Context: an optimization exercise on an open-source flow, tuned for small area and a short achievable clock period. The choices shown serve that exercise and are no tape-out recipe.
RTL that was checked went through simulation tests only; none was proved equivalent to the original.
Some runs may be left out. An edit can pass the tests and still lose a function that they never use.
No functional check of the RTL was part of runs 1, 5 and 6.
No activity file was given, so power comes from the tool's default toggle rates.

==> flow/design.v <==
`timescale 1ns / 1ns
module MAC_R0_0_16 (
   input              clk,
   input              ld,
   input              clr,
   input      [7:0]   x,
   input      [7:0]   wt_in,
   output reg [7:0]   wt_out,
   output reg [15:0]  acc_out
);
   wire [63:0] pp;
   genvar i;
   generate for (i = 0; i < 64; i = i + 1) begin : g_pp
      assign pp[i] = x[i/8] & wt_out[i%8];
   end endgenerate
   reg [28:0] m;    
   wire p_s1;
   wire p_c2;
   wire p_s3;
   wire p_c4;
   wire p_s5;
   wire p_c6;
   wire p_s7;
   wire p_c8;
   wire p_s9;
   wire p_c10;
   wire p_s11;
   wire p_c12;
   wire p_s13;
   wire p_c14;
   wire p_s15;
   wire p_c16;
   wire p_s17;
   wire p_c18;
   wire p_s19;
   wire p_c20;
   wire p_s21;
   wire p_c22;
   wire p_s23;
   wire p_c24;
   wire p_s25;
   wire p_c26;
   wire p_s27;
   wire p_c28;
   wire p_s29;
   wire p_c30;
   wire p_s31;
   wire p_c32;
   wire p_s33;
   wire p_c34;
   wire p_s35;
   wire p_c36;
   wire p_s37;
   wire p_c38;
   wire p_s39;
   wire p_c40;
   wire p_s41;
   wire p_c42;
   wire p_s43;
   wire p_c44;
   wire p_s45;
   wire p_c46;
   wire p_s47;
   wire p_c48;
   wire p_s49;
   wire p_c50;
   wire p_s51;
   wire p_c52;
   wire p_s53;
   wire p_c54;
   wire p_s55;
   wire p_c56;
   wire p_s57;
   wire p_c58;
   wire p_s59;
   wire p_c60;
   wire p_s61;
   wire p_c62;
   wire p_s63;
   wire p_c64;
   wire p_s65;
   wire p_c66;
   wire p_s67;
   wire p_c68;
   wire p_s69;
   wire p_c70;
   wire p_s71;
   wire p_c72;
   wire p_s73;
   wire p_c74;
   wire p_s75;
   wire p_c76;
   wire p_s77;
   wire p_c78;
   wire p_s79;
   wire p_c80;
   wire p_s81;
   wire p_c82;
   wire p_s83;
   wire p_c84;
   assign p_s1 = pp[6] ^ pp[13];
   assign p_c2 = pp[6] & pp[13];
   assign p_s3 = pp[7] ^ pp[14] ^ pp[21];
   assign p_c4 = (pp[7] & pp[14]) | (pp[7] & pp[21]) | (pp[14] & pp[21]);
   assign p_s5 = pp[28] ^ pp[35];
   assign p_c6 = pp[28] & pp[35];
   assign p_s7 = pp[15] ^ pp[22] ^ pp[29];
   assign p_c8 = (pp[15] & pp[22]) | (pp[15] & pp[29]) | (pp[22] & pp[29]);
   assign p_s9 = pp[36] ^ pp[43];
   assign p_c10 = pp[36] & pp[43];
   assign p_s11 = pp[23] ^ pp[30] ^ pp[37];
   assign p_c12 = (pp[23] & pp[30]) | (pp[23] & pp[37]) | (pp[30] & pp[37]);
   assign p_s13 = pp[4] ^ pp[11];
   assign p_c14 = pp[4] & pp[11];
   assign p_s15 = pp[5] ^ pp[12] ^ pp[19];
   assign p_c16 = (pp[5] & pp[12]) | (pp[5] & pp[19]) | (pp[12] & pp[19]);
   assign p_s17 = pp[26] ^ pp[33];
   assign p_c18 = pp[26] & pp[33];
   assign p_s19 = p_s1 ^ pp[20] ^ pp[27];
   assign p_c20 = (p_s1 & pp[20]) | (p_s1 & pp[27]) | (pp[20] & pp[27]);
   assign p_s21 = pp[34] ^ pp[41] ^ pp[48];
   assign p_c22 = (pp[34] & pp[41]) | (pp[34] & pp[48]) | (pp[41] & pp[48]);
   assign p_s23 = p_c2 ^ p_s3 ^ p_s5;
   assign p_c24 = (p_c2 & p_s3) | (p_c2 & p_s5) | (p_s3 & p_s5);
   assign p_s25 = pp[42] ^ pp[49] ^ pp[56];
   assign p_c26 = (pp[42] & pp[49]) | (pp[42] & pp[56]) | (pp[49] & pp[56]);
   assign p_s27 = p_c4 ^ p_c6 ^ p_s7;
   assign p_c28 = (p_c4 & p_c6) | (p_c4 & p_s7) | (p_c6 & p_s7);
   assign p_s29 = p_s9 ^ pp[50] ^ pp[57];
   assign p_c30 = (p_s9 & pp[50]) | (p_s9 & pp[57]) | (pp[50] & pp[57]);
   assign p_s31 = p_c8 ^ p_c10 ^ p_s11;
   assign p_c32 = (p_c8 & p_c10) | (p_c8 & p_s11) | (p_c10 & p_s11);
   assign p_s33 = pp[44] ^ pp[51] ^ pp[58];
   assign p_c34 = (pp[44] & pp[51]) | (pp[44] & pp[58]) | (pp[51] & pp[58]);
   assign p_s35 = p_c12 ^ pp[31] ^ pp[38];
   assign p_c36 = (p_c12 & pp[31]) | (p_c12 & pp[38]) | (pp[31] & pp[38]);
   assign p_s37 = pp[45] ^ pp[52] ^ pp[59];
   assign p_c38 = (pp[45] & pp[52]) | (pp[45] & pp[59]) | (pp[52] & pp[59]);
   assign p_s39 = pp[39] ^ pp[46] ^ pp[53];
   assign p_c40 = (pp[39] & pp[46]) | (pp[39] & pp[53]) | (pp[46] & pp[53]);
   assign p_s41 = pp[3] ^ pp[10];
   assign p_c42 = pp[3] & pp[10];
   assign p_s43 = p_s13 ^ pp[18] ^ pp[25];
   assign p_c44 = (p_s13 & pp[18]) | (p_s13 & pp[25]) | (pp[18] & pp[25]);
   assign p_s45 = p_c14 ^ p_s15 ^ p_s17;
   assign p_c46 = (p_c14 & p_s15) | (p_c14 & p_s17) | (p_s15 & p_s17);
   assign p_s47 = p_c16 ^ p_c18 ^ p_s19;
   assign p_c48 = (p_c16 & p_c18) | (p_c16 & p_s19) | (p_c18 & p_s19);
   assign p_s49 = p_c20 ^ p_c22 ^ p_s23;
   assign p_c50 = (p_c20 & p_c22) | (p_c20 & p_s23) | (p_c22 & p_s23);
   assign p_s51 = p_c24 ^ p_c26 ^ p_s27;
   assign p_c52 = (p_c24 & p_c26) | (p_c24 & p_s27) | (p_c26 & p_s27);
   assign p_s53 = p_c28 ^ p_c30 ^ p_s31;
   assign p_c54 = (p_c28 & p_c30) | (p_c28 & p_s31) | (p_c30 & p_s31);
   assign p_s55 = p_c32 ^ p_c34 ^ p_s35;
   assign p_c56 = (p_c32 & p_c34) | (p_c32 & p_s35) | (p_c34 & p_s35);
   assign p_s57 = p_c36 ^ p_c38 ^ p_s39;
   assign p_c58 = (p_c36 & p_c38) | (p_c36 & p_s39) | (p_c38 & p_s39);
   assign p_s59 = p_c40 ^ pp[47] ^ pp[54];
   assign p_c60 = (p_c40 & pp[47]) | (p_c40 & pp[54]) | (pp[47] & pp[54]);
   assign p_s61 = pp[2] ^ pp[9];
   assign p_c62 = pp[2] & pp[9];
   assign p_s63 = p_s41 ^ pp[17] ^ pp[24];
   assign p_c64 = (p_s41 & pp[17]) | (p_s41 & pp[24]) | (pp[17] & pp[24]);
   assign p_s65 = p_c42 ^ p_s43 ^ pp[32];
   assign p_c66 = (p_c42 & p_s43) | (p_c42 & pp[32]) | (p_s43 & pp[32]);
   assign p_s67 = p_c44 ^ p_s45 ^ pp[40];
   assign p_c68 = (p_c44 & p_s45) | (p_c44 & pp[40]) | (p_s45 & pp[40]);
   assign p_s69 = p_c46 ^ p_s47 ^ p_s21;
   assign p_c70 = (p_c46 & p_s47) | (p_c46 & p_s21) | (p_s47 & p_s21);
   assign p_s71 = p_c48 ^ p_s49 ^ p_s25;
   assign p_c72 = (p_c48 & p_s49) | (p_c48 & p_s25) | (p_s49 & p_s25);
   assign p_s73 = p_c50 ^ p_s51 ^ p_s29;
   assign p_c74 = (p_c50 & p_s51) | (p_c50 & p_s29) | (p_s51 & p_s29);
   assign p_s75 = p_c52 ^ p_s53 ^ p_s33;
   assign p_c76 = (p_c52 & p_s53) | (p_c52 & p_s33) | (p_s53 & p_s33);
   assign p_s77 = p_c54 ^ p_s55 ^ p_s37;
   assign p_c78 = (p_c54 & p_s55) | (p_c54 & p_s37) | (p_s55 & p_s37);
   assign p_s79 = p_c56 ^ p_s57 ^ pp[60];
   assign p_c80 = (p_c56 & p_s57) | (p_c56 & pp[60]) | (p_s57 & pp[60]);
   assign p_s81 = p_c58 ^ p_s59 ^ pp[61];
   assign p_c82 = (p_c58 & p_s59) | (p_c58 & pp[61]) | (p_s59 & pp[61]);
   assign p_s83 = p_c60 ^ pp[55] ^ pp[62];
   assign p_c84 = (p_c60 & pp[55]) | (p_c60 & pp[62]) | (pp[55] & pp[62]);
   wire [15:0] ra = {1'b0, m[27], m[25], m[23], m[21], m[19], m[17], m[15], m[13], m[11], m[9], m[7], m[5], m[3], m[1], m[0]};
   wire [15:0] rb = {1'b0, m[28], m[26], m[24], m[22], m[20], m[18], m[16], m[14], m[12], m[10], m[8], m[6], m[4], m[2], 1'b0};
   always @(posedge clk) begin
      if (ld) wt_out <= wt_in;
      m <= {pp[63], p_c84, p_s83, p_c82, p_s81, p_c80, p_s79, p_c78, p_s77, p_c76, p_s75, p_c74, p_s73, p_c72, p_s71, p_c70, p_s69, p_c68, p_s67, p_c66, p_s65, p_c64, p_s63, p_c62, pp[16], p_s61, pp[8], pp[1], pp[0]};
      acc_out <= clr ? 16'd0 : ra + rb;
   end
endmodule
module MAC_R0_16_17 (
   input              clk,
   input              ld,
   input              clr,
   input      [7:0]   x,
   input      [7:0]   wt_in,
   input      [15:0]  acc_in,
   output reg [7:0]   wt_out,
   output reg [16:0]  acc_out
);
   wire [63:0] pp;
   genvar i;
   generate for (i = 0; i < 64; i = i + 1) begin : g_pp
      assign pp[i] = x[i/8] & wt_out[i%8];
   end endgenerate
   reg [28:0] m;    
   wire p_s1;
   wire p_c2;
   wire p_s3;
   wire p_c4;
   wire p_s5;
   wire p_c6;
   wire p_s7;
   wire p_c8;
   wire p_s9;
   wire p_c10;
   wire p_s11;
   wire p_c12;
   wire p_s13;
   wire p_c14;
   wire p_s15;
   wire p_c16;
   wire p_s17;
   wire p_c18;
   wire p_s19;
   wire p_c20;
   wire p_s21;
   wire p_c22;
   wire p_s23;
   wire p_c24;
   wire p_s25;
   wire p_c26;
   wire p_s27;
   wire p_c28;
   wire p_s29;
   wire p_c30;
   wire p_s31;
   wire p_c32;
   wire p_s33;
   wire p_c34;
   wire p_s35;
   wire p_c36;
   wire p_s37;
   wire p_c38;
   wire p_s39;
   wire p_c40;
   wire p_s41;
   wire p_c42;
   wire p_s43;
   wire p_c44;
   wire p_s45;
   wire p_c46;
   wire p_s47;
   wire p_c48;
   wire p_s49;
   wire p_c50;
   wire p_s51;
   wire p_c52;
   wire p_s53;
   wire p_c54;
   wire p_s55;
   wire p_c56;
   wire p_s57;
   wire p_c58;
   wire p_s59;
   wire p_c60;
   wire p_s61;
   wire p_c62;
   wire p_s63;
   wire p_c64;
   wire p_s65;
   wire p_c66;
   wire p_s67;
   wire p_c68;
   wire p_s69;
   wire p_c70;
   wire p_s71;
   wire p_c72;
   wire p_s73;
   wire p_c74;
   wire p_s75;
   wire p_c76;
   wire p_s77;
   wire p_c78;
   wire p_s79;
   wire p_c80;
   wire p_s81;
   wire p_c82;
   wire p_s83;
   wire p_c84;
   wire q_s1;
   wire q_c2;
   wire q_s3;
   wire q_c4;
   wire q_s5;
   wire q_c6;
   wire q_s7;
   wire q_c8;
   wire q_s9;
   wire q_c10;
   wire q_s11;
   wire q_c12;
   wire q_s13;
   wire q_c14;
   wire q_s15;
   wire q_c16;
   wire q_s17;
   wire q_c18;
   wire q_s19;
   wire q_c20;
   wire q_s21;
   wire q_c22;
   wire q_s23;
   wire q_c24;
   wire q_s25;
   wire q_c26;
   wire q_s27;
   wire q_c28;
   assign p_s1 = pp[6] ^ pp[13];
   assign p_c2 = pp[6] & pp[13];
   assign p_s3 = pp[7] ^ pp[14] ^ pp[21];
   assign p_c4 = (pp[7] & pp[14]) | (pp[7] & pp[21]) | (pp[14] & pp[21]);
   assign p_s5 = pp[28] ^ pp[35];
   assign p_c6 = pp[28] & pp[35];
   assign p_s7 = pp[15] ^ pp[22] ^ pp[29];
   assign p_c8 = (pp[15] & pp[22]) | (pp[15] & pp[29]) | (pp[22] & pp[29]);
   assign p_s9 = pp[36] ^ pp[43];
   assign p_c10 = pp[36] & pp[43];
   assign p_s11 = pp[23] ^ pp[30] ^ pp[37];
   assign p_c12 = (pp[23] & pp[30]) | (pp[23] & pp[37]) | (pp[30] & pp[37]);
   assign p_s13 = pp[4] ^ pp[11];
   assign p_c14 = pp[4] & pp[11];
   assign p_s15 = pp[5] ^ pp[12] ^ pp[19];
   assign p_c16 = (pp[5] & pp[12]) | (pp[5] & pp[19]) | (pp[12] & pp[19]);
   assign p_s17 = pp[26] ^ pp[33];
   assign p_c18 = pp[26] & pp[33];
   assign p_s19 = p_s1 ^ pp[20] ^ pp[27];
   assign p_c20 = (p_s1 & pp[20]) | (p_s1 & pp[27]) | (pp[20] & pp[27]);
   assign p_s21 = pp[34] ^ pp[41] ^ pp[48];
   assign p_c22 = (pp[34] & pp[41]) | (pp[34] & pp[48]) | (pp[41] & pp[48]);
   assign p_s23 = p_c2 ^ p_s3 ^ p_s5;
   assign p_c24 = (p_c2 & p_s3) | (p_c2 & p_s5) | (p_s3 & p_s5);
   assign p_s25 = pp[42] ^ pp[49] ^ pp[56];
   assign p_c26 = (pp[42] & pp[49]) | (pp[42] & pp[56]) | (pp[49] & pp[56]);
   assign p_s27 = p_c4 ^ p_c6 ^ p_s7;
   assign p_c28 = (p_c4 & p_c6) | (p_c4 & p_s7) | (p_c6 & p_s7);
   assign p_s29 = p_s9 ^ pp[50] ^ pp[57];
   assign p_c30 = (p_s9 & pp[50]) | (p_s9 & pp[57]) | (pp[50] & pp[57]);
   assign p_s31 = p_c8 ^ p_c10 ^ p_s11;
   assign p_c32 = (p_c8 & p_c10) | (p_c8 & p_s11) | (p_c10 & p_s11);
   assign p_s33 = pp[44] ^ pp[51] ^ pp[58];
   assign p_c34 = (pp[44] & pp[51]) | (pp[44] & pp[58]) | (pp[51] & pp[58]);
   assign p_s35 = p_c12 ^ pp[31] ^ pp[38];
   assign p_c36 = (p_c12 & pp[31]) | (p_c12 & pp[38]) | (pp[31] & pp[38]);
   assign p_s37 = pp[45] ^ pp[52] ^ pp[59];
   assign p_c38 = (pp[45] & pp[52]) | (pp[45] & pp[59]) | (pp[52] & pp[59]);
   assign p_s39 = pp[39] ^ pp[46] ^ pp[53];
   assign p_c40 = (pp[39] & pp[46]) | (pp[39] & pp[53]) | (pp[46] & pp[53]);
   assign p_s41 = pp[3] ^ pp[10];
   assign p_c42 = pp[3] & pp[10];
   assign p_s43 = p_s13 ^ pp[18] ^ pp[25];
   assign p_c44 = (p_s13 & pp[18]) | (p_s13 & pp[25]) | (pp[18] & pp[25]);
   assign p_s45 = p_c14 ^ p_s15 ^ p_s17;
   assign p_c46 = (p_c14 & p_s15) | (p_c14 & p_s17) | (p_s15 & p_s17);
   assign p_s47 = p_c16 ^ p_c18 ^ p_s19;
   assign p_c48 = (p_c16 & p_c18) | (p_c16 & p_s19) | (p_c18 & p_s19);
   assign p_s49 = p_c20 ^ p_c22 ^ p_s23;
   assign p_c50 = (p_c20 & p_c22) | (p_c20 & p_s23) | (p_c22 & p_s23);
   assign p_s51 = p_c24 ^ p_c26 ^ p_s27;
   assign p_c52 = (p_c24 & p_c26) | (p_c24 & p_s27) | (p_c26 & p_s27);
   assign p_s53 = p_c28 ^ p_c30 ^ p_s31;
   assign p_c54 = (p_c28 & p_c30) | (p_c28 & p_s31) | (p_c30 & p_s31);
   assign p_s55 = p_c32 ^ p_c34 ^ p_s35;
   assign p_c56 = (p_c32 & p_c34) | (p_c32 & p_s35) | (p_c34 & p_s35);
   assign p_s57 = p_c36 ^ p_c38 ^ p_s39;
   assign p_c58 = (p_c36 & p_c38) | (p_c36 & p_s39) | (p_c38 & p_s39);
   assign p_s59 = p_c40 ^ pp[47] ^ pp[54];
   assign p_c60 = (p_c40 & pp[47]) | (p_c40 & pp[54]) | (pp[47] & pp[54]);
   assign p_s61 = pp[2] ^ pp[9];
   assign p_c62 = pp[2] & pp[9];
   assign p_s63 = p_s41 ^ pp[17] ^ pp[24];
   assign p_c64 = (p_s41 & pp[17]) | (p_s41 & pp[24]) | (pp[17] & pp[24]);
   assign p_s65 = p_c42 ^ p_s43 ^ pp[32];
   assign p_c66 = (p_c42 & p_s43) | (p_c42 & pp[32]) | (p_s43 & pp[32]);
   assign p_s67 = p_c44 ^ p_s45 ^ pp[40];
   assign p_c68 = (p_c44 & p_s45) | (p_c44 & pp[40]) | (p_s45 & pp[40]);
   assign p_s69 = p_c46 ^ p_s47 ^ p_s21;
   assign p_c70 = (p_c46 & p_s47) | (p_c46 & p_s21) | (p_s47 & p_s21);
   assign p_s71 = p_c48 ^ p_s49 ^ p_s25;
   assign p_c72 = (p_c48 & p_s49) | (p_c48 & p_s25) | (p_s49 & p_s25);
   assign p_s73 = p_c50 ^ p_s51 ^ p_s29;
   assign p_c74 = (p_c50 & p_s51) | (p_c50 & p_s29) | (p_s51 & p_s29);
   assign p_s75 = p_c52 ^ p_s53 ^ p_s33;
   assign p_c76 = (p_c52 & p_s53) | (p_c52 & p_s33) | (p_s53 & p_s33);
   assign p_s77 = p_c54 ^ p_s55 ^ p_s37;
   assign p_c78 = (p_c54 & p_s55) | (p_c54 & p_s37) | (p_s55 & p_s37);
   assign p_s79 = p_c56 ^ p_s57 ^ pp[60];
   assign p_c80 = (p_c56 & p_s57) | (p_c56 & pp[60]) | (p_s57 & pp[60]);
   assign p_s81 = p_c58 ^ p_s59 ^ pp[61];
   assign p_c82 = (p_c58 & p_s59) | (p_c58 & pp[61]) | (p_s59 & pp[61]);
   assign p_s83 = p_c60 ^ pp[55] ^ pp[62];
   assign p_c84 = (p_c60 & pp[55]) | (p_c60 & pp[62]) | (pp[55] & pp[62]);
   assign q_s1 = m[1] ^ m[2];
   assign q_c2 = m[1] & m[2];
   assign q_s3 = m[3] ^ m[4] ^ acc_in[2];
   assign q_c4 = (m[3] & m[4]) | (m[3] & acc_in[2]) | (m[4] & acc_in[2]);
   assign q_s5 = m[5] ^ m[6] ^ acc_in[3];
   assign q_c6 = (m[5] & m[6]) | (m[5] & acc_in[3]) | (m[6] & acc_in[3]);
   assign q_s7 = m[7] ^ m[8] ^ acc_in[4];
   assign q_c8 = (m[7] & m[8]) | (m[7] & acc_in[4]) | (m[8] & acc_in[4]);
   assign q_s9 = m[9] ^ m[10] ^ acc_in[5];
   assign q_c10 = (m[9] & m[10]) | (m[9] & acc_in[5]) | (m[10] & acc_in[5]);
   assign q_s11 = m[11] ^ m[12] ^ acc_in[6];
   assign q_c12 = (m[11] & m[12]) | (m[11] & acc_in[6]) | (m[12] & acc_in[6]);
   assign q_s13 = m[13] ^ m[14] ^ acc_in[7];
   assign q_c14 = (m[13] & m[14]) | (m[13] & acc_in[7]) | (m[14] & acc_in[7]);
   assign q_s15 = m[15] ^ m[16] ^ acc_in[8];
   assign q_c16 = (m[15] & m[16]) | (m[15] & acc_in[8]) | (m[16] & acc_in[8]);
   assign q_s17 = m[17] ^ m[18] ^ acc_in[9];
   assign q_c18 = (m[17] & m[18]) | (m[17] & acc_in[9]) | (m[18] & acc_in[9]);
   assign q_s19 = m[19] ^ m[20] ^ acc_in[10];
   assign q_c20 = (m[19] & m[20]) | (m[19] & acc_in[10]) | (m[20] & acc_in[10]);
   assign q_s21 = m[21] ^ m[22] ^ acc_in[11];
   assign q_c22 = (m[21] & m[22]) | (m[21] & acc_in[11]) | (m[22] & acc_in[11]);
   assign q_s23 = m[23] ^ m[24] ^ acc_in[12];
   assign q_c24 = (m[23] & m[24]) | (m[23] & acc_in[12]) | (m[24] & acc_in[12]);
   assign q_s25 = m[25] ^ m[26] ^ acc_in[13];
   assign q_c26 = (m[25] & m[26]) | (m[25] & acc_in[13]) | (m[26] & acc_in[13]);
   assign q_s27 = m[27] ^ m[28] ^ acc_in[14];
   assign q_c28 = (m[27] & m[28]) | (m[27] & acc_in[14]) | (m[28] & acc_in[14]);
   wire [16:0] ra = {1'b0, q_c28, q_c26, q_c24, q_c22, q_c20, q_c18, q_c16, q_c14, q_c12, q_c10, q_c8, q_c6, q_c4, q_c2, q_s1, m[0]};
   wire [16:0] rb = {1'b0, acc_in[15], q_s27, q_s25, q_s23, q_s21, q_s19, q_s17, q_s15, q_s13, q_s11, q_s9, q_s7, q_s5, q_s3, acc_in[1], acc_in[0]};
   always @(posedge clk) begin
      if (ld) wt_out <= wt_in;
      m <= {pp[63], p_c84, p_s83, p_c82, p_s81, p_c80, p_s79, p_c78, p_s77, p_c76, p_s75, p_c74, p_s73, p_c72, p_s71, p_c70, p_s69, p_c68, p_s67, p_c66, p_s65, p_c64, p_s63, p_c62, pp[16], p_s61, pp[8], pp[1], pp[0]};
      acc_out <= clr ? 17'd0 : ra + rb;
   end
endmodule
module MAC_R0_17_18 (
   input              clk,
   input              ld,
   input              clr,
   input      [7:0]   x,
   input      [7:0]   wt_in,
   input      [16:0]  acc_in,
   output reg [7:0]   wt_out,
   output reg [17:0]  acc_out
);
   wire [63:0] pp;
   genvar i;
   generate for (i = 0; i < 64; i = i + 1) begin : g_pp
      assign pp[i] = x[i/8] & wt_out[i%8];
   end endgenerate
   reg [28:0] m;    
   wire p_s1;
   wire p_c2;
   wire p_s3;
   wire p_c4;
   wire p_s5;
   wire p_c6;
   wire p_s7;
   wire p_c8;
   wire p_s9;
   wire p_c10;
   wire p_s11;
   wire p_c12;
   wire p_s13;
   wire p_c14;
   wire p_s15;
   wire p_c16;
   wire p_s17;
   wire p_c18;
   wire p_s19;
   wire p_c20;
   wire p_s21;
   wire p_c22;
   wire p_s23;
   wire p_c24;
   wire p_s25;
   wire p_c26;
   wire p_s27;
   wire p_c28;
   wire p_s29;
   wire p_c30;
   wire p_s31;
   wire p_c32;
   wire p_s33;
   wire p_c34;
   wire p_s35;
   wire p_c36;
   wire p_s37;
   wire p_c38;
   wire p_s39;
   wire p_c40;
   wire p_s41;
   wire p_c42;
   wire p_s43;
   wire p_c44;
   wire p_s45;
   wire p_c46;
   wire p_s47;
   wire p_c48;
   wire p_s49;
   wire p_c50;
   wire p_s51;
   wire p_c52;
   wire p_s53;
   wire p_c54;
   wire p_s55;
   wire p_c56;
   wire p_s57;
   wire p_c58;
   wire p_s59;
   wire p_c60;
   wire p_s61;
   wire p_c62;
   wire p_s63;
   wire p_c64;
   wire p_s65;
   wire p_c66;
   wire p_s67;
   wire p_c68;
   wire p_s69;
   wire p_c70;
   wire p_s71;
   wire p_c72;
   wire p_s73;
   wire p_c74;
   wire p_s75;
   wire p_c76;
   wire p_s77;
   wire p_c78;
   wire p_s79;
   wire p_c80;
   wire p_s81;
   wire p_c82;
   wire p_s83;
   wire p_c84;
   wire q_s1;
   wire q_c2;
   wire q_s3;
   wire q_c4;
   wire q_s5;
   wire q_c6;
   wire q_s7;
   wire q_c8;
   wire q_s9;
   wire q_c10;
   wire q_s11;
   wire q_c12;
   wire q_s13;
   wire q_c14;
   wire q_s15;
   wire q_c16;
   wire q_s17;
   wire q_c18;
   wire q_s19;
   wire q_c20;
   wire q_s21;
   wire q_c22;
   wire q_s23;
   wire q_c24;
   wire q_s25;
   wire q_c26;
   wire q_s27;
   wire q_c28;
   assign p_s1 = pp[6] ^ pp[13];
   assign p_c2 = pp[6] & pp[13];
   assign p_s3 = pp[7] ^ pp[14] ^ pp[21];
   assign p_c4 = (pp[7] & pp[14]) | (pp[7] & pp[21]) | (pp[14] & pp[21]);
   assign p_s5 = pp[28] ^ pp[35];
   assign p_c6 = pp[28] & pp[35];
   assign p_s7 = pp[15] ^ pp[22] ^ pp[29];
   assign p_c8 = (pp[15] & pp[22]) | (pp[15] & pp[29]) | (pp[22] & pp[29]);
   assign p_s9 = pp[36] ^ pp[43];
   assign p_c10 = pp[36] & pp[43];
   assign p_s11 = pp[23] ^ pp[30] ^ pp[37];
   assign p_c12 = (pp[23] & pp[30]) | (pp[23] & pp[37]) | (pp[30] & pp[37]);
   assign p_s13 = pp[4] ^ pp[11];
   assign p_c14 = pp[4] & pp[11];
   assign p_s15 = pp[5] ^ pp[12] ^ pp[19];
   assign p_c16 = (pp[5] & pp[12]) | (pp[5] & pp[19]) | (pp[12] & pp[19]);
   assign p_s17 = pp[26] ^ pp[33];
   assign p_c18 = pp[26] & pp[33];
   assign p_s19 = p_s1 ^ pp[20] ^ pp[27];
   assign p_c20 = (p_s1 & pp[20]) | (p_s1 & pp[27]) | (pp[20] & pp[27]);
   assign p_s21 = pp[34] ^ pp[41] ^ pp[48];
   assign p_c22 = (pp[34] & pp[41]) | (pp[34] & pp[48]) | (pp[41] & pp[48]);
   assign p_s23 = p_c2 ^ p_s3 ^ p_s5;
   assign p_c24 = (p_c2 & p_s3) | (p_c2 & p_s5) | (p_s3 & p_s5);
   assign p_s25 = pp[42] ^ pp[49] ^ pp[56];
   assign p_c26 = (pp[42] & pp[49]) | (pp[42] & pp[56]) | (pp[49] & pp[56]);
   assign p_s27 = p_c4 ^ p_c6 ^ p_s7;
   assign p_c28 = (p_c4 & p_c6) | (p_c4 & p_s7) | (p_c6 & p_s7);
   assign p_s29 = p_s9 ^ pp[50] ^ pp[57];
   assign p_c30 = (p_s9 & pp[50]) | (p_s9 & pp[57]) | (pp[50] & pp[57]);
   assign p_s31 = p_c8 ^ p_c10 ^ p_s11;
   assign p_c32 = (p_c8 & p_c10) | (p_c8 & p_s11) | (p_c10 & p_s11);
   assign p_s33 = pp[44] ^ pp[51] ^ pp[58];
   assign p_c34 = (pp[44] & pp[51]) | (pp[44] & pp[58]) | (pp[51] & pp[58]);
   assign p_s35 = p_c12 ^ pp[31] ^ pp[38];
   assign p_c36 = (p_c12 & pp[31]) | (p_c12 & pp[38]) | (pp[31] & pp[38]);
   assign p_s37 = pp[45] ^ pp[52] ^ pp[59];
   assign p_c38 = (pp[45] & pp[52]) | (pp[45] & pp[59]) | (pp[52] & pp[59]);
   assign p_s39 = pp[39] ^ pp[46] ^ pp[53];
   assign p_c40 = (pp[39] & pp[46]) | (pp[39] & pp[53]) | (pp[46] & pp[53]);
   assign p_s41 = pp[3] ^ pp[10];
   assign p_c42 = pp[3] & pp[10];
   assign p_s43 = p_s13 ^ pp[18] ^ pp[25];
   assign p_c44 = (p_s13 & pp[18]) | (p_s13 & pp[25]) | (pp[18] & pp[25]);
   assign p_s45 = p_c14 ^ p_s15 ^ p_s17;
   assign p_c46 = (p_c14 & p_s15) | (p_c14 & p_s17) | (p_s15 & p_s17);
   assign p_s47 = p_c16 ^ p_c18 ^ p_s19;
   assign p_c48 = (p_c16 & p_c18) | (p_c16 & p_s19) | (p_c18 & p_s19);
   assign p_s49 = p_c20 ^ p_c22 ^ p_s23;
   assign p_c50 = (p_c20 & p_c22) | (p_c20 & p_s23) | (p_c22 & p_s23);
   assign p_s51 = p_c24 ^ p_c26 ^ p_s27;
   assign p_c52 = (p_c24 & p_c26) | (p_c24 & p_s27) | (p_c26 & p_s27);
   assign p_s53 = p_c28 ^ p_c30 ^ p_s31;
   assign p_c54 = (p_c28 & p_c30) | (p_c28 & p_s31) | (p_c30 & p_s31);
   assign p_s55 = p_c32 ^ p_c34 ^ p_s35;
   assign p_c56 = (p_c32 & p_c34) | (p_c32 & p_s35) | (p_c34 & p_s35);
   assign p_s57 = p_c36 ^ p_c38 ^ p_s39;
   assign p_c58 = (p_c36 & p_c38) | (p_c36 & p_s39) | (p_c38 & p_s39);
   assign p_s59 = p_c40 ^ pp[47] ^ pp[54];
   assign p_c60 = (p_c40 & pp[47]) | (p_c40 & pp[54]) | (pp[47] & pp[54]);
   assign p_s61 = pp[2] ^ pp[9];
   assign p_c62 = pp[2] & pp[9];
   assign p_s63 = p_s41 ^ pp[17] ^ pp[24];
   assign p_c64 = (p_s41 & pp[17]) | (p_s41 & pp[24]) | (pp[17] & pp[24]);
   assign p_s65 = p_c42 ^ p_s43 ^ pp[32];
   assign p_c66 = (p_c42 & p_s43) | (p_c42 & pp[32]) | (p_s43 & pp[32]);
   assign p_s67 = p_c44 ^ p_s45 ^ pp[40];
   assign p_c68 = (p_c44 & p_s45) | (p_c44 & pp[40]) | (p_s45 & pp[40]);
   assign p_s69 = p_c46 ^ p_s47 ^ p_s21;
   assign p_c70 = (p_c46 & p_s47) | (p_c46 & p_s21) | (p_s47 & p_s21);
   assign p_s71 = p_c48 ^ p_s49 ^ p_s25;
   assign p_c72 = (p_c48 & p_s49) | (p_c48 & p_s25) | (p_s49 & p_s25);
   assign p_s73 = p_c50 ^ p_s51 ^ p_s29;
   assign p_c74 = (p_c50 & p_s51) | (p_c50 & p_s29) | (p_s51 & p_s29);
   assign p_s75 = p_c52 ^ p_s53 ^ p_s33;
   assign p_c76 = (p_c52 & p_s53) | (p_c52 & p_s33) | (p_s53 & p_s33);
   assign p_s77 = p_c54 ^ p_s55 ^ p_s37;
   assign p_c78 = (p_c54 & p_s55) | (p_c54 & p_s37) | (p_s55 & p_s37);
   assign p_s79 = p_c56 ^ p_s57 ^ pp[60];
   assign p_c80 = (p_c56 & p_s57) | (p_c56 & pp[60]) | (p_s57 & pp[60]);
   assign p_s81 = p_c58 ^ p_s59 ^ pp[61];
   assign p_c82 = (p_c58 & p_s59) | (p_c58 & pp[61]) | (p_s59 & pp[61]);
   assign p_s83 = p_c60 ^ pp[55] ^ pp[62];
   assign p_c84 = (p_c60 & pp[55]) | (p_c60 & pp[62]) | (pp[55] & pp[62]);
   assign q_s1 = m[1] ^ m[2];
   assign q_c2 = m[1] & m[2];
   assign q_s3 = m[3] ^ m[4] ^ acc_in[2];
   assign q_c4 = (m[3] & m[4]) | (m[3] & acc_in[2]) | (m[4] & acc_in[2]);
   assign q_s5 = m[5] ^ m[6] ^ acc_in[3];
   assign q_c6 = (m[5] & m[6]) | (m[5] & acc_in[3]) | (m[6] & acc_in[3]);
   assign q_s7 = m[7] ^ m[8] ^ acc_in[4];
   assign q_c8 = (m[7] & m[8]) | (m[7] & acc_in[4]) | (m[8] & acc_in[4]);
   assign q_s9 = m[9] ^ m[10] ^ acc_in[5];
   assign q_c10 = (m[9] & m[10]) | (m[9] & acc_in[5]) | (m[10] & acc_in[5]);
   assign q_s11 = m[11] ^ m[12] ^ acc_in[6];
   assign q_c12 = (m[11] & m[12]) | (m[11] & acc_in[6]) | (m[12] & acc_in[6]);
   assign q_s13 = m[13] ^ m[14] ^ acc_in[7];
   assign q_c14 = (m[13] & m[14]) | (m[13] & acc_in[7]) | (m[14] & acc_in[7]);
   assign q_s15 = m[15] ^ m[16] ^ acc_in[8];
   assign q_c16 = (m[15] & m[16]) | (m[15] & acc_in[8]) | (m[16] & acc_in[8]);
   assign q_s17 = m[17] ^ m[18] ^ acc_in[9];
   assign q_c18 = (m[17] & m[18]) | (m[17] & acc_in[9]) | (m[18] & acc_in[9]);
   assign q_s19 = m[19] ^ m[20] ^ acc_in[10];
   assign q_c20 = (m[19] & m[20]) | (m[19] & acc_in[10]) | (m[20] & acc_in[10]);
   assign q_s21 = m[21] ^ m[22] ^ acc_in[11];
   assign q_c22 = (m[21] & m[22]) | (m[21] & acc_in[11]) | (m[22] & acc_in[11]);
   assign q_s23 = m[23] ^ m[24] ^ acc_in[12];
   assign q_c24 = (m[23] & m[24]) | (m[23] & acc_in[12]) | (m[24] & acc_in[12]);
   assign q_s25 = m[25] ^ m[26] ^ acc_in[13];
   assign q_c26 = (m[25] & m[26]) | (m[25] & acc_in[13]) | (m[26] & acc_in[13]);
   assign q_s27 = m[27] ^ m[28] ^ acc_in[14];
   assign q_c28 = (m[27] & m[28]) | (m[27] & acc_in[14]) | (m[28] & acc_in[14]);
   wire [17:0] ra = {1'b0, acc_in[16], q_c28, q_c26, q_c24, q_c22, q_c20, q_c18, q_c16, q_c14, q_c12, q_c10, q_c8, q_c6, q_c4, q_c2, q_s1, m[0]};
   wire [17:0] rb = {1'b0, 1'b0, acc_in[15], q_s27, q_s25, q_s23, q_s21, q_s19, q_s17, q_s15, q_s13, q_s11, q_s9, q_s7, q_s5, q_s3, acc_in[1], acc_in[0]};
   always @(posedge clk) begin
      if (ld) wt_out <= wt_in;
      m <= {pp[63], p_c84, p_s83, p_c82, p_s81, p_c80, p_s79, p_c78, p_s77, p_c76, p_s75, p_c74, p_s73, p_c72, p_s71, p_c70, p_s69, p_c68, p_s67, p_c66, p_s65, p_c64, p_s63, p_c62, pp[16], p_s61, pp[8], pp[1], pp[0]};
      acc_out <= clr ? 18'd0 : ra + rb;
   end
endmodule
module MAC_R0_18_18 (
   input              clk,
   input              ld,
   input              clr,
   input      [7:0]   x,
   input      [7:0]   wt_in,
   input      [17:0]  acc_in,
   output reg [7:0]   wt_out,
   output reg [17:0]  acc_out
);
   wire [63:0] pp;
   genvar i;
   generate for (i = 0; i < 64; i = i + 1) begin : g_pp
      assign pp[i] = x[i/8] & wt_out[i%8];
   end endgenerate
   reg [28:0] m;    
   wire p_s1;
   wire p_c2;
   wire p_s3;
   wire p_c4;
   wire p_s5;
   wire p_c6;
   wire p_s7;
   wire p_c8;
   wire p_s9;
   wire p_c10;
   wire p_s11;
   wire p_c12;
   wire p_s13;
   wire p_c14;
   wire p_s15;
   wire p_c16;
   wire p_s17;
   wire p_c18;
   wire p_s19;
   wire p_c20;
   wire p_s21;
   wire p_c22;
   wire p_s23;
   wire p_c24;
   wire p_s25;
   wire p_c26;
   wire p_s27;
   wire p_c28;
   wire p_s29;
   wire p_c30;
   wire p_s31;
   wire p_c32;
   wire p_s33;
   wire p_c34;
   wire p_s35;
   wire p_c36;
   wire p_s37;
   wire p_c38;
   wire p_s39;
   wire p_c40;
   wire p_s41;
   wire p_c42;
   wire p_s43;
   wire p_c44;
   wire p_s45;
   wire p_c46;
   wire p_s47;
   wire p_c48;
   wire p_s49;
   wire p_c50;
   wire p_s51;
   wire p_c52;
   wire p_s53;
   wire p_c54;
   wire p_s55;
   wire p_c56;
   wire p_s57;
   wire p_c58;
   wire p_s59;
   wire p_c60;
   wire p_s61;
   wire p_c62;
   wire p_s63;
   wire p_c64;
   wire p_s65;
   wire p_c66;
   wire p_s67;
   wire p_c68;
   wire p_s69;
   wire p_c70;
   wire p_s71;
   wire p_c72;
   wire p_s73;
   wire p_c74;
   wire p_s75;
   wire p_c76;
   wire p_s77;
   wire p_c78;
   wire p_s79;
   wire p_c80;
   wire p_s81;
   wire p_c82;
   wire p_s83;
   wire p_c84;
   wire q_s1;
   wire q_c2;
   wire q_s3;
   wire q_c4;
   wire q_s5;
   wire q_c6;
   wire q_s7;
   wire q_c8;
   wire q_s9;
   wire q_c10;
   wire q_s11;
   wire q_c12;
   wire q_s13;
   wire q_c14;
   wire q_s15;
   wire q_c16;
   wire q_s17;
   wire q_c18;
   wire q_s19;
   wire q_c20;
   wire q_s21;
   wire q_c22;
   wire q_s23;
   wire q_c24;
   wire q_s25;
   wire q_c26;
   wire q_s27;
   wire q_c28;
   assign p_s1 = pp[6] ^ pp[13];
   assign p_c2 = pp[6] & pp[13];
   assign p_s3 = pp[7] ^ pp[14] ^ pp[21];
   assign p_c4 = (pp[7] & pp[14]) | (pp[7] & pp[21]) | (pp[14] & pp[21]);
   assign p_s5 = pp[28] ^ pp[35];
   assign p_c6 = pp[28] & pp[35];
   assign p_s7 = pp[15] ^ pp[22] ^ pp[29];
   assign p_c8 = (pp[15] & pp[22]) | (pp[15] & pp[29]) | (pp[22] & pp[29]);
   assign p_s9 = pp[36] ^ pp[43];
   assign p_c10 = pp[36] & pp[43];
   assign p_s11 = pp[23] ^ pp[30] ^ pp[37];
   assign p_c12 = (pp[23] & pp[30]) | (pp[23] & pp[37]) | (pp[30] & pp[37]);
   assign p_s13 = pp[4] ^ pp[11];
   assign p_c14 = pp[4] & pp[11];
   assign p_s15 = pp[5] ^ pp[12] ^ pp[19];
   assign p_c16 = (pp[5] & pp[12]) | (pp[5] & pp[19]) | (pp[12] & pp[19]);
   assign p_s17 = pp[26] ^ pp[33];
   assign p_c18 = pp[26] & pp[33];
   assign p_s19 = p_s1 ^ pp[20] ^ pp[27];
   assign p_c20 = (p_s1 & pp[20]) | (p_s1 & pp[27]) | (pp[20] & pp[27]);
   assign p_s21 = pp[34] ^ pp[41] ^ pp[48];
   assign p_c22 = (pp[34] & pp[41]) | (pp[34] & pp[48]) | (pp[41] & pp[48]);
   assign p_s23 = p_c2 ^ p_s3 ^ p_s5;
   assign p_c24 = (p_c2 & p_s3) | (p_c2 & p_s5) | (p_s3 & p_s5);
   assign p_s25 = pp[42] ^ pp[49] ^ pp[56];
   assign p_c26 = (pp[42] & pp[49]) | (pp[42] & pp[56]) | (pp[49] & pp[56]);
   assign p_s27 = p_c4 ^ p_c6 ^ p_s7;
   assign p_c28 = (p_c4 & p_c6) | (p_c4 & p_s7) | (p_c6 & p_s7);
   assign p_s29 = p_s9 ^ pp[50] ^ pp[57];
   assign p_c30 = (p_s9 & pp[50]) | (p_s9 & pp[57]) | (pp[50] & pp[57]);
   assign p_s31 = p_c8 ^ p_c10 ^ p_s11;
   assign p_c32 = (p_c8 & p_c10) | (p_c8 & p_s11) | (p_c10 & p_s11);
   assign p_s33 = pp[44] ^ pp[51] ^ pp[58];
   assign p_c34 = (pp[44] & pp[51]) | (pp[44] & pp[58]) | (pp[51] & pp[58]);
   assign p_s35 = p_c12 ^ pp[31] ^ pp[38];
   assign p_c36 = (p_c12 & pp[31]) | (p_c12 & pp[38]) | (pp[31] & pp[38]);
   assign p_s37 = pp[45] ^ pp[52] ^ pp[59];
   assign p_c38 = (pp[45] & pp[52]) | (pp[45] & pp[59]) | (pp[52] & pp[59]);
   assign p_s39 = pp[39] ^ pp[46] ^ pp[53];
   assign p_c40 = (pp[39] & pp[46]) | (pp[39] & pp[53]) | (pp[46] & pp[53]);
   assign p_s41 = pp[3] ^ pp[10];
   assign p_c42 = pp[3] & pp[10];
   assign p_s43 = p_s13 ^ pp[18] ^ pp[25];
   assign p_c44 = (p_s13 & pp[18]) | (p_s13 & pp[25]) | (pp[18] & pp[25]);
   assign p_s45 = p_c14 ^ p_s15 ^ p_s17;
   assign p_c46 = (p_c14 & p_s15) | (p_c14 & p_s17) | (p_s15 & p_s17);
   assign p_s47 = p_c16 ^ p_c18 ^ p_s19;
   assign p_c48 = (p_c16 & p_c18) | (p_c16 & p_s19) | (p_c18 & p_s19);
   assign p_s49 = p_c20 ^ p_c22 ^ p_s23;
   assign p_c50 = (p_c20 & p_c22) | (p_c20 & p_s23) | (p_c22 & p_s23);
   assign p_s51 = p_c24 ^ p_c26 ^ p_s27;
   assign p_c52 = (p_c24 & p_c26) | (p_c24 & p_s27) | (p_c26 & p_s27);
   assign p_s53 = p_c28 ^ p_c30 ^ p_s31;
   assign p_c54 = (p_c28 & p_c30) | (p_c28 & p_s31) | (p_c30 & p_s31);
   assign p_s55 = p_c32 ^ p_c34 ^ p_s35;
   assign p_c56 = (p_c32 & p_c34) | (p_c32 & p_s35) | (p_c34 & p_s35);
   assign p_s57 = p_c36 ^ p_c38 ^ p_s39;
   assign p_c58 = (p_c36 & p_c38) | (p_c36 & p_s39) | (p_c38 & p_s39);
   assign p_s59 = p_c40 ^ pp[47] ^ pp[54];
   assign p_c60 = (p_c40 & pp[47]) | (p_c40 & pp[54]) | (pp[47] & pp[54]);
   assign p_s61 = pp[2] ^ pp[9];
   assign p_c62 = pp[2] & pp[9];
   assign p_s63 = p_s41 ^ pp[17] ^ pp[24];
   assign p_c64 = (p_s41 & pp[17]) | (p_s41 & pp[24]) | (pp[17] & pp[24]);
   assign p_s65 = p_c42 ^ p_s43 ^ pp[32];
   assign p_c66 = (p_c42 & p_s43) | (p_c42 & pp[32]) | (p_s43 & pp[32]);
   assign p_s67 = p_c44 ^ p_s45 ^ pp[40];
   assign p_c68 = (p_c44 & p_s45) | (p_c44 & pp[40]) | (p_s45 & pp[40]);
   assign p_s69 = p_c46 ^ p_s47 ^ p_s21;
   assign p_c70 = (p_c46 & p_s47) | (p_c46 & p_s21) | (p_s47 & p_s21);
   assign p_s71 = p_c48 ^ p_s49 ^ p_s25;
   assign p_c72 = (p_c48 & p_s49) | (p_c48 & p_s25) | (p_s49 & p_s25);
   assign p_s73 = p_c50 ^ p_s51 ^ p_s29;
   assign p_c74 = (p_c50 & p_s51) | (p_c50 & p_s29) | (p_s51 & p_s29);
   assign p_s75 = p_c52 ^ p_s53 ^ p_s33;
   assign p_c76 = (p_c52 & p_s53) | (p_c52 & p_s33) | (p_s53 & p_s33);
   assign p_s77 = p_c54 ^ p_s55 ^ p_s37;
   assign p_c78 = (p_c54 & p_s55) | (p_c54 & p_s37) | (p_s55 & p_s37);
   assign p_s79 = p_c56 ^ p_s57 ^ pp[60];
   assign p_c80 = (p_c56 & p_s57) | (p_c56 & pp[60]) | (p_s57 & pp[60]);
   assign p_s81 = p_c58 ^ p_s59 ^ pp[61];
   assign p_c82 = (p_c58 & p_s59) | (p_c58 & pp[61]) | (p_s59 & pp[61]);
   assign p_s83 = p_c60 ^ pp[55] ^ pp[62];
   assign p_c84 = (p_c60 & pp[55]) | (p_c60 & pp[62]) | (pp[55] & pp[62]);
   assign q_s1 = m[1] ^ m[2];
   assign q_c2 = m[1] & m[2];
   assign q_s3 = m[3] ^ m[4] ^ acc_in[2];
   assign q_c4 = (m[3] & m[4]) | (m[3] & acc_in[2]) | (m[4] & acc_in[2]);
   assign q_s5 = m[5] ^ m[6] ^ acc_in[3];
   assign q_c6 = (m[5] & m[6]) | (m[5] & acc_in[3]) | (m[6] & acc_in[3]);
   assign q_s7 = m[7] ^ m[8] ^ acc_in[4];
   assign q_c8 = (m[7] & m[8]) | (m[7] & acc_in[4]) | (m[8] & acc_in[4]);
   assign q_s9 = m[9] ^ m[10] ^ acc_in[5];
   assign q_c10 = (m[9] & m[10]) | (m[9] & acc_in[5]) | (m[10] & acc_in[5]);
   assign q_s11 = m[11] ^ m[12] ^ acc_in[6];
   assign q_c12 = (m[11] & m[12]) | (m[11] & acc_in[6]) | (m[12] & acc_in[6]);
   assign q_s13 = m[13] ^ m[14] ^ acc_in[7];
   assign q_c14 = (m[13] & m[14]) | (m[13] & acc_in[7]) | (m[14] & acc_in[7]);
   assign q_s15 = m[15] ^ m[16] ^ acc_in[8];
   assign q_c16 = (m[15] & m[16]) | (m[15] & acc_in[8]) | (m[16] & acc_in[8]);
   assign q_s17 = m[17] ^ m[18] ^ acc_in[9];
   assign q_c18 = (m[17] & m[18]) | (m[17] & acc_in[9]) | (m[18] & acc_in[9]);
   assign q_s19 = m[19] ^ m[20] ^ acc_in[10];
   assign q_c20 = (m[19] & m[20]) | (m[19] & acc_in[10]) | (m[20] & acc_in[10]);
   assign q_s21 = m[21] ^ m[22] ^ acc_in[11];
   assign q_c22 = (m[21] & m[22]) | (m[21] & acc_in[11]) | (m[22] & acc_in[11]);
   assign q_s23 = m[23] ^ m[24] ^ acc_in[12];
   assign q_c24 = (m[23] & m[24]) | (m[23] & acc_in[12]) | (m[24] & acc_in[12]);
   assign q_s25 = m[25] ^ m[26] ^ acc_in[13];
   assign q_c26 = (m[25] & m[26]) | (m[25] & acc_in[13]) | (m[26] & acc_in[13]);
   assign q_s27 = m[27] ^ m[28] ^ acc_in[14];
   assign q_c28 = (m[27] & m[28]) | (m[27] & acc_in[14]) | (m[28] & acc_in[14]);
   wire [17:0] ra = {acc_in[17], acc_in[16], q_c28, q_c26, q_c24, q_c22, q_c20, q_c18, q_c16, q_c14, q_c12, q_c10, q_c8, q_c6, q_c4, q_c2, q_s1, m[0]};
   wire [17:0] rb = {1'b0, 1'b0, acc_in[15], q_s27, q_s25, q_s23, q_s21, q_s19, q_s17, q_s15, q_s13, q_s11, q_s9, q_s7, q_s5, q_s3, acc_in[1], acc_in[0]};
   always @(posedge clk) begin
      if (ld) wt_out <= wt_in;
      m <= {pp[63], p_c84, p_s83, p_c82, p_s81, p_c80, p_s79, p_c78, p_s77, p_c76, p_s75, p_c74, p_s73, p_c72, p_s71, p_c70, p_s69, p_c68, p_s67, p_c66, p_s65, p_c64, p_s63, p_c62, pp[16], p_s61, pp[8], pp[1], pp[0]};
      acc_out <= clr ? 18'd0 : ra + rb;
   end
endmodule
module MAC_RN_0_16 (
   input              clk,
   input              ld,
   input              clr,
   input      [7:0]   x,
   input      [7:0]   wt_in,
   output reg [7:0]   wt_out,
   output reg [15:0]  acc_out
);
   wire [63:0] pp;
   genvar i;
   generate for (i = 0; i < 64; i = i + 1) begin : g_pp
      assign pp[i] = x[i/8] & wt_out[i%8];
   end endgenerate
   reg [28:0] m;    
   wire p_s1;
   wire p_c2;
   wire p_s3;
   wire p_c4;
   wire p_s5;
   wire p_c6;
   wire p_s7;
   wire p_c8;
   wire p_s9;
   wire p_c10;
   wire p_s11;
   wire p_c12;
   wire p_s13;
   wire p_c14;
   wire p_s15;
   wire p_c16;
   wire p_s17;
   wire p_c18;
   wire p_s19;
   wire p_c20;
   wire p_s21;
   wire p_c22;
   wire p_s23;
   wire p_c24;
   wire p_s25;
   wire p_c26;
   wire p_s27;
   wire p_c28;
   wire p_s29;
   wire p_c30;
   wire p_s31;
   wire p_c32;
   wire p_s33;
   wire p_c34;
   wire p_s35;
   wire p_c36;
   wire p_s37;
   wire p_c38;
   wire p_s39;
   wire p_c40;
   wire p_s41;
   wire p_c42;
   wire p_s43;
   wire p_c44;
   wire p_s45;
   wire p_c46;
   wire p_s47;
   wire p_c48;
   wire p_s49;
   wire p_c50;
   wire p_s51;
   wire p_c52;
   wire p_s53;
   wire p_c54;
   wire p_s55;
   wire p_c56;
   wire p_s57;
   wire p_c58;
   wire p_s59;
   wire p_c60;
   wire p_s61;
   wire p_c62;
   wire p_s63;
   wire p_c64;
   wire p_s65;
   wire p_c66;
   wire p_s67;
   wire p_c68;
   wire p_s69;
   wire p_c70;
   wire p_s71;
   wire p_c72;
   wire p_s73;
   wire p_c74;
   wire p_s75;
   wire p_c76;
   wire p_s77;
   wire p_c78;
   wire p_s79;
   wire p_c80;
   wire p_s81;
   wire p_c82;
   wire p_s83;
   wire p_c84;
   assign p_s1 = pp[6] ^ pp[13];
   assign p_c2 = pp[6] & pp[13];
   assign p_s3 = pp[7] ^ pp[14] ^ pp[21];
   assign p_c4 = (pp[7] & pp[14]) | (pp[7] & pp[21]) | (pp[14] & pp[21]);
   assign p_s5 = pp[28] ^ pp[35];
   assign p_c6 = pp[28] & pp[35];
   assign p_s7 = pp[15] ^ pp[22] ^ pp[29];
   assign p_c8 = (pp[15] & pp[22]) | (pp[15] & pp[29]) | (pp[22] & pp[29]);
   assign p_s9 = pp[36] ^ pp[43];
   assign p_c10 = pp[36] & pp[43];
   assign p_s11 = pp[23] ^ pp[30] ^ pp[37];
   assign p_c12 = (pp[23] & pp[30]) | (pp[23] & pp[37]) | (pp[30] & pp[37]);
   assign p_s13 = pp[4] ^ pp[11];
   assign p_c14 = pp[4] & pp[11];
   assign p_s15 = pp[5] ^ pp[12] ^ pp[19];
   assign p_c16 = (pp[5] & pp[12]) | (pp[5] & pp[19]) | (pp[12] & pp[19]);
   assign p_s17 = pp[26] ^ pp[33];
   assign p_c18 = pp[26] & pp[33];
   assign p_s19 = p_s1 ^ pp[20] ^ pp[27];
   assign p_c20 = (p_s1 & pp[20]) | (p_s1 & pp[27]) | (pp[20] & pp[27]);
   assign p_s21 = pp[34] ^ pp[41] ^ pp[48];
   assign p_c22 = (pp[34] & pp[41]) | (pp[34] & pp[48]) | (pp[41] & pp[48]);
   assign p_s23 = p_c2 ^ p_s3 ^ p_s5;
   assign p_c24 = (p_c2 & p_s3) | (p_c2 & p_s5) | (p_s3 & p_s5);
   assign p_s25 = pp[42] ^ pp[49] ^ pp[56];
   assign p_c26 = (pp[42] & pp[49]) | (pp[42] & pp[56]) | (pp[49] & pp[56]);
   assign p_s27 = p_c4 ^ p_c6 ^ p_s7;
   assign p_c28 = (p_c4 & p_c6) | (p_c4 & p_s7) | (p_c6 & p_s7);
   assign p_s29 = p_s9 ^ pp[50] ^ pp[57];
   assign p_c30 = (p_s9 & pp[50]) | (p_s9 & pp[57]) | (pp[50] & pp[57]);
   assign p_s31 = p_c8 ^ p_c10 ^ p_s11;
   assign p_c32 = (p_c8 & p_c10) | (p_c8 & p_s11) | (p_c10 & p_s11);
   assign p_s33 = pp[44] ^ pp[51] ^ pp[58];
   assign p_c34 = (pp[44] & pp[51]) | (pp[44] & pp[58]) | (pp[51] & pp[58]);
   assign p_s35 = p_c12 ^ pp[31] ^ pp[38];
   assign p_c36 = (p_c12 & pp[31]) | (p_c12 & pp[38]) | (pp[31] & pp[38]);
   assign p_s37 = pp[45] ^ pp[52] ^ pp[59];
   assign p_c38 = (pp[45] & pp[52]) | (pp[45] & pp[59]) | (pp[52] & pp[59]);
   assign p_s39 = pp[39] ^ pp[46] ^ pp[53];
   assign p_c40 = (pp[39] & pp[46]) | (pp[39] & pp[53]) | (pp[46] & pp[53]);
   assign p_s41 = pp[3] ^ pp[10];
   assign p_c42 = pp[3] & pp[10];
   assign p_s43 = p_s13 ^ pp[18] ^ pp[25];
   assign p_c44 = (p_s13 & pp[18]) | (p_s13 & pp[25]) | (pp[18] & pp[25]);
   assign p_s45 = p_c14 ^ p_s15 ^ p_s17;
   assign p_c46 = (p_c14 & p_s15) | (p_c14 & p_s17) | (p_s15 & p_s17);
   assign p_s47 = p_c16 ^ p_c18 ^ p_s19;
   assign p_c48 = (p_c16 & p_c18) | (p_c16 & p_s19) | (p_c18 & p_s19);
   assign p_s49 = p_c20 ^ p_c22 ^ p_s23;
   assign p_c50 = (p_c20 & p_c22) | (p_c20 & p_s23) | (p_c22 & p_s23);
   assign p_s51 = p_c24 ^ p_c26 ^ p_s27;
   assign p_c52 = (p_c24 & p_c26) | (p_c24 & p_s27) | (p_c26 & p_s27);
   assign p_s53 = p_c28 ^ p_c30 ^ p_s31;
   assign p_c54 = (p_c28 & p_c30) | (p_c28 & p_s31) | (p_c30 & p_s31);
   assign p_s55 = p_c32 ^ p_c34 ^ p_s35;
   assign p_c56 = (p_c32 & p_c34) | (p_c32 & p_s35) | (p_c34 & p_s35);
   assign p_s57 = p_c36 ^ p_c38 ^ p_s39;
   assign p_c58 = (p_c36 & p_c38) | (p_c36 & p_s39) | (p_c38 & p_s39);
   assign p_s59 = p_c40 ^ pp[47] ^ pp[54];
   assign p_c60 = (p_c40 & pp[47]) | (p_c40 & pp[54]) | (pp[47] & pp[54]);
   assign p_s61 = pp[2] ^ pp[9];
   assign p_c62 = pp[2] & pp[9];
   assign p_s63 = p_s41 ^ pp[17] ^ pp[24];
   assign p_c64 = (p_s41 & pp[17]) | (p_s41 & pp[24]) | (pp[17] & pp[24]);
   assign p_s65 = p_c42 ^ p_s43 ^ pp[32];
   assign p_c66 = (p_c42 & p_s43) | (p_c42 & pp[32]) | (p_s43 & pp[32]);
   assign p_s67 = p_c44 ^ p_s45 ^ pp[40];
   assign p_c68 = (p_c44 & p_s45) | (p_c44 & pp[40]) | (p_s45 & pp[40]);
   assign p_s69 = p_c46 ^ p_s47 ^ p_s21;
   assign p_c70 = (p_c46 & p_s47) | (p_c46 & p_s21) | (p_s47 & p_s21);
   assign p_s71 = p_c48 ^ p_s49 ^ p_s25;
   assign p_c72 = (p_c48 & p_s49) | (p_c48 & p_s25) | (p_s49 & p_s25);
   assign p_s73 = p_c50 ^ p_s51 ^ p_s29;
   assign p_c74 = (p_c50 & p_s51) | (p_c50 & p_s29) | (p_s51 & p_s29);
   assign p_s75 = p_c52 ^ p_s53 ^ p_s33;
   assign p_c76 = (p_c52 & p_s53) | (p_c52 & p_s33) | (p_s53 & p_s33);
   assign p_s77 = p_c54 ^ p_s55 ^ p_s37;
   assign p_c78 = (p_c54 & p_s55) | (p_c54 & p_s37) | (p_s55 & p_s37);
   assign p_s79 = p_c56 ^ p_s57 ^ pp[60];
   assign p_c80 = (p_c56 & p_s57) | (p_c56 & pp[60]) | (p_s57 & pp[60]);
   assign p_s81 = p_c58 ^ p_s59 ^ pp[61];
   assign p_c82 = (p_c58 & p_s59) | (p_c58 & pp[61]) | (p_s59 & pp[61]);
   assign p_s83 = p_c60 ^ pp[55] ^ pp[62];
   assign p_c84 = (p_c60 & pp[55]) | (p_c60 & pp[62]) | (pp[55] & pp[62]);
   wire [15:0] ra = {1'b0, m[27], m[25], m[23], m[21], m[19], m[17], m[15], m[13], m[11], m[9], m[7], m[5], m[3], m[1], m[0]};
   wire [15:0] rb = {1'b0, m[28], m[26], m[24], m[22], m[20], m[18], m[16], m[14], m[12], m[10], m[8], m[6], m[4], m[2], 1'b0};
   always @(posedge clk) begin
      if (ld) wt_out <= wt_in;
      m <= {pp[63], p_c84, p_s83, p_c82, p_s81, p_c80, p_s79, p_c78, p_s77, p_c76, p_s75, p_c74, p_s73, p_c72, p_s71, p_c70, p_s69, p_c68, p_s67, p_c66, p_s65, p_c64, p_s63, p_c62, pp[16], p_s61, pp[8], pp[1], pp[0]};
      acc_out <= clr ? 16'd0 : ra + rb;
   end
endmodule
module MAC_RN_16_17 (
   input              clk,
   input              ld,
   input              clr,
   input      [7:0]   x,
   input      [7:0]   wt_in,
   input      [15:0]  acc_in,
   output reg [7:0]   wt_out,
   output reg [16:0]  acc_out
);
   wire [63:0] pp;
   genvar i;
   generate for (i = 0; i < 64; i = i + 1) begin : g_pp
      assign pp[i] = x[i/8] & wt_out[i%8];
   end endgenerate
   reg [28:0] m;    
   wire p_s1;
   wire p_c2;
   wire p_s3;
   wire p_c4;
   wire p_s5;
   wire p_c6;
   wire p_s7;
   wire p_c8;
   wire p_s9;
   wire p_c10;
   wire p_s11;
   wire p_c12;
   wire p_s13;
   wire p_c14;
   wire p_s15;
   wire p_c16;
   wire p_s17;
   wire p_c18;
   wire p_s19;
   wire p_c20;
   wire p_s21;
   wire p_c22;
   wire p_s23;
   wire p_c24;
   wire p_s25;
   wire p_c26;
   wire p_s27;
   wire p_c28;
   wire p_s29;
   wire p_c30;
   wire p_s31;
   wire p_c32;
   wire p_s33;
   wire p_c34;
   wire p_s35;
   wire p_c36;
   wire p_s37;
   wire p_c38;
   wire p_s39;
   wire p_c40;
   wire p_s41;
   wire p_c42;
   wire p_s43;
   wire p_c44;
   wire p_s45;
   wire p_c46;
   wire p_s47;
   wire p_c48;
   wire p_s49;
   wire p_c50;
   wire p_s51;
   wire p_c52;
   wire p_s53;
   wire p_c54;
   wire p_s55;
   wire p_c56;
   wire p_s57;
   wire p_c58;
   wire p_s59;
   wire p_c60;
   wire p_s61;
   wire p_c62;
   wire p_s63;
   wire p_c64;
   wire p_s65;
   wire p_c66;
   wire p_s67;
   wire p_c68;
   wire p_s69;
   wire p_c70;
   wire p_s71;
   wire p_c72;
   wire p_s73;
   wire p_c74;
   wire p_s75;
   wire p_c76;
   wire p_s77;
   wire p_c78;
   wire p_s79;
   wire p_c80;
   wire p_s81;
   wire p_c82;
   wire p_s83;
   wire p_c84;
   wire q_s1;
   wire q_c2;
   wire q_s3;
   wire q_c4;
   wire q_s5;
   wire q_c6;
   wire q_s7;
   wire q_c8;
   wire q_s9;
   wire q_c10;
   wire q_s11;
   wire q_c12;
   wire q_s13;
   wire q_c14;
   wire q_s15;
   wire q_c16;
   wire q_s17;
   wire q_c18;
   wire q_s19;
   wire q_c20;
   wire q_s21;
   wire q_c22;
   wire q_s23;
   wire q_c24;
   wire q_s25;
   wire q_c26;
   wire q_s27;
   wire q_c28;
   assign p_s1 = pp[6] ^ pp[13];
   assign p_c2 = pp[6] & pp[13];
   assign p_s3 = pp[7] ^ pp[14] ^ pp[21];
   assign p_c4 = (pp[7] & pp[14]) | (pp[7] & pp[21]) | (pp[14] & pp[21]);
   assign p_s5 = pp[28] ^ pp[35];
   assign p_c6 = pp[28] & pp[35];
   assign p_s7 = pp[15] ^ pp[22] ^ pp[29];
   assign p_c8 = (pp[15] & pp[22]) | (pp[15] & pp[29]) | (pp[22] & pp[29]);
   assign p_s9 = pp[36] ^ pp[43];
   assign p_c10 = pp[36] & pp[43];
   assign p_s11 = pp[23] ^ pp[30] ^ pp[37];
   assign p_c12 = (pp[23] & pp[30]) | (pp[23] & pp[37]) | (pp[30] & pp[37]);
   assign p_s13 = pp[4] ^ pp[11];
   assign p_c14 = pp[4] & pp[11];
   assign p_s15 = pp[5] ^ pp[12] ^ pp[19];
   assign p_c16 = (pp[5] & pp[12]) | (pp[5] & pp[19]) | (pp[12] & pp[19]);
   assign p_s17 = pp[26] ^ pp[33];
   assign p_c18 = pp[26] & pp[33];
   assign p_s19 = p_s1 ^ pp[20] ^ pp[27];
   assign p_c20 = (p_s1 & pp[20]) | (p_s1 & pp[27]) | (pp[20] & pp[27]);
   assign p_s21 = pp[34] ^ pp[41] ^ pp[48];
   assign p_c22 = (pp[34] & pp[41]) | (pp[34] & pp[48]) | (pp[41] & pp[48]);
   assign p_s23 = p_c2 ^ p_s3 ^ p_s5;
   assign p_c24 = (p_c2 & p_s3) | (p_c2 & p_s5) | (p_s3 & p_s5);
   assign p_s25 = pp[42] ^ pp[49] ^ pp[56];
   assign p_c26 = (pp[42] & pp[49]) | (pp[42] & pp[56]) | (pp[49] & pp[56]);
   assign p_s27 = p_c4 ^ p_c6 ^ p_s7;
   assign p_c28 = (p_c4 & p_c6) | (p_c4 & p_s7) | (p_c6 & p_s7);
   assign p_s29 = p_s9 ^ pp[50] ^ pp[57];
   assign p_c30 = (p_s9 & pp[50]) | (p_s9 & pp[57]) | (pp[50] & pp[57]);
   assign p_s31 = p_c8 ^ p_c10 ^ p_s11;
   assign p_c32 = (p_c8 & p_c10) | (p_c8 & p_s11) | (p_c10 & p_s11);
   assign p_s33 = pp[44] ^ pp[51] ^ pp[58];
   assign p_c34 = (pp[44] & pp[51]) | (pp[44] & pp[58]) | (pp[51] & pp[58]);
   assign p_s35 = p_c12 ^ pp[31] ^ pp[38];
   assign p_c36 = (p_c12 & pp[31]) | (p_c12 & pp[38]) | (pp[31] & pp[38]);
   assign p_s37 = pp[45] ^ pp[52] ^ pp[59];
   assign p_c38 = (pp[45] & pp[52]) | (pp[45] & pp[59]) | (pp[52] & pp[59]);
   assign p_s39 = pp[39] ^ pp[46] ^ pp[53];
   assign p_c40 = (pp[39] & pp[46]) | (pp[39] & pp[53]) | (pp[46] & pp[53]);
   assign p_s41 = pp[3] ^ pp[10];
   assign p_c42 = pp[3] & pp[10];
   assign p_s43 = p_s13 ^ pp[18] ^ pp[25];
   assign p_c44 = (p_s13 & pp[18]) | (p_s13 & pp[25]) | (pp[18] & pp[25]);
   assign p_s45 = p_c14 ^ p_s15 ^ p_s17;
   assign p_c46 = (p_c14 & p_s15) | (p_c14 & p_s17) | (p_s15 & p_s17);
   assign p_s47 = p_c16 ^ p_c18 ^ p_s19;
   assign p_c48 = (p_c16 & p_c18) | (p_c16 & p_s19) | (p_c18 & p_s19);
   assign p_s49 = p_c20 ^ p_c22 ^ p_s23;
   assign p_c50 = (p_c20 & p_c22) | (p_c20 & p_s23) | (p_c22 & p_s23);
   assign p_s51 = p_c24 ^ p_c26 ^ p_s27;
   assign p_c52 = (p_c24 & p_c26) | (p_c24 & p_s27) | (p_c26 & p_s27);
   assign p_s53 = p_c28 ^ p_c30 ^ p_s31;
   assign p_c54 = (p_c28 & p_c30) | (p_c28 & p_s31) | (p_c30 & p_s31);
   assign p_s55 = p_c32 ^ p_c34 ^ p_s35;
   assign p_c56 = (p_c32 & p_c34) | (p_c32 & p_s35) | (p_c34 & p_s35);
   assign p_s57 = p_c36 ^ p_c38 ^ p_s39;
   assign p_c58 = (p_c36 & p_c38) | (p_c36 & p_s39) | (p_c38 & p_s39);
   assign p_s59 = p_c40 ^ pp[47] ^ pp[54];
   assign p_c60 = (p_c40 & pp[47]) | (p_c40 & pp[54]) | (pp[47] & pp[54]);
   assign p_s61 = pp[2] ^ pp[9];
   assign p_c62 = pp[2] & pp[9];
   assign p_s63 = p_s41 ^ pp[17] ^ pp[24];
   assign p_c64 = (p_s41 & pp[17]) | (p_s41 & pp[24]) | (pp[17] & pp[24]);
   assign p_s65 = p_c42 ^ p_s43 ^ pp[32];
   assign p_c66 = (p_c42 & p_s43) | (p_c42 & pp[32]) | (p_s43 & pp[32]);
   assign p_s67 = p_c44 ^ p_s45 ^ pp[40];
   assign p_c68 = (p_c44 & p_s45) | (p_c44 & pp[40]) | (p_s45 & pp[40]);
   assign p_s69 = p_c46 ^ p_s47 ^ p_s21;
   assign p_c70 = (p_c46 & p_s47) | (p_c46 & p_s21) | (p_s47 & p_s21);
   assign p_s71 = p_c48 ^ p_s49 ^ p_s25;
   assign p_c72 = (p_c48 & p_s49) | (p_c48 & p_s25) | (p_s49 & p_s25);
   assign p_s73 = p_c50 ^ p_s51 ^ p_s29;
   assign p_c74 = (p_c50 & p_s51) | (p_c50 & p_s29) | (p_s51 & p_s29);
   assign p_s75 = p_c52 ^ p_s53 ^ p_s33;
   assign p_c76 = (p_c52 & p_s53) | (p_c52 & p_s33) | (p_s53 & p_s33);
   assign p_s77 = p_c54 ^ p_s55 ^ p_s37;
   assign p_c78 = (p_c54 & p_s55) | (p_c54 & p_s37) | (p_s55 & p_s37);
   assign p_s79 = p_c56 ^ p_s57 ^ pp[60];
   assign p_c80 = (p_c56 & p_s57) | (p_c56 & pp[60]) | (p_s57 & pp[60]);
   assign p_s81 = p_c58 ^ p_s59 ^ pp[61];
   assign p_c82 = (p_c58 & p_s59) | (p_c58 & pp[61]) | (p_s59 & pp[61]);
   assign p_s83 = p_c60 ^ pp[55] ^ pp[62];
   assign p_c84 = (p_c60 & pp[55]) | (p_c60 & pp[62]) | (pp[55] & pp[62]);
   assign q_s1 = m[1] ^ m[2];
   assign q_c2 = m[1] & m[2];
   assign q_s3 = m[3] ^ m[4] ^ acc_in[2];
   assign q_c4 = (m[3] & m[4]) | (m[3] & acc_in[2]) | (m[4] & acc_in[2]);
   assign q_s5 = m[5] ^ m[6] ^ acc_in[3];
   assign q_c6 = (m[5] & m[6]) | (m[5] & acc_in[3]) | (m[6] & acc_in[3]);
   assign q_s7 = m[7] ^ m[8] ^ acc_in[4];
   assign q_c8 = (m[7] & m[8]) | (m[7] & acc_in[4]) | (m[8] & acc_in[4]);
   assign q_s9 = m[9] ^ m[10] ^ acc_in[5];
   assign q_c10 = (m[9] & m[10]) | (m[9] & acc_in[5]) | (m[10] & acc_in[5]);
   assign q_s11 = m[11] ^ m[12] ^ acc_in[6];
   assign q_c12 = (m[11] & m[12]) | (m[11] & acc_in[6]) | (m[12] & acc_in[6]);
   assign q_s13 = m[13] ^ m[14] ^ acc_in[7];
   assign q_c14 = (m[13] & m[14]) | (m[13] & acc_in[7]) | (m[14] & acc_in[7]);
   assign q_s15 = m[15] ^ m[16] ^ acc_in[8];
   assign q_c16 = (m[15] & m[16]) | (m[15] & acc_in[8]) | (m[16] & acc_in[8]);
   assign q_s17 = m[17] ^ m[18] ^ acc_in[9];
   assign q_c18 = (m[17] & m[18]) | (m[17] & acc_in[9]) | (m[18] & acc_in[9]);
   assign q_s19 = m[19] ^ m[20] ^ acc_in[10];
   assign q_c20 = (m[19] & m[20]) | (m[19] & acc_in[10]) | (m[20] & acc_in[10]);
   assign q_s21 = m[21] ^ m[22] ^ acc_in[11];
   assign q_c22 = (m[21] & m[22]) | (m[21] & acc_in[11]) | (m[22] & acc_in[11]);
   assign q_s23 = m[23] ^ m[24] ^ acc_in[12];
   assign q_c24 = (m[23] & m[24]) | (m[23] & acc_in[12]) | (m[24] & acc_in[12]);
   assign q_s25 = m[25] ^ m[26] ^ acc_in[13];
   assign q_c26 = (m[25] & m[26]) | (m[25] & acc_in[13]) | (m[26] & acc_in[13]);
   assign q_s27 = m[27] ^ m[28] ^ acc_in[14];
   assign q_c28 = (m[27] & m[28]) | (m[27] & acc_in[14]) | (m[28] & acc_in[14]);
   wire [16:0] ra = {1'b0, q_c28, q_c26, q_c24, q_c22, q_c20, q_c18, q_c16, q_c14, q_c12, q_c10, q_c8, q_c6, q_c4, q_c2, q_s1, m[0]};
   wire [16:0] rb = {1'b0, acc_in[15], q_s27, q_s25, q_s23, q_s21, q_s19, q_s17, q_s15, q_s13, q_s11, q_s9, q_s7, q_s5, q_s3, acc_in[1], acc_in[0]};
   always @(posedge clk) begin
      if (ld) wt_out <= wt_in;
      m <= {pp[63], p_c84, p_s83, p_c82, p_s81, p_c80, p_s79, p_c78, p_s77, p_c76, p_s75, p_c74, p_s73, p_c72, p_s71, p_c70, p_s69, p_c68, p_s67, p_c66, p_s65, p_c64, p_s63, p_c62, pp[16], p_s61, pp[8], pp[1], pp[0]};
      acc_out <= clr ? 17'd0 : ra + rb;
   end
endmodule
module MAC_RN_17_18 (
   input              clk,
   input              ld,
   input              clr,
   input      [7:0]   x,
   input      [7:0]   wt_in,
   input      [16:0]  acc_in,
   output reg [7:0]   wt_out,
   output reg [17:0]  acc_out
);
   wire [63:0] pp;
   genvar i;
   generate for (i = 0; i < 64; i = i + 1) begin : g_pp
      assign pp[i] = x[i/8] & wt_out[i%8];
   end endgenerate
   reg [28:0] m;    
   wire p_s1;
   wire p_c2;
   wire p_s3;
   wire p_c4;
   wire p_s5;
   wire p_c6;
   wire p_s7;
   wire p_c8;
   wire p_s9;
   wire p_c10;
   wire p_s11;
   wire p_c12;
   wire p_s13;
   wire p_c14;
   wire p_s15;
   wire p_c16;
   wire p_s17;
   wire p_c18;
   wire p_s19;
   wire p_c20;
   wire p_s21;
   wire p_c22;
   wire p_s23;
   wire p_c24;
   wire p_s25;
   wire p_c26;
   wire p_s27;
   wire p_c28;
   wire p_s29;
   wire p_c30;
   wire p_s31;
   wire p_c32;
   wire p_s33;
   wire p_c34;
   wire p_s35;
   wire p_c36;
   wire p_s37;
   wire p_c38;
   wire p_s39;
   wire p_c40;
   wire p_s41;
   wire p_c42;
   wire p_s43;
   wire p_c44;
   wire p_s45;
   wire p_c46;
   wire p_s47;
   wire p_c48;
   wire p_s49;
   wire p_c50;
   wire p_s51;
   wire p_c52;
   wire p_s53;
   wire p_c54;
   wire p_s55;
   wire p_c56;
   wire p_s57;
   wire p_c58;
   wire p_s59;
   wire p_c60;
   wire p_s61;
   wire p_c62;
   wire p_s63;
   wire p_c64;
   wire p_s65;
   wire p_c66;
   wire p_s67;
   wire p_c68;
   wire p_s69;
   wire p_c70;
   wire p_s71;
   wire p_c72;
   wire p_s73;
   wire p_c74;
   wire p_s75;
   wire p_c76;
   wire p_s77;
   wire p_c78;
   wire p_s79;
   wire p_c80;
   wire p_s81;
   wire p_c82;
   wire p_s83;
   wire p_c84;
   wire q_s1;
   wire q_c2;
   wire q_s3;
   wire q_c4;
   wire q_s5;
   wire q_c6;
   wire q_s7;
   wire q_c8;
   wire q_s9;
   wire q_c10;
   wire q_s11;
   wire q_c12;
   wire q_s13;
   wire q_c14;
   wire q_s15;
   wire q_c16;
   wire q_s17;
   wire q_c18;
   wire q_s19;
   wire q_c20;
   wire q_s21;
   wire q_c22;
   wire q_s23;
   wire q_c24;
   wire q_s25;
   wire q_c26;
   wire q_s27;
   wire q_c28;
   assign p_s1 = pp[6] ^ pp[13];
   assign p_c2 = pp[6] & pp[13];
   assign p_s3 = pp[7] ^ pp[14] ^ pp[21];
   assign p_c4 = (pp[7] & pp[14]) | (pp[7] & pp[21]) | (pp[14] & pp[21]);
   assign p_s5 = pp[28] ^ pp[35];
   assign p_c6 = pp[28] & pp[35];
   assign p_s7 = pp[15] ^ pp[22] ^ pp[29];
   assign p_c8 = (pp[15] & pp[22]) | (pp[15] & pp[29]) | (pp[22] & pp[29]);
   assign p_s9 = pp[36] ^ pp[43];
   assign p_c10 = pp[36] & pp[43];
   assign p_s11 = pp[23] ^ pp[30] ^ pp[37];
   assign p_c12 = (pp[23] & pp[30]) | (pp[23] & pp[37]) | (pp[30] & pp[37]);
   assign p_s13 = pp[4] ^ pp[11];
   assign p_c14 = pp[4] & pp[11];
   assign p_s15 = pp[5] ^ pp[12] ^ pp[19];
   assign p_c16 = (pp[5] & pp[12]) | (pp[5] & pp[19]) | (pp[12] & pp[19]);
   assign p_s17 = pp[26] ^ pp[33];
   assign p_c18 = pp[26] & pp[33];
   assign p_s19 = p_s1 ^ pp[20] ^ pp[27];
   assign p_c20 = (p_s1 & pp[20]) | (p_s1 & pp[27]) | (pp[20] & pp[27]);
   assign p_s21 = pp[34] ^ pp[41] ^ pp[48];
   assign p_c22 = (pp[34] & pp[41]) | (pp[34] & pp[48]) | (pp[41] & pp[48]);
   assign p_s23 = p_c2 ^ p_s3 ^ p_s5;
   assign p_c24 = (p_c2 & p_s3) | (p_c2 & p_s5) | (p_s3 & p_s5);
   assign p_s25 = pp[42] ^ pp[49] ^ pp[56];
   assign p_c26 = (pp[42] & pp[49]) | (pp[42] & pp[56]) | (pp[49] & pp[56]);
   assign p_s27 = p_c4 ^ p_c6 ^ p_s7;
   assign p_c28 = (p_c4 & p_c6) | (p_c4 & p_s7) | (p_c6 & p_s7);
   assign p_s29 = p_s9 ^ pp[50] ^ pp[57];
   assign p_c30 = (p_s9 & pp[50]) | (p_s9 & pp[57]) | (pp[50] & pp[57]);
   assign p_s31 = p_c8 ^ p_c10 ^ p_s11;
   assign p_c32 = (p_c8 & p_c10) | (p_c8 & p_s11) | (p_c10 & p_s11);
   assign p_s33 = pp[44] ^ pp[51] ^ pp[58];
   assign p_c34 = (pp[44] & pp[51]) | (pp[44] & pp[58]) | (pp[51] & pp[58]);
   assign p_s35 = p_c12 ^ pp[31] ^ pp[38];
   assign p_c36 = (p_c12 & pp[31]) | (p_c12 & pp[38]) | (pp[31] & pp[38]);
   assign p_s37 = pp[45] ^ pp[52] ^ pp[59];
   assign p_c38 = (pp[45] & pp[52]) | (pp[45] & pp[59]) | (pp[52] & pp[59]);
   assign p_s39 = pp[39] ^ pp[46] ^ pp[53];
   assign p_c40 = (pp[39] & pp[46]) | (pp[39] & pp[53]) | (pp[46] & pp[53]);
   assign p_s41 = pp[3] ^ pp[10];
   assign p_c42 = pp[3] & pp[10];
   assign p_s43 = p_s13 ^ pp[18] ^ pp[25];
   assign p_c44 = (p_s13 & pp[18]) | (p_s13 & pp[25]) | (pp[18] & pp[25]);
   assign p_s45 = p_c14 ^ p_s15 ^ p_s17;
   assign p_c46 = (p_c14 & p_s15) | (p_c14 & p_s17) | (p_s15 & p_s17);
   assign p_s47 = p_c16 ^ p_c18 ^ p_s19;
   assign p_c48 = (p_c16 & p_c18) | (p_c16 & p_s19) | (p_c18 & p_s19);
   assign p_s49 = p_c20 ^ p_c22 ^ p_s23;
   assign p_c50 = (p_c20 & p_c22) | (p_c20 & p_s23) | (p_c22 & p_s23);
   assign p_s51 = p_c24 ^ p_c26 ^ p_s27;
   assign p_c52 = (p_c24 & p_c26) | (p_c24 & p_s27) | (p_c26 & p_s27);
   assign p_s53 = p_c28 ^ p_c30 ^ p_s31;
   assign p_c54 = (p_c28 & p_c30) | (p_c28 & p_s31) | (p_c30 & p_s31);
   assign p_s55 = p_c32 ^ p_c34 ^ p_s35;
   assign p_c56 = (p_c32 & p_c34) | (p_c32 & p_s35) | (p_c34 & p_s35);
   assign p_s57 = p_c36 ^ p_c38 ^ p_s39;
   assign p_c58 = (p_c36 & p_c38) | (p_c36 & p_s39) | (p_c38 & p_s39);
   assign p_s59 = p_c40 ^ pp[47] ^ pp[54];
   assign p_c60 = (p_c40 & pp[47]) | (p_c40 & pp[54]) | (pp[47] & pp[54]);
   assign p_s61 = pp[2] ^ pp[9];
   assign p_c62 = pp[2] & pp[9];
   assign p_s63 = p_s41 ^ pp[17] ^ pp[24];
   assign p_c64 = (p_s41 & pp[17]) | (p_s41 & pp[24]) | (pp[17] & pp[24]);
   assign p_s65 = p_c42 ^ p_s43 ^ pp[32];
   assign p_c66 = (p_c42 & p_s43) | (p_c42 & pp[32]) | (p_s43 & pp[32]);
   assign p_s67 = p_c44 ^ p_s45 ^ pp[40];
   assign p_c68 = (p_c44 & p_s45) | (p_c44 & pp[40]) | (p_s45 & pp[40]);
   assign p_s69 = p_c46 ^ p_s47 ^ p_s21;
   assign p_c70 = (p_c46 & p_s47) | (p_c46 & p_s21) | (p_s47 & p_s21);
   assign p_s71 = p_c48 ^ p_s49 ^ p_s25;
   assign p_c72 = (p_c48 & p_s49) | (p_c48 & p_s25) | (p_s49 & p_s25);
   assign p_s73 = p_c50 ^ p_s51 ^ p_s29;
   assign p_c74 = (p_c50 & p_s51) | (p_c50 & p_s29) | (p_s51 & p_s29);
   assign p_s75 = p_c52 ^ p_s53 ^ p_s33;
   assign p_c76 = (p_c52 & p_s53) | (p_c52 & p_s33) | (p_s53 & p_s33);
   assign p_s77 = p_c54 ^ p_s55 ^ p_s37;
   assign p_c78 = (p_c54 & p_s55) | (p_c54 & p_s37) | (p_s55 & p_s37);
   assign p_s79 = p_c56 ^ p_s57 ^ pp[60];
   assign p_c80 = (p_c56 & p_s57) | (p_c56 & pp[60]) | (p_s57 & pp[60]);
   assign p_s81 = p_c58 ^ p_s59 ^ pp[61];
   assign p_c82 = (p_c58 & p_s59) | (p_c58 & pp[61]) | (p_s59 & pp[61]);
   assign p_s83 = p_c60 ^ pp[55] ^ pp[62];
   assign p_c84 = (p_c60 & pp[55]) | (p_c60 & pp[62]) | (pp[55] & pp[62]);
   assign q_s1 = m[1] ^ m[2];
   assign q_c2 = m[1] & m[2];
   assign q_s3 = m[3] ^ m[4] ^ acc_in[2];
   assign q_c4 = (m[3] & m[4]) | (m[3] & acc_in[2]) | (m[4] & acc_in[2]);
   assign q_s5 = m[5] ^ m[6] ^ acc_in[3];
   assign q_c6 = (m[5] & m[6]) | (m[5] & acc_in[3]) | (m[6] & acc_in[3]);
   assign q_s7 = m[7] ^ m[8] ^ acc_in[4];
   assign q_c8 = (m[7] & m[8]) | (m[7] & acc_in[4]) | (m[8] & acc_in[4]);
   assign q_s9 = m[9] ^ m[10] ^ acc_in[5];
   assign q_c10 = (m[9] & m[10]) | (m[9] & acc_in[5]) | (m[10] & acc_in[5]);
   assign q_s11 = m[11] ^ m[12] ^ acc_in[6];
   assign q_c12 = (m[11] & m[12]) | (m[11] & acc_in[6]) | (m[12] & acc_in[6]);
   assign q_s13 = m[13] ^ m[14] ^ acc_in[7];
   assign q_c14 = (m[13] & m[14]) | (m[13] & acc_in[7]) | (m[14] & acc_in[7]);
   assign q_s15 = m[15] ^ m[16] ^ acc_in[8];
   assign q_c16 = (m[15] & m[16]) | (m[15] & acc_in[8]) | (m[16] & acc_in[8]);
   assign q_s17 = m[17] ^ m[18] ^ acc_in[9];
   assign q_c18 = (m[17] & m[18]) | (m[17] & acc_in[9]) | (m[18] & acc_in[9]);
   assign q_s19 = m[19] ^ m[20] ^ acc_in[10];
   assign q_c20 = (m[19] & m[20]) | (m[19] & acc_in[10]) | (m[20] & acc_in[10]);
   assign q_s21 = m[21] ^ m[22] ^ acc_in[11];
   assign q_c22 = (m[21] & m[22]) | (m[21] & acc_in[11]) | (m[22] & acc_in[11]);
   assign q_s23 = m[23] ^ m[24] ^ acc_in[12];
   assign q_c24 = (m[23] & m[24]) | (m[23] & acc_in[12]) | (m[24] & acc_in[12]);
   assign q_s25 = m[25] ^ m[26] ^ acc_in[13];
   assign q_c26 = (m[25] & m[26]) | (m[25] & acc_in[13]) | (m[26] & acc_in[13]);
   assign q_s27 = m[27] ^ m[28] ^ acc_in[14];
   assign q_c28 = (m[27] & m[28]) | (m[27] & acc_in[14]) | (m[28] & acc_in[14]);
   wire [17:0] ra = {1'b0, acc_in[16], q_c28, q_c26, q_c24, q_c22, q_c20, q_c18, q_c16, q_c14, q_c12, q_c10, q_c8, q_c6, q_c4, q_c2, q_s1, m[0]};
   wire [17:0] rb = {1'b0, 1'b0, acc_in[15], q_s27, q_s25, q_s23, q_s21, q_s19, q_s17, q_s15, q_s13, q_s11, q_s9, q_s7, q_s5, q_s3, acc_in[1], acc_in[0]};
   always @(posedge clk) begin
      if (ld) wt_out <= wt_in;
      m <= {pp[63], p_c84, p_s83, p_c82, p_s81, p_c80, p_s79, p_c78, p_s77, p_c76, p_s75, p_c74, p_s73, p_c72, p_s71, p_c70, p_s69, p_c68, p_s67, p_c66, p_s65, p_c64, p_s63, p_c62, pp[16], p_s61, pp[8], pp[1], pp[0]};
      acc_out <= clr ? 18'd0 : ra + rb;
   end
endmodule
module MAC_RN_18_18 (
   input              clk,
   input              ld,
   input              clr,
   input      [7:0]   x,
   input      [7:0]   wt_in,
   input      [17:0]  acc_in,
   output reg [7:0]   wt_out,
   output reg [17:0]  acc_out
);
   wire [63:0] pp;
   genvar i;
   generate for (i = 0; i < 64; i = i + 1) begin : g_pp
      assign pp[i] = x[i/8] & wt_out[i%8];
   end endgenerate
   reg [28:0] m;    
   wire p_s1;
   wire p_c2;
   wire p_s3;
   wire p_c4;
   wire p_s5;
   wire p_c6;
   wire p_s7;
   wire p_c8;
   wire p_s9;
   wire p_c10;
   wire p_s11;
   wire p_c12;
   wire p_s13;
   wire p_c14;
   wire p_s15;
   wire p_c16;
   wire p_s17;
   wire p_c18;
   wire p_s19;
   wire p_c20;
   wire p_s21;
   wire p_c22;
   wire p_s23;
   wire p_c24;
   wire p_s25;
   wire p_c26;
   wire p_s27;
   wire p_c28;
   wire p_s29;
   wire p_c30;
   wire p_s31;
   wire p_c32;
   wire p_s33;
   wire p_c34;
   wire p_s35;
   wire p_c36;
   wire p_s37;
   wire p_c38;
   wire p_s39;
   wire p_c40;
   wire p_s41;
   wire p_c42;
   wire p_s43;
   wire p_c44;
   wire p_s45;
   wire p_c46;
   wire p_s47;
   wire p_c48;
   wire p_s49;
   wire p_c50;
   wire p_s51;
   wire p_c52;
   wire p_s53;
   wire p_c54;
   wire p_s55;
   wire p_c56;
   wire p_s57;
   wire p_c58;
   wire p_s59;
   wire p_c60;
   wire p_s61;
   wire p_c62;
   wire p_s63;
   wire p_c64;
   wire p_s65;
   wire p_c66;
   wire p_s67;
   wire p_c68;
   wire p_s69;
   wire p_c70;
   wire p_s71;
   wire p_c72;
   wire p_s73;
   wire p_c74;
   wire p_s75;
   wire p_c76;
   wire p_s77;
   wire p_c78;
   wire p_s79;
   wire p_c80;
   wire p_s81;
   wire p_c82;
   wire p_s83;
   wire p_c84;
   wire q_s1;
   wire q_c2;
   wire q_s3;
   wire q_c4;
   wire q_s5;
   wire q_c6;
   wire q_s7;
   wire q_c8;
   wire q_s9;
   wire q_c10;
   wire q_s11;
   wire q_c12;
   wire q_s13;
   wire q_c14;
   wire q_s15;
   wire q_c16;
   wire q_s17;
   wire q_c18;
   wire q_s19;
   wire q_c20;
   wire q_s21;
   wire q_c22;
   wire q_s23;
   wire q_c24;
   wire q_s25;
   wire q_c26;
   wire q_s27;
   wire q_c28;
   assign p_s1 = pp[6] ^ pp[13];
   assign p_c2 = pp[6] & pp[13];
   assign p_s3 = pp[7] ^ pp[14] ^ pp[21];
   assign p_c4 = (pp[7] & pp[14]) | (pp[7] & pp[21]) | (pp[14] & pp[21]);
   assign p_s5 = pp[28] ^ pp[35];
   assign p_c6 = pp[28] & pp[35];
   assign p_s7 = pp[15] ^ pp[22] ^ pp[29];
   assign p_c8 = (pp[15] & pp[22]) | (pp[15] & pp[29]) | (pp[22] & pp[29]);
   assign p_s9 = pp[36] ^ pp[43];
   assign p_c10 = pp[36] & pp[43];
   assign p_s11 = pp[23] ^ pp[30] ^ pp[37];
   assign p_c12 = (pp[23] & pp[30]) | (pp[23] & pp[37]) | (pp[30] & pp[37]);
   assign p_s13 = pp[4] ^ pp[11];
   assign p_c14 = pp[4] & pp[11];
   assign p_s15 = pp[5] ^ pp[12] ^ pp[19];
   assign p_c16 = (pp[5] & pp[12]) | (pp[5] & pp[19]) | (pp[12] & pp[19]);
   assign p_s17 = pp[26] ^ pp[33];
   assign p_c18 = pp[26] & pp[33];
   assign p_s19 = p_s1 ^ pp[20] ^ pp[27];
   assign p_c20 = (p_s1 & pp[20]) | (p_s1 & pp[27]) | (pp[20] & pp[27]);
   assign p_s21 = pp[34] ^ pp[41] ^ pp[48];
   assign p_c22 = (pp[34] & pp[41]) | (pp[34] & pp[48]) | (pp[41] & pp[48]);
   assign p_s23 = p_c2 ^ p_s3 ^ p_s5;
   assign p_c24 = (p_c2 & p_s3) | (p_c2 & p_s5) | (p_s3 & p_s5);
   assign p_s25 = pp[42] ^ pp[49] ^ pp[56];
   assign p_c26 = (pp[42] & pp[49]) | (pp[42] & pp[56]) | (pp[49] & pp[56]);
   assign p_s27 = p_c4 ^ p_c6 ^ p_s7;
   assign p_c28 = (p_c4 & p_c6) | (p_c4 & p_s7) | (p_c6 & p_s7);
   assign p_s29 = p_s9 ^ pp[50] ^ pp[57];
   assign p_c30 = (p_s9 & pp[50]) | (p_s9 & pp[57]) | (pp[50] & pp[57]);
   assign p_s31 = p_c8 ^ p_c10 ^ p_s11;
   assign p_c32 = (p_c8 & p_c10) | (p_c8 & p_s11) | (p_c10 & p_s11);
   assign p_s33 = pp[44] ^ pp[51] ^ pp[58];
   assign p_c34 = (pp[44] & pp[51]) | (pp[44] & pp[58]) | (pp[51] & pp[58]);
   assign p_s35 = p_c12 ^ pp[31] ^ pp[38];
   assign p_c36 = (p_c12 & pp[31]) | (p_c12 & pp[38]) | (pp[31] & pp[38]);
   assign p_s37 = pp[45] ^ pp[52] ^ pp[59];
   assign p_c38 = (pp[45] & pp[52]) | (pp[45] & pp[59]) | (pp[52] & pp[59]);
   assign p_s39 = pp[39] ^ pp[46] ^ pp[53];
   assign p_c40 = (pp[39] & pp[46]) | (pp[39] & pp[53]) | (pp[46] & pp[53]);
   assign p_s41 = pp[3] ^ pp[10];
   assign p_c42 = pp[3] & pp[10];
   assign p_s43 = p_s13 ^ pp[18] ^ pp[25];
   assign p_c44 = (p_s13 & pp[18]) | (p_s13 & pp[25]) | (pp[18] & pp[25]);
   assign p_s45 = p_c14 ^ p_s15 ^ p_s17;
   assign p_c46 = (p_c14 & p_s15) | (p_c14 & p_s17) | (p_s15 & p_s17);
   assign p_s47 = p_c16 ^ p_c18 ^ p_s19;
   assign p_c48 = (p_c16 & p_c18) | (p_c16 & p_s19) | (p_c18 & p_s19);
   assign p_s49 = p_c20 ^ p_c22 ^ p_s23;
   assign p_c50 = (p_c20 & p_c22) | (p_c20 & p_s23) | (p_c22 & p_s23);
   assign p_s51 = p_c24 ^ p_c26 ^ p_s27;
   assign p_c52 = (p_c24 & p_c26) | (p_c24 & p_s27) | (p_c26 & p_s27);
   assign p_s53 = p_c28 ^ p_c30 ^ p_s31;
   assign p_c54 = (p_c28 & p_c30) | (p_c28 & p_s31) | (p_c30 & p_s31);
   assign p_s55 = p_c32 ^ p_c34 ^ p_s35;
   assign p_c56 = (p_c32 & p_c34) | (p_c32 & p_s35) | (p_c34 & p_s35);
   assign p_s57 = p_c36 ^ p_c38 ^ p_s39;
   assign p_c58 = (p_c36 & p_c38) | (p_c36 & p_s39) | (p_c38 & p_s39);
   assign p_s59 = p_c40 ^ pp[47] ^ pp[54];
   assign p_c60 = (p_c40 & pp[47]) | (p_c40 & pp[54]) | (pp[47] & pp[54]);
   assign p_s61 = pp[2] ^ pp[9];
   assign p_c62 = pp[2] & pp[9];
   assign p_s63 = p_s41 ^ pp[17] ^ pp[24];
   assign p_c64 = (p_s41 & pp[17]) | (p_s41 & pp[24]) | (pp[17] & pp[24]);
   assign p_s65 = p_c42 ^ p_s43 ^ pp[32];
   assign p_c66 = (p_c42 & p_s43) | (p_c42 & pp[32]) | (p_s43 & pp[32]);
   assign p_s67 = p_c44 ^ p_s45 ^ pp[40];
   assign p_c68 = (p_c44 & p_s45) | (p_c44 & pp[40]) | (p_s45 & pp[40]);
   assign p_s69 = p_c46 ^ p_s47 ^ p_s21;
   assign p_c70 = (p_c46 & p_s47) | (p_c46 & p_s21) | (p_s47 & p_s21);
   assign p_s71 = p_c48 ^ p_s49 ^ p_s25;
   assign p_c72 = (p_c48 & p_s49) | (p_c48 & p_s25) | (p_s49 & p_s25);
   assign p_s73 = p_c50 ^ p_s51 ^ p_s29;
   assign p_c74 = (p_c50 & p_s51) | (p_c50 & p_s29) | (p_s51 & p_s29);
   assign p_s75 = p_c52 ^ p_s53 ^ p_s33;
   assign p_c76 = (p_c52 & p_s53) | (p_c52 & p_s33) | (p_s53 & p_s33);
   assign p_s77 = p_c54 ^ p_s55 ^ p_s37;
   assign p_c78 = (p_c54 & p_s55) | (p_c54 & p_s37) | (p_s55 & p_s37);
   assign p_s79 = p_c56 ^ p_s57 ^ pp[60];
   assign p_c80 = (p_c56 & p_s57) | (p_c56 & pp[60]) | (p_s57 & pp[60]);
   assign p_s81 = p_c58 ^ p_s59 ^ pp[61];
   assign p_c82 = (p_c58 & p_s59) | (p_c58 & pp[61]) | (p_s59 & pp[61]);
   assign p_s83 = p_c60 ^ pp[55] ^ pp[62];
   assign p_c84 = (p_c60 & pp[55]) | (p_c60 & pp[62]) | (pp[55] & pp[62]);
   assign q_s1 = m[1] ^ m[2];
   assign q_c2 = m[1] & m[2];
   assign q_s3 = m[3] ^ m[4] ^ acc_in[2];
   assign q_c4 = (m[3] & m[4]) | (m[3] & acc_in[2]) | (m[4] & acc_in[2]);
   assign q_s5 = m[5] ^ m[6] ^ acc_in[3];
   assign q_c6 = (m[5] & m[6]) | (m[5] & acc_in[3]) | (m[6] & acc_in[3]);
   assign q_s7 = m[7] ^ m[8] ^ acc_in[4];
   assign q_c8 = (m[7] & m[8]) | (m[7] & acc_in[4]) | (m[8] & acc_in[4]);
   assign q_s9 = m[9] ^ m[10] ^ acc_in[5];
   assign q_c10 = (m[9] & m[10]) | (m[9] & acc_in[5]) | (m[10] & acc_in[5]);
   assign q_s11 = m[11] ^ m[12] ^ acc_in[6];
   assign q_c12 = (m[11] & m[12]) | (m[11] & acc_in[6]) | (m[12] & acc_in[6]);
   assign q_s13 = m[13] ^ m[14] ^ acc_in[7];
   assign q_c14 = (m[13] & m[14]) | (m[13] & acc_in[7]) | (m[14] & acc_in[7]);
   assign q_s15 = m[15] ^ m[16] ^ acc_in[8];
   assign q_c16 = (m[15] & m[16]) | (m[15] & acc_in[8]) | (m[16] & acc_in[8]);
   assign q_s17 = m[17] ^ m[18] ^ acc_in[9];
   assign q_c18 = (m[17] & m[18]) | (m[17] & acc_in[9]) | (m[18] & acc_in[9]);
   assign q_s19 = m[19] ^ m[20] ^ acc_in[10];
   assign q_c20 = (m[19] & m[20]) | (m[19] & acc_in[10]) | (m[20] & acc_in[10]);
   assign q_s21 = m[21] ^ m[22] ^ acc_in[11];
   assign q_c22 = (m[21] & m[22]) | (m[21] & acc_in[11]) | (m[22] & acc_in[11]);
   assign q_s23 = m[23] ^ m[24] ^ acc_in[12];
   assign q_c24 = (m[23] & m[24]) | (m[23] & acc_in[12]) | (m[24] & acc_in[12]);
   assign q_s25 = m[25] ^ m[26] ^ acc_in[13];
   assign q_c26 = (m[25] & m[26]) | (m[25] & acc_in[13]) | (m[26] & acc_in[13]);
   assign q_s27 = m[27] ^ m[28] ^ acc_in[14];
   assign q_c28 = (m[27] & m[28]) | (m[27] & acc_in[14]) | (m[28] & acc_in[14]);
   wire [17:0] ra = {acc_in[17], acc_in[16], q_c28, q_c26, q_c24, q_c22, q_c20, q_c18, q_c16, q_c14, q_c12, q_c10, q_c8, q_c6, q_c4, q_c2, q_s1, m[0]};
   wire [17:0] rb = {1'b0, 1'b0, acc_in[15], q_s27, q_s25, q_s23, q_s21, q_s19, q_s17, q_s15, q_s13, q_s11, q_s9, q_s7, q_s5, q_s3, acc_in[1], acc_in[0]};
   always @(posedge clk) begin
      if (ld) wt_out <= wt_in;
      m <= {pp[63], p_c84, p_s83, p_c82, p_s81, p_c80, p_s79, p_c78, p_s77, p_c76, p_s75, p_c74, p_s73, p_c72, p_s71, p_c70, p_s69, p_c68, p_s67, p_c66, p_s65, p_c64, p_s63, p_c62, pp[16], p_s61, pp[8], pp[1], pp[0]};
      acc_out <= clr ? 18'd0 : ra + rb;
   end
endmodule
`timescale 1ns / 1ns
module MMU #(parameter depth=4, bit_width=8, acc_width=32, size=4)
(
   input          clk,
   input          control,
   input  [31:0]  data_arr,
   input  [31:0]  wt_arr,
   output [127:0] acc_out
);
   reg        c1;           
   reg [31:0] d [0:2];      
   always @(posedge clk) begin
      c1   <= control;
      d[0] <= control ? 32'd0 : data_arr;
      d[1] <= control ? 32'd0 : d[0];
      d[2] <= control ? 32'd0 : d[1];
   end
   genvar r;
   generate
      for (r = 0; r < 4; r = r + 1) begin : row
         wire [31:0] xr = (r == 0) ? data_arr : d[r-1];
         wire [7:0]  w1, w2, w3, w4;
         wire [15:0] a1;
         wire [16:0] a2;
         wire [17:0] a3, a4;
         if (r == 0) begin : g0
            MAC_R0_0_16 u_c0 (.clk(clk), .ld(control), .clr(c1), .x(xr[7:0]),
               .wt_in(wt_arr[8*r +: 8]), .wt_out(w1), .acc_out(a1));
            MAC_R0_16_17 u_c1 (.clk(clk), .ld(control), .clr(c1), .x(xr[15:8]),
               .wt_in(w1), .acc_in(a1), .wt_out(w2), .acc_out(a2));
            MAC_R0_17_18 u_c2 (.clk(clk), .ld(control), .clr(c1), .x(xr[23:16]),
               .wt_in(w2), .acc_in(a2), .wt_out(w3), .acc_out(a3));
            MAC_R0_18_18 u_c3 (.clk(clk), .ld(control), .clr(c1), .x(xr[31:24]),
               .wt_in(w3), .acc_in(a3), .wt_out(w4), .acc_out(a4));
         end else begin : gn
            MAC_RN_0_16 u_c0 (.clk(clk), .ld(control), .clr(c1), .x(xr[7:0]),
               .wt_in(wt_arr[8*r +: 8]), .wt_out(w1), .acc_out(a1));
            MAC_RN_16_17 u_c1 (.clk(clk), .ld(control), .clr(c1), .x(xr[15:8]),
               .wt_in(w1), .acc_in(a1), .wt_out(w2), .acc_out(a2));
            MAC_RN_17_18 u_c2 (.clk(clk), .ld(control), .clr(c1), .x(xr[23:16]),
               .wt_in(w2), .acc_in(a2), .wt_out(w3), .acc_out(a3));
            MAC_RN_18_18 u_c3 (.clk(clk), .ld(control), .clr(c1), .x(xr[31:24]),
               .wt_in(w3), .acc_in(a3), .wt_out(w4), .acc_out(a4));
         end
         assign acc_out[32*r +: 32] = {14'd0, a4};
      end
   endgenerate
endmodule
==> flow/run.sh <==
#!/bin/bash
# synth_recipe.tcl (not shown) runs the flow's synth.tcl, then flattens the netlist and writes it again
# the make line also repeats each setting of config.mk as NAME=value (left out here)
make -C /OpenROAD-flow-scripts/flow DESIGN_CONFIG=/design/flow/config.mk WORK_HOME=/design/flow/orfs CLKGATE_MAP_FILE= SYNTH_SCRIPT=/design/flow/synth_recipe.tcl finish
==> flow/config.mk <==
export PLATFORM = sky130hd
export DESIGN_NAME = MMU
export DESIGN_NICKNAME = MMU
export VERILOG_FILES = /design/flow/design.v
export SDC_FILE = /design/flow/constraint.sdc
export NUM_CORES = 4
export LEC_CHECK = 0
export CAP_MARGIN = 20
export CORE_MARGIN = 2
export CORE_UTILIZATION = 40
export SETUP_SLACK_MARGIN = 4.2
export SLEW_MARGIN = 20
==> flow/constraint.sdc <==
create_clock -name core_clock -period 7.0 [get_ports {clk}]
set_input_delay 1.4000 -clock core_clock [delete_from_list [all_inputs] [get_ports {clk}]]
set_output_delay 1.4000 -clock core_clock [all_outputs]
set_load 0.01 [all_outputs]
Fig. 1: run 1, register map, names as in the netlist
Other sequential cells in the stronger grey, the rest of the logic in the fainter grey.
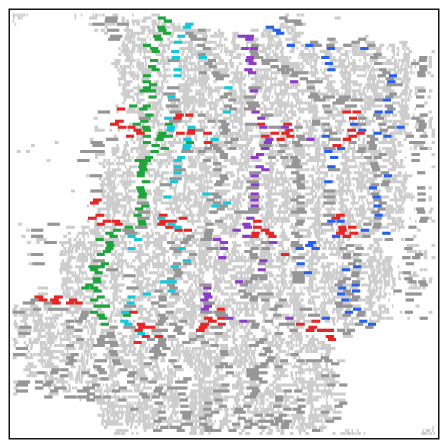
- purple: row.gn.u_c1.acc_out (flops 51)
- blue: row.gn.u_c2.acc_out (flops 54)
- green: row.gn.u_c0.m (flops 87)
- cyan: row.gn.u_c0.acc_out (flops 48)
- red: d (flops 96)

Fig. 2: run 1, supply voltage drop heat map
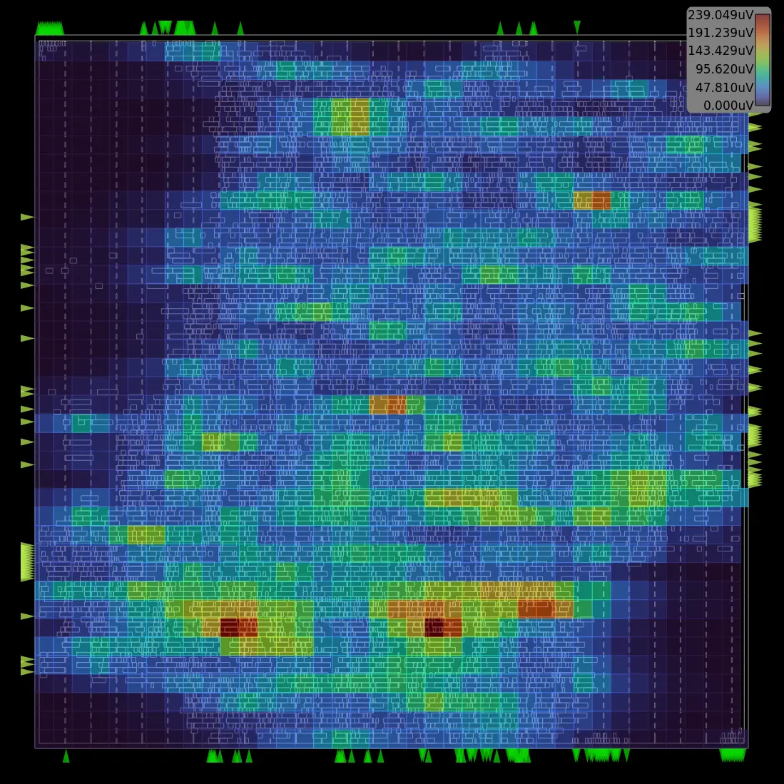
Int Pwr: 0.0134 W
PD cells: 296 nW/um^2
Net Switching: 0.00678 W
total power: 0.0201 W

Fig. 3: run 1, M1 wires
Scale bar: 100 um.
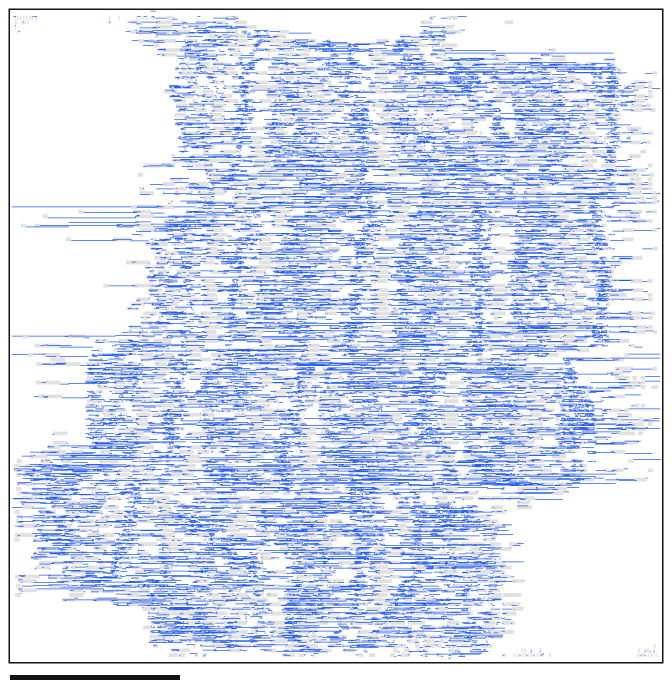
- nets with wire on the layer: 6332
- wire length on this layer: 59.1 mm
grt met1 use: 23.4%
Post-Route WL: 121000 um
via count: 36100

==> flow_summary_export.csv, run 1 <==
group,metric,value,unit
status,status,"no timing/DRC/antenna violations",
timing,hold_viol,0,
floorplanning,coreArea,143000,sq um
final_layout,layout-drive-gt1-share,15.4,%
drt,dr.pass1.iters,5,
clock_network,numCtsBuffers,111,
global_route,grt.total_usage,16.7,%
floorplanning,initial_core_util,40.3,%
critical_path,worstSetupPathType,"input port to flop",
synth,yosys-top-cells-count,"837 x dfxtp_1, 759 x and2_1, 732 x fa_1",
final_layout,multi_input_area,36000,sq um
pwr,p_leak,31.3,nW
timing,finalSetupTns,0,ps
global_route,grt_pass1_vias,38300,
run,maxCapViolCount,0,
final_layout,num-nets-final,6857,
critical_path,cp-end-kind,"flop",
synth,yosysMostFrequentCell,"dfxtp_1",
synth,synth.largest_area_cell,"dfxtp_1",
synth,yosys_warnings,10,
floorplanning,die_w,384,um
floorplanning,dieArea,147000,sq um
pwr,vdd_drop_max,0.000217,V
global_route,antenna_found_initial,4,
clock_network,cts_hold_buf,0,
timing,grt_setup_unrepaired,"yes",
clock_network,htreeDepth,3,
drt,antenna_left,0,
final_layout,num_antenna_cells,0,
critical_path,crit_path_start_kind,"input port",
synth,yosysSeqAreaShare,35.7,%
timing,maxSlewHeadroom,29.1,%
timing,fin_crit_sh,43.3,%
drt,wl_per_cell,15.7,um
timing,maxSlewViolCount,0,
timing,tightest_slew,1060,ps
synth,ys.flop_type,"dfxtp_1",
synth,syn_avg_cell_area,10.8,sq um
critical_path,crit_chain,"buf_12, and2_4, fa_2, fa_1, inv_1, fa_1, inv_1, fa_2",
timing,max_freq,330,MHz
place,io_buffer_count,137,
place,hpwl,91200,um
clock_network,clockBufferDepth,3,
floorplanning,die_height,384,um
critical_path,crit_required,7660,ps
floorplanning,num_rows,139,
min_path,hold_depth,1,
place,routabilityCongestion,0.823,
synth,synth-seq-cells,965,
clock_network,cts_tree,"done",
timing,fin_crit,3030,ps
drt,drc,0,
final_layout,regArea,20700,sq um
critical_path,worstPathArrival,3690,ps
drt,vias_per_cell,4.69,
timing,setup_violations,0,
global_route,grt_pass1_wl,200000,um
synth,yosysUniqueCellTypes,84,
critical_path,cp_slowest_cell,"fa_1",
timing,fin_skew,31.0,ps
min_path,min_path_type,"flop to flop",
synth,syn_area,57800,sq um
critical_path,reg2regPathDepth,11,
## run 1: final cells by class
class	instances	area share, %
Clock inverter	73	1.37
Inverter	634	3.50
Sequential cell	965	30.4
Multi-Input combinational cell	3680	52.9
Clock buffer	138	4.55
Tap cell	1903	3.50
Timing Repair Buffer	295	3.82
## run 1: through the flow
| step | hold WS (ps) | cell area, sq um | std cells | utilization, % | setup WS [ps] |
|---|---|---|---|---|---|
| after floorplan | 414 | 58300 | 5387 | - | 3420 |
| after global placement | 428 | 61500 | 7324 | 42.9 | 2650 |
| after detailed placement | 437 | 61500 | 7324 | 42.9 | 2580 |
| after CTS | 459 | 66900 | 7630 | 46.7 | 4020 |
| after global routing | 470 | 68000 | 7688 | 47.4 | 3860 |
| final | 454 | 68000 | 7688 | 47.4 | 3970 |
## run 1: metal layers
layer	vias up	track usage (%)	wire [um]	part of all wire [%]
li1	17600	-	-	-
met1	17800	23.4	59100	49
met2	461	26.8	55100	46
met3	144	2.55	4230	3.5
met4	6	4.58	2220	1.8
met5	-	0	31	0.026
## run 1: report_power, final
group / internal (W) / switching [W] / total, W
Sequential: 0.00646 / 0.000594 / 0.00705
Combinational: 0.00310 / 0.00375 / 0.00685
Clock: 0.00382 / 0.00243 / 0.00625
## run 1: registers in the layout, indices dropped and copies added (netlist names), 24 cells and up
| name | count |
|---|---|
| d | 96 |
| row.g0.u_c0.m | 29 |
| row.g0.u_c1.m | 29 |
| row.g0.u_c2.m | 29 |
| row.g0.u_c3.m | 29 |
| row.gn.u_c0.acc_out | 48 |
| row.gn.u_c0.m | 87 |
| row.gn.u_c0.wt_out | 24 |
| row.gn.u_c1.acc_out | 51 |
| row.gn.u_c1.m | 87 |
| row.gn.u_c1.wt_out | 24 |
| row.gn.u_c2.acc_out | 54 |
| row.gn.u_c2.m | 87 |
| row.gn.u_c2.wt_out | 24 |
| row.gn.u_c3.acc_out | 54 |
| row.gn.u_c3.m | 87 |
| row.gn.u_c3.wt_out | 24 |
## run 1: cells by family (layout without fill, tap and decap cells)
logic type / Yosys count / count (layout) / share of synthesized area (%)
AND/OR/NAND/NOR: 1787 / 1787 / 16.6
XOR/XNOR: 144 / 144 / 2.18
other: 1 / 56 / 0.00649
adder cells (fa/ha/maj): 1104 / 1104 / 33.4
buffers and inverters: 742 / 1140 / 5.21
AO/OA/AOI/OAI: 562 / 562 / 6.40
flip-flops: 965 / 965 / 35.7
multiplexers: 27 / 27 / 0.522
## run 1: what timing repair did
item,in CTS,in global routing
pin swaps,97,162
hold endpoints to repair,0,0
resized for setup,452,233
setup buffers,93,58
endpoints found under the setup margin,291,192
cloned,2,0
## run 1: cell usage in the layout (no fill, tap or decap), types with 23 or more instances in the layout
cell	synthesis	routed
edfxtp_1	128	128
xnor2_1	83	82
nor2b_1	181	177
ha_1	372	338
buf_4	56	151
fa_2	0	90
fa_1	732	642
inv_2	1	37
o21a_1	37	36
and2_4	0	127
nand2b_1	28	28
inv_1	633	597
clkdlybuf4s50_1	0	32
nand2_1	357	351
dlygate4sd2_1	0	66
nor2_1	279	273
dfxtp_2	0	66
a21o_1	75	75
and2_1	759	632
dfxtp_1	837	770
o21ai_0	80	69
nor3_1	67	64
nand3_1	23	23
xor2_1	61	60
conb_1	1	56
ha_4	0	30
clkbuf_16	0	117
a21oi_1	155	138
## run 1: critical path: cells and delay by family
| family | cells | cell delay (ps) |
|---|---|---|
| and+or+nand+nor | 1 | 130 |
| adders and majority gates | 4 | 1940 |
| buffers and inverters | 3 | 210 |
## run 1: final timing paths
check / to / from / slack [ps]
worst max-delay path: row[0].g0.u_c3.m[14]$_DFF_P_ / data_arr[26] / 3970
worst min-delay path: row[2].gn.u_c0.acc_out[0]$_SDFF_PP0_ / row[2].gn.u_c0.m[0]$_DFF_P_ / 450
worst max register to register: row[2].gn.u_c1.acc_out[14]$_SDFF_PP0_ / row[2].gn.u_c0.acc_out[2]$_SDFF_PP0_ / 4030
worst min register to register: row[2].gn.u_c0.acc_out[0]$_SDFF_PP0_ / row[2].gn.u_c0.m[0]$_DFF_P_ / 450
Fig. 4: run 1, met3 routing
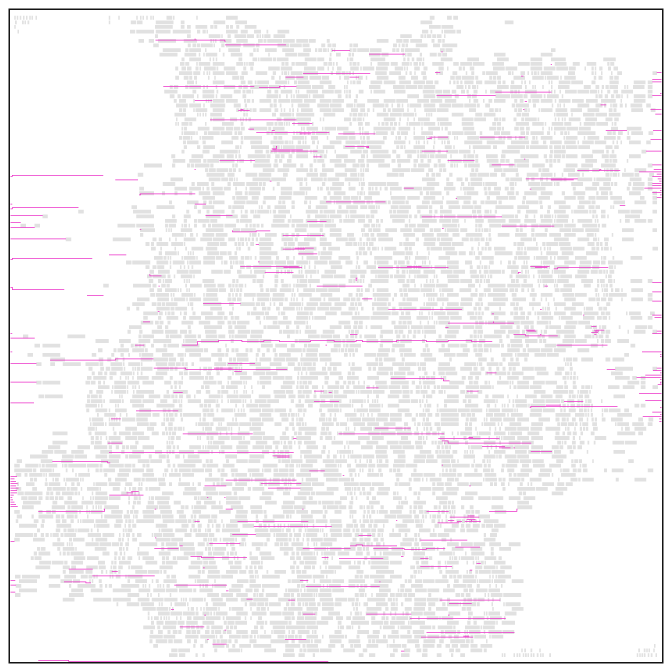

## Run 2: files that changed since run 1, shown whole
==> flow/design.v <==
`timescale 1ns / 1ns
module MAC_R0_0_16 (
   input              clk,
   input              ld,
   input              clr,
   input      [7:0]   x,
   input      [7:0]   wt_in,
   input      [9:0]   w3_in,
   output reg [9:0]   w3_out,
   output reg [7:0]   wt_out,
   output reg [15:0]  acc_out
);
   wire [9:0] w1 = {2'b00, wt_out};
   wire [9:0] w2 = {1'b0, wt_out, 1'b0};
   wire s01 = ~x[1] &  x[0];
   wire s02 =  x[1] & ~x[0];
   wire s03 =  x[1] &  x[0];
   wire [9:0] pr0 = ({10{s01}} & w1) | ({10{s02}} & w2) | ({10{s03}} & w3_out);
   wire s11 = ~x[3] &  x[2];
   wire s12 =  x[3] & ~x[2];
   wire s13 =  x[3] &  x[2];
   wire [9:0] pr1 = ({10{s11}} & w1) | ({10{s12}} & w2) | ({10{s13}} & w3_out);
   wire s21 = ~x[5] &  x[4];
   wire s22 =  x[5] & ~x[4];
   wire s23 =  x[5] &  x[4];
   wire [9:0] pr2 = ({10{s21}} & w1) | ({10{s22}} & w2) | ({10{s23}} & w3_out);
   wire s31 = ~x[7] &  x[6];
   wire s32 =  x[7] & ~x[6];
   wire s33 =  x[7] &  x[6];
   wire [9:0] pr3 = ({10{s31}} & w1) | ({10{s32}} & w2) | ({10{s33}} & w3_out);
   reg [28:0] m;    
   wire p_s1;
   wire p_c2;
   wire p_s3;
   wire p_c4;
   wire p_s5;
   wire p_c6;
   wire p_s7;
   wire p_c8;
   wire p_s9;
   wire p_c10;
   wire p_s11;
   wire p_c12;
   wire p_s13;
   wire p_c14;
   wire p_s15;
   wire p_c16;
   wire p_s17;
   wire p_c18;
   wire p_s19;
   wire p_c20;
   wire p_s21;
   wire p_c22;
   wire p_s23;
   wire p_c24;
   wire p_s25;
   wire p_c26;
   wire p_s27;
   wire p_c28;
   wire p_s29;
   wire p_c30;
   wire p_s31;
   wire p_c32;
   assign p_s1 = pr0[6] ^ pr1[4];
   assign p_c2 = pr0[6] & pr1[4];
   assign p_s3 = pr0[7] ^ pr1[5] ^ pr2[3];
   assign p_c4 = (pr0[7] & pr1[5]) | (pr0[7] & pr2[3]) | (pr1[5] & pr2[3]);
   assign p_s5 = pr0[8] ^ pr1[6] ^ pr2[4];
   assign p_c6 = (pr0[8] & pr1[6]) | (pr0[8] & pr2[4]) | (pr1[6] & pr2[4]);
   assign p_s7 = pr0[9] ^ pr1[7] ^ pr2[5];
   assign p_c8 = (pr0[9] & pr1[7]) | (pr0[9] & pr2[5]) | (pr1[7] & pr2[5]);
   assign p_s9 = pr1[8] ^ pr2[6];
   assign p_c10 = pr1[8] & pr2[6];
   assign p_s11 = pr1[9] ^ pr2[7];
   assign p_c12 = pr1[9] & pr2[7];
   assign p_s13 = pr0[4] ^ pr1[2];
   assign p_c14 = pr0[4] & pr1[2];
   assign p_s15 = pr0[5] ^ pr1[3] ^ pr2[1];
   assign p_c16 = (pr0[5] & pr1[3]) | (pr0[5] & pr2[1]) | (pr1[3] & pr2[1]);
   assign p_s17 = p_s1 ^ pr2[2] ^ pr3[0];
   assign p_c18 = (p_s1 & pr2[2]) | (p_s1 & pr3[0]) | (pr2[2] & pr3[0]);
   assign p_s19 = p_c2 ^ p_s3 ^ pr3[1];
   assign p_c20 = (p_c2 & p_s3) | (p_c2 & pr3[1]) | (p_s3 & pr3[1]);
   assign p_s21 = p_c4 ^ p_s5 ^ pr3[2];
   assign p_c22 = (p_c4 & p_s5) | (p_c4 & pr3[2]) | (p_s5 & pr3[2]);
   assign p_s23 = p_c6 ^ p_s7 ^ pr3[3];
   assign p_c24 = (p_c6 & p_s7) | (p_c6 & pr3[3]) | (p_s7 & pr3[3]);
   assign p_s25 = p_c8 ^ p_s9 ^ pr3[4];
   assign p_c26 = (p_c8 & p_s9) | (p_c8 & pr3[4]) | (p_s9 & pr3[4]);
   assign p_s27 = p_c10 ^ p_s11 ^ pr3[5];
   assign p_c28 = (p_c10 & p_s11) | (p_c10 & pr3[5]) | (p_s11 & pr3[5]);
   assign p_s29 = p_c12 ^ pr2[8] ^ pr3[6];
   assign p_c30 = (p_c12 & pr2[8]) | (p_c12 & pr3[6]) | (pr2[8] & pr3[6]);
   assign p_s31 = pr2[9] ^ pr3[7];
   assign p_c32 = pr2[9] & pr3[7];
   wire [15:0] ra = {m[28], m[26], m[24], m[22], m[20], m[18], m[16], m[14], m[12], m[10], m[8], m[6], m[4], m[2], m[1], m[0]};
   wire [15:0] rb = {1'b0, m[27], m[25], m[23], m[21], m[19], m[17], m[15], m[13], m[11], m[9], m[7], m[5], m[3], 1'b0, 1'b0};
   always @(posedge clk) begin
      if (ld) wt_out <= wt_in;
      if (ld) w3_out <= w3_in;
      m <= {pr3[9], pr3[8], p_c32, p_s31, p_c30, p_s29, p_c28, p_s27, p_c26, p_s25, p_c24, p_s23, p_c22, p_s21, p_c20, p_s19, p_c18, p_s17, p_c16, p_s15, p_c14, pr2[0], p_s13, pr1[1], pr0[3], pr1[0], pr0[2], pr0[1], pr0[0]};
      acc_out <= clr ? 16'd0 : ra + rb;
   end
endmodule
module MAC_R0_16_17 (
   input              clk,
   input              ld,
   input              clr,
   input      [7:0]   x,
   input      [7:0]   wt_in,
   input      [9:0]   w3_in,
   output reg [9:0]   w3_out,
   input      [15:0]  acc_in,
   output reg [7:0]   wt_out,
   output reg [16:0]  acc_out
);
   wire [9:0] w1 = {2'b00, wt_out};
   wire [9:0] w2 = {1'b0, wt_out, 1'b0};
   wire s01 = ~x[1] &  x[0];
   wire s02 =  x[1] & ~x[0];
   wire s03 =  x[1] &  x[0];
   wire [9:0] pr0 = ({10{s01}} & w1) | ({10{s02}} & w2) | ({10{s03}} & w3_out);
   wire s11 = ~x[3] &  x[2];
   wire s12 =  x[3] & ~x[2];
   wire s13 =  x[3] &  x[2];
   wire [9:0] pr1 = ({10{s11}} & w1) | ({10{s12}} & w2) | ({10{s13}} & w3_out);
   wire s21 = ~x[5] &  x[4];
   wire s22 =  x[5] & ~x[4];
   wire s23 =  x[5] &  x[4];
   wire [9:0] pr2 = ({10{s21}} & w1) | ({10{s22}} & w2) | ({10{s23}} & w3_out);
   wire s31 = ~x[7] &  x[6];
   wire s32 =  x[7] & ~x[6];
   wire s33 =  x[7] &  x[6];
   wire [9:0] pr3 = ({10{s31}} & w1) | ({10{s32}} & w2) | ({10{s33}} & w3_out);
   reg [28:0] m;    
   wire p_s1;
   wire p_c2;
   wire p_s3;
   wire p_c4;
   wire p_s5;
   wire p_c6;
   wire p_s7;
   wire p_c8;
   wire p_s9;
   wire p_c10;
   wire p_s11;
   wire p_c12;
   wire p_s13;
   wire p_c14;
   wire p_s15;
   wire p_c16;
   wire p_s17;
   wire p_c18;
   wire p_s19;
   wire p_c20;
   wire p_s21;
   wire p_c22;
   wire p_s23;
   wire p_c24;
   wire p_s25;
   wire p_c26;
   wire p_s27;
   wire p_c28;
   wire p_s29;
   wire p_c30;
   wire p_s31;
   wire p_c32;
   wire q_s1;
   wire q_c2;
   wire q_s3;
   wire q_c4;
   wire q_s5;
   wire q_c6;
   wire q_s7;
   wire q_c8;
   wire q_s9;
   wire q_c10;
   wire q_s11;
   wire q_c12;
   wire q_s13;
   wire q_c14;
   wire q_s15;
   wire q_c16;
   wire q_s17;
   wire q_c18;
   wire q_s19;
   wire q_c20;
   wire q_s21;
   wire q_c22;
   wire q_s23;
   wire q_c24;
   wire q_s25;
   wire q_c26;
   wire q_s27;
   wire q_c28;
   assign p_s1 = pr0[6] ^ pr1[4];
   assign p_c2 = pr0[6] & pr1[4];
   assign p_s3 = pr0[7] ^ pr1[5] ^ pr2[3];
   assign p_c4 = (pr0[7] & pr1[5]) | (pr0[7] & pr2[3]) | (pr1[5] & pr2[3]);
   assign p_s5 = pr0[8] ^ pr1[6] ^ pr2[4];
   assign p_c6 = (pr0[8] & pr1[6]) | (pr0[8] & pr2[4]) | (pr1[6] & pr2[4]);
   assign p_s7 = pr0[9] ^ pr1[7] ^ pr2[5];
   assign p_c8 = (pr0[9] & pr1[7]) | (pr0[9] & pr2[5]) | (pr1[7] & pr2[5]);
   assign p_s9 = pr1[8] ^ pr2[6];
   assign p_c10 = pr1[8] & pr2[6];
   assign p_s11 = pr1[9] ^ pr2[7];
   assign p_c12 = pr1[9] & pr2[7];
   assign p_s13 = pr0[4] ^ pr1[2];
   assign p_c14 = pr0[4] & pr1[2];
   assign p_s15 = pr0[5] ^ pr1[3] ^ pr2[1];
   assign p_c16 = (pr0[5] & pr1[3]) | (pr0[5] & pr2[1]) | (pr1[3] & pr2[1]);
   assign p_s17 = p_s1 ^ pr2[2] ^ pr3[0];
   assign p_c18 = (p_s1 & pr2[2]) | (p_s1 & pr3[0]) | (pr2[2] & pr3[0]);
   assign p_s19 = p_c2 ^ p_s3 ^ pr3[1];
   assign p_c20 = (p_c2 & p_s3) | (p_c2 & pr3[1]) | (p_s3 & pr3[1]);
   assign p_s21 = p_c4 ^ p_s5 ^ pr3[2];
   assign p_c22 = (p_c4 & p_s5) | (p_c4 & pr3[2]) | (p_s5 & pr3[2]);
   assign p_s23 = p_c6 ^ p_s7 ^ pr3[3];
   assign p_c24 = (p_c6 & p_s7) | (p_c6 & pr3[3]) | (p_s7 & pr3[3]);
   assign p_s25 = p_c8 ^ p_s9 ^ pr3[4];
   assign p_c26 = (p_c8 & p_s9) | (p_c8 & pr3[4]) | (p_s9 & pr3[4]);
   assign p_s27 = p_c10 ^ p_s11 ^ pr3[5];
   assign p_c28 = (p_c10 & p_s11) | (p_c10 & pr3[5]) | (p_s11 & pr3[5]);
   assign p_s29 = p_c12 ^ pr2[8] ^ pr3[6];
   assign p_c30 = (p_c12 & pr2[8]) | (p_c12 & pr3[6]) | (pr2[8] & pr3[6]);
   assign p_s31 = pr2[9] ^ pr3[7];
   assign p_c32 = pr2[9] & pr3[7];
   assign q_s1 = m[2] ^ m[3];
   assign q_c2 = m[2] & m[3];
   assign q_s3 = m[4] ^ m[5] ^ acc_in[3];
   assign q_c4 = (m[4] & m[5]) | (m[4] & acc_in[3]) | (m[5] & acc_in[3]);
   assign q_s5 = m[6] ^ m[7] ^ acc_in[4];
   assign q_c6 = (m[6] & m[7]) | (m[6] & acc_in[4]) | (m[7] & acc_in[4]);
   assign q_s7 = m[8] ^ m[9] ^ acc_in[5];
   assign q_c8 = (m[8] & m[9]) | (m[8] & acc_in[5]) | (m[9] & acc_in[5]);
   assign q_s9 = m[10] ^ m[11] ^ acc_in[6];
   assign q_c10 = (m[10] & m[11]) | (m[10] & acc_in[6]) | (m[11] & acc_in[6]);
   assign q_s11 = m[12] ^ m[13] ^ acc_in[7];
   assign q_c12 = (m[12] & m[13]) | (m[12] & acc_in[7]) | (m[13] & acc_in[7]);
   assign q_s13 = m[14] ^ m[15] ^ acc_in[8];
   assign q_c14 = (m[14] & m[15]) | (m[14] & acc_in[8]) | (m[15] & acc_in[8]);
   assign q_s15 = m[16] ^ m[17] ^ acc_in[9];
   assign q_c16 = (m[16] & m[17]) | (m[16] & acc_in[9]) | (m[17] & acc_in[9]);
   assign q_s17 = m[18] ^ m[19] ^ acc_in[10];
   assign q_c18 = (m[18] & m[19]) | (m[18] & acc_in[10]) | (m[19] & acc_in[10]);
   assign q_s19 = m[20] ^ m[21] ^ acc_in[11];
   assign q_c20 = (m[20] & m[21]) | (m[20] & acc_in[11]) | (m[21] & acc_in[11]);
   assign q_s21 = m[22] ^ m[23] ^ acc_in[12];
   assign q_c22 = (m[22] & m[23]) | (m[22] & acc_in[12]) | (m[23] & acc_in[12]);
   assign q_s23 = m[24] ^ m[25] ^ acc_in[13];
   assign q_c24 = (m[24] & m[25]) | (m[24] & acc_in[13]) | (m[25] & acc_in[13]);
   assign q_s25 = m[26] ^ m[27] ^ acc_in[14];
   assign q_c26 = (m[26] & m[27]) | (m[26] & acc_in[14]) | (m[27] & acc_in[14]);
   assign q_s27 = m[28] ^ acc_in[15];
   assign q_c28 = m[28] & acc_in[15];
   wire [16:0] ra = {q_c28, q_c26, q_c24, q_c22, q_c20, q_c18, q_c16, q_c14, q_c12, q_c10, q_c8, q_c6, q_c4, q_c2, q_s1, m[1], m[0]};
   wire [16:0] rb = {1'b0, q_s27, q_s25, q_s23, q_s21, q_s19, q_s17, q_s15, q_s13, q_s11, q_s9, q_s7, q_s5, q_s3, acc_in[2], acc_in[1], acc_in[0]};
   always @(posedge clk) begin
      if (ld) wt_out <= wt_in;
      if (ld) w3_out <= w3_in;
      m <= {pr3[9], pr3[8], p_c32, p_s31, p_c30, p_s29, p_c28, p_s27, p_c26, p_s25, p_c24, p_s23, p_c22, p_s21, p_c20, p_s19, p_c18, p_s17, p_c16, p_s15, p_c14, pr2[0], p_s13, pr1[1], pr0[3], pr1[0], pr0[2], pr0[1], pr0[0]};
      acc_out <= clr ? 17'd0 : ra + rb;
   end
endmodule
module MAC_R0_17_18 (
   input              clk,
   input              ld,
   input              clr,
   input      [7:0]   x,
   input      [7:0]   wt_in,
   input      [9:0]   w3_in,
   output reg [9:0]   w3_out,
   input      [16:0]  acc_in,
   output reg [7:0]   wt_out,
   output reg [17:0]  acc_out
);
   wire [9:0] w1 = {2'b00, wt_out};
   wire [9:0] w2 = {1'b0, wt_out, 1'b0};
   wire s01 = ~x[1] &  x[0];
   wire s02 =  x[1] & ~x[0];
   wire s03 =  x[1] &  x[0];
   wire [9:0] pr0 = ({10{s01}} & w1) | ({10{s02}} & w2) | ({10{s03}} & w3_out);
   wire s11 = ~x[3] &  x[2];
   wire s12 =  x[3] & ~x[2];
   wire s13 =  x[3] &  x[2];
   wire [9:0] pr1 = ({10{s11}} & w1) | ({10{s12}} & w2) | ({10{s13}} & w3_out);
   wire s21 = ~x[5] &  x[4];
   wire s22 =  x[5] & ~x[4];
   wire s23 =  x[5] &  x[4];
   wire [9:0] pr2 = ({10{s21}} & w1) | ({10{s22}} & w2) | ({10{s23}} & w3_out);
   wire s31 = ~x[7] &  x[6];
   wire s32 =  x[7] & ~x[6];
   wire s33 =  x[7] &  x[6];
   wire [9:0] pr3 = ({10{s31}} & w1) | ({10{s32}} & w2) | ({10{s33}} & w3_out);
   reg [28:0] m;    
   wire p_s1;
   wire p_c2;
   wire p_s3;
   wire p_c4;
   wire p_s5;
   wire p_c6;
   wire p_s7;
   wire p_c8;
   wire p_s9;
   wire p_c10;
   wire p_s11;
   wire p_c12;
   wire p_s13;
   wire p_c14;
   wire p_s15;
   wire p_c16;
   wire p_s17;
   wire p_c18;
   wire p_s19;
   wire p_c20;
   wire p_s21;
   wire p_c22;
   wire p_s23;
   wire p_c24;
   wire p_s25;
   wire p_c26;
   wire p_s27;
   wire p_c28;
   wire p_s29;
   wire p_c30;
   wire p_s31;
   wire p_c32;
   wire q_s1;
   wire q_c2;
   wire q_s3;
   wire q_c4;
   wire q_s5;
   wire q_c6;
   wire q_s7;
   wire q_c8;
   wire q_s9;
   wire q_c10;
   wire q_s11;
   wire q_c12;
   wire q_s13;
   wire q_c14;
   wire q_s15;
   wire q_c16;
   wire q_s17;
   wire q_c18;
   wire q_s19;
   wire q_c20;
   wire q_s21;
   wire q_c22;
   wire q_s23;
   wire q_c24;
   wire q_s25;
   wire q_c26;
   wire q_s27;
   wire q_c28;
   assign p_s1 = pr0[6] ^ pr1[4];
   assign p_c2 = pr0[6] & pr1[4];
   assign p_s3 = pr0[7] ^ pr1[5] ^ pr2[3];
   assign p_c4 = (pr0[7] & pr1[5]) | (pr0[7] & pr2[3]) | (pr1[5] & pr2[3]);
   assign p_s5 = pr0[8] ^ pr1[6] ^ pr2[4];
   assign p_c6 = (pr0[8] & pr1[6]) | (pr0[8] & pr2[4]) | (pr1[6] & pr2[4]);
   assign p_s7 = pr0[9] ^ pr1[7] ^ pr2[5];
   assign p_c8 = (pr0[9] & pr1[7]) | (pr0[9] & pr2[5]) | (pr1[7] & pr2[5]);
   assign p_s9 = pr1[8] ^ pr2[6];
   assign p_c10 = pr1[8] & pr2[6];
   assign p_s11 = pr1[9] ^ pr2[7];
   assign p_c12 = pr1[9] & pr2[7];
   assign p_s13 = pr0[4] ^ pr1[2];
   assign p_c14 = pr0[4] & pr1[2];
   assign p_s15 = pr0[5] ^ pr1[3] ^ pr2[1];
   assign p_c16 = (pr0[5] & pr1[3]) | (pr0[5] & pr2[1]) | (pr1[3] & pr2[1]);
   assign p_s17 = p_s1 ^ pr2[2] ^ pr3[0];
   assign p_c18 = (p_s1 & pr2[2]) | (p_s1 & pr3[0]) | (pr2[2] & pr3[0]);
   assign p_s19 = p_c2 ^ p_s3 ^ pr3[1];
   assign p_c20 = (p_c2 & p_s3) | (p_c2 & pr3[1]) | (p_s3 & pr3[1]);
   assign p_s21 = p_c4 ^ p_s5 ^ pr3[2];
   assign p_c22 = (p_c4 & p_s5) | (p_c4 & pr3[2]) | (p_s5 & pr3[2]);
   assign p_s23 = p_c6 ^ p_s7 ^ pr3[3];
   assign p_c24 = (p_c6 & p_s7) | (p_c6 & pr3[3]) | (p_s7 & pr3[3]);
   assign p_s25 = p_c8 ^ p_s9 ^ pr3[4];
   assign p_c26 = (p_c8 & p_s9) | (p_c8 & pr3[4]) | (p_s9 & pr3[4]);
   assign p_s27 = p_c10 ^ p_s11 ^ pr3[5];
   assign p_c28 = (p_c10 & p_s11) | (p_c10 & pr3[5]) | (p_s11 & pr3[5]);
   assign p_s29 = p_c12 ^ pr2[8] ^ pr3[6];
   assign p_c30 = (p_c12 & pr2[8]) | (p_c12 & pr3[6]) | (pr2[8] & pr3[6]);
   assign p_s31 = pr2[9] ^ pr3[7];
   assign p_c32 = pr2[9] & pr3[7];
   assign q_s1 = m[2] ^ m[3];
   assign q_c2 = m[2] & m[3];
   assign q_s3 = m[4] ^ m[5] ^ acc_in[3];
   assign q_c4 = (m[4] & m[5]) | (m[4] & acc_in[3]) | (m[5] & acc_in[3]);
   assign q_s5 = m[6] ^ m[7] ^ acc_in[4];
   assign q_c6 = (m[6] & m[7]) | (m[6] & acc_in[4]) | (m[7] & acc_in[4]);
   assign q_s7 = m[8] ^ m[9] ^ acc_in[5];
   assign q_c8 = (m[8] & m[9]) | (m[8] & acc_in[5]) | (m[9] & acc_in[5]);
   assign q_s9 = m[10] ^ m[11] ^ acc_in[6];
   assign q_c10 = (m[10] & m[11]) | (m[10] & acc_in[6]) | (m[11] & acc_in[6]);
   assign q_s11 = m[12] ^ m[13] ^ acc_in[7];
   assign q_c12 = (m[12] & m[13]) | (m[12] & acc_in[7]) | (m[13] & acc_in[7]);
   assign q_s13 = m[14] ^ m[15] ^ acc_in[8];
   assign q_c14 = (m[14] & m[15]) | (m[14] & acc_in[8]) | (m[15] & acc_in[8]);
   assign q_s15 = m[16] ^ m[17] ^ acc_in[9];
   assign q_c16 = (m[16] & m[17]) | (m[16] & acc_in[9]) | (m[17] & acc_in[9]);
   assign q_s17 = m[18] ^ m[19] ^ acc_in[10];
   assign q_c18 = (m[18] & m[19]) | (m[18] & acc_in[10]) | (m[19] & acc_in[10]);
   assign q_s19 = m[20] ^ m[21] ^ acc_in[11];
   assign q_c20 = (m[20] & m[21]) | (m[20] & acc_in[11]) | (m[21] & acc_in[11]);
   assign q_s21 = m[22] ^ m[23] ^ acc_in[12];
   assign q_c22 = (m[22] & m[23]) | (m[22] & acc_in[12]) | (m[23] & acc_in[12]);
   assign q_s23 = m[24] ^ m[25] ^ acc_in[13];
   assign q_c24 = (m[24] & m[25]) | (m[24] & acc_in[13]) | (m[25] & acc_in[13]);
   assign q_s25 = m[26] ^ m[27] ^ acc_in[14];
   assign q_c26 = (m[26] & m[27]) | (m[26] & acc_in[14]) | (m[27] & acc_in[14]);
   assign q_s27 = m[28] ^ acc_in[15];
   assign q_c28 = m[28] & acc_in[15];
   wire [17:0] ra = {1'b0, q_c28, q_c26, q_c24, q_c22, q_c20, q_c18, q_c16, q_c14, q_c12, q_c10, q_c8, q_c6, q_c4, q_c2, q_s1, m[1], m[0]};
   wire [17:0] rb = {1'b0, acc_in[16], q_s27, q_s25, q_s23, q_s21, q_s19, q_s17, q_s15, q_s13, q_s11, q_s9, q_s7, q_s5, q_s3, acc_in[2], acc_in[1], acc_in[0]};
   always @(posedge clk) begin
      if (ld) wt_out <= wt_in;
      if (ld) w3_out <= w3_in;
      m <= {pr3[9], pr3[8], p_c32, p_s31, p_c30, p_s29, p_c28, p_s27, p_c26, p_s25, p_c24, p_s23, p_c22, p_s21, p_c20, p_s19, p_c18, p_s17, p_c16, p_s15, p_c14, pr2[0], p_s13, pr1[1], pr0[3], pr1[0], pr0[2], pr0[1], pr0[0]};
      acc_out <= clr ? 18'd0 : ra + rb;
   end
endmodule
module MAC_R0_18_18 (
   input              clk,
   input              ld,
   input              clr,
   input      [7:0]   x,
   input      [7:0]   wt_in,
   input      [9:0]   w3_in,
   output reg [9:0]   w3_out,
   input      [17:0]  acc_in,
   output reg [7:0]   wt_out,
   output reg [17:0]  acc_out
);
   wire [9:0] w1 = {2'b00, wt_out};
   wire [9:0] w2 = {1'b0, wt_out, 1'b0};
   wire s01 = ~x[1] &  x[0];
   wire s02 =  x[1] & ~x[0];
   wire s03 =  x[1] &  x[0];
   wire [9:0] pr0 = ({10{s01}} & w1) | ({10{s02}} & w2) | ({10{s03}} & w3_out);
   wire s11 = ~x[3] &  x[2];
   wire s12 =  x[3] & ~x[2];
   wire s13 =  x[3] &  x[2];
   wire [9:0] pr1 = ({10{s11}} & w1) | ({10{s12}} & w2) | ({10{s13}} & w3_out);
   wire s21 = ~x[5] &  x[4];
   wire s22 =  x[5] & ~x[4];
   wire s23 =  x[5] &  x[4];
   wire [9:0] pr2 = ({10{s21}} & w1) | ({10{s22}} & w2) | ({10{s23}} & w3_out);
   wire s31 = ~x[7] &  x[6];
   wire s32 =  x[7] & ~x[6];
   wire s33 =  x[7] &  x[6];
   wire [9:0] pr3 = ({10{s31}} & w1) | ({10{s32}} & w2) | ({10{s33}} & w3_out);
   reg [28:0] m;    
   wire p_s1;
   wire p_c2;
   wire p_s3;
   wire p_c4;
   wire p_s5;
   wire p_c6;
   wire p_s7;
   wire p_c8;
   wire p_s9;
   wire p_c10;
   wire p_s11;
   wire p_c12;
   wire p_s13;
   wire p_c14;
   wire p_s15;
   wire p_c16;
   wire p_s17;
   wire p_c18;
   wire p_s19;
   wire p_c20;
   wire p_s21;
   wire p_c22;
   wire p_s23;
   wire p_c24;
   wire p_s25;
   wire p_c26;
   wire p_s27;
   wire p_c28;
   wire p_s29;
   wire p_c30;
   wire p_s31;
   wire p_c32;
   wire q_s1;
   wire q_c2;
   wire q_s3;
   wire q_c4;
   wire q_s5;
   wire q_c6;
   wire q_s7;
   wire q_c8;
   wire q_s9;
   wire q_c10;
   wire q_s11;
   wire q_c12;
   wire q_s13;
   wire q_c14;
   wire q_s15;
   wire q_c16;
   wire q_s17;
   wire q_c18;
   wire q_s19;
   wire q_c20;
   wire q_s21;
   wire q_c22;
   wire q_s23;
   wire q_c24;
   wire q_s25;
   wire q_c26;
   wire q_s27;
   wire q_c28;
   assign p_s1 = pr0[6] ^ pr1[4];
   assign p_c2 = pr0[6] & pr1[4];
   assign p_s3 = pr0[7] ^ pr1[5] ^ pr2[3];
   assign p_c4 = (pr0[7] & pr1[5]) | (pr0[7] & pr2[3]) | (pr1[5] & pr2[3]);
   assign p_s5 = pr0[8] ^ pr1[6] ^ pr2[4];
   assign p_c6 = (pr0[8] & pr1[6]) | (pr0[8] & pr2[4]) | (pr1[6] & pr2[4]);
   assign p_s7 = pr0[9] ^ pr1[7] ^ pr2[5];
   assign p_c8 = (pr0[9] & pr1[7]) | (pr0[9] & pr2[5]) | (pr1[7] & pr2[5]);
   assign p_s9 = pr1[8] ^ pr2[6];
   assign p_c10 = pr1[8] & pr2[6];
   assign p_s11 = pr1[9] ^ pr2[7];
   assign p_c12 = pr1[9] & pr2[7];
   assign p_s13 = pr0[4] ^ pr1[2];
   assign p_c14 = pr0[4] & pr1[2];
   assign p_s15 = pr0[5] ^ pr1[3] ^ pr2[1];
   assign p_c16 = (pr0[5] & pr1[3]) | (pr0[5] & pr2[1]) | (pr1[3] & pr2[1]);
   assign p_s17 = p_s1 ^ pr2[2] ^ pr3[0];
   assign p_c18 = (p_s1 & pr2[2]) | (p_s1 & pr3[0]) | (pr2[2] & pr3[0]);
   assign p_s19 = p_c2 ^ p_s3 ^ pr3[1];
   assign p_c20 = (p_c2 & p_s3) | (p_c2 & pr3[1]) | (p_s3 & pr3[1]);
   assign p_s21 = p_c4 ^ p_s5 ^ pr3[2];
   assign p_c22 = (p_c4 & p_s5) | (p_c4 & pr3[2]) | (p_s5 & pr3[2]);
   assign p_s23 = p_c6 ^ p_s7 ^ pr3[3];
   assign p_c24 = (p_c6 & p_s7) | (p_c6 & pr3[3]) | (p_s7 & pr3[3]);
   assign p_s25 = p_c8 ^ p_s9 ^ pr3[4];
   assign p_c26 = (p_c8 & p_s9) | (p_c8 & pr3[4]) | (p_s9 & pr3[4]);
   assign p_s27 = p_c10 ^ p_s11 ^ pr3[5];
   assign p_c28 = (p_c10 & p_s11) | (p_c10 & pr3[5]) | (p_s11 & pr3[5]);
   assign p_s29 = p_c12 ^ pr2[8] ^ pr3[6];
   assign p_c30 = (p_c12 & pr2[8]) | (p_c12 & pr3[6]) | (pr2[8] & pr3[6]);
   assign p_s31 = pr2[9] ^ pr3[7];
   assign p_c32 = pr2[9] & pr3[7];
   assign q_s1 = m[2] ^ m[3];
   assign q_c2 = m[2] & m[3];
   assign q_s3 = m[4] ^ m[5] ^ acc_in[3];
   assign q_c4 = (m[4] & m[5]) | (m[4] & acc_in[3]) | (m[5] & acc_in[3]);
   assign q_s5 = m[6] ^ m[7] ^ acc_in[4];
   assign q_c6 = (m[6] & m[7]) | (m[6] & acc_in[4]) | (m[7] & acc_in[4]);
   assign q_s7 = m[8] ^ m[9] ^ acc_in[5];
   assign q_c8 = (m[8] & m[9]) | (m[8] & acc_in[5]) | (m[9] & acc_in[5]);
   assign q_s9 = m[10] ^ m[11] ^ acc_in[6];
   assign q_c10 = (m[10] & m[11]) | (m[10] & acc_in[6]) | (m[11] & acc_in[6]);
   assign q_s11 = m[12] ^ m[13] ^ acc_in[7];
   assign q_c12 = (m[12] & m[13]) | (m[12] & acc_in[7]) | (m[13] & acc_in[7]);
   assign q_s13 = m[14] ^ m[15] ^ acc_in[8];
   assign q_c14 = (m[14] & m[15]) | (m[14] & acc_in[8]) | (m[15] & acc_in[8]);
   assign q_s15 = m[16] ^ m[17] ^ acc_in[9];
   assign q_c16 = (m[16] & m[17]) | (m[16] & acc_in[9]) | (m[17] & acc_in[9]);
   assign q_s17 = m[18] ^ m[19] ^ acc_in[10];
   assign q_c18 = (m[18] & m[19]) | (m[18] & acc_in[10]) | (m[19] & acc_in[10]);
   assign q_s19 = m[20] ^ m[21] ^ acc_in[11];
   assign q_c20 = (m[20] & m[21]) | (m[20] & acc_in[11]) | (m[21] & acc_in[11]);
   assign q_s21 = m[22] ^ m[23] ^ acc_in[12];
   assign q_c22 = (m[22] & m[23]) | (m[22] & acc_in[12]) | (m[23] & acc_in[12]);
   assign q_s23 = m[24] ^ m[25] ^ acc_in[13];
   assign q_c24 = (m[24] & m[25]) | (m[24] & acc_in[13]) | (m[25] & acc_in[13]);
   assign q_s25 = m[26] ^ m[27] ^ acc_in[14];
   assign q_c26 = (m[26] & m[27]) | (m[26] & acc_in[14]) | (m[27] & acc_in[14]);
   assign q_s27 = m[28] ^ acc_in[15];
   assign q_c28 = m[28] & acc_in[15];
   wire [17:0] ra = {acc_in[17], q_c28, q_c26, q_c24, q_c22, q_c20, q_c18, q_c16, q_c14, q_c12, q_c10, q_c8, q_c6, q_c4, q_c2, q_s1, m[1], m[0]};
   wire [17:0] rb = {1'b0, acc_in[16], q_s27, q_s25, q_s23, q_s21, q_s19, q_s17, q_s15, q_s13, q_s11, q_s9, q_s7, q_s5, q_s3, acc_in[2], acc_in[1], acc_in[0]};
   always @(posedge clk) begin
      if (ld) wt_out <= wt_in;
      if (ld) w3_out <= w3_in;
      m <= {pr3[9], pr3[8], p_c32, p_s31, p_c30, p_s29, p_c28, p_s27, p_c26, p_s25, p_c24, p_s23, p_c22, p_s21, p_c20, p_s19, p_c18, p_s17, p_c16, p_s15, p_c14, pr2[0], p_s13, pr1[1], pr0[3], pr1[0], pr0[2], pr0[1], pr0[0]};
      acc_out <= clr ? 18'd0 : ra + rb;
   end
endmodule
module MAC_RN_0_16 (
   input              clk,
   input              ld,
   input              clr,
   input      [7:0]   x,
   input      [7:0]   wt_in,
   output reg [7:0]   wt_out,
   output reg [15:0]  acc_out
);
   wire [63:0] pp;
   genvar i;
   generate for (i = 0; i < 64; i = i + 1) begin : g_pp
      assign pp[i] = x[i/8] & wt_out[i%8];
   end endgenerate
   reg [28:0] m;    
   wire p_s1;
   wire p_c2;
   wire p_s3;
   wire p_c4;
   wire p_s5;
   wire p_c6;
   wire p_s7;
   wire p_c8;
   wire p_s9;
   wire p_c10;
   wire p_s11;
   wire p_c12;
   wire p_s13;
   wire p_c14;
   wire p_s15;
   wire p_c16;
   wire p_s17;
   wire p_c18;
   wire p_s19;
   wire p_c20;
   wire p_s21;
   wire p_c22;
   wire p_s23;
   wire p_c24;
   wire p_s25;
   wire p_c26;
   wire p_s27;
   wire p_c28;
   wire p_s29;
   wire p_c30;
   wire p_s31;
   wire p_c32;
   wire p_s33;
   wire p_c34;
   wire p_s35;
   wire p_c36;
   wire p_s37;
   wire p_c38;
   wire p_s39;
   wire p_c40;
   wire p_s41;
   wire p_c42;
   wire p_s43;
   wire p_c44;
   wire p_s45;
   wire p_c46;
   wire p_s47;
   wire p_c48;
   wire p_s49;
   wire p_c50;
   wire p_s51;
   wire p_c52;
   wire p_s53;
   wire p_c54;
   wire p_s55;
   wire p_c56;
   wire p_s57;
   wire p_c58;
   wire p_s59;
   wire p_c60;
   wire p_s61;
   wire p_c62;
   wire p_s63;
   wire p_c64;
   wire p_s65;
   wire p_c66;
   wire p_s67;
   wire p_c68;
   wire p_s69;
   wire p_c70;
   wire p_s71;
   wire p_c72;
   wire p_s73;
   wire p_c74;
   wire p_s75;
   wire p_c76;
   wire p_s77;
   wire p_c78;
   wire p_s79;
   wire p_c80;
   wire p_s81;
   wire p_c82;
   wire p_s83;
   wire p_c84;
   assign p_s1 = pp[6] ^ pp[13];
   assign p_c2 = pp[6] & pp[13];
   assign p_s3 = pp[7] ^ pp[14] ^ pp[21];
   assign p_c4 = (pp[7] & pp[14]) | (pp[7] & pp[21]) | (pp[14] & pp[21]);
   assign p_s5 = pp[28] ^ pp[35];
   assign p_c6 = pp[28] & pp[35];
   assign p_s7 = pp[15] ^ pp[22] ^ pp[29];
   assign p_c8 = (pp[15] & pp[22]) | (pp[15] & pp[29]) | (pp[22] & pp[29]);
   assign p_s9 = pp[36] ^ pp[43];
   assign p_c10 = pp[36] & pp[43];
   assign p_s11 = pp[23] ^ pp[30] ^ pp[37];
   assign p_c12 = (pp[23] & pp[30]) | (pp[23] & pp[37]) | (pp[30] & pp[37]);
   assign p_s13 = pp[4] ^ pp[11];
   assign p_c14 = pp[4] & pp[11];
   assign p_s15 = pp[5] ^ pp[12] ^ pp[19];
   assign p_c16 = (pp[5] & pp[12]) | (pp[5] & pp[19]) | (pp[12] & pp[19]);
   assign p_s17 = pp[26] ^ pp[33];
   assign p_c18 = pp[26] & pp[33];
   assign p_s19 = p_s1 ^ pp[20] ^ pp[27];
   assign p_c20 = (p_s1 & pp[20]) | (p_s1 & pp[27]) | (pp[20] & pp[27]);
   assign p_s21 = pp[34] ^ pp[41] ^ pp[48];
   assign p_c22 = (pp[34] & pp[41]) | (pp[34] & pp[48]) | (pp[41] & pp[48]);
   assign p_s23 = p_c2 ^ p_s3 ^ p_s5;
   assign p_c24 = (p_c2 & p_s3) | (p_c2 & p_s5) | (p_s3 & p_s5);
   assign p_s25 = pp[42] ^ pp[49] ^ pp[56];
   assign p_c26 = (pp[42] & pp[49]) | (pp[42] & pp[56]) | (pp[49] & pp[56]);
   assign p_s27 = p_c4 ^ p_c6 ^ p_s7;
   assign p_c28 = (p_c4 & p_c6) | (p_c4 & p_s7) | (p_c6 & p_s7);
   assign p_s29 = p_s9 ^ pp[50] ^ pp[57];
   assign p_c30 = (p_s9 & pp[50]) | (p_s9 & pp[57]) | (pp[50] & pp[57]);
   assign p_s31 = p_c8 ^ p_c10 ^ p_s11;
   assign p_c32 = (p_c8 & p_c10) | (p_c8 & p_s11) | (p_c10 & p_s11);
   assign p_s33 = pp[44] ^ pp[51] ^ pp[58];
   assign p_c34 = (pp[44] & pp[51]) | (pp[44] & pp[58]) | (pp[51] & pp[58]);
   assign p_s35 = p_c12 ^ pp[31] ^ pp[38];
   assign p_c36 = (p_c12 & pp[31]) | (p_c12 & pp[38]) | (pp[31] & pp[38]);
   assign p_s37 = pp[45] ^ pp[52] ^ pp[59];
   assign p_c38 = (pp[45] & pp[52]) | (pp[45] & pp[59]) | (pp[52] & pp[59]);
   assign p_s39 = pp[39] ^ pp[46] ^ pp[53];
   assign p_c40 = (pp[39] & pp[46]) | (pp[39] & pp[53]) | (pp[46] & pp[53]);
   assign p_s41 = pp[3] ^ pp[10];
   assign p_c42 = pp[3] & pp[10];
   assign p_s43 = p_s13 ^ pp[18] ^ pp[25];
   assign p_c44 = (p_s13 & pp[18]) | (p_s13 & pp[25]) | (pp[18] & pp[25]);
   assign p_s45 = p_c14 ^ p_s15 ^ p_s17;
   assign p_c46 = (p_c14 & p_s15) | (p_c14 & p_s17) | (p_s15 & p_s17);
   assign p_s47 = p_c16 ^ p_c18 ^ p_s19;
   assign p_c48 = (p_c16 & p_c18) | (p_c16 & p_s19) | (p_c18 & p_s19);
   assign p_s49 = p_c20 ^ p_c22 ^ p_s23;
   assign p_c50 = (p_c20 & p_c22) | (p_c20 & p_s23) | (p_c22 & p_s23);
   assign p_s51 = p_c24 ^ p_c26 ^ p_s27;
   assign p_c52 = (p_c24 & p_c26) | (p_c24 & p_s27) | (p_c26 & p_s27);
   assign p_s53 = p_c28 ^ p_c30 ^ p_s31;
   assign p_c54 = (p_c28 & p_c30) | (p_c28 & p_s31) | (p_c30 & p_s31);
   assign p_s55 = p_c32 ^ p_c34 ^ p_s35;
   assign p_c56 = (p_c32 & p_c34) | (p_c32 & p_s35) | (p_c34 & p_s35);
   assign p_s57 = p_c36 ^ p_c38 ^ p_s39;
   assign p_c58 = (p_c36 & p_c38) | (p_c36 & p_s39) | (p_c38 & p_s39);
   assign p_s59 = p_c40 ^ pp[47] ^ pp[54];
   assign p_c60 = (p_c40 & pp[47]) | (p_c40 & pp[54]) | (pp[47] & pp[54]);
   assign p_s61 = pp[2] ^ pp[9];
   assign p_c62 = pp[2] & pp[9];
   assign p_s63 = p_s41 ^ pp[17] ^ pp[24];
   assign p_c64 = (p_s41 & pp[17]) | (p_s41 & pp[24]) | (pp[17] & pp[24]);
   assign p_s65 = p_c42 ^ p_s43 ^ pp[32];
   assign p_c66 = (p_c42 & p_s43) | (p_c42 & pp[32]) | (p_s43 & pp[32]);
   assign p_s67 = p_c44 ^ p_s45 ^ pp[40];
   assign p_c68 = (p_c44 & p_s45) | (p_c44 & pp[40]) | (p_s45 & pp[40]);
   assign p_s69 = p_c46 ^ p_s47 ^ p_s21;
   assign p_c70 = (p_c46 & p_s47) | (p_c46 & p_s21) | (p_s47 & p_s21);
   assign p_s71 = p_c48 ^ p_s49 ^ p_s25;
   assign p_c72 = (p_c48 & p_s49) | (p_c48 & p_s25) | (p_s49 & p_s25);
   assign p_s73 = p_c50 ^ p_s51 ^ p_s29;
   assign p_c74 = (p_c50 & p_s51) | (p_c50 & p_s29) | (p_s51 & p_s29);
   assign p_s75 = p_c52 ^ p_s53 ^ p_s33;
   assign p_c76 = (p_c52 & p_s53) | (p_c52 & p_s33) | (p_s53 & p_s33);
   assign p_s77 = p_c54 ^ p_s55 ^ p_s37;
   assign p_c78 = (p_c54 & p_s55) | (p_c54 & p_s37) | (p_s55 & p_s37);
   assign p_s79 = p_c56 ^ p_s57 ^ pp[60];
   assign p_c80 = (p_c56 & p_s57) | (p_c56 & pp[60]) | (p_s57 & pp[60]);
   assign p_s81 = p_c58 ^ p_s59 ^ pp[61];
   assign p_c82 = (p_c58 & p_s59) | (p_c58 & pp[61]) | (p_s59 & pp[61]);
   assign p_s83 = p_c60 ^ pp[55] ^ pp[62];
   assign p_c84 = (p_c60 & pp[55]) | (p_c60 & pp[62]) | (pp[55] & pp[62]);
   wire [15:0] ra = {1'b0, m[27], m[25], m[23], m[21], m[19], m[17], m[15], m[13], m[11], m[9], m[7], m[5], m[3], m[1], m[0]};
   wire [15:0] rb = {1'b0, m[28], m[26], m[24], m[22], m[20], m[18], m[16], m[14], m[12], m[10], m[8], m[6], m[4], m[2], 1'b0};
   always @(posedge clk) begin
      if (ld) wt_out <= wt_in;
      m <= {pp[63], p_c84, p_s83, p_c82, p_s81, p_c80, p_s79, p_c78, p_s77, p_c76, p_s75, p_c74, p_s73, p_c72, p_s71, p_c70, p_s69, p_c68, p_s67, p_c66, p_s65, p_c64, p_s63, p_c62, pp[16], p_s61, pp[8], pp[1], pp[0]};
      acc_out <= clr ? 16'd0 : ra + rb;
   end
endmodule
module MAC_RN_16_17 (
   input              clk,
   input              ld,
   input              clr,
   input      [7:0]   x,
   input      [7:0]   wt_in,
   input      [15:0]  acc_in,
   output reg [7:0]   wt_out,
   output reg [16:0]  acc_out
);
   wire [63:0] pp;
   genvar i;
   generate for (i = 0; i < 64; i = i + 1) begin : g_pp
      assign pp[i] = x[i/8] & wt_out[i%8];
   end endgenerate
   reg [28:0] m;    
   wire p_s1;
   wire p_c2;
   wire p_s3;
   wire p_c4;
   wire p_s5;
   wire p_c6;
   wire p_s7;
   wire p_c8;
   wire p_s9;
   wire p_c10;
   wire p_s11;
   wire p_c12;
   wire p_s13;
   wire p_c14;
   wire p_s15;
   wire p_c16;
   wire p_s17;
   wire p_c18;
   wire p_s19;
   wire p_c20;
   wire p_s21;
   wire p_c22;
   wire p_s23;
   wire p_c24;
   wire p_s25;
   wire p_c26;
   wire p_s27;
   wire p_c28;
   wire p_s29;
   wire p_c30;
   wire p_s31;
   wire p_c32;
   wire p_s33;
   wire p_c34;
   wire p_s35;
   wire p_c36;
   wire p_s37;
   wire p_c38;
   wire p_s39;
   wire p_c40;
   wire p_s41;
   wire p_c42;
   wire p_s43;
   wire p_c44;
   wire p_s45;
   wire p_c46;
   wire p_s47;
   wire p_c48;
   wire p_s49;
   wire p_c50;
   wire p_s51;
   wire p_c52;
   wire p_s53;
   wire p_c54;
   wire p_s55;
   wire p_c56;
   wire p_s57;
   wire p_c58;
   wire p_s59;
   wire p_c60;
   wire p_s61;
   wire p_c62;
   wire p_s63;
   wire p_c64;
   wire p_s65;
   wire p_c66;
   wire p_s67;
   wire p_c68;
   wire p_s69;
   wire p_c70;
   wire p_s71;
   wire p_c72;
   wire p_s73;
   wire p_c74;
   wire p_s75;
   wire p_c76;
   wire p_s77;
   wire p_c78;
   wire p_s79;
   wire p_c80;
   wire p_s81;
   wire p_c82;
   wire p_s83;
   wire p_c84;
   wire q_s1;
   wire q_c2;
   wire q_s3;
   wire q_c4;
   wire q_s5;
   wire q_c6;
   wire q_s7;
   wire q_c8;
   wire q_s9;
   wire q_c10;
   wire q_s11;
   wire q_c12;
   wire q_s13;
   wire q_c14;
   wire q_s15;
   wire q_c16;
   wire q_s17;
   wire q_c18;
   wire q_s19;
   wire q_c20;
   wire q_s21;
   wire q_c22;
   wire q_s23;
   wire q_c24;
   wire q_s25;
   wire q_c26;
   wire q_s27;
   wire q_c28;
   assign p_s1 = pp[6] ^ pp[13];
   assign p_c2 = pp[6] & pp[13];
   assign p_s3 = pp[7] ^ pp[14] ^ pp[21];
   assign p_c4 = (pp[7] & pp[14]) | (pp[7] & pp[21]) | (pp[14] & pp[21]);
   assign p_s5 = pp[28] ^ pp[35];
   assign p_c6 = pp[28] & pp[35];
   assign p_s7 = pp[15] ^ pp[22] ^ pp[29];
   assign p_c8 = (pp[15] & pp[22]) | (pp[15] & pp[29]) | (pp[22] & pp[29]);
   assign p_s9 = pp[36] ^ pp[43];
   assign p_c10 = pp[36] & pp[43];
   assign p_s11 = pp[23] ^ pp[30] ^ pp[37];
   assign p_c12 = (pp[23] & pp[30]) | (pp[23] & pp[37]) | (pp[30] & pp[37]);
   assign p_s13 = pp[4] ^ pp[11];
   assign p_c14 = pp[4] & pp[11];
   assign p_s15 = pp[5] ^ pp[12] ^ pp[19];
   assign p_c16 = (pp[5] & pp[12]) | (pp[5] & pp[19]) | (pp[12] & pp[19]);
   assign p_s17 = pp[26] ^ pp[33];
   assign p_c18 = pp[26] & pp[33];
   assign p_s19 = p_s1 ^ pp[20] ^ pp[27];
   assign p_c20 = (p_s1 & pp[20]) | (p_s1 & pp[27]) | (pp[20] & pp[27]);
   assign p_s21 = pp[34] ^ pp[41] ^ pp[48];
   assign p_c22 = (pp[34] & pp[41]) | (pp[34] & pp[48]) | (pp[41] & pp[48]);
   assign p_s23 = p_c2 ^ p_s3 ^ p_s5;
   assign p_c24 = (p_c2 & p_s3) | (p_c2 & p_s5) | (p_s3 & p_s5);
   assign p_s25 = pp[42] ^ pp[49] ^ pp[56];
   assign p_c26 = (pp[42] & pp[49]) | (pp[42] & pp[56]) | (pp[49] & pp[56]);
   assign p_s27 = p_c4 ^ p_c6 ^ p_s7;
   assign p_c28 = (p_c4 & p_c6) | (p_c4 & p_s7) | (p_c6 & p_s7);
   assign p_s29 = p_s9 ^ pp[50] ^ pp[57];
   assign p_c30 = (p_s9 & pp[50]) | (p_s9 & pp[57]) | (pp[50] & pp[57]);
   assign p_s31 = p_c8 ^ p_c10 ^ p_s11;
   assign p_c32 = (p_c8 & p_c10) | (p_c8 & p_s11) | (p_c10 & p_s11);
   assign p_s33 = pp[44] ^ pp[51] ^ pp[58];
   assign p_c34 = (pp[44] & pp[51]) | (pp[44] & pp[58]) | (pp[51] & pp[58]);
   assign p_s35 = p_c12 ^ pp[31] ^ pp[38];
   assign p_c36 = (p_c12 & pp[31]) | (p_c12 & pp[38]) | (pp[31] & pp[38]);
   assign p_s37 = pp[45] ^ pp[52] ^ pp[59];
   assign p_c38 = (pp[45] & pp[52]) | (pp[45] & pp[59]) | (pp[52] & pp[59]);
   assign p_s39 = pp[39] ^ pp[46] ^ pp[53];
   assign p_c40 = (pp[39] & pp[46]) | (pp[39] & pp[53]) | (pp[46] & pp[53]);
   assign p_s41 = pp[3] ^ pp[10];
   assign p_c42 = pp[3] & pp[10];
   assign p_s43 = p_s13 ^ pp[18] ^ pp[25];
   assign p_c44 = (p_s13 & pp[18]) | (p_s13 & pp[25]) | (pp[18] & pp[25]);
   assign p_s45 = p_c14 ^ p_s15 ^ p_s17;
   assign p_c46 = (p_c14 & p_s15) | (p_c14 & p_s17) | (p_s15 & p_s17);
   assign p_s47 = p_c16 ^ p_c18 ^ p_s19;
   assign p_c48 = (p_c16 & p_c18) | (p_c16 & p_s19) | (p_c18 & p_s19);
   assign p_s49 = p_c20 ^ p_c22 ^ p_s23;
   assign p_c50 = (p_c20 & p_c22) | (p_c20 & p_s23) | (p_c22 & p_s23);
   assign p_s51 = p_c24 ^ p_c26 ^ p_s27;
   assign p_c52 = (p_c24 & p_c26) | (p_c24 & p_s27) | (p_c26 & p_s27);
   assign p_s53 = p_c28 ^ p_c30 ^ p_s31;
   assign p_c54 = (p_c28 & p_c30) | (p_c28 & p_s31) | (p_c30 & p_s31);
   assign p_s55 = p_c32 ^ p_c34 ^ p_s35;
   assign p_c56 = (p_c32 & p_c34) | (p_c32 & p_s35) | (p_c34 & p_s35);
   assign p_s57 = p_c36 ^ p_c38 ^ p_s39;
   assign p_c58 = (p_c36 & p_c38) | (p_c36 & p_s39) | (p_c38 & p_s39);
   assign p_s59 = p_c40 ^ pp[47] ^ pp[54];
   assign p_c60 = (p_c40 & pp[47]) | (p_c40 & pp[54]) | (pp[47] & pp[54]);
   assign p_s61 = pp[2] ^ pp[9];
   assign p_c62 = pp[2] & pp[9];
   assign p_s63 = p_s41 ^ pp[17] ^ pp[24];
   assign p_c64 = (p_s41 & pp[17]) | (p_s41 & pp[24]) | (pp[17] & pp[24]);
   assign p_s65 = p_c42 ^ p_s43 ^ pp[32];
   assign p_c66 = (p_c42 & p_s43) | (p_c42 & pp[32]) | (p_s43 & pp[32]);
   assign p_s67 = p_c44 ^ p_s45 ^ pp[40];
   assign p_c68 = (p_c44 & p_s45) | (p_c44 & pp[40]) | (p_s45 & pp[40]);
   assign p_s69 = p_c46 ^ p_s47 ^ p_s21;
   assign p_c70 = (p_c46 & p_s47) | (p_c46 & p_s21) | (p_s47 & p_s21);
   assign p_s71 = p_c48 ^ p_s49 ^ p_s25;
   assign p_c72 = (p_c48 & p_s49) | (p_c48 & p_s25) | (p_s49 & p_s25);
   assign p_s73 = p_c50 ^ p_s51 ^ p_s29;
   assign p_c74 = (p_c50 & p_s51) | (p_c50 & p_s29) | (p_s51 & p_s29);
   assign p_s75 = p_c52 ^ p_s53 ^ p_s33;
   assign p_c76 = (p_c52 & p_s53) | (p_c52 & p_s33) | (p_s53 & p_s33);
   assign p_s77 = p_c54 ^ p_s55 ^ p_s37;
   assign p_c78 = (p_c54 & p_s55) | (p_c54 & p_s37) | (p_s55 & p_s37);
   assign p_s79 = p_c56 ^ p_s57 ^ pp[60];
   assign p_c80 = (p_c56 & p_s57) | (p_c56 & pp[60]) | (p_s57 & pp[60]);
   assign p_s81 = p_c58 ^ p_s59 ^ pp[61];
   assign p_c82 = (p_c58 & p_s59) | (p_c58 & pp[61]) | (p_s59 & pp[61]);
   assign p_s83 = p_c60 ^ pp[55] ^ pp[62];
   assign p_c84 = (p_c60 & pp[55]) | (p_c60 & pp[62]) | (pp[55] & pp[62]);
   assign q_s1 = m[1] ^ m[2];
   assign q_c2 = m[1] & m[2];
   assign q_s3 = m[3] ^ m[4] ^ acc_in[2];
   assign q_c4 = (m[3] & m[4]) | (m[3] & acc_in[2]) | (m[4] & acc_in[2]);
   assign q_s5 = m[5] ^ m[6] ^ acc_in[3];
   assign q_c6 = (m[5] & m[6]) | (m[5] & acc_in[3]) | (m[6] & acc_in[3]);
   assign q_s7 = m[7] ^ m[8] ^ acc_in[4];
   assign q_c8 = (m[7] & m[8]) | (m[7] & acc_in[4]) | (m[8] & acc_in[4]);
   assign q_s9 = m[9] ^ m[10] ^ acc_in[5];
   assign q_c10 = (m[9] & m[10]) | (m[9] & acc_in[5]) | (m[10] & acc_in[5]);
   assign q_s11 = m[11] ^ m[12] ^ acc_in[6];
   assign q_c12 = (m[11] & m[12]) | (m[11] & acc_in[6]) | (m[12] & acc_in[6]);
   assign q_s13 = m[13] ^ m[14] ^ acc_in[7];
   assign q_c14 = (m[13] & m[14]) | (m[13] & acc_in[7]) | (m[14] & acc_in[7]);
   assign q_s15 = m[15] ^ m[16] ^ acc_in[8];
   assign q_c16 = (m[15] & m[16]) | (m[15] & acc_in[8]) | (m[16] & acc_in[8]);
   assign q_s17 = m[17] ^ m[18] ^ acc_in[9];
   assign q_c18 = (m[17] & m[18]) | (m[17] & acc_in[9]) | (m[18] & acc_in[9]);
   assign q_s19 = m[19] ^ m[20] ^ acc_in[10];
   assign q_c20 = (m[19] & m[20]) | (m[19] & acc_in[10]) | (m[20] & acc_in[10]);
   assign q_s21 = m[21] ^ m[22] ^ acc_in[11];
   assign q_c22 = (m[21] & m[22]) | (m[21] & acc_in[11]) | (m[22] & acc_in[11]);
   assign q_s23 = m[23] ^ m[24] ^ acc_in[12];
   assign q_c24 = (m[23] & m[24]) | (m[23] & acc_in[12]) | (m[24] & acc_in[12]);
   assign q_s25 = m[25] ^ m[26] ^ acc_in[13];
   assign q_c26 = (m[25] & m[26]) | (m[25] & acc_in[13]) | (m[26] & acc_in[13]);
   assign q_s27 = m[27] ^ m[28] ^ acc_in[14];
   assign q_c28 = (m[27] & m[28]) | (m[27] & acc_in[14]) | (m[28] & acc_in[14]);
   wire [16:0] ra = {1'b0, q_c28, q_c26, q_c24, q_c22, q_c20, q_c18, q_c16, q_c14, q_c12, q_c10, q_c8, q_c6, q_c4, q_c2, q_s1, m[0]};
   wire [16:0] rb = {1'b0, acc_in[15], q_s27, q_s25, q_s23, q_s21, q_s19, q_s17, q_s15, q_s13, q_s11, q_s9, q_s7, q_s5, q_s3, acc_in[1], acc_in[0]};
   always @(posedge clk) begin
      if (ld) wt_out <= wt_in;
      m <= {pp[63], p_c84, p_s83, p_c82, p_s81, p_c80, p_s79, p_c78, p_s77, p_c76, p_s75, p_c74, p_s73, p_c72, p_s71, p_c70, p_s69, p_c68, p_s67, p_c66, p_s65, p_c64, p_s63, p_c62, pp[16], p_s61, pp[8], pp[1], pp[0]};
      acc_out <= clr ? 17'd0 : ra + rb;
   end
endmodule
module MAC_RN_17_18 (
   input              clk,
   input              ld,
   input              clr,
   input      [7:0]   x,
   input      [7:0]   wt_in,
   input      [16:0]  acc_in,
   output reg [7:0]   wt_out,
   output reg [17:0]  acc_out
);
   wire [63:0] pp;
   genvar i;
   generate for (i = 0; i < 64; i = i + 1) begin : g_pp
      assign pp[i] = x[i/8] & wt_out[i%8];
   end endgenerate
   reg [28:0] m;    
   wire p_s1;
   wire p_c2;
   wire p_s3;
   wire p_c4;
   wire p_s5;
   wire p_c6;
   wire p_s7;
   wire p_c8;
   wire p_s9;
   wire p_c10;
   wire p_s11;
   wire p_c12;
   wire p_s13;
   wire p_c14;
   wire p_s15;
   wire p_c16;
   wire p_s17;
   wire p_c18;
   wire p_s19;
   wire p_c20;
   wire p_s21;
   wire p_c22;
   wire p_s23;
   wire p_c24;
   wire p_s25;
   wire p_c26;
   wire p_s27;
   wire p_c28;
   wire p_s29;
   wire p_c30;
   wire p_s31;
   wire p_c32;
   wire p_s33;
   wire p_c34;
   wire p_s35;
   wire p_c36;
   wire p_s37;
   wire p_c38;
   wire p_s39;
   wire p_c40;
   wire p_s41;
   wire p_c42;
   wire p_s43;
   wire p_c44;
   wire p_s45;
   wire p_c46;
   wire p_s47;
   wire p_c48;
   wire p_s49;
   wire p_c50;
   wire p_s51;
   wire p_c52;
   wire p_s53;
   wire p_c54;
   wire p_s55;
   wire p_c56;
   wire p_s57;
   wire p_c58;
   wire p_s59;
   wire p_c60;
   wire p_s61;
   wire p_c62;
   wire p_s63;
   wire p_c64;
   wire p_s65;
   wire p_c66;
   wire p_s67;
   wire p_c68;
   wire p_s69;
   wire p_c70;
   wire p_s71;
   wire p_c72;
   wire p_s73;
   wire p_c74;
   wire p_s75;
   wire p_c76;
   wire p_s77;
   wire p_c78;
   wire p_s79;
   wire p_c80;
   wire p_s81;
   wire p_c82;
   wire p_s83;
   wire p_c84;
   wire q_s1;
   wire q_c2;
   wire q_s3;
   wire q_c4;
   wire q_s5;
   wire q_c6;
   wire q_s7;
   wire q_c8;
   wire q_s9;
   wire q_c10;
   wire q_s11;
   wire q_c12;
   wire q_s13;
   wire q_c14;
   wire q_s15;
   wire q_c16;
   wire q_s17;
   wire q_c18;
   wire q_s19;
   wire q_c20;
   wire q_s21;
   wire q_c22;
   wire q_s23;
   wire q_c24;
   wire q_s25;
   wire q_c26;
   wire q_s27;
   wire q_c28;
   assign p_s1 = pp[6] ^ pp[13];
   assign p_c2 = pp[6] & pp[13];
   assign p_s3 = pp[7] ^ pp[14] ^ pp[21];
   assign p_c4 = (pp[7] & pp[14]) | (pp[7] & pp[21]) | (pp[14] & pp[21]);
   assign p_s5 = pp[28] ^ pp[35];
   assign p_c6 = pp[28] & pp[35];
   assign p_s7 = pp[15] ^ pp[22] ^ pp[29];
   assign p_c8 = (pp[15] & pp[22]) | (pp[15] & pp[29]) | (pp[22] & pp[29]);
   assign p_s9 = pp[36] ^ pp[43];
   assign p_c10 = pp[36] & pp[43];
   assign p_s11 = pp[23] ^ pp[30] ^ pp[37];
   assign p_c12 = (pp[23] & pp[30]) | (pp[23] & pp[37]) | (pp[30] & pp[37]);
   assign p_s13 = pp[4] ^ pp[11];
   assign p_c14 = pp[4] & pp[11];
   assign p_s15 = pp[5] ^ pp[12] ^ pp[19];
   assign p_c16 = (pp[5] & pp[12]) | (pp[5] & pp[19]) | (pp[12] & pp[19]);
   assign p_s17 = pp[26] ^ pp[33];
   assign p_c18 = pp[26] & pp[33];
   assign p_s19 = p_s1 ^ pp[20] ^ pp[27];
   assign p_c20 = (p_s1 & pp[20]) | (p_s1 & pp[27]) | (pp[20] & pp[27]);
   assign p_s21 = pp[34] ^ pp[41] ^ pp[48];
   assign p_c22 = (pp[34] & pp[41]) | (pp[34] & pp[48]) | (pp[41] & pp[48]);
   assign p_s23 = p_c2 ^ p_s3 ^ p_s5;
   assign p_c24 = (p_c2 & p_s3) | (p_c2 & p_s5) | (p_s3 & p_s5);
   assign p_s25 = pp[42] ^ pp[49] ^ pp[56];
   assign p_c26 = (pp[42] & pp[49]) | (pp[42] & pp[56]) | (pp[49] & pp[56]);
   assign p_s27 = p_c4 ^ p_c6 ^ p_s7;
   assign p_c28 = (p_c4 & p_c6) | (p_c4 & p_s7) | (p_c6 & p_s7);
   assign p_s29 = p_s9 ^ pp[50] ^ pp[57];
   assign p_c30 = (p_s9 & pp[50]) | (p_s9 & pp[57]) | (pp[50] & pp[57]);
   assign p_s31 = p_c8 ^ p_c10 ^ p_s11;
   assign p_c32 = (p_c8 & p_c10) | (p_c8 & p_s11) | (p_c10 & p_s11);
   assign p_s33 = pp[44] ^ pp[51] ^ pp[58];
   assign p_c34 = (pp[44] & pp[51]) | (pp[44] & pp[58]) | (pp[51] & pp[58]);
   assign p_s35 = p_c12 ^ pp[31] ^ pp[38];
   assign p_c36 = (p_c12 & pp[31]) | (p_c12 & pp[38]) | (pp[31] & pp[38]);
   assign p_s37 = pp[45] ^ pp[52] ^ pp[59];
   assign p_c38 = (pp[45] & pp[52]) | (pp[45] & pp[59]) | (pp[52] & pp[59]);
   assign p_s39 = pp[39] ^ pp[46] ^ pp[53];
   assign p_c40 = (pp[39] & pp[46]) | (pp[39] & pp[53]) | (pp[46] & pp[53]);
   assign p_s41 = pp[3] ^ pp[10];
   assign p_c42 = pp[3] & pp[10];
   assign p_s43 = p_s13 ^ pp[18] ^ pp[25];
   assign p_c44 = (p_s13 & pp[18]) | (p_s13 & pp[25]) | (pp[18] & pp[25]);
   assign p_s45 = p_c14 ^ p_s15 ^ p_s17;
   assign p_c46 = (p_c14 & p_s15) | (p_c14 & p_s17) | (p_s15 & p_s17);
   assign p_s47 = p_c16 ^ p_c18 ^ p_s19;
   assign p_c48 = (p_c16 & p_c18) | (p_c16 & p_s19) | (p_c18 & p_s19);
   assign p_s49 = p_c20 ^ p_c22 ^ p_s23;
   assign p_c50 = (p_c20 & p_c22) | (p_c20 & p_s23) | (p_c22 & p_s23);
   assign p_s51 = p_c24 ^ p_c26 ^ p_s27;
   assign p_c52 = (p_c24 & p_c26) | (p_c24 & p_s27) | (p_c26 & p_s27);
   assign p_s53 = p_c28 ^ p_c30 ^ p_s31;
   assign p_c54 = (p_c28 & p_c30) | (p_c28 & p_s31) | (p_c30 & p_s31);
   assign p_s55 = p_c32 ^ p_c34 ^ p_s35;
   assign p_c56 = (p_c32 & p_c34) | (p_c32 & p_s35) | (p_c34 & p_s35);
   assign p_s57 = p_c36 ^ p_c38 ^ p_s39;
   assign p_c58 = (p_c36 & p_c38) | (p_c36 & p_s39) | (p_c38 & p_s39);
   assign p_s59 = p_c40 ^ pp[47] ^ pp[54];
   assign p_c60 = (p_c40 & pp[47]) | (p_c40 & pp[54]) | (pp[47] & pp[54]);
   assign p_s61 = pp[2] ^ pp[9];
   assign p_c62 = pp[2] & pp[9];
   assign p_s63 = p_s41 ^ pp[17] ^ pp[24];
   assign p_c64 = (p_s41 & pp[17]) | (p_s41 & pp[24]) | (pp[17] & pp[24]);
   assign p_s65 = p_c42 ^ p_s43 ^ pp[32];
   assign p_c66 = (p_c42 & p_s43) | (p_c42 & pp[32]) | (p_s43 & pp[32]);
   assign p_s67 = p_c44 ^ p_s45 ^ pp[40];
   assign p_c68 = (p_c44 & p_s45) | (p_c44 & pp[40]) | (p_s45 & pp[40]);
   assign p_s69 = p_c46 ^ p_s47 ^ p_s21;
   assign p_c70 = (p_c46 & p_s47) | (p_c46 & p_s21) | (p_s47 & p_s21);
   assign p_s71 = p_c48 ^ p_s49 ^ p_s25;
   assign p_c72 = (p_c48 & p_s49) | (p_c48 & p_s25) | (p_s49 & p_s25);
   assign p_s73 = p_c50 ^ p_s51 ^ p_s29;
   assign p_c74 = (p_c50 & p_s51) | (p_c50 & p_s29) | (p_s51 & p_s29);
   assign p_s75 = p_c52 ^ p_s53 ^ p_s33;
   assign p_c76 = (p_c52 & p_s53) | (p_c52 & p_s33) | (p_s53 & p_s33);
   assign p_s77 = p_c54 ^ p_s55 ^ p_s37;
   assign p_c78 = (p_c54 & p_s55) | (p_c54 & p_s37) | (p_s55 & p_s37);
   assign p_s79 = p_c56 ^ p_s57 ^ pp[60];
   assign p_c80 = (p_c56 & p_s57) | (p_c56 & pp[60]) | (p_s57 & pp[60]);
   assign p_s81 = p_c58 ^ p_s59 ^ pp[61];
   assign p_c82 = (p_c58 & p_s59) | (p_c58 & pp[61]) | (p_s59 & pp[61]);
   assign p_s83 = p_c60 ^ pp[55] ^ pp[62];
   assign p_c84 = (p_c60 & pp[55]) | (p_c60 & pp[62]) | (pp[55] & pp[62]);
   assign q_s1 = m[1] ^ m[2];
   assign q_c2 = m[1] & m[2];
   assign q_s3 = m[3] ^ m[4] ^ acc_in[2];
   assign q_c4 = (m[3] & m[4]) | (m[3] & acc_in[2]) | (m[4] & acc_in[2]);
   assign q_s5 = m[5] ^ m[6] ^ acc_in[3];
   assign q_c6 = (m[5] & m[6]) | (m[5] & acc_in[3]) | (m[6] & acc_in[3]);
   assign q_s7 = m[7] ^ m[8] ^ acc_in[4];
   assign q_c8 = (m[7] & m[8]) | (m[7] & acc_in[4]) | (m[8] & acc_in[4]);
   assign q_s9 = m[9] ^ m[10] ^ acc_in[5];
   assign q_c10 = (m[9] & m[10]) | (m[9] & acc_in[5]) | (m[10] & acc_in[5]);
   assign q_s11 = m[11] ^ m[12] ^ acc_in[6];
   assign q_c12 = (m[11] & m[12]) | (m[11] & acc_in[6]) | (m[12] & acc_in[6]);
   assign q_s13 = m[13] ^ m[14] ^ acc_in[7];
   assign q_c14 = (m[13] & m[14]) | (m[13] & acc_in[7]) | (m[14] & acc_in[7]);
   assign q_s15 = m[15] ^ m[16] ^ acc_in[8];
   assign q_c16 = (m[15] & m[16]) | (m[15] & acc_in[8]) | (m[16] & acc_in[8]);
   assign q_s17 = m[17] ^ m[18] ^ acc_in[9];
   assign q_c18 = (m[17] & m[18]) | (m[17] & acc_in[9]) | (m[18] & acc_in[9]);
   assign q_s19 = m[19] ^ m[20] ^ acc_in[10];
   assign q_c20 = (m[19] & m[20]) | (m[19] & acc_in[10]) | (m[20] & acc_in[10]);
   assign q_s21 = m[21] ^ m[22] ^ acc_in[11];
   assign q_c22 = (m[21] & m[22]) | (m[21] & acc_in[11]) | (m[22] & acc_in[11]);
   assign q_s23 = m[23] ^ m[24] ^ acc_in[12];
   assign q_c24 = (m[23] & m[24]) | (m[23] & acc_in[12]) | (m[24] & acc_in[12]);
   assign q_s25 = m[25] ^ m[26] ^ acc_in[13];
   assign q_c26 = (m[25] & m[26]) | (m[25] & acc_in[13]) | (m[26] & acc_in[13]);
   assign q_s27 = m[27] ^ m[28] ^ acc_in[14];
   assign q_c28 = (m[27] & m[28]) | (m[27] & acc_in[14]) | (m[28] & acc_in[14]);
   wire [17:0] ra = {1'b0, acc_in[16], q_c28, q_c26, q_c24, q_c22, q_c20, q_c18, q_c16, q_c14, q_c12, q_c10, q_c8, q_c6, q_c4, q_c2, q_s1, m[0]};
   wire [17:0] rb = {1'b0, 1'b0, acc_in[15], q_s27, q_s25, q_s23, q_s21, q_s19, q_s17, q_s15, q_s13, q_s11, q_s9, q_s7, q_s5, q_s3, acc_in[1], acc_in[0]};
   always @(posedge clk) begin
      if (ld) wt_out <= wt_in;
      m <= {pp[63], p_c84, p_s83, p_c82, p_s81, p_c80, p_s79, p_c78, p_s77, p_c76, p_s75, p_c74, p_s73, p_c72, p_s71, p_c70, p_s69, p_c68, p_s67, p_c66, p_s65, p_c64, p_s63, p_c62, pp[16], p_s61, pp[8], pp[1], pp[0]};
      acc_out <= clr ? 18'd0 : ra + rb;
   end
endmodule
module MAC_RN_18_18 (
   input              clk,
   input              ld,
   input              clr,
   input      [7:0]   x,
   input      [7:0]   wt_in,
   input      [17:0]  acc_in,
   output reg [7:0]   wt_out,
   output reg [17:0]  acc_out
);
   wire [63:0] pp;
   genvar i;
   generate for (i = 0; i < 64; i = i + 1) begin : g_pp
      assign pp[i] = x[i/8] & wt_out[i%8];
   end endgenerate
   reg [28:0] m;    
   wire p_s1;
   wire p_c2;
   wire p_s3;
   wire p_c4;
   wire p_s5;
   wire p_c6;
   wire p_s7;
   wire p_c8;
   wire p_s9;
   wire p_c10;
   wire p_s11;
   wire p_c12;
   wire p_s13;
   wire p_c14;
   wire p_s15;
   wire p_c16;
   wire p_s17;
   wire p_c18;
   wire p_s19;
   wire p_c20;
   wire p_s21;
   wire p_c22;
   wire p_s23;
   wire p_c24;
   wire p_s25;
   wire p_c26;
   wire p_s27;
   wire p_c28;
   wire p_s29;
   wire p_c30;
   wire p_s31;
   wire p_c32;
   wire p_s33;
   wire p_c34;
   wire p_s35;
   wire p_c36;
   wire p_s37;
   wire p_c38;
   wire p_s39;
   wire p_c40;
   wire p_s41;
   wire p_c42;
   wire p_s43;
   wire p_c44;
   wire p_s45;
   wire p_c46;
   wire p_s47;
   wire p_c48;
   wire p_s49;
   wire p_c50;
   wire p_s51;
   wire p_c52;
   wire p_s53;
   wire p_c54;
   wire p_s55;
   wire p_c56;
   wire p_s57;
   wire p_c58;
   wire p_s59;
   wire p_c60;
   wire p_s61;
   wire p_c62;
   wire p_s63;
   wire p_c64;
   wire p_s65;
   wire p_c66;
   wire p_s67;
   wire p_c68;
   wire p_s69;
   wire p_c70;
   wire p_s71;
   wire p_c72;
   wire p_s73;
   wire p_c74;
   wire p_s75;
   wire p_c76;
   wire p_s77;
   wire p_c78;
   wire p_s79;
   wire p_c80;
   wire p_s81;
   wire p_c82;
   wire p_s83;
   wire p_c84;
   wire q_s1;
   wire q_c2;
   wire q_s3;
   wire q_c4;
   wire q_s5;
   wire q_c6;
   wire q_s7;
   wire q_c8;
   wire q_s9;
   wire q_c10;
   wire q_s11;
   wire q_c12;
   wire q_s13;
   wire q_c14;
   wire q_s15;
   wire q_c16;
   wire q_s17;
   wire q_c18;
   wire q_s19;
   wire q_c20;
   wire q_s21;
   wire q_c22;
   wire q_s23;
   wire q_c24;
   wire q_s25;
   wire q_c26;
   wire q_s27;
   wire q_c28;
   assign p_s1 = pp[6] ^ pp[13];
   assign p_c2 = pp[6] & pp[13];
   assign p_s3 = pp[7] ^ pp[14] ^ pp[21];
   assign p_c4 = (pp[7] & pp[14]) | (pp[7] & pp[21]) | (pp[14] & pp[21]);
   assign p_s5 = pp[28] ^ pp[35];
   assign p_c6 = pp[28] & pp[35];
   assign p_s7 = pp[15] ^ pp[22] ^ pp[29];
   assign p_c8 = (pp[15] & pp[22]) | (pp[15] & pp[29]) | (pp[22] & pp[29]);
   assign p_s9 = pp[36] ^ pp[43];
   assign p_c10 = pp[36] & pp[43];
   assign p_s11 = pp[23] ^ pp[30] ^ pp[37];
   assign p_c12 = (pp[23] & pp[30]) | (pp[23] & pp[37]) | (pp[30] & pp[37]);
   assign p_s13 = pp[4] ^ pp[11];
   assign p_c14 = pp[4] & pp[11];
   assign p_s15 = pp[5] ^ pp[12] ^ pp[19];
   assign p_c16 = (pp[5] & pp[12]) | (pp[5] & pp[19]) | (pp[12] & pp[19]);
   assign p_s17 = pp[26] ^ pp[33];
   assign p_c18 = pp[26] & pp[33];
   assign p_s19 = p_s1 ^ pp[20] ^ pp[27];
   assign p_c20 = (p_s1 & pp[20]) | (p_s1 & pp[27]) | (pp[20] & pp[27]);
   assign p_s21 = pp[34] ^ pp[41] ^ pp[48];
   assign p_c22 = (pp[34] & pp[41]) | (pp[34] & pp[48]) | (pp[41] & pp[48]);
   assign p_s23 = p_c2 ^ p_s3 ^ p_s5;
   assign p_c24 = (p_c2 & p_s3) | (p_c2 & p_s5) | (p_s3 & p_s5);
   assign p_s25 = pp[42] ^ pp[49] ^ pp[56];
   assign p_c26 = (pp[42] & pp[49]) | (pp[42] & pp[56]) | (pp[49] & pp[56]);
   assign p_s27 = p_c4 ^ p_c6 ^ p_s7;
   assign p_c28 = (p_c4 & p_c6) | (p_c4 & p_s7) | (p_c6 & p_s7);
   assign p_s29 = p_s9 ^ pp[50] ^ pp[57];
   assign p_c30 = (p_s9 & pp[50]) | (p_s9 & pp[57]) | (pp[50] & pp[57]);
   assign p_s31 = p_c8 ^ p_c10 ^ p_s11;
   assign p_c32 = (p_c8 & p_c10) | (p_c8 & p_s11) | (p_c10 & p_s11);
   assign p_s33 = pp[44] ^ pp[51] ^ pp[58];
   assign p_c34 = (pp[44] & pp[51]) | (pp[44] & pp[58]) | (pp[51] & pp[58]);
   assign p_s35 = p_c12 ^ pp[31] ^ pp[38];
   assign p_c36 = (p_c12 & pp[31]) | (p_c12 & pp[38]) | (pp[31] & pp[38]);
   assign p_s37 = pp[45] ^ pp[52] ^ pp[59];
   assign p_c38 = (pp[45] & pp[52]) | (pp[45] & pp[59]) | (pp[52] & pp[59]);
   assign p_s39 = pp[39] ^ pp[46] ^ pp[53];
   assign p_c40 = (pp[39] & pp[46]) | (pp[39] & pp[53]) | (pp[46] & pp[53]);
   assign p_s41 = pp[3] ^ pp[10];
   assign p_c42 = pp[3] & pp[10];
   assign p_s43 = p_s13 ^ pp[18] ^ pp[25];
   assign p_c44 = (p_s13 & pp[18]) | (p_s13 & pp[25]) | (pp[18] & pp[25]);
   assign p_s45 = p_c14 ^ p_s15 ^ p_s17;
   assign p_c46 = (p_c14 & p_s15) | (p_c14 & p_s17) | (p_s15 & p_s17);
   assign p_s47 = p_c16 ^ p_c18 ^ p_s19;
   assign p_c48 = (p_c16 & p_c18) | (p_c16 & p_s19) | (p_c18 & p_s19);
   assign p_s49 = p_c20 ^ p_c22 ^ p_s23;
   assign p_c50 = (p_c20 & p_c22) | (p_c20 & p_s23) | (p_c22 & p_s23);
   assign p_s51 = p_c24 ^ p_c26 ^ p_s27;
   assign p_c52 = (p_c24 & p_c26) | (p_c24 & p_s27) | (p_c26 & p_s27);
   assign p_s53 = p_c28 ^ p_c30 ^ p_s31;
   assign p_c54 = (p_c28 & p_c30) | (p_c28 & p_s31) | (p_c30 & p_s31);
   assign p_s55 = p_c32 ^ p_c34 ^ p_s35;
   assign p_c56 = (p_c32 & p_c34) | (p_c32 & p_s35) | (p_c34 & p_s35);
   assign p_s57 = p_c36 ^ p_c38 ^ p_s39;
   assign p_c58 = (p_c36 & p_c38) | (p_c36 & p_s39) | (p_c38 & p_s39);
   assign p_s59 = p_c40 ^ pp[47] ^ pp[54];
   assign p_c60 = (p_c40 & pp[47]) | (p_c40 & pp[54]) | (pp[47] & pp[54]);
   assign p_s61 = pp[2] ^ pp[9];
   assign p_c62 = pp[2] & pp[9];
   assign p_s63 = p_s41 ^ pp[17] ^ pp[24];
   assign p_c64 = (p_s41 & pp[17]) | (p_s41 & pp[24]) | (pp[17] & pp[24]);
   assign p_s65 = p_c42 ^ p_s43 ^ pp[32];
   assign p_c66 = (p_c42 & p_s43) | (p_c42 & pp[32]) | (p_s43 & pp[32]);
   assign p_s67 = p_c44 ^ p_s45 ^ pp[40];
   assign p_c68 = (p_c44 & p_s45) | (p_c44 & pp[40]) | (p_s45 & pp[40]);
   assign p_s69 = p_c46 ^ p_s47 ^ p_s21;
   assign p_c70 = (p_c46 & p_s47) | (p_c46 & p_s21) | (p_s47 & p_s21);
   assign p_s71 = p_c48 ^ p_s49 ^ p_s25;
   assign p_c72 = (p_c48 & p_s49) | (p_c48 & p_s25) | (p_s49 & p_s25);
   assign p_s73 = p_c50 ^ p_s51 ^ p_s29;
   assign p_c74 = (p_c50 & p_s51) | (p_c50 & p_s29) | (p_s51 & p_s29);
   assign p_s75 = p_c52 ^ p_s53 ^ p_s33;
   assign p_c76 = (p_c52 & p_s53) | (p_c52 & p_s33) | (p_s53 & p_s33);
   assign p_s77 = p_c54 ^ p_s55 ^ p_s37;
   assign p_c78 = (p_c54 & p_s55) | (p_c54 & p_s37) | (p_s55 & p_s37);
   assign p_s79 = p_c56 ^ p_s57 ^ pp[60];
   assign p_c80 = (p_c56 & p_s57) | (p_c56 & pp[60]) | (p_s57 & pp[60]);
   assign p_s81 = p_c58 ^ p_s59 ^ pp[61];
   assign p_c82 = (p_c58 & p_s59) | (p_c58 & pp[61]) | (p_s59 & pp[61]);
   assign p_s83 = p_c60 ^ pp[55] ^ pp[62];
   assign p_c84 = (p_c60 & pp[55]) | (p_c60 & pp[62]) | (pp[55] & pp[62]);
   assign q_s1 = m[1] ^ m[2];
   assign q_c2 = m[1] & m[2];
   assign q_s3 = m[3] ^ m[4] ^ acc_in[2];
   assign q_c4 = (m[3] & m[4]) | (m[3] & acc_in[2]) | (m[4] & acc_in[2]);
   assign q_s5 = m[5] ^ m[6] ^ acc_in[3];
   assign q_c6 = (m[5] & m[6]) | (m[5] & acc_in[3]) | (m[6] & acc_in[3]);
   assign q_s7 = m[7] ^ m[8] ^ acc_in[4];
   assign q_c8 = (m[7] & m[8]) | (m[7] & acc_in[4]) | (m[8] & acc_in[4]);
   assign q_s9 = m[9] ^ m[10] ^ acc_in[5];
   assign q_c10 = (m[9] & m[10]) | (m[9] & acc_in[5]) | (m[10] & acc_in[5]);
   assign q_s11 = m[11] ^ m[12] ^ acc_in[6];
   assign q_c12 = (m[11] & m[12]) | (m[11] & acc_in[6]) | (m[12] & acc_in[6]);
   assign q_s13 = m[13] ^ m[14] ^ acc_in[7];
   assign q_c14 = (m[13] & m[14]) | (m[13] & acc_in[7]) | (m[14] & acc_in[7]);
   assign q_s15 = m[15] ^ m[16] ^ acc_in[8];
   assign q_c16 = (m[15] & m[16]) | (m[15] & acc_in[8]) | (m[16] & acc_in[8]);
   assign q_s17 = m[17] ^ m[18] ^ acc_in[9];
   assign q_c18 = (m[17] & m[18]) | (m[17] & acc_in[9]) | (m[18] & acc_in[9]);
   assign q_s19 = m[19] ^ m[20] ^ acc_in[10];
   assign q_c20 = (m[19] & m[20]) | (m[19] & acc_in[10]) | (m[20] & acc_in[10]);
   assign q_s21 = m[21] ^ m[22] ^ acc_in[11];
   assign q_c22 = (m[21] & m[22]) | (m[21] & acc_in[11]) | (m[22] & acc_in[11]);
   assign q_s23 = m[23] ^ m[24] ^ acc_in[12];
   assign q_c24 = (m[23] & m[24]) | (m[23] & acc_in[12]) | (m[24] & acc_in[12]);
   assign q_s25 = m[25] ^ m[26] ^ acc_in[13];
   assign q_c26 = (m[25] & m[26]) | (m[25] & acc_in[13]) | (m[26] & acc_in[13]);
   assign q_s27 = m[27] ^ m[28] ^ acc_in[14];
   assign q_c28 = (m[27] & m[28]) | (m[27] & acc_in[14]) | (m[28] & acc_in[14]);
   wire [17:0] ra = {acc_in[17], acc_in[16], q_c28, q_c26, q_c24, q_c22, q_c20, q_c18, q_c16, q_c14, q_c12, q_c10, q_c8, q_c6, q_c4, q_c2, q_s1, m[0]};
   wire [17:0] rb = {1'b0, 1'b0, acc_in[15], q_s27, q_s25, q_s23, q_s21, q_s19, q_s17, q_s15, q_s13, q_s11, q_s9, q_s7, q_s5, q_s3, acc_in[1], acc_in[0]};
   always @(posedge clk) begin
      if (ld) wt_out <= wt_in;
      m <= {pp[63], p_c84, p_s83, p_c82, p_s81, p_c80, p_s79, p_c78, p_s77, p_c76, p_s75, p_c74, p_s73, p_c72, p_s71, p_c70, p_s69, p_c68, p_s67, p_c66, p_s65, p_c64, p_s63, p_c62, pp[16], p_s61, pp[8], pp[1], pp[0]};
      acc_out <= clr ? 18'd0 : ra + rb;
   end
endmodule
`timescale 1ns / 1ns
module MMU #(parameter depth=4, bit_width=8, acc_width=32, size=4)
(
   input          clk,
   input          control,
   input  [31:0]  data_arr,
   input  [31:0]  wt_arr,
   output [127:0] acc_out
);
   reg        c1;           
   reg [31:0] d [0:2];      
   always @(posedge clk) begin
      c1   <= control;
      d[0] <= control ? 32'd0 : data_arr;
      d[1] <= control ? 32'd0 : d[0];
      d[2] <= control ? 32'd0 : d[1];
   end
   genvar r;
   generate
      for (r = 0; r < 4; r = r + 1) begin : row
         wire [31:0] xr = (r == 0) ? data_arr : d[r-1];
         wire [7:0]  w1, w2, w3, w4;
         wire [15:0] a1;
         wire [16:0] a2;
         wire [17:0] a3, a4;
         if (r == 0) begin : g0
            wire [9:0] t1, t2, t3, t4;
            wire [9:0] t0 = {2'b00, wt_arr[7:0]} + {1'b0, wt_arr[7:0], 1'b0};
            MAC_R0_0_16 u_c0 (.clk(clk), .ld(control), .clr(c1), .x(xr[7:0]),
               .wt_in(wt_arr[8*r +: 8]), .w3_in(t0), .wt_out(w1), .w3_out(t1),
               .acc_out(a1));
            MAC_R0_16_17 u_c1 (.clk(clk), .ld(control), .clr(c1), .x(xr[15:8]),
               .wt_in(w1), .w3_in(t1), .acc_in(a1), .wt_out(w2), .w3_out(t2),
               .acc_out(a2));
            MAC_R0_17_18 u_c2 (.clk(clk), .ld(control), .clr(c1), .x(xr[23:16]),
               .wt_in(w2), .w3_in(t2), .acc_in(a2), .wt_out(w3), .w3_out(t3),
               .acc_out(a3));
            MAC_R0_18_18 u_c3 (.clk(clk), .ld(control), .clr(c1), .x(xr[31:24]),
               .wt_in(w3), .w3_in(t3), .acc_in(a3), .wt_out(w4), .w3_out(t4),
               .acc_out(a4));
         end else begin : gn
            MAC_RN_0_16 u_c0 (.clk(clk), .ld(control), .clr(c1), .x(xr[7:0]),
               .wt_in(wt_arr[8*r +: 8]), .wt_out(w1), .acc_out(a1));
            MAC_RN_16_17 u_c1 (.clk(clk), .ld(control), .clr(c1), .x(xr[15:8]),
               .wt_in(w1), .acc_in(a1), .wt_out(w2), .acc_out(a2));
            MAC_RN_17_18 u_c2 (.clk(clk), .ld(control), .clr(c1), .x(xr[23:16]),
               .wt_in(w2), .acc_in(a2), .wt_out(w3), .acc_out(a3));
            MAC_RN_18_18 u_c3 (.clk(clk), .ld(control), .clr(c1), .x(xr[31:24]),
               .wt_in(w3), .acc_in(a3), .wt_out(w4), .acc_out(a4));
         end
         assign acc_out[32*r +: 32] = {14'd0, a4};
      end
   endgenerate
endmodule
==> flow/config.mk <==
export PLATFORM = sky130hd
export DESIGN_NAME = MMU
export DESIGN_NICKNAME = MMU
export VERILOG_FILES = /design/flow/design.v
export SDC_FILE = /design/flow/constraint.sdc
export NUM_CORES = 4
export LEC_CHECK = 0
export CAP_MARGIN = 20
export CORE_MARGIN = 2
export CORE_UTILIZATION = 60
export SETUP_SLACK_MARGIN = 4.2
export SLEW_MARGIN = 20
export TNS_END_PERCENT = 5
Fig. 5: run 2, met3 routing
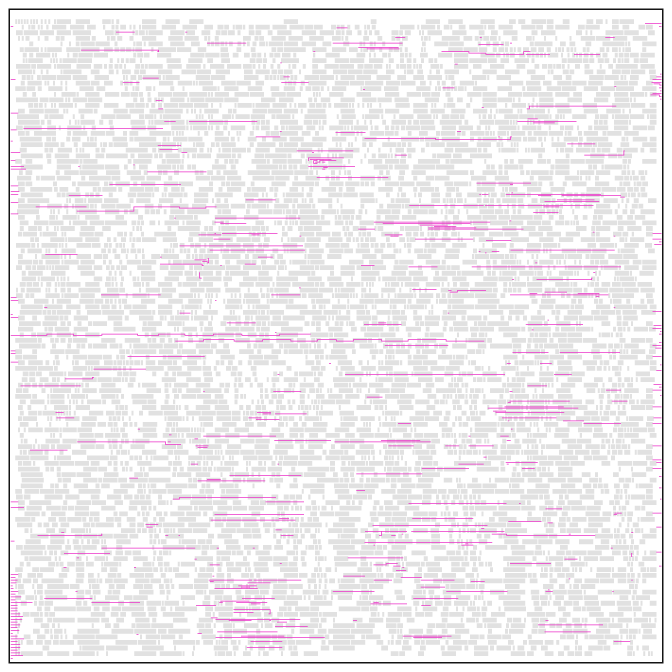
- wire length on this layer: 5180 um
- nets with wire on the layer: 295
- share of all routed wire: 4.2%
- main direction: horizontal

Fig. 6: run 2, M1 wires
Scale bar: 100 um.
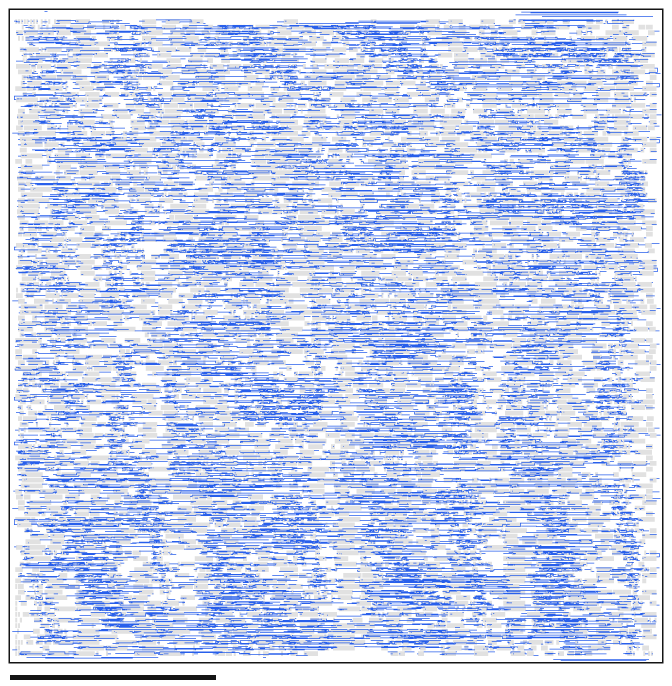
- share of all routed wire: 50%
- wire length on this layer: 60.7 mm
- longest straight run: 75.9 um
- nets with wire on the layer: 6159
- main direction: horizontal
grt met1 use: 37.7%
via count: 37300
Post-Route WL: 122000 um

==> flow_summary_export.csv, run 2 <==
group,metric,value,unit
timing,hold_viol,0,
drt,dr.pass1.iters,5,
critical_path,crit_buf_inv,1,
pwr,p_leak,30.7,nW
synth,synth_top_family_by_area,"adder cells",
clock_network,numCtsBuffers,109,
global_route,gr-total-overflow,0,
min_path,hold_depth,1,
status,status,"no timing/DRC/antenna violations",
critical_path,cp_max_fo,1,
critical_path,r2r_start,"row[1].gn.u_c1.wt_out[5]$_DFFE_PP_",
clock_network,clk_pin_slew,60,ps
synth,synth_simple_gate_area_share,14.9,%
floorplanning,initial_core_util,60.7,%
critical_path,r2r-end,"row[1].gn.u_c1.m[16]$_DFF_P_",
floorplanning,num_rows,114,
floorplanning,die_height,317,um
timing,fin_skew,28.8,ps
synth,synthArstFlopShare,0,%
global_route,grt_pass1_vias,38300,
synth,ys.flop_type,"dfxtp_1",
final_layout,layout_common_cells,"802 x dfxtp_1, 628 x fa_1, 543 x and2_1",
final_layout,layout-drive-gt1-share,10.3,%
run,maxCapViolCount,0,
synth,yosys_warnings,10,
timing,grt_setup_unrepaired,"yes",
place,place_area,61200,sq um
timing,tightest_slew,999,ps
synth,yosysSeqAreaShare,36.9,%
timing,setup_slack,4020,ps
synth,synthMuxAreaShare,2.72,%
critical_path,crit_required,5600,ps
timing,fin_crit,2980,ps
global_route,antenna_found_initial,0,
place,io_buffer_count,137,
min_path,holdPathEnd,"row[2].gn.u_c0.acc_out[0]$_SDFF_PP0_",
floorplanning,coreArea,96900,sq um
critical_path,cp_slowest_cell,"clkdlybuf4s50_1",
floorplanning,dieArea,101000,sq um
min_path,min_path_type,"flop to flop",
synth,synth_compound_area_share,8.26,%
synth,synth_area_leaders,"dfxtp_1 28%, fa_1 22%, edfxtp_1 8.4%",
final_layout,num_antenna_cells,0,
critical_path,rrSetupSlack,4030,ps
synth,synth_edf_count,164,
critical_path,cp-end-kind,"output port",
clock_network,clkLatencyLatePin,690,ps
synth,synthXorXnorAreaFrac,2.64,%
synth,synth_cells,5408,
synth,syn_area,58800,sq um
clock_network,clockBufferDepth,3,
final_layout,design_area,66200,sq um
critical_path,worst_path_dominant_cell_family,"buffers and inverters",
synth,synth-seq-cells,1001,
final_layout,num-nets-final,6683,
critical_path,slowest_delay,580,ps
critical_path,crit_chain,"clkdlybuf4s50_1",
place,hpwl,92400,um
timing,fin_crit_sh,42.5,%
pwr,vdd_drop_max,0.000241,V
global_route,grt.total_usage,25.1,%
drt,drtIter0Drc,2061,
critical_path,worstPathArrival,1580,ps
final_layout,final_common_cell,"dfxtp_1",
clock_network,cts_tree,"done",
clock_network,clock_sinks,1001,
synth,yosys-top-cells-count,"837 x dfxtp_1, 634 x fa_1, 594 x and2_1",
clock_network,htreeDepth,3,
pwr,pwr_density_cell,294,nW/um^2
critical_path,crit_path_start_kind,"flop",
synth,synth_top_area_share,28.5,%
place,pre_cts_ws,2890,ps
synth,yosysUniqueCellTypes,89,
critical_path,reg2regPathDepth,7,
timing,setup_violations,0,
drt,antenna_left,0,
clock_network,cts_hold_buf,0,
final_layout,largest_register_ffs,96,
synth,synth.largest_area_cell,"dfxtp_1",
global_route,grt_pass1_wl,201000,um
timing,maxSlewHeadroom,33.4,%
final_layout,regMostFlops,"d",
drt,drc,0,
timing,maxSlewViolCount,0,
drt,wl_per_cell,17.6,um
final_layout,syn_to_final_growth,12.5,%
timing,max_freq,336,MHz
synth,yosysMostFrequentCell,"dfxtp_1",
clock_network,cts_root_buffer,"clkbuf_16",
global_route,grt_max_degree,109,
synth,syn_avg_cell_area,10.9,sq um
floorplanning,num_io_pins,194,
critical_path,worstSetupPathType,"flop to output port",
drt,vias_per_cell,5.35,
min_path,hold_start,"row[2].gn.u_c0.m[0]$_DFF_P_",
timing,finalSetupTns,0,ps
synth,synth-adder-area-share,29.6,%
place,routabilityCongestion,0.881,
floorplanning,die_w,317,um
[run 2: worst max path at each step]
stage                                    startpoint                      endpoint  cells past startpoint
6_report       row[0].g0.u_c3.acc_out[5]$_SDFF_PP0_                    acc_out[5]                      1
5_1_grt          row[2].gn.u_c3.wt_out[7]$_DFFE_PP_  row[2].gn.u_c3.m[18]$_DFF_P_                      7
4_1_cts          row[2].gn.u_c1.wt_out[5]$_DFFE_PP_  row[2].gn.u_c1.m[16]$_DFF_P_                      7
3_5_place_dp                           data_arr[11]  row[0].g0.u_c1.m[17]$_DFF_P_                      6
3_3_place_gp                           data_arr[11]  row[0].g0.u_c1.m[17]$_DFF_P_                      6
2_1_floorplan                           data_arr[5]  row[0].g0.u_c0.m[13]$_DFF_P_                      7
[run 2: what timing repair did]
| action | in CTS | in global routing |
|---|---|---|
| endpoints found under the setup margin | 252 | 285 |
| pin swaps | 0 | 79 |
| gates resized for setup | 52 | 149 |
| buffers inserted | 5 | 64 |
[run 2: area by class of cell]
type	instances	area [sq um]
multi-input combinational	3751	35000
fill	7581	30700
sequential	1001	21700
clock buffer	149	3180
inverter	531	1990
timing repair buffer	212	1930
tap	1276	1600
clock inverter	54	759
[run 2: report_power, final]
group          switching, W  total [W]  internal (W)
Sequential         0.000637    0.00729       0.00666
Combinational       0.00328    0.00594       0.00266
Clock               0.00239    0.00621       0.00381
Total               0.00631     0.0194        0.0131
[run 2: routing by layer]
| layer | track usage, % | routed length [um] | vias up |
|---|---|---|---|
| met2 | 38.8 | 54100 | 682 |
| li1 | - | - | 18000 |
| met1 | 37.7 | 60700 | 18400 |
| met3 | 3.28 | 5180 | 175 |
| met4 | 6.25 | 2480 | 0 |
| met5 | 0 | 0 | - |
[run 2: stage by stage]
stage | std cells | util, % | hold WS [ps] | power (W)
floorplan | 5463 | - | 414 | 0.0117
global placement | 6702 | 63.2 | 419 | 0.0131
detailed placement | 6702 | 63.2 | 430 | 0.0132
CTS | 6910 | 67.4 | 444 | 0.0195
global route | 6974 | 68.3 | 464 | 0.0207
finish | 6974 | 68.3 | 444 | 0.0194
[run 2: logic make-up after synthesis]
group | Yosys count
AOI/OAI and AO/OA | 710
buffers and inverters | 711
DFF | 1001
muxes | 143
other | 1
and+or+nand+nor | 1654
xor gates and xnor gates | 177
adders and majority gates | 1011
--- run 3 (diff from run 2) ---
--- a/flow/config.mk
+++ b/flow/config.mk
@@ -9,4 +9,5 @@
 export CORE_MARGIN = 2
 export CORE_UTILIZATION = 60
+export CTS_BUF_LIST = sky130_fd_sc_hd__clkbuf_4 sky130_fd_sc_hd__clkbuf_8
 export SETUP_SLACK_MARGIN = 4.2
 export SLEW_MARGIN = 20
Fig. 7: run 3, supply voltage drop heat map
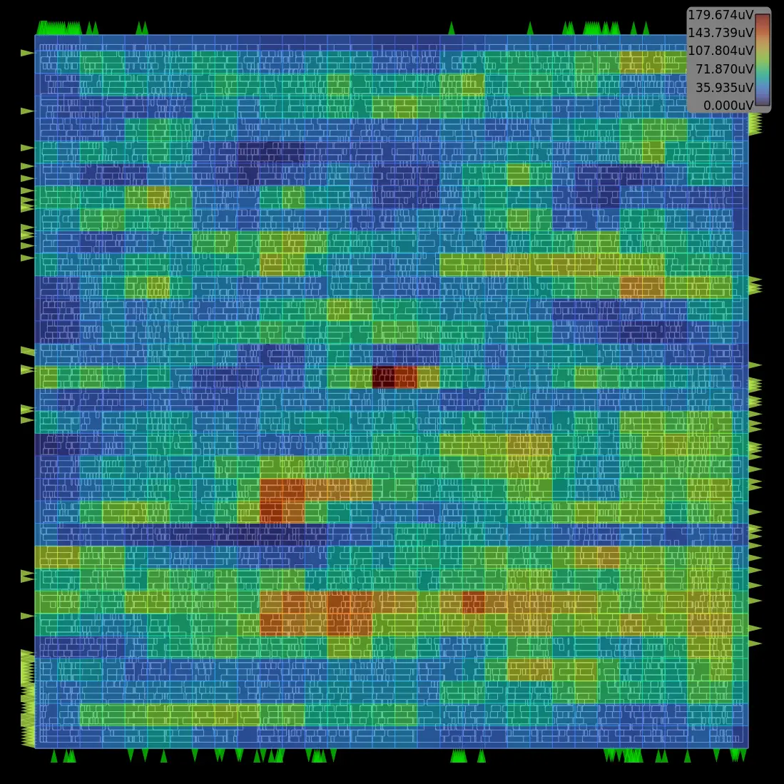
total power: 0.0189 W
PD cells: 286 nW/um^2

Fig. 8: run 3, M1 wires
Scale bar: 100 um.
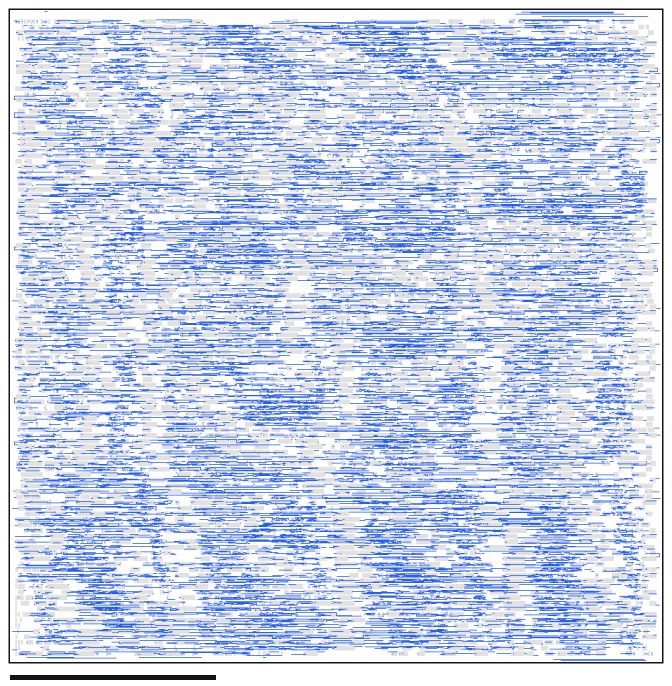
- longest straight run: 75.9 um
- nets with wire on the layer: 6234
- share of all routed wire: 49%
- wire length on this layer: 60.5 mm

==> flow_summary_export.csv, run 3 <==
group,metric,value,unit
global_route,antenna_found_initial,1,
synth,syn_area,58800,sq um
critical_path,crit_required,7710,ps
timing,hold_viol,0,
global_route,gr-total-overflow,0,
final_layout,num-nets-final,6753,
floorplanning,coreArea,96900,sq um
final_layout,syn_to_final_growth,12.5,%
place,io_buffer_count,137,
clock_network,cts_hold_buf,0,
synth,yosysMostFrequentCell,"dfxtp_1",
floorplanning,num_io_pins,194,
status,status,"no timing/DRC/antenna violations",
drt,dr.pass1.iters,5,
clock_network,clk_pin_slew,60,ps
timing,fin_crit,2930,ps
floorplanning,initial_core_util,60.7,%
drt,met2WireLength,54100,um
synth,synth_top_area_share,28.5,%
drt,drtIter0Drc,2017,
clock_network,htreeDepth,4,
synth,synth.largest_area_cell,"dfxtp_1",
floorplanning,dieArea,101000,sq um
synth,syn_avg_cell_area,10.9,sq um
synth,synth_area_leaders,"dfxtp_1 28%, fa_1 22%, edfxtp_1 8.4%",
drt,antenna_left,0,
timing,grt_setup_unrepaired,"yes",
timing,finalSetupTns,0,ps
drt,vias_per_cell,5.31,
final_layout,regMostFlops,"d",
pwr,p_leak,31.0,nW
drt,top_layer,"met4",
place,routabilityCongestion,0.881,
floorplanning,die_w,317,um
min_path,min_path_type,"flop to flop",
run,maxCapViolCount,0,
timing,tightest_slew,991,ps
global_route,grt_pass1_wl,203000,um
global_route,grt_pass1_vias,38900,
drt,wl_per_cell,17.3,um
final_layout,final_common_cell,"dfxtp_1",
synth,yosys_warnings,10,
drt,wl_met1,60500,um
drt,drt-total-wl,123000,um
place,hpwl,92400,um
clock_network,cts_tree,"done",
critical_path,crit_path_start_kind,"input port",
final_layout,layout_common_cells,"793 x dfxtp_1, 629 x fa_1, 539 x and2_1",
timing,setup_slack,4070,ps
final_layout,fillCellCount,7645,
synth,synthArstFlopShare,0,%
final_layout,largest_register_ffs,96,
critical_path,worstSetupPathType,"input port to flop",
floorplanning,num_rows,114,
synth,yosysSeqAreaShare,36.9,%
floorplanning,die_height,317,um
place,pre_cts_ws,2890,ps
critical_path,worstPathArrival,3640,ps
pwr,vdd_drop_max,0.000201,V
timing,setup_violations,0,
clock_network,clockBufferDepth,3,
drt,wl_met3,5400,um
timing,max_freq,341,MHz
synth,yosysUniqueCellTypes,89,
synth,synth_edf_count,164,
critical_path,cp_max_fo,12,
timing,fin_crit_sh,41.9,%
global_route,grt.total_usage,25.4,%
global_route,grt_max_degree,109,
final_layout,layout-drive-gt1-share,12.9,%
timing,maxSlewViolCount,0,
clock_network,cts_root_buffer,"clkbuf_8",
synth,ys.flop_type,"dfxtp_1",
timing,fin_skew,28.2,ps
drt,drc,0,
drt,routed-via-count,37700,
clock_network,clkLatencyLatePin,840,ps
timing,maxSlewHeadroom,33.9,%
synth,synth-seq-cells,1001,
clock_network,clock_sinks,1001,
synth,yosys-top-cells-count,"837 x dfxtp_1, 634 x fa_1, 594 x and2_1",
critical_path,cp-end-kind,"flop",
synth,synth_cells,5408,
clock_network,numCtsBuffers,167,
[run 3: cell families (layout without fill, tap and decap cells)]
group,count (synthesis),after routing,synth area share [%]
other cells,1,61,0.00638
fa+ha+maj,1011,1011,29.6
flops,1001,1001,36.9
mux,143,143,2.72
xor+xnor,177,177,2.64
simple gates,1654,1654,14.9
buf+inv,711,1068,4.96
compound gates,710,710,8.26
[run 3: per-layer routing]
| layer | track usage [%] | vias to the layer above |
|---|---|---|
| met4 | 7.67 | 0 |
| li1 | - | 18200 |
| met3 | 3.90 | 215 |
| met2 | 38.8 | 755 |
| met1 | 37.6 | 18500 |
| met5 | 0 | - |
[run 3: where the power goes]
part	internal, W	switching (W)
registers	0.00666	0.000630
clock network	0.00334	0.00237
logic	0.00263	0.00331
total	0.0126	0.00631
[run 3: path summary, 6_finish.rpt]
kind                                                          from                                    to  slack [ps]  cells past startpoint
worst max-delay path                                  data_arr[10]          row[0].g0.u_c1.m[17]$_DFF_P_        4070                      6
worst min-delay path                   row[2].gn.u_c0.m[0]$_DFF_P_  row[2].gn.u_c0.acc_out[0]$_SDFF_PP0_         450                      1
worst max register to register  row[1].gn.u_c1.wt_out[5]$_DFFE_PP_          row[1].gn.u_c1.m[16]$_DFF_P_        4090                      7
worst min register to register         row[2].gn.u_c0.m[0]$_DFF_P_  row[2].gn.u_c0.acc_out[0]$_SDFF_PP0_         450                      1
[run 3: final cells by class]
cell class / instances / area [sq um] / area share, %
well taps: 1276 / 1600 / 2.41
multi-input cells: 3751 / 35100 / 53.0
diodes: 5 / 12.5 / 0.0189
inverters: 531 / 1990 / 3.01
clock inverters: 52 / 558 / 0.843
repair buffers: 224 / 1970 / 2.97
clock buffers: 261 / 3220 / 4.87
flip-flops and latches: 1001 / 21700 / 32.8
[run 3: repair_timing]
action | in CTS | in global routing
gates resized for setup | 262 | 80
buffers inserted | 66 | 15
pin swaps | 75 | 30
endpoints found under the setup margin | 232 | 265
[run 3: critical path, stage by stage]
cell and delay [ps]:
clkdlybuf4s50_1 690, nor2b_4 360, a22oi_2 140, fa_1 540
inv_1 60, fa_1 460
[run 3: metrics by stage]
| stage | util [%] | std cells | total power, W | hold slack (ps) | instance area, sq um |
|---|---|---|---|---|---|
| after CTS | 67.9 | 7081 | 0.0190 | 444 | 65700 |
| after detailed placement | 63.2 | 6702 | 0.0132 | 430 | 61200 |
| after floorplan | - | 5463 | 0.0117 | 414 | 59300 |
| final | 68.3 | 7101 | 0.0189 | 445 | 66200 |
| after global routing | 68.3 | 7101 | 0.0202 | 465 | 66200 |
| after global placement | 63.2 | 6702 | 0.0131 | 419 | 61200 |
Fig. 9: run 3, ports around the boundary
Scale bar: 100 um. Pins as bars across the die edge, other pins in grey.
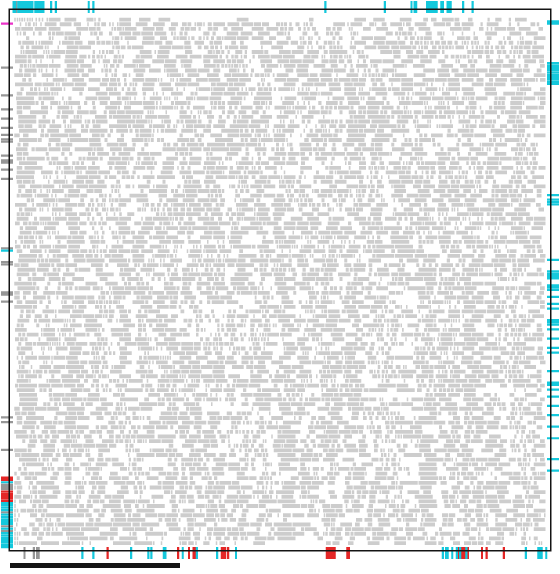

--- run 4 (diff from run 3) ---
--- a/flow/config.mk
+++ b/flow/config.mk
@@ -8,7 +8,5 @@
 export CAP_MARGIN = 20
 export CORE_MARGIN = 2
-export CORE_UTILIZATION = 60
-export CTS_BUF_LIST = sky130_fd_sc_hd__clkbuf_4 sky130_fd_sc_hd__clkbuf_8
+export CORE_UTILIZATION = 40
 export SETUP_SLACK_MARGIN = 4.2
 export SLEW_MARGIN = 20
-export TNS_END_PERCENT = 5
Fig. 10: run 4, ports around the boundary
Scale bar: 100 um. Pins as bars across the die edge, other pins in grey.
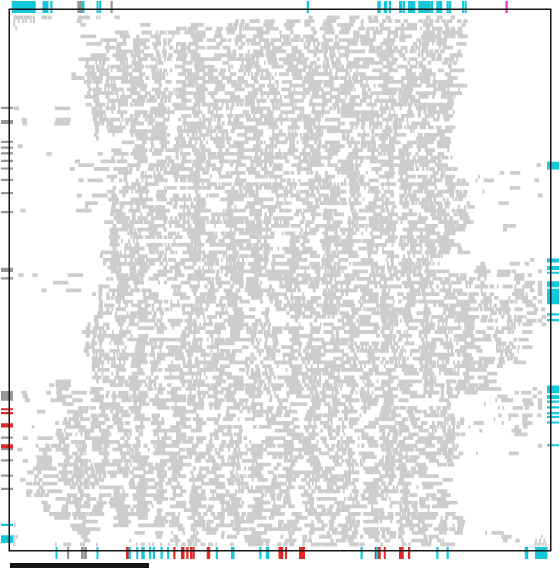
- red: data_arr (pins 32; direction input; edge 26 bottom, 6 left)
- magenta: clk (pins 1; direction input; edge top)
- cyan: acc_out (pins 128; direction output; edge 58 top, 34 right, 31 bottom, 5 left)
- all pins by edge: 64 top, 61 bottom, 35 left, 34 right
die width: 387 um
die span in y: 387 um

Fig. 11: run 4, met3 routing
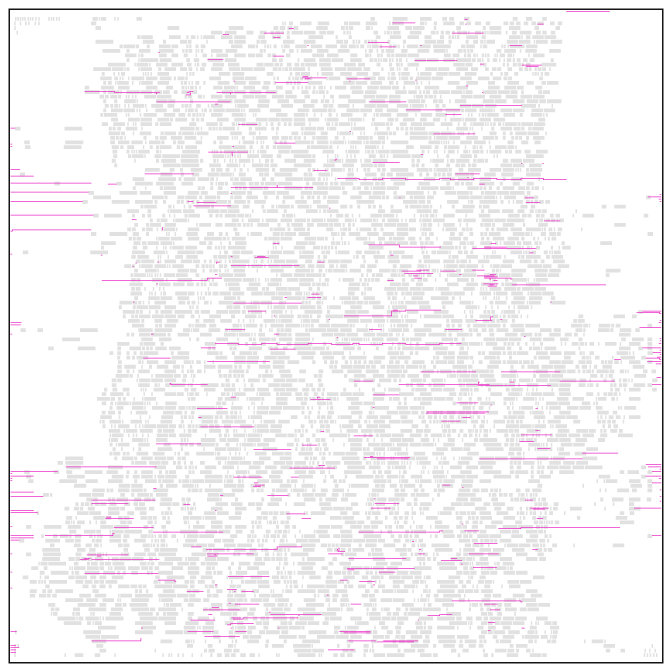
- wire length on this layer: 4350 um
- longest straight run: 62.6 um
- main direction: horizontal
- nets with wire on the layer: 216
- share of all routed wire: 3.3%

==> flow_summary_export.csv, run 4 <==
group,metric,value,unit
drt,drc,0,
global_route,grt_max_degree,172,
timing,fin_crit,2880,ps
global_route,gr-total-overflow,0,
global_route,grt.total_usage,17.5,%
synth,synth_edf_count,164,
timing,setup_violations,0,
synth,yosysSeqAreaShare,36.9,%
critical_path,crit_buf_inv,3,
drt,dr.pass1.iters,5,
global_route,grt_pass1_vias,39500,
drt,antenna_left,0,
critical_path,worstSetupPathType,"flop to flop",
synth,syn_avg_cell_area,10.9,sq um
global_route,grt_pass1_wl,213000,um
clock_network,cts_hold_buf,0,
synth,synth-seq-cells,1001,
timing,maxSlewHeadroom,39.9,%
place,routabilityCongestion,0.841,
clock_network,clk_pin_slew,60,ps
synth,yosys_warnings,10,
final_layout,regMostFlops,"d",
place,io_buffer_count,137,
clock_network,clkLatencyLatePin,730,ps
final_layout,num_antenna_cells,0,
global_route,antenna_found_initial,1,
synth,yosysMostFrequentCell,"dfxtp_1",
synth,synth_cells,5408,
final_layout,largest_register_ffs,96,
drt,vias_per_cell,4.87,
critical_path,cp-end-kind,"flop",
timing,fin_crit_sh,41.1,%
pwr,pwr_density_cell,290,nW/um^2
synth,yosysUniqueCellTypes,89,
final_layout,final_common_cell,"dfxtp_1",
place,hpwl,97200,um
timing,grt_setup_unrepaired,"yes",
synth,syn_area,58800,sq um
drt,routed-via-count,37300,
final_layout,layout-drive-gt1-share,15.6,%
drt,drt-total-wl,130000,um
timing,hold_viol,0,
critical_path,worst_path_dominant_cell_family,"adder cells",
critical_path,worstPathArrival,3520,ps
pwr,p_leak,31.2,nW
clock_network,cts_root_buffer,"clkbuf_16",
final_layout,syn_to_final_growth,16.0,%
synth,synth_top_area_share,28.5,%
critical_path,crit_path_start_kind,"flop",
clock_network,cts_tree,"done",
pwr,fin_total_pwr,0.0198,W
place,dp_cells,7341,
floorplanning,initial_core_util,40.3,%
timing,tightest_slew,901,ps
clock_network,htreeDepth,3,
timing,maxSlewViolCount,0,
critical_path,cp_max_fo,3,
floorplanning,num_rows,140,
timing,finalSetupTns,0,ps
critical_path,crit_required,7640,ps
critical_path,crit_chain,"buf_6, and2_4, fa_2, fa_1, inv_1, fa_1, inv_1, fa_2",
final_layout,fin_cells,7675,
pwr,vdd_drop_max,0.000206,V
synth,synth.largest_area_cell,"dfxtp_1",
synth,synth_area_leaders,"dfxtp_1 28%, fa_1 22%, edfxtp_1 8.4%",
drt,drtIter0Drc,1662,
timing,fin_skew,29.4,ps
floorplanning,dieArea,150000,sq um
synth,synthArstFlopShare,0,%
critical_path,cp_slowest_cell,"fa_2",
critical_path,slowest_delay,530,ps
clock_network,clockBufferDepth,3,
run,maxCapViolCount,0,
floorplanning,coreArea,146000,sq um
final_layout,num-nets-final,6740,
clock_network,numCtsBuffers,111,
drt,wl_per_cell,17.0,um
final_layout,fillCellCount,13500,
min_path,min_path_type,"flop to flop",
timing,max_freq,348,MHz
clock_network,clock_sinks,1001,
floorplanning,num_io_pins,194,
synth,yosys-top-cells-count,"837 x dfxtp_1, 634 x fa_1, 594 x and2_1",
status,status,"no timing/DRC/antenna violations",
synth,ys.flop_type,"dfxtp_1",
final_layout,layout_common_cells,"778 x dfxtp_1, 578 x fa_1, 502 x inv_1",
## run 4: changes by cell type in the layout (fill, tap and decap cells not counted), sizes merged, moves of 8 or more
cell	before	now
dlygate4sd2	38	68
clkinv	27	38
clkdlybuf4s50	49	38
buf	98	131
clkbuf	263	154
clkdlybuf4s15	27	18
dlymetal6s2s	10	2
## run 4: logic make-up after synthesis
kind of cell / after synthesis / synth area share [%]
AOI/OAI and AO/OA: 710 / 8.26
xor gates and xnor gates: 177 / 2.64
other: 1 / 0.00638
buffers and inverters: 711 / 4.96
DFF: 1001 / 36.9
muxes: 143 / 2.72
adders and majority gates: 1011 / 29.6
and+or+nand+nor: 1654 / 14.9
## run 4: path summary, 6_finish.rpt
kind | from | to | slack [ps] | depth (start not counted)
max | row[3].gn.u_c1.wt_out[7]$_DFFE_PP_ | row[3].gn.u_c1.m[18]$_DFF_P_ | 4120 | 8
min | row[2].gn.u_c0.m[0]$_DFF_P_ | row[2].gn.u_c0.acc_out[0]$_SDFF_PP0_ | 440 | 1
max reg2reg | row[3].gn.u_c1.wt_out[7]$_DFFE_PP_ | row[3].gn.u_c1.m[18]$_DFF_P_ | 4120 | 8
min reg2reg | row[2].gn.u_c0.m[0]$_DFF_P_ | row[2].gn.u_c0.acc_out[0]$_SDFF_PP0_ | 440 | 1
## run 4: metrics by stage
stage / hold slack (ps) / utilization [%] / instance area, sq um / worst slack, ps
final: 444 / 46.8 / 68200 / 4120
after global routing: 461 / 46.8 / 68200 / 4070
after CTS: 449 / 46.1 / 67200 / 4100
after detailed placement: 430 / 42.8 / 62300 / 2850
after global placement: 429 / 42.8 / 62300 / 2870
after floorplan: 414 / - / 59800 / 3910
## run 4: metal layers
| layer | vias up | GRT usage (%) | wire [um] |
|---|---|---|---|
| met1 | 18500 | 24.4 | 63000 |
| met5 | - | 0 | 10 |
| met3 | 157 | 2.22 | 4350 |
| met2 | 553 | 28.7 | 60300 |
| met4 | 2 | 4.79 | 2590 |
| li1 | 18100 | - | - |
## run 4: timing repair
action,4_1_cts,5_1_grt
pin swaps,167,145
gates resized for setup,298,200
setup buffers,82,43
cloned,1,0
endpoints found under the setup margin,243,183
## run 4: cell type report
type / instances / area (sq um) / share of cell area, %
clock buffers: 144 / 3180 / 4.66
clock inverters: 64 / 753 / 1.10
inverters: 531 / 1990 / 2.92
multi-input cells: 3751 / 35900 / 52.5
flip-flops and latches: 1001 / 21800 / 31.9
well taps: 1917 / 2400 / 3.51
repair buffers: 267 / 2290 / 3.36
## run 4: power by group
group	internal (W)	total (W)	switching (W)
logic	0.00280	0.00632	0.00352
clock network	0.00367	0.00615	0.00248
registers	0.00666	0.00728	0.000625
==> run 5: too many edits to list; what changed since run 4 <==
flow/design.v: 1573 -> 2353 lines; modules unchanged: 1
  MAC_R0_0_16: edited, 103 -> 180 lines
  MAC_R0_16_17: edited, 160 -> 259 lines
  MAC_R0_17_18: edited, 160 -> 265 lines
  MAC_R0_18_18: edited, 160 -> 265 lines
  MAC_RN_0_16: edited, 191 -> 276 lines
  MAC_RN_16_17: edited, 248 -> 347 lines
  MAC_RN_17_18: edited, 248 -> 353 lines
  MAC_RN_18_18: edited, 248 -> 353 lines
==> module MAC_R0_0_16 as of run 5 <==
module MAC_R0_0_16 (
   input              clk,
   input              ld,
   input              clr,
   input      [7:0]   x,
   input      [7:0]   wt_in,
   input      [9:0]   w3_in,
   output reg [9:0]   w3_out,
   output reg [7:0]   wt_out,
   output reg [15:0]  acc_out
);
   wire [9:0] w1 = {2'b00, wt_out};
   wire [9:0] w2 = {1'b0, wt_out, 1'b0};
   wire s01 = ~x[1] &  x[0];
   wire s02 =  x[1] & ~x[0];
   wire s03 =  x[1] &  x[0];
   wire [9:0] pr0 = ({10{s01}} & w1) | ({10{s02}} & w2) | ({10{s03}} & w3_out);
   wire s11 = ~x[3] &  x[2];
   wire s12 =  x[3] & ~x[2];
   wire s13 =  x[3] &  x[2];
   wire [9:0] pr1 = ({10{s11}} & w1) | ({10{s12}} & w2) | ({10{s13}} & w3_out);
   wire s21 = ~x[5] &  x[4];
   wire s22 =  x[5] & ~x[4];
   wire s23 =  x[5] &  x[4];
   wire [9:0] pr2 = ({10{s21}} & w1) | ({10{s22}} & w2) | ({10{s23}} & w3_out);
   wire s31 = ~x[7] &  x[6];
   wire s32 =  x[7] & ~x[6];
   wire s33 =  x[7] &  x[6];
   wire [9:0] pr3 = ({10{s31}} & w1) | ({10{s32}} & w2) | ({10{s33}} & w3_out);
   reg [28:0] m;    
   wire p_s1;
   wire p_c2;
   wire p_s3;
   wire p_c4;
   wire p_s5;
   wire p_c6;
   wire p_s7;
   wire p_c8;
   wire p_s9;
   wire p_c10;
   wire p_s11;
   wire p_c12;
   wire p_s13;
   wire p_c14;
   wire p_s15;
   wire p_c16;
   wire p_s17;
   wire p_c18;
   wire p_s19;
   wire p_c20;
   wire p_s21;
   wire p_c22;
   wire p_s23;
   wire p_c24;
   wire p_s25;
   wire p_c26;
   wire p_s27;
   wire p_c28;
   wire p_s29;
   wire p_c30;
   wire p_s31;
   wire p_c32;
   assign p_s1 = pr0[6] ^ pr1[4];
   assign p_c2 = pr0[6] & pr1[4];
   assign p_s3 = pr0[7] ^ pr1[5] ^ pr2[3];
   assign p_c4 = (pr0[7] & pr1[5]) | (pr0[7] & pr2[3]) | (pr1[5] & pr2[3]);
   assign p_s5 = pr0[8] ^ pr1[6] ^ pr2[4];
   assign p_c6 = (pr0[8] & pr1[6]) | (pr0[8] & pr2[4]) | (pr1[6] & pr2[4]);
   assign p_s7 = pr0[9] ^ pr1[7] ^ pr2[5];
   assign p_c8 = (pr0[9] & pr1[7]) | (pr0[9] & pr2[5]) | (pr1[7] & pr2[5]);
   assign p_s9 = pr1[8] ^ pr2[6];
   assign p_c10 = pr1[8] & pr2[6];
   assign p_s11 = pr1[9] ^ pr2[7];
   assign p_c12 = pr1[9] & pr2[7];
   assign p_s13 = pr0[4] ^ pr1[2];
   assign p_c14 = pr0[4] & pr1[2];
   assign p_s15 = pr0[5] ^ pr1[3] ^ pr2[1];
   assign p_c16 = (pr0[5] & pr1[3]) | (pr0[5] & pr2[1]) | (pr1[3] & pr2[1]);
   assign p_s17 = p_s1 ^ pr2[2] ^ pr3[0];
   assign p_c18 = (p_s1 & pr2[2]) | (p_s1 & pr3[0]) | (pr2[2] & pr3[0]);
   assign p_s19 = p_c2 ^ p_s3 ^ pr3[1];
   assign p_c20 = (p_c2 & p_s3) | (p_c2 & pr3[1]) | (p_s3 & pr3[1]);
   assign p_s21 = p_c4 ^ p_s5 ^ pr3[2];
   assign p_c22 = (p_c4 & p_s5) | (p_c4 & pr3[2]) | (p_s5 & pr3[2]);
   assign p_s23 = p_c6 ^ p_s7 ^ pr3[3];
   assign p_c24 = (p_c6 & p_s7) | (p_c6 & pr3[3]) | (p_s7 & pr3[3]);
   assign p_s25 = p_c8 ^ p_s9 ^ pr3[4];
   assign p_c26 = (p_c8 & p_s9) | (p_c8 & pr3[4]) | (p_s9 & pr3[4]);
   assign p_s27 = p_c10 ^ p_s11 ^ pr3[5];
   assign p_c28 = (p_c10 & p_s11) | (p_c10 & pr3[5]) | (p_s11 & pr3[5]);
   assign p_s29 = p_c12 ^ pr2[8] ^ pr3[6];
   assign p_c30 = (p_c12 & pr2[8]) | (p_c12 & pr3[6]) | (pr2[8] & pr3[6]);
   assign p_s31 = pr2[9] ^ pr3[7];
   assign p_c32 = pr2[9] & pr3[7];
   wire c_g0_0 = m[2] & m[3];
   wire c_p0_0 = m[2] ^ m[3];
   wire c_g0_1 = m[4] & m[5];
   wire c_p0_1 = m[4] ^ m[5];
   wire c_g0_2 = m[6] & m[7];
   wire c_p0_2 = m[6] ^ m[7];
   wire c_g0_3 = m[8] & m[9];
   wire c_p0_3 = m[8] ^ m[9];
   wire c_g0_4 = m[10] & m[11];
   wire c_p0_4 = m[10] ^ m[11];
   wire c_g0_5 = m[12] & m[13];
   wire c_p0_5 = m[12] ^ m[13];
   wire c_g0_6 = m[14] & m[15];
   wire c_p0_6 = m[14] ^ m[15];
   wire c_g0_7 = m[16] & m[17];
   wire c_p0_7 = m[16] ^ m[17];
   wire c_g0_8 = m[18] & m[19];
   wire c_p0_8 = m[18] ^ m[19];
   wire c_g0_9 = m[20] & m[21];
   wire c_p0_9 = m[20] ^ m[21];
   wire c_g0_10 = m[22] & m[23];
   wire c_p0_10 = m[22] ^ m[23];
   wire c_g0_11 = m[24] & m[25];
   wire c_p0_11 = m[24] ^ m[25];
   wire c_g0_12 = m[26] & m[27];
   wire c_p0_12 = m[26] ^ m[27];
   wire c_g0_13 = m[28] & 1'b0;
   wire c_p0_13 = m[28] ^ 1'b0;
   wire c_g1_1 = c_g0_1 | (c_p0_1 & c_g0_0);
   wire c_p1_1 = c_p0_1 & c_p0_0;
   wire c_g1_3 = c_g0_3 | (c_p0_3 & c_g0_2);
   wire c_p1_3 = c_p0_3 & c_p0_2;
   wire c_g1_5 = c_g0_5 | (c_p0_5 & c_g0_4);
   wire c_p1_5 = c_p0_5 & c_p0_4;
   wire c_g1_7 = c_g0_7 | (c_p0_7 & c_g0_6);
   wire c_p1_7 = c_p0_7 & c_p0_6;
   wire c_g1_9 = c_g0_9 | (c_p0_9 & c_g0_8);
   wire c_p1_9 = c_p0_9 & c_p0_8;
   wire c_g1_11 = c_g0_11 | (c_p0_11 & c_g0_10);
   wire c_p1_11 = c_p0_11 & c_p0_10;
   wire c_g1_13 = c_g0_13 | (c_p0_13 & c_g0_12);
   wire c_p1_13 = c_p0_13 & c_p0_12;
   wire c_g2_2 = c_g0_2 | (c_p0_2 & c_g1_1);
   wire c_p2_2 = c_p0_2 & c_p1_1;
   wire c_g2_3 = c_g1_3 | (c_p1_3 & c_g1_1);
   wire c_p2_3 = c_p1_3 & c_p1_1;
   wire c_g2_6 = c_g0_6 | (c_p0_6 & c_g1_5);
   wire c_p2_6 = c_p0_6 & c_p1_5;
   wire c_g2_7 = c_g1_7 | (c_p1_7 & c_g1_5);
   wire c_p2_7 = c_p1_7 & c_p1_5;
   wire c_g2_10 = c_g0_10 | (c_p0_10 & c_g1_9);
   wire c_p2_10 = c_p0_10 & c_p1_9;
   wire c_g2_11 = c_g1_11 | (c_p1_11 & c_g1_9);
   wire c_p2_11 = c_p1_11 & c_p1_9;
   wire c_g3_4 = c_g0_4 | (c_p0_4 & c_g2_3);
   wire c_p3_4 = c_p0_4 & c_p2_3;
   wire c_g3_5 = c_g1_5 | (c_p1_5 & c_g2_3);
   wire c_p3_5 = c_p1_5 & c_p2_3;
   wire c_g3_6 = c_g2_6 | (c_p2_6 & c_g2_3);
   wire c_p3_6 = c_p2_6 & c_p2_3;
   wire c_g3_7 = c_g2_7 | (c_p2_7 & c_g2_3);
   wire c_p3_7 = c_p2_7 & c_p2_3;
   wire c_g3_12 = c_g0_12 | (c_p0_12 & c_g2_11);
   wire c_p3_12 = c_p0_12 & c_p2_11;
   wire c_g3_13 = c_g1_13 | (c_p1_13 & c_g2_11);
   wire c_p3_13 = c_p1_13 & c_p2_11;
   wire c_g4_8 = c_g0_8 | (c_p0_8 & c_g3_7);
   wire c_p4_8 = c_p0_8 & c_p3_7;
   wire c_g4_9 = c_g1_9 | (c_p1_9 & c_g3_7);
   wire c_p4_9 = c_p1_9 & c_p3_7;
   wire c_g4_10 = c_g2_10 | (c_p2_10 & c_g3_7);
   wire c_p4_10 = c_p2_10 & c_p3_7;
   wire c_g4_11 = c_g2_11 | (c_p2_11 & c_g3_7);
   wire c_p4_11 = c_p2_11 & c_p3_7;
   wire c_g4_12 = c_g3_12 | (c_p3_12 & c_g3_7);
   wire c_p4_12 = c_p3_12 & c_p3_7;
   wire c_g4_13 = c_g3_13 | (c_p3_13 & c_g3_7);
   wire c_p4_13 = c_p3_13 & c_p3_7;
   wire [15:0] sum = {(c_p0_13 ^ c_g4_12), (c_p0_12 ^ c_g4_11), (c_p0_11 ^ c_g4_10), (c_p0_10 ^ c_g4_9), (c_p0_9 ^ c_g4_8), (c_p0_8 ^ c_g3_7), (c_p0_7 ^ c_g3_6), (c_p0_6 ^ c_g3_5), (c_p0_5 ^ c_g3_4), (c_p0_4 ^ c_g2_3), (c_p0_3 ^ c_g2_2), (c_p0_2 ^ c_g1_1), (c_p0_1 ^ c_g0_0), c_p0_0, m[1], m[0]};
   always @(posedge clk) begin
      if (ld) wt_out <= wt_in;
      if (ld) w3_out <= w3_in;
      m <= {pr3[9], pr3[8], p_c32, p_s31, p_c30, p_s29, p_c28, p_s27, p_c26, p_s25, p_c24, p_s23, p_c22, p_s21, p_c20, p_s19, p_c18, p_s17, p_c16, p_s15, p_c14, pr2[0], p_s13, pr1[1], pr0[3], pr1[0], pr0[2], pr0[1], pr0[0]};
      acc_out <= clr ? 16'd0 : sum;
   end
endmodule
Fig. 12: run 5, met3 routing
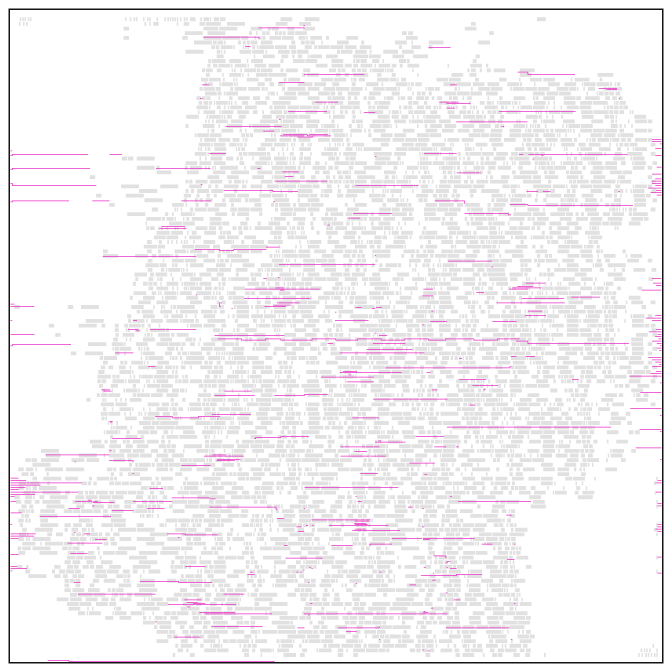
- wire length on this layer: 4710 um
- share of all routed wire: 3.9%
- nets with wire on the layer: 233
via count: 34700
M3 GR Usage: 2.66%
Post-Route WL: 120000 um

==> flow_summary_export.csv, run 5 <==
group,metric,value,unit
place,hpwl,89500,um
clock_network,clkLatencyLatePin,720,ps
place,io_buffer_count,137,
final_layout,final_common_cell,"dfxtp_1",
critical_path,cp_slowest_cell,"fa_1",
run,maxCapViolCount,0,
synth,synthArstFlopShare,0,%
clock_network,clockBufferDepth,3,
synth,synth_top_area_share,29.3,%
critical_path,crit_required,7580,ps
timing,maxSlewViolCount,0,
global_route,antenna_found_initial,2,
synth,yosysSeqAreaShare,37.9,%
synth,yosysUniqueCellTypes,63,
critical_path,crit_chain,"inv_2, fa_1, inv_2, ha_4, a21oi_2, nand4b_1, a21o_1, a31oi_4, o21a_1, or2_4, ha_4, nor2b_1",
synth,synth_cells,5104,
clock_network,numCtsBuffers,110,
drt,drtIter0Drc,1487,
min_path,hold_depth,1,
floorplanning,coreArea,142000,sq um
timing,max_freq,347,MHz
final_layout,largest_register_ffs,96,
floorplanning,dieArea,146000,sq um
critical_path,slowest_delay,590,ps
global_route,grtUsageMet2,26.3,%
synth,synth_edf_count,164,
global_route,grt_busiest_layer,"met2",
critical_path,worstPathArrival,3470,ps
clock_network,clk_pin_slew,70,ps
final_layout,num_antenna_cells,0,
final_layout,syn_to_final_growth,17.6,%
clock_network,htreeDepth,3,
synth,syn_area,57200,sq um
drt,vias_per_cell,4.69,
clock_network,cts_tree,"done",
status,status,"no timing/DRC/antenna violations",
synth,yosysMostFrequentCell,"dfxtp_1",
critical_path,worstSetupPathType,"flop to flop",
critical_path,cp_max_fo,2,
timing,tightest_slew,932,ps
pwr,fin_total_pwr,0.0188,W
floorplanning,die_height,382,um
min_path,min_path_type,"flop to flop",
global_route,grt.total_usage,16.7,%
min_path,holdPathEnd,"row[0].g0.u_c0.acc_out[1]$_SDFF_PP0_",
final_layout,regMostFlops,"d",
pwr,p_leak,30.5,nW
timing,hold_slack,461,ps
floorplanning,initial_core_util,40.4,%
final_layout,layout-drive-gt1-share,17.3,%
drt,antenna_left,0,
timing,grt_setup_unrepaired,"yes",
pwr,pwr_density_cell,280,nW/um^2
min_path,hold_start,"row[0].g0.u_c0.m[1]$_DFF_P_",
pwr,vdd_drop_max,0.000212,V
global_route,grt_pass1_vias,36900,
timing,fin_crit,2880,ps
timing,hold_viol,0,
critical_path,rrSetupSlack,4120,ps
clock_network,clock_sinks,1001,
timing,maxSlewHeadroom,37.9,%
critical_path,crit_path_start_kind,"flop",
drt,wl_per_cell,16.2,um
synth,yosys-top-cells-count,"837 x dfxtp_1, 684 x fa_1, 660 x inv_1",
place,routabilityCongestion,0.839,
floorplanning,num_rows,138,
floorplanning,num_io_pins,194,
final_layout,num-nets-final,6526,
timing,fin_crit_sh,41.2,%
synth,synth.largest_area_cell,"dfxtp_1",
floorplanning,die_w,382,um
global_route,grt_max_degree,181,
timing,finalSetupTns,0,ps
critical_path,cp-end-kind,"flop",
critical_path,r2r-end,"row[3].gn.u_c3.acc_out[16]$_SDFF_PP0_",
drt,drc,0,
critical_path,r2r_start,"row[3].gn.u_c2.acc_out[2]$_SDFF_PP0_",
critical_path,reg2regPathDepth,12,
clock_network,cts_root_buffer,"clkbuf_16",
global_route,grt_pass1_wl,198000,um
global_route,gr-total-overflow,0,
synth,synth_area_leaders,"dfxtp_1 29%, fa_1 24%, edfxtp_1 8.6%",
final_layout,layout_common_cells,"761 x dfxtp_1, 627 x inv_1, 622 x fa_1",
synth,syn_avg_cell_area,11.2,sq um
timing,fin_skew,27.5,ps
timing,setup_violations,0,
synth,synth-seq-cells,1001,
synth,yosys_warnings,10,
clock_network,cts_hold_buf,0,
synth,ys.flop_type,"dfxtp_1",
drt,dr.pass1.iters,5,
Fig. 13: run 5, M1 wires
Scale bar: 100 um.
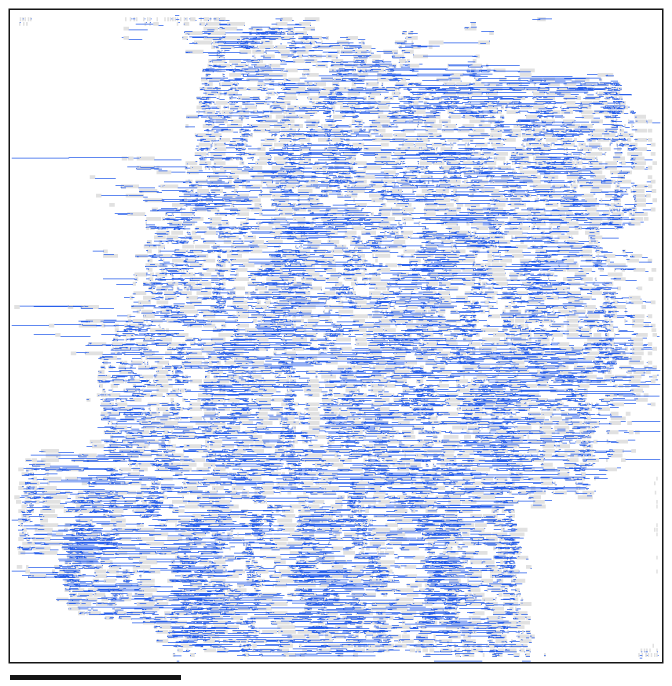
- longest straight run: 71.3 um
- wire length on this layer: 58.5 mm
grt met1 use: 23.9%

## run 5: cell count changes after synthesis, sizes merged, moves of 16 or more
cell / delta
a21o: -43
a21oi: -67
and2: -109
and3: -16
fa: +50
inv: +129
nand2: +45
nor2: -59
nor3: -23
o21ai: -79
xnor2: -24
xor2: -19
## run 5: critical path, delay by kind of cell (launching register included)
kind / cells / cell delay (ps)
fa+ha+maj: 3 / 1030
compound gates: 4 / 760
simple gates: 3 / 530
flops: 1 / 320
buf+inv: 2 / 90
## run 5: kinds of logic (layout without fill, tap and decap cells)
family | Yosys count | in the layout | synth area share [%]
adders and majority gates | 1049 | 1049 | 31.9
and+or+nand+nor | 1444 | 1444 | 13.1
DFF | 1001 | 1001 | 37.9
buffers and inverters | 828 | 1174 | 5.80
other | 1 | 56 | 0.00656
AOI/OAI and AO/OA | 493 | 493 | 6.16
muxes | 154 | 154 | 3.01
xor gates and xnor gates | 134 | 134 | 2.05
## run 5: repair_timing
action	in CTS	in global routing
gates resized for setup	332	282
pin swaps	120	202
endpoints found under the setup margin	249	179
setup buffers	112	54
## run 5: cell type report
type                       instances  area (sq um)
sequential                      1001         21800
tap                             1890          2360
clock buffer                     156          3220
timing repair buffer             308          2620
fill                           12900         74500
inverter                         660          2480
clock inverter                    50           507
multi-input combinational       3330         34300
## run 5: how the worst max path moves through the flow
stage	from	endpoint	slack, ps	depth (start not counted)
final	row[3].gn.u_c2.acc_out[2]$_SDFF_PP0_	row[3].gn.u_c3.acc_out[16]$_SDFF_PP0_	4120	12
after global placement	data_arr[13]	row[0].g0.u_c1.m[13]$_DFF_P_	2850	6
after CTS	row[3].gn.u_c2.acc_out[9]$_SDFF_PP0_	row[3].gn.u_c3.acc_out[16]$_SDFF_PP0_	4090	10
after global routing	row[0].g0.u_c3.m[22]$_DFF_P_	row[0].g0.u_c3.acc_out[17]$_SDFF_PP0_	4020	11
after detailed placement	data_arr[13]	row[0].g0.u_c1.m[13]$_DFF_P_	2800	6
after floorplan	data_arr[2]	row[0].g0.u_c0.m[13]$_DFF_P_	3990	6
## run 5: stage by stage
step | setup WS [ps] | area (sq um) | std cells | utilization [%]
CTS | 4090 | 66000 | 7341 | 46.5
finish | 4120 | 67300 | 7395 | 47.4
global route | 4020 | 67300 | 7395 | 47.4
floorplan | 3990 | 57900 | 5159 | -
detailed placement | 2800 | 60600 | 7023 | 42.8
global placement | 2850 | 60600 | 7023 | 42.8
## run 5: power by group
part | internal (W) | switching, W
Combinational | 0.00269 | 0.00301
Sequential | 0.00666 | 0.000596
Clock | 0.00344 | 0.00240
## run 5: routing by layer
layer	vias up	wire [um]
met2	538	54000
li1	16800	-
met1	17200	58500
met3	172	4710
met5	-	26
met4	4	2540
Fig. 14: run 5, register map, names as in the netlist
Other sequential cells in the stronger grey, the rest of the logic in the fainter grey.
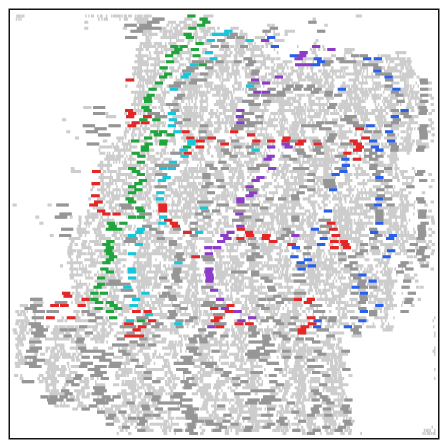

--- run 6: outline of the changes from run 5 ---
flow/design.v: 2353 -> 2695 lines; modules unchanged: 1
  MAC_R0_0_16: edited, 180 -> 212 lines
  MAC_R0_16_17: edited, 259 -> 301 lines
  MAC_R0_17_18: edited, 265 -> 313 lines
  MAC_R0_18_18: edited, 265 -> 313 lines
  MAC_RN_0_16: edited, 276 -> 310 lines
  MAC_RN_16_17: edited, 347 -> 389 lines
  MAC_RN_17_18: edited, 353 -> 401 lines
  MAC_RN_18_18: edited, 353 -> 401 lines
==> flow/flow/run.sh (new file) <==
#!/bin/bash
# Layout flow: the standard flow (standard.sh), with one change to
# synthesis: Yosys's synth runs without the quick ABC pass of its fine stage
# (synth -noabc), so that extract_fa meets the full and half adders as the
# RTL writes them and maps them without inverters around them. Registers
# and everything after synthesis are as in the standard flow.
set -euo pipefail
work=$(pwd)
sed 's/yosys synth -nofsm -noshare {\*}\$args/yosys synth -nofsm -noshare -noabc {*}$args/' \
  synth_recipe.tcl > own_synth.tcl
grep -q -- '-noabc' own_synth.tcl
bash standard.sh SYNTH_SCRIPT="$work/own_synth.tcl" finish > standard.log 2>&1
==> flow/standard.sh (new file) <==
#!/bin/bash
# synth_recipe.tcl (not shown) runs the flow's synth.tcl, then flattens the netlist and writes it again
# the make line also repeats each setting of config.mk as NAME=value (left out here)
make -C /OpenROAD-flow-scripts/flow DESIGN_CONFIG=/design/flow/config.mk WORK_HOME=/design/flow/orfs CLKGATE_MAP_FILE= SYNTH_SCRIPT=/design/flow/synth_recipe.tcl "${@:-finish}"
removed: flow/run.sh
Fig. 15: run 6, register map, names as in the netlist
Other sequential cells in the stronger grey, the rest of the logic in the fainter grey.
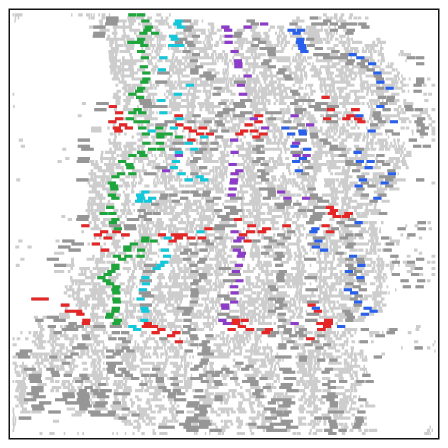
- red: d (flops 96)
- green: row.gn.u_c0.m (flops 87)
- purple: row.gn.u_c1.acc_out (flops 51; where a vertical strip down the middle)
- blue: row.gn.u_c2.acc_out (flops 54)
- cyan: row.gn.u_c0.acc_out (flops 48)
- not coloured: 665
Reg area: 21700 sq um
Seq group: 0.00728 W
Seq/total area: 33.1%
Post-Route Utilization: 46.5%

Fig. 16: run 6, met3 routing
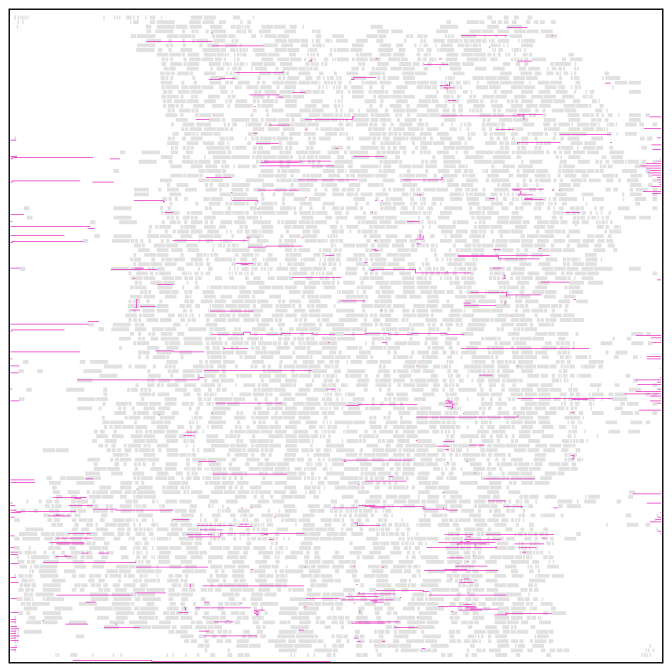
- wire length on this layer: 4570 um
- nets with wire on the layer: 246
- longest straight run: 104 um
- share of all routed wire: 3.7%
- main direction: horizontal
M3 GR Usage: 2.42%
via count: 34800
Post-Route WL: 123000 um

==> flow_summary_export.csv, run 6 <==
group,metric,value,unit
status,status,"no timing/DRC/antenna violations",
synth,synth_cells,4819,
global_route,antenna_found_initial,5,
final_layout,num_antenna_cells,0,
critical_path,crit_required,7590,ps
critical_path,crit_path_start_kind,"flop",
final_layout,syn_to_final_growth,15.6,%
drt,antenna_left,0,
timing,fin_crit,2840,ps
final_layout,layout_common_cells,"798 x dfxtp_1, 723 x and2_1, 593 x fa_1",
global_route,met1_usage,24.1,%
clock_network,cts_root_buffer,"clkbuf_16",
timing,finalSetupTns,0,ps
pwr,pwr_density_cell,295,nW/um^2
floorplanning,coreArea,141000,sq um
timing,maxSlewHeadroom,35.1,%
drt,drtIter0Drc,1729,
drt,vias_per_cell,4.92,
run,maxCapViolCount,0,
timing,tightest_slew,973,ps
global_route,gr-total-overflow,0,
synth,synth_edf_count,164,
synth,synth-seq-cells,1001,
clock_network,cts_tree,"done",
final_layout,largest_register_ffs,96,
critical_path,worstPathArrival,3420,ps
pwr,p_leak,29.9,nW
floorplanning,num_rows,138,
critical_path,cp_max_fo,4,
global_route,grt_pass1_vias,37000,
place,io_buffer_count,137,
clock_network,clk_pin_slew,60,ps
synth,synth_top_area_share,29.5,%
drt,dr.pass1.iters,5,
synth,synth_area_leaders,"dfxtp_1 29%, fa_1 22%, and2_1 8.7%",
critical_path,cp-end-kind,"flop",
floorplanning,die_height,381,um
global_route,grt_max_degree,143,
timing,grt_setup_unrepaired,"yes",
pwr,fin_total_pwr,0.0194,W
synth,synthArstFlopShare,0,%
synth,yosys-top-cells-count,"837 x dfxtp_1, 793 x and2_1, 634 x fa_1",
min_path,min_path_type,"flop to flop",
clock_network,clkLatencyLatePin,740,ps
synth,synth.largest_area_cell,"dfxtp_1",
place,hpwl,93700,um
synth,yosysUniqueCellTypes,76,
clock_network,cts_hold_buf,0,
timing,fin_crit_sh,40.5,%
critical_path,worstSetupPathType,"flop to flop",
timing,fin_skew,38.5,ps
timing,maxSlewViolCount,0,
clock_network,clock_sinks,1001,
timing,setup_violations,0,
clock_network,clockBufferDepth,3,
synth,ys.flop_type,"dfxtp_1",
synth,yosysMostFrequentCell,"dfxtp_1",
synth,yosys_warnings,10,
synth,syn_avg_cell_area,11.8,sq um
synth,syn_area,56900,sq um
timing,max_freq,352,MHz
final_layout,num-nets-final,6148,
global_route,grtUsageMet2,27.2,%
floorplanning,die_w,381,um
floorplanning,dieArea,145000,sq um
clock_network,htreeDepth,3,
final_layout,regMostFlops,"d",
clock_network,numCtsBuffers,113,
global_route,grt.total_usage,17.1,%
synth,yosysSeqAreaShare,38.1,%
final_layout,layout-drive-gt1-share,13.5,%
global_route,grt_busiest_layer,"met2",
global_route,grt_pass1_wl,200000,um
floorplanning,num_io_pins,194,
place,routabilityCongestion,0.844,
timing,hold_viol,0,
final_layout,final_common_cell,"dfxtp_1",
floorplanning,initial_core_util,40.2,%
pwr,vdd_drop_max,0.000223,V
drt,wl_per_cell,17.5,um
drt,drc,0,
-- run 6: cell count changes in the layout (fill, tap and decap cells not counted), moves of 37 or more --
cell / delta
o21ai_0: +44
inv_1: -578
nand2_1: -271
and2_1: +326
a21oi_1: +66
buf_4: -64
nor2_1: +52
dfxtp_1: +37
ha_1: +38
-- run 6: path summary, 6_finish.rpt --
kind	startpoint	endpoint	slack, ps	cells after the start
max	row[2].gn.u_c2.wt_out[7]$_DFFE_PP_	row[2].gn.u_c2.m[14]$_DFF_P_	4160	6
min	row[3].gn.u_c0.m[0]$_DFF_P_	row[3].gn.u_c0.acc_out[0]$_SDFF_PP0_	440	1
max reg2reg	row[2].gn.u_c2.wt_out[7]$_DFFE_PP_	row[2].gn.u_c2.m[14]$_DFF_P_	4160	6
min reg2reg	row[3].gn.u_c0.m[0]$_DFF_P_	row[3].gn.u_c0.acc_out[0]$_SDFF_PP0_	440	1
-- run 6: worst max-delay path: stages, from the launching register on --
cell      delay (ps)
edfxtp_1         470
buf_4            180
and2_4           150
fa_2             530
fa_2             440
fa_1             510
fa_1             420
-- run 6: kinds of logic (layout without fill, tap and decap cells) --
kind of cell    count (synthesis)  after routing  synth area share [%]
xor+xnor                      178            178                  2.74
simple gates                 1576           1576                  15.6
other cells                     1             56               0.00659
compound gates                705            705                  8.41
fa+ha+maj                    1010           1010                  30.6
buf+inv                       207            502                  1.74
flops                        1001           1001                  38.1
mux                           141            141                  2.75
-- run 6: area by class of cell --
class	count	area [sq um]
fill	12800	75700
multi-input combinational	3666	35400
clock buffer	155	3370
tap	1890	2360
inverter	54	203
clock inverter	57	669
sequential	1001	21700
timing repair buffer	236	2020
-- run 6: through the flow --
stage	std cells	setup WS, ps	hold WS [ps]	area (sq um)
2_1_floorplan	4874	3890	414	57400
3_3_place_gp	6754	3020	429	60200
3_5_place_dp	6754	2930	429	60200
4_1_cts	7028	4120	440	64900
5_1_grt	7059	4120	466	65700
6_report	7059	4160	437	65700
-- run 6: what timing repair did --
| action | CTS | global route |
|---|---|---|
| gates resized for setup | 213 | 197 |
| endpoints found under the setup margin | 243 | 171 |
| buffers inserted | 62 | 31 |
| gates cloned | 0 | 0 |
| pin swaps | 72 | 159 |
-- run 6: per-layer routing --
layer	wire length (um)	vias up
li1	-	16800
met5	61	-
met2	55700	560
met4	3060	10
met1	59900	17100
met3	4570	195
-- run 6: where the power goes --
group / internal [W] / switching, W
Sequential: 0.00666 / 0.000622
Clock: 0.00376 / 0.00249
Combinational: 0.00268 / 0.00321
Total: 0.0131 / 0.00632
--- run 7: outline of the changes from run 6 ---
flow/design.v: 2695 -> 2695 lines; modules unchanged: 1
  MAC_R0_0_16: edited, 212 -> 212 lines
  MAC_R0_16_17: edited, 301 -> 301 lines
  MAC_R0_17_18: edited, 313 -> 313 lines
  MAC_R0_18_18: edited, 313 -> 313 lines
  MAC_RN_0_16: edited, 310 -> 310 lines
  MAC_RN_16_17: edited, 389 -> 389 lines
  MAC_RN_17_18: edited, 401 -> 401 lines
  MAC_RN_18_18: edited, 401 -> 401 lines
--- a/flow/config.mk
+++ b/flow/config.mk
@@ -8,5 +8,7 @@
 export CAP_MARGIN = 20
 export CORE_MARGIN = 2
-export CORE_UTILIZATION = 40
+export CORE_UTILIZATION = 55
+export CTS_CLUSTER_DIAMETER = 70
+export CTS_CLUSTER_SIZE = 25
 export SETUP_SLACK_MARGIN = 4.2
 export SLEW_MARGIN = 20
Fig. 17: run 7, supply voltage drop heat map
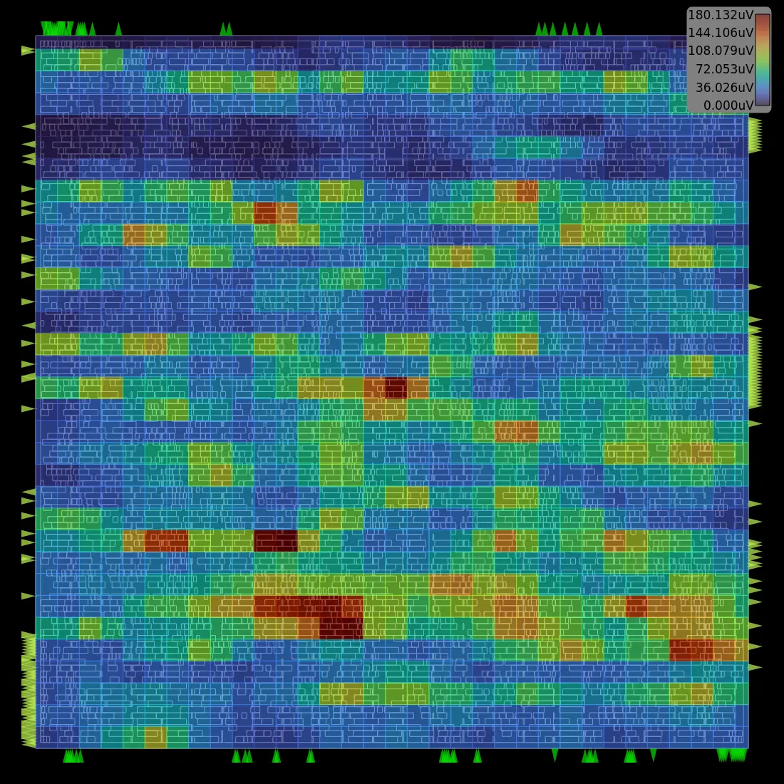
Int Pwr: 0.0118 W
PD cells: 281 nW/um^2
total power: 0.0179 W
Net Switching: 0.00612 W

==> flow_summary_export.csv, run 7 <==
group,metric,value,unit
synth,synth_cells,4818,
critical_path,r2r_start,"row[0].g0.u_c2.acc_out[4]$_SDFF_PP0_",
drt,wl_met3,4050,um
clock_network,clk_pin_slew,80,ps
synth,yosys-top-cells-count,"837 x dfxtp_1, 791 x and2_1, 634 x fa_1",
drt,drtIter0Drc,1619,
timing,setup_violations,0,
clock_network,clockBufferDepth,3,
critical_path,r2r-end,"row[0].g0.u_c3.acc_out[17]$_SDFF_PP0_",
status,status,"no timing/DRC/antenna violations",
clock_network,cts_hold_buf,0,
final_layout,largest_register_ffs,96,
timing,hold_viol,0,
drt,top_layer,"met4",
final_layout,multi_input_area,35400,sq um
critical_path,crit_required,7540,ps
critical_path,crit_path_start_kind,"flop",
drt,antenna_left,0,
final_layout,regArea,21700,sq um
clock_network,cts_root_buffer,"clkbuf_16",
synth,syn_avg_cell_area,11.8,sq um
min_path,holdPathEnd,"row[2].gn.u_c0.acc_out[0]$_SDFF_PP0_",
timing,maxSlewViolCount,0,
synth,syn_area,57100,sq um
floorplanning,dieArea,106000,sq um
final_layout,layout-drive-gt1-share,11.6,%
drt,dr.pass1.iters,5,
drt,wl_per_cell,18.4,um
critical_path,reg2regPathDepth,9,
timing,max_freq,350,MHz
drt,met2WireLength,52000,um
min_path,hold_depth,1,
timing,fin_crit,2860,ps
critical_path,startpoint,"row[0].g0.u_c2.acc_out[4]$_SDFF_PP0_",
synth,yosysUniqueCellTypes,78,
global_route,grt_pass1_wl,196000,um
global_route,grt_max_degree,145,
critical_path,cp_max_fo,3,
synth,yosysSeqAreaShare,38.0,%
synth,synth_area_leaders,"dfxtp_1 29%, fa_1 22%, and2_1 8.7%",
run,maxCapViolCount,0,
clock_network,clkLatencyLatePin,650,ps
global_route,gr-total-overflow,0,
floorplanning,die_w,326,um
timing,fin_skew,25.9,ps
final_layout,num_antenna_cells,0,
final_layout,syn_to_final_growth,11.9,%
place,io_buffer_count,137,
timing,grt_setup_unrepaired,"yes",
place,routabilityCongestion,0.846,
Fig. 18: run 7, met3 routing
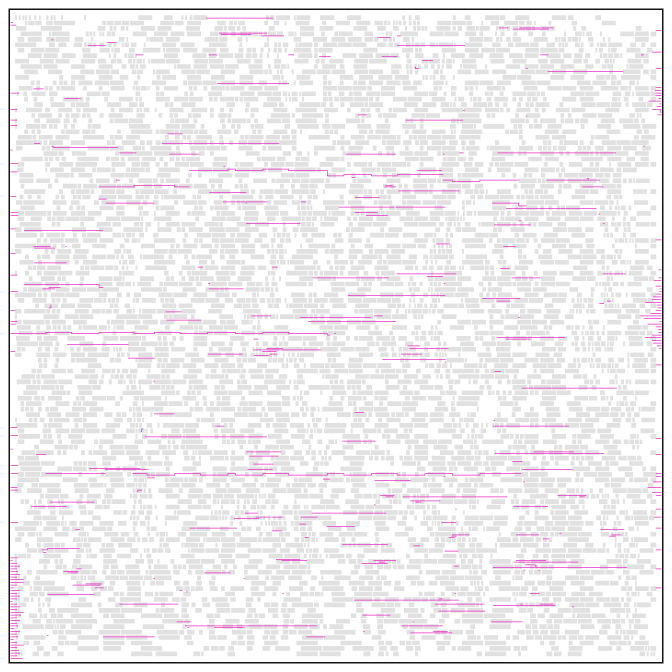
- longest straight run: 66.7 um
- wire length on this layer: 4050 um
- nets with wire on the layer: 268
- share of all routed wire: 3.4%
- main direction: horizontal
Post-Route WL: 119000 um
M3 GR Usage: 2.84%
via count: 34300

==> run 7: what timing repair did <==
item                       4_1_cts  5_1_grt
cloned                           0        0
setup buffers                   57       35
pin swaps                       30       91
resized for setup              177      158
setup endpoints to repair      194      138
==> run 7: through the flow <==
step	power (W)	util [%]	cell area (sq um)	hold slack (ps)	cells
after CTS	0.0179	61.2	63100	444	6435
after detailed placement	0.0128	57.9	59700	429	6239
final	0.0179	61.9	63900	431	6470
after global placement	0.0128	57.9	59700	432	6239
after floorplan	0.0114	-	57600	414	4873
after global routing	0.0192	61.9	63900	463	6470
==> run 7: worst max path at each step <==
stage                                            end  slack [ps]
6_report       row[0].g0.u_c3.acc_out[17]$_SDFF_PP0_        4140
5_1_grt        row[1].gn.u_c3.acc_out[17]$_SDFF_PP0_        4050
4_1_cts        row[0].g0.u_c2.acc_out[16]$_SDFF_PP0_        4160
3_5_place_dp            row[0].g0.u_c0.m[15]$_DFF_P_        2940
3_3_place_gp            row[0].g0.u_c0.m[15]$_DFF_P_        2980
2_1_floorplan           row[0].g0.u_c3.m[13]$_DFF_P_        3890
==> run 7: report_power, final <==
part,switching (W),internal [W]
combinational,0.00314,0.00271
sequential,0.000616,0.00665
clock,0.00237,0.00246
==> run 7: cell type report <==
class,instances,share of cell area [%]
clock inverters,51,1.08
repair buffers,236,3.16
multi-input cells,3658,55.4
well taps,1380,2.70
inverters,56,0.329
flip-flops and latches,1001,34.0
clock buffers,88,3.30
==> run 7: worst max-delay path, cell delays in order (launching register included) <==
cell     delay [ps]
dfxtp_2         330
fa_1            590
ha_4            240
a21oi_4         150
o31ai_4          90
o311a_1         340
o31ai_4         260
a31oi_4         150
a21oi_2         250
mux2_2          360
==> run 7: logic make-up after synthesis <==
group	after synthesis	share of synthesized area, %
muxes	150	2.91
xor gates and xnor gates	176	2.70
and+or+nand+nor	1559	15.4
other	1	0.00657
buffers and inverters	214	1.78
DFF	1001	38.0
adders and majority gates	1010	30.5
AOI/OAI and AO/OA	707	8.75
==> run 7: layer usage <==
metal,global-route usage [%],vias up
li1,-,16700
met1,35.2,16900
met2,35.0,541
met3,2.84,123
met4,4.54,0
met5,0,-
--- run 8 (diff from run 7) ---
--- a/flow/config.mk
+++ b/flow/config.mk
@@ -8,5 +8,5 @@
 export CAP_MARGIN = 20
 export CORE_MARGIN = 2
-export CORE_UTILIZATION = 55
+export CORE_UTILIZATION = 40
 export CTS_CLUSTER_DIAMETER = 70
 export CTS_CLUSTER_SIZE = 25
Fig. 19: run 8, register map, names as in the netlist
Other sequential cells in the stronger grey, the rest of the logic in the fainter grey.
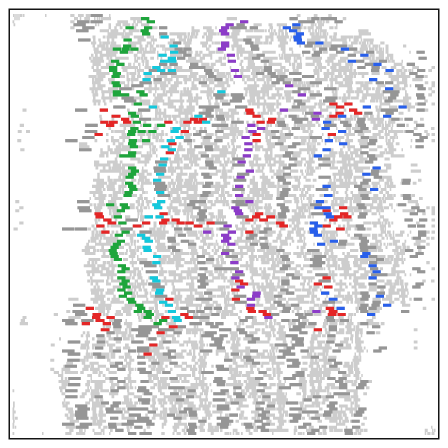
- blue: row.gn.u_c2.acc_out (flops 54)
- purple: row.gn.u_c1.acc_out (flops 51)
- red: d (flops 96)
- cyan: row.gn.u_c0.acc_out (flops 48)
- green: row.gn.u_c0.m (flops 87)
- not coloured: 665

==> flow_summary_export.csv, run 8 <==
group,metric,value,unit
status,status,"no timing/DRC/antenna violations",
synth,synth.largest_area_cell,"dfxtp_1",
synth,yosys-top-cells-count,"837 x dfxtp_1, 791 x and2_1, 634 x fa_1",
timing,finalSetupTns,0,ps
final_layout,layout-drive-gt1-share,12.3,%
synth,syn_avg_cell_area,11.8,sq um
floorplanning,die_w,382,um
critical_path,crit_required,7550,ps
global_route,grt_pass1_vias,36500,
final_layout,largest_register_ffs,96,
critical_path,crit_path_start_kind,"flop",
drt,dr.pass1.iters,5,
timing,grt_setup_unrepaired,"yes",
place,pre_cts_ws,2960,ps
synth,yosysMostFrequentCell,"dfxtp_1",
drt,drtIter0Drc,1701,
global_route,grt.total_usage,16.7,%
clock_network,clk_pin_slew,90,ps
timing,fin_crit,2840,ps
floorplanning,initial_core_util,40.3,%
drt,vias_per_cell,4.90,
final_layout,final_common_cell,"dfxtp_1",
synth,synthArstFlopShare,0,%
floorplanning,dieArea,146000,sq um
global_route,grt_max_degree,111,
synth,yosysSeqAreaShare,38.0,%
synth,ys.flop_type,"dfxtp_1",
global_route,antenna_found_initial,2,
final_layout,syn_to_final_growth,13.3,%
clock_network,htreeDepth,3,
synth,synth_cells,4818,
clock_network,clkLatencyLatePin,690,ps
final_layout,regMostFlops,"d",
run,maxCapViolCount,0,
timing,tightest_slew,961,ps
timing,hold_viol,0,
place,routabilityCongestion,0.811,
synth,synth-seq-cells,1001,
pwr,p_leak,29.5,nW
timing,max_freq,352,MHz
synth,yosysUniqueCellTypes,78,
place,io_buffer_count,137,
clock_network,cts_root_buffer,"clkbuf_16",
place,hpwl,90800,um
floorplanning,num_rows,138,
floorplanning,die_height,382,um
clock_network,numCtsBuffers,74,
min_path,hold_start,"row[1].gn.u_c0.m[0]$_DFF_P_",
critical_path,worstSetupPathType,"flop to flop",
critical_path,startpoint,"row[0].g0.u_c3.m[7]$_DFF_P_",
timing,fin_crit_sh,40.6,%
timing,maxSlewViolCount,0,
drt,antenna_left,0,
critical_path,worstPathArrival,3390,ps
timing,setup_slack,4160,ps
clock_network,clockBufferDepth,3,
clock_network,cts_hold_buf,0,
critical_path,r2r_start,"row[0].g0.u_c3.m[7]$_DFF_P_",
drt,drc,0,
global_route,grt_pass1_wl,198000,um
global_route,gr-total-overflow,0,
synth,synth_edf_count,164,
place,dp_cells,6749,
floorplanning,coreArea,142000,sq um
critical_path,cp_max_fo,3,
pwr,fin_total_pwr,0.0179,W
critical_path,cp-end-kind,"flop",
min_path,min_path_type,"flop to flop",
floorplanning,num_io_pins,194,
clock_network,cts_tree,"done",
final_layout,num-nets-final,6108,
clock_network,clock_sinks,1001,
synth,yosys_warnings,10,
timing,fin_skew,37.7,ps
synth,syn_area,57100,sq um
critical_path,rrSetupSlack,4160,ps
final_layout,fin_cells,6983,
timing,setup_violations,0,
drt,wl_per_cell,17.2,um
pwr,vdd_drop_max,0.000189,V
pwr,pwr_density_cell,277,nW/um^2
timing,maxSlewHeadroom,36.0,%
synth,synth_area_leaders,"dfxtp_1 29%, fa_1 22%, and2_1 8.7%",
synth,synth_top_area_share,29.4,%
final_layout,layout_common_cells,"809 x dfxtp_1, 756 x and2_1, 605 x fa_1",
Fig. 20: run 8, M1 wires
Scale bar: 100 um.
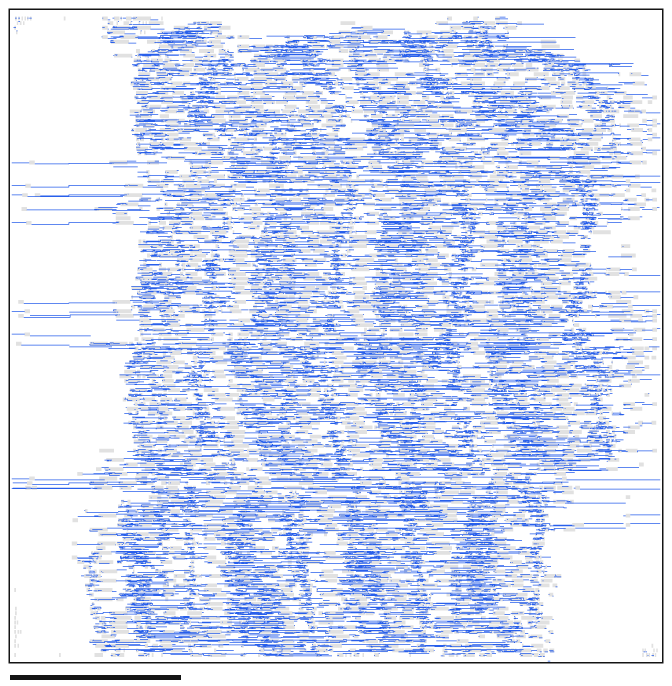
- nets with wire on the layer: 5651
- wire length on this layer: 59.9 mm
- main direction: horizontal
- longest straight run: 63.5 um
via count: 34200
grt met1 use: 24.2%
Post-Route WL: 120000 um

==> run 8: cell counts after synthesis <==
No cell type changed its count.
==> run 8: timing repair <==
action                                 CTS  global route
setup buffers                           55            42
setup endpoints to repair              199           139
gates cloned                             0             0
pin swaps                               41            87
endpoints found under the hold margin    0             0
resized for setup                      183           192
==> run 8: stage by stage <==
stage               area, sq um  hold WS, ps  utilization [%]
finish                    64600          444             45.7
global route              64600          465             45.7
CTS                       63700          445             45.0
detailed placement        60400          426             42.6
global placement          60400          428             42.6
floorplan                 57600          414                -
==> run 8: final timing paths <==
check	endpoint	depth (start not counted)
setup / recovery	row[0].g0.u_c3.acc_out[15]$_SDFF_PP0_	9
hold / removal	row[1].gn.u_c0.acc_out[0]$_SDFF_PP0_	1
setup reg to reg	row[0].g0.u_c3.acc_out[15]$_SDFF_PP0_	9
hold reg to reg	row[1].gn.u_c0.acc_out[0]$_SDFF_PP0_	1
==> run 8: routing by layer <==
metal / GRT usage (%) / share of wire (%) / vias to the layer above / routed length (um)
li1: - / - / 16700 / -
met1: 24.2 / 50 / 16900 / 59900
met2: 26.1 / 45 / 472 / 53600
met3: 2.33 / 3.6 / 125 / 4290
met4: 4.04 / 1.7 / 0 / 1990
met5: 0 / 0 / - / 0
==> run 8: where the power goes <==
part	internal (W)	leakage (nW)	switching, W
Combinational	0.00274	19.7	0.00317
Clock	0.00230	1.33	0.00245
Sequential	0.00665	8.51	0.000599
Total	0.0117	29.5	0.00622
==> run 8: worst max-delay path, stage by stage, from the launching register on <==
cell and delay, ps:
dfxtp_2 330, fa_1 590, ha_4 230, a21oi_4 180, o31ai_4 90, o311a_1 350
o31ai_4 250, a31oi_4 150, a31oi_2 180, mux2_2 350
==> run 8: cells by family after synthesis <==
kind of cell	count (synthesis)	share of synthesized area, %
AO/OA/AOI/OAI	707	8.75
XOR/XNOR	176	2.70
adder cells (fa/ha/maj)	1010	30.5
buffers and inverters	214	1.78
flip-flops	1001	38.0
multiplexers	150	2.91
other	1	0.00657
AND/OR/NAND/NOR	1559	15.4
==> run 8: cell type report <==
| class | instances | area, sq um |
|---|---|---|
| fillers | 13100 | 76900 |
| multi-input cells | 3658 | 35600 |
| flip-flops and latches | 1001 | 21700 |
| well taps | 1890 | 2360 |
| repair buffers | 241 | 2030 |
| clock buffers | 81 | 1960 |
| clock inverters | 55 | 783 |
| inverters | 56 | 210 |
| diodes | 1 | 2.50 |

-- afterwards: timing with drivers on the ports --
The flow's constraints put no driver on any port. The routed layouts listed below were extracted and timed again, unchanged, in two steps.
Step 1 (the two cells are an assumption about what drives the block):
set clk [get_ports {clk}]
set_driving_cell -lib_cell sky130_fd_sc_hd__clkbuf_16 $clk
set_driving_cell -lib_cell sky130_fd_sc_hd__buf_2 [delete_from_list [all_inputs] $clk]
Step 2 moves the port delays by t, midway between the first and last clock arrival at a register: inputs arrive t later, outputs are due t later. That takes back most of the time a late clock gives input paths.
a / b / c = ideal ports / drivers / drivers and shift; a / b = the first two.
run	shift t [ns]	slack for setup (ns)	clock arrival spread, ns	cell pins on the clock port's net
run 1	0.792	3.970 / 3.985 / 3.193	0.033 / 0.034	1
run 2	0.738	4.023 / 3.959 / 3.420	0.031 / 0.030	1
run 3	0.895	4.070 / 4.093 / 3.220	0.035 / 0.035	1
run 4	0.790	4.124 / 4.124 / 3.504	0.039 / 0.039	1
run 5	0.777	4.115 / 4.115 / 3.488	0.031 / 0.032	1
run 6	0.796	4.162 / 4.162 / 3.519	0.053 / 0.053	1
run 7	0.712	4.145 / 4.145 / 3.538	0.033 / 0.034	1
run 8	0.744	4.157 / 4.157 / 3.512	0.041 / 0.041	1
After both steps setup and hold are still met in every run listed. For run 3, which loses most, drivers alone change the setup slack by +0.023 ns; drivers and shift together by -0.850 ns.
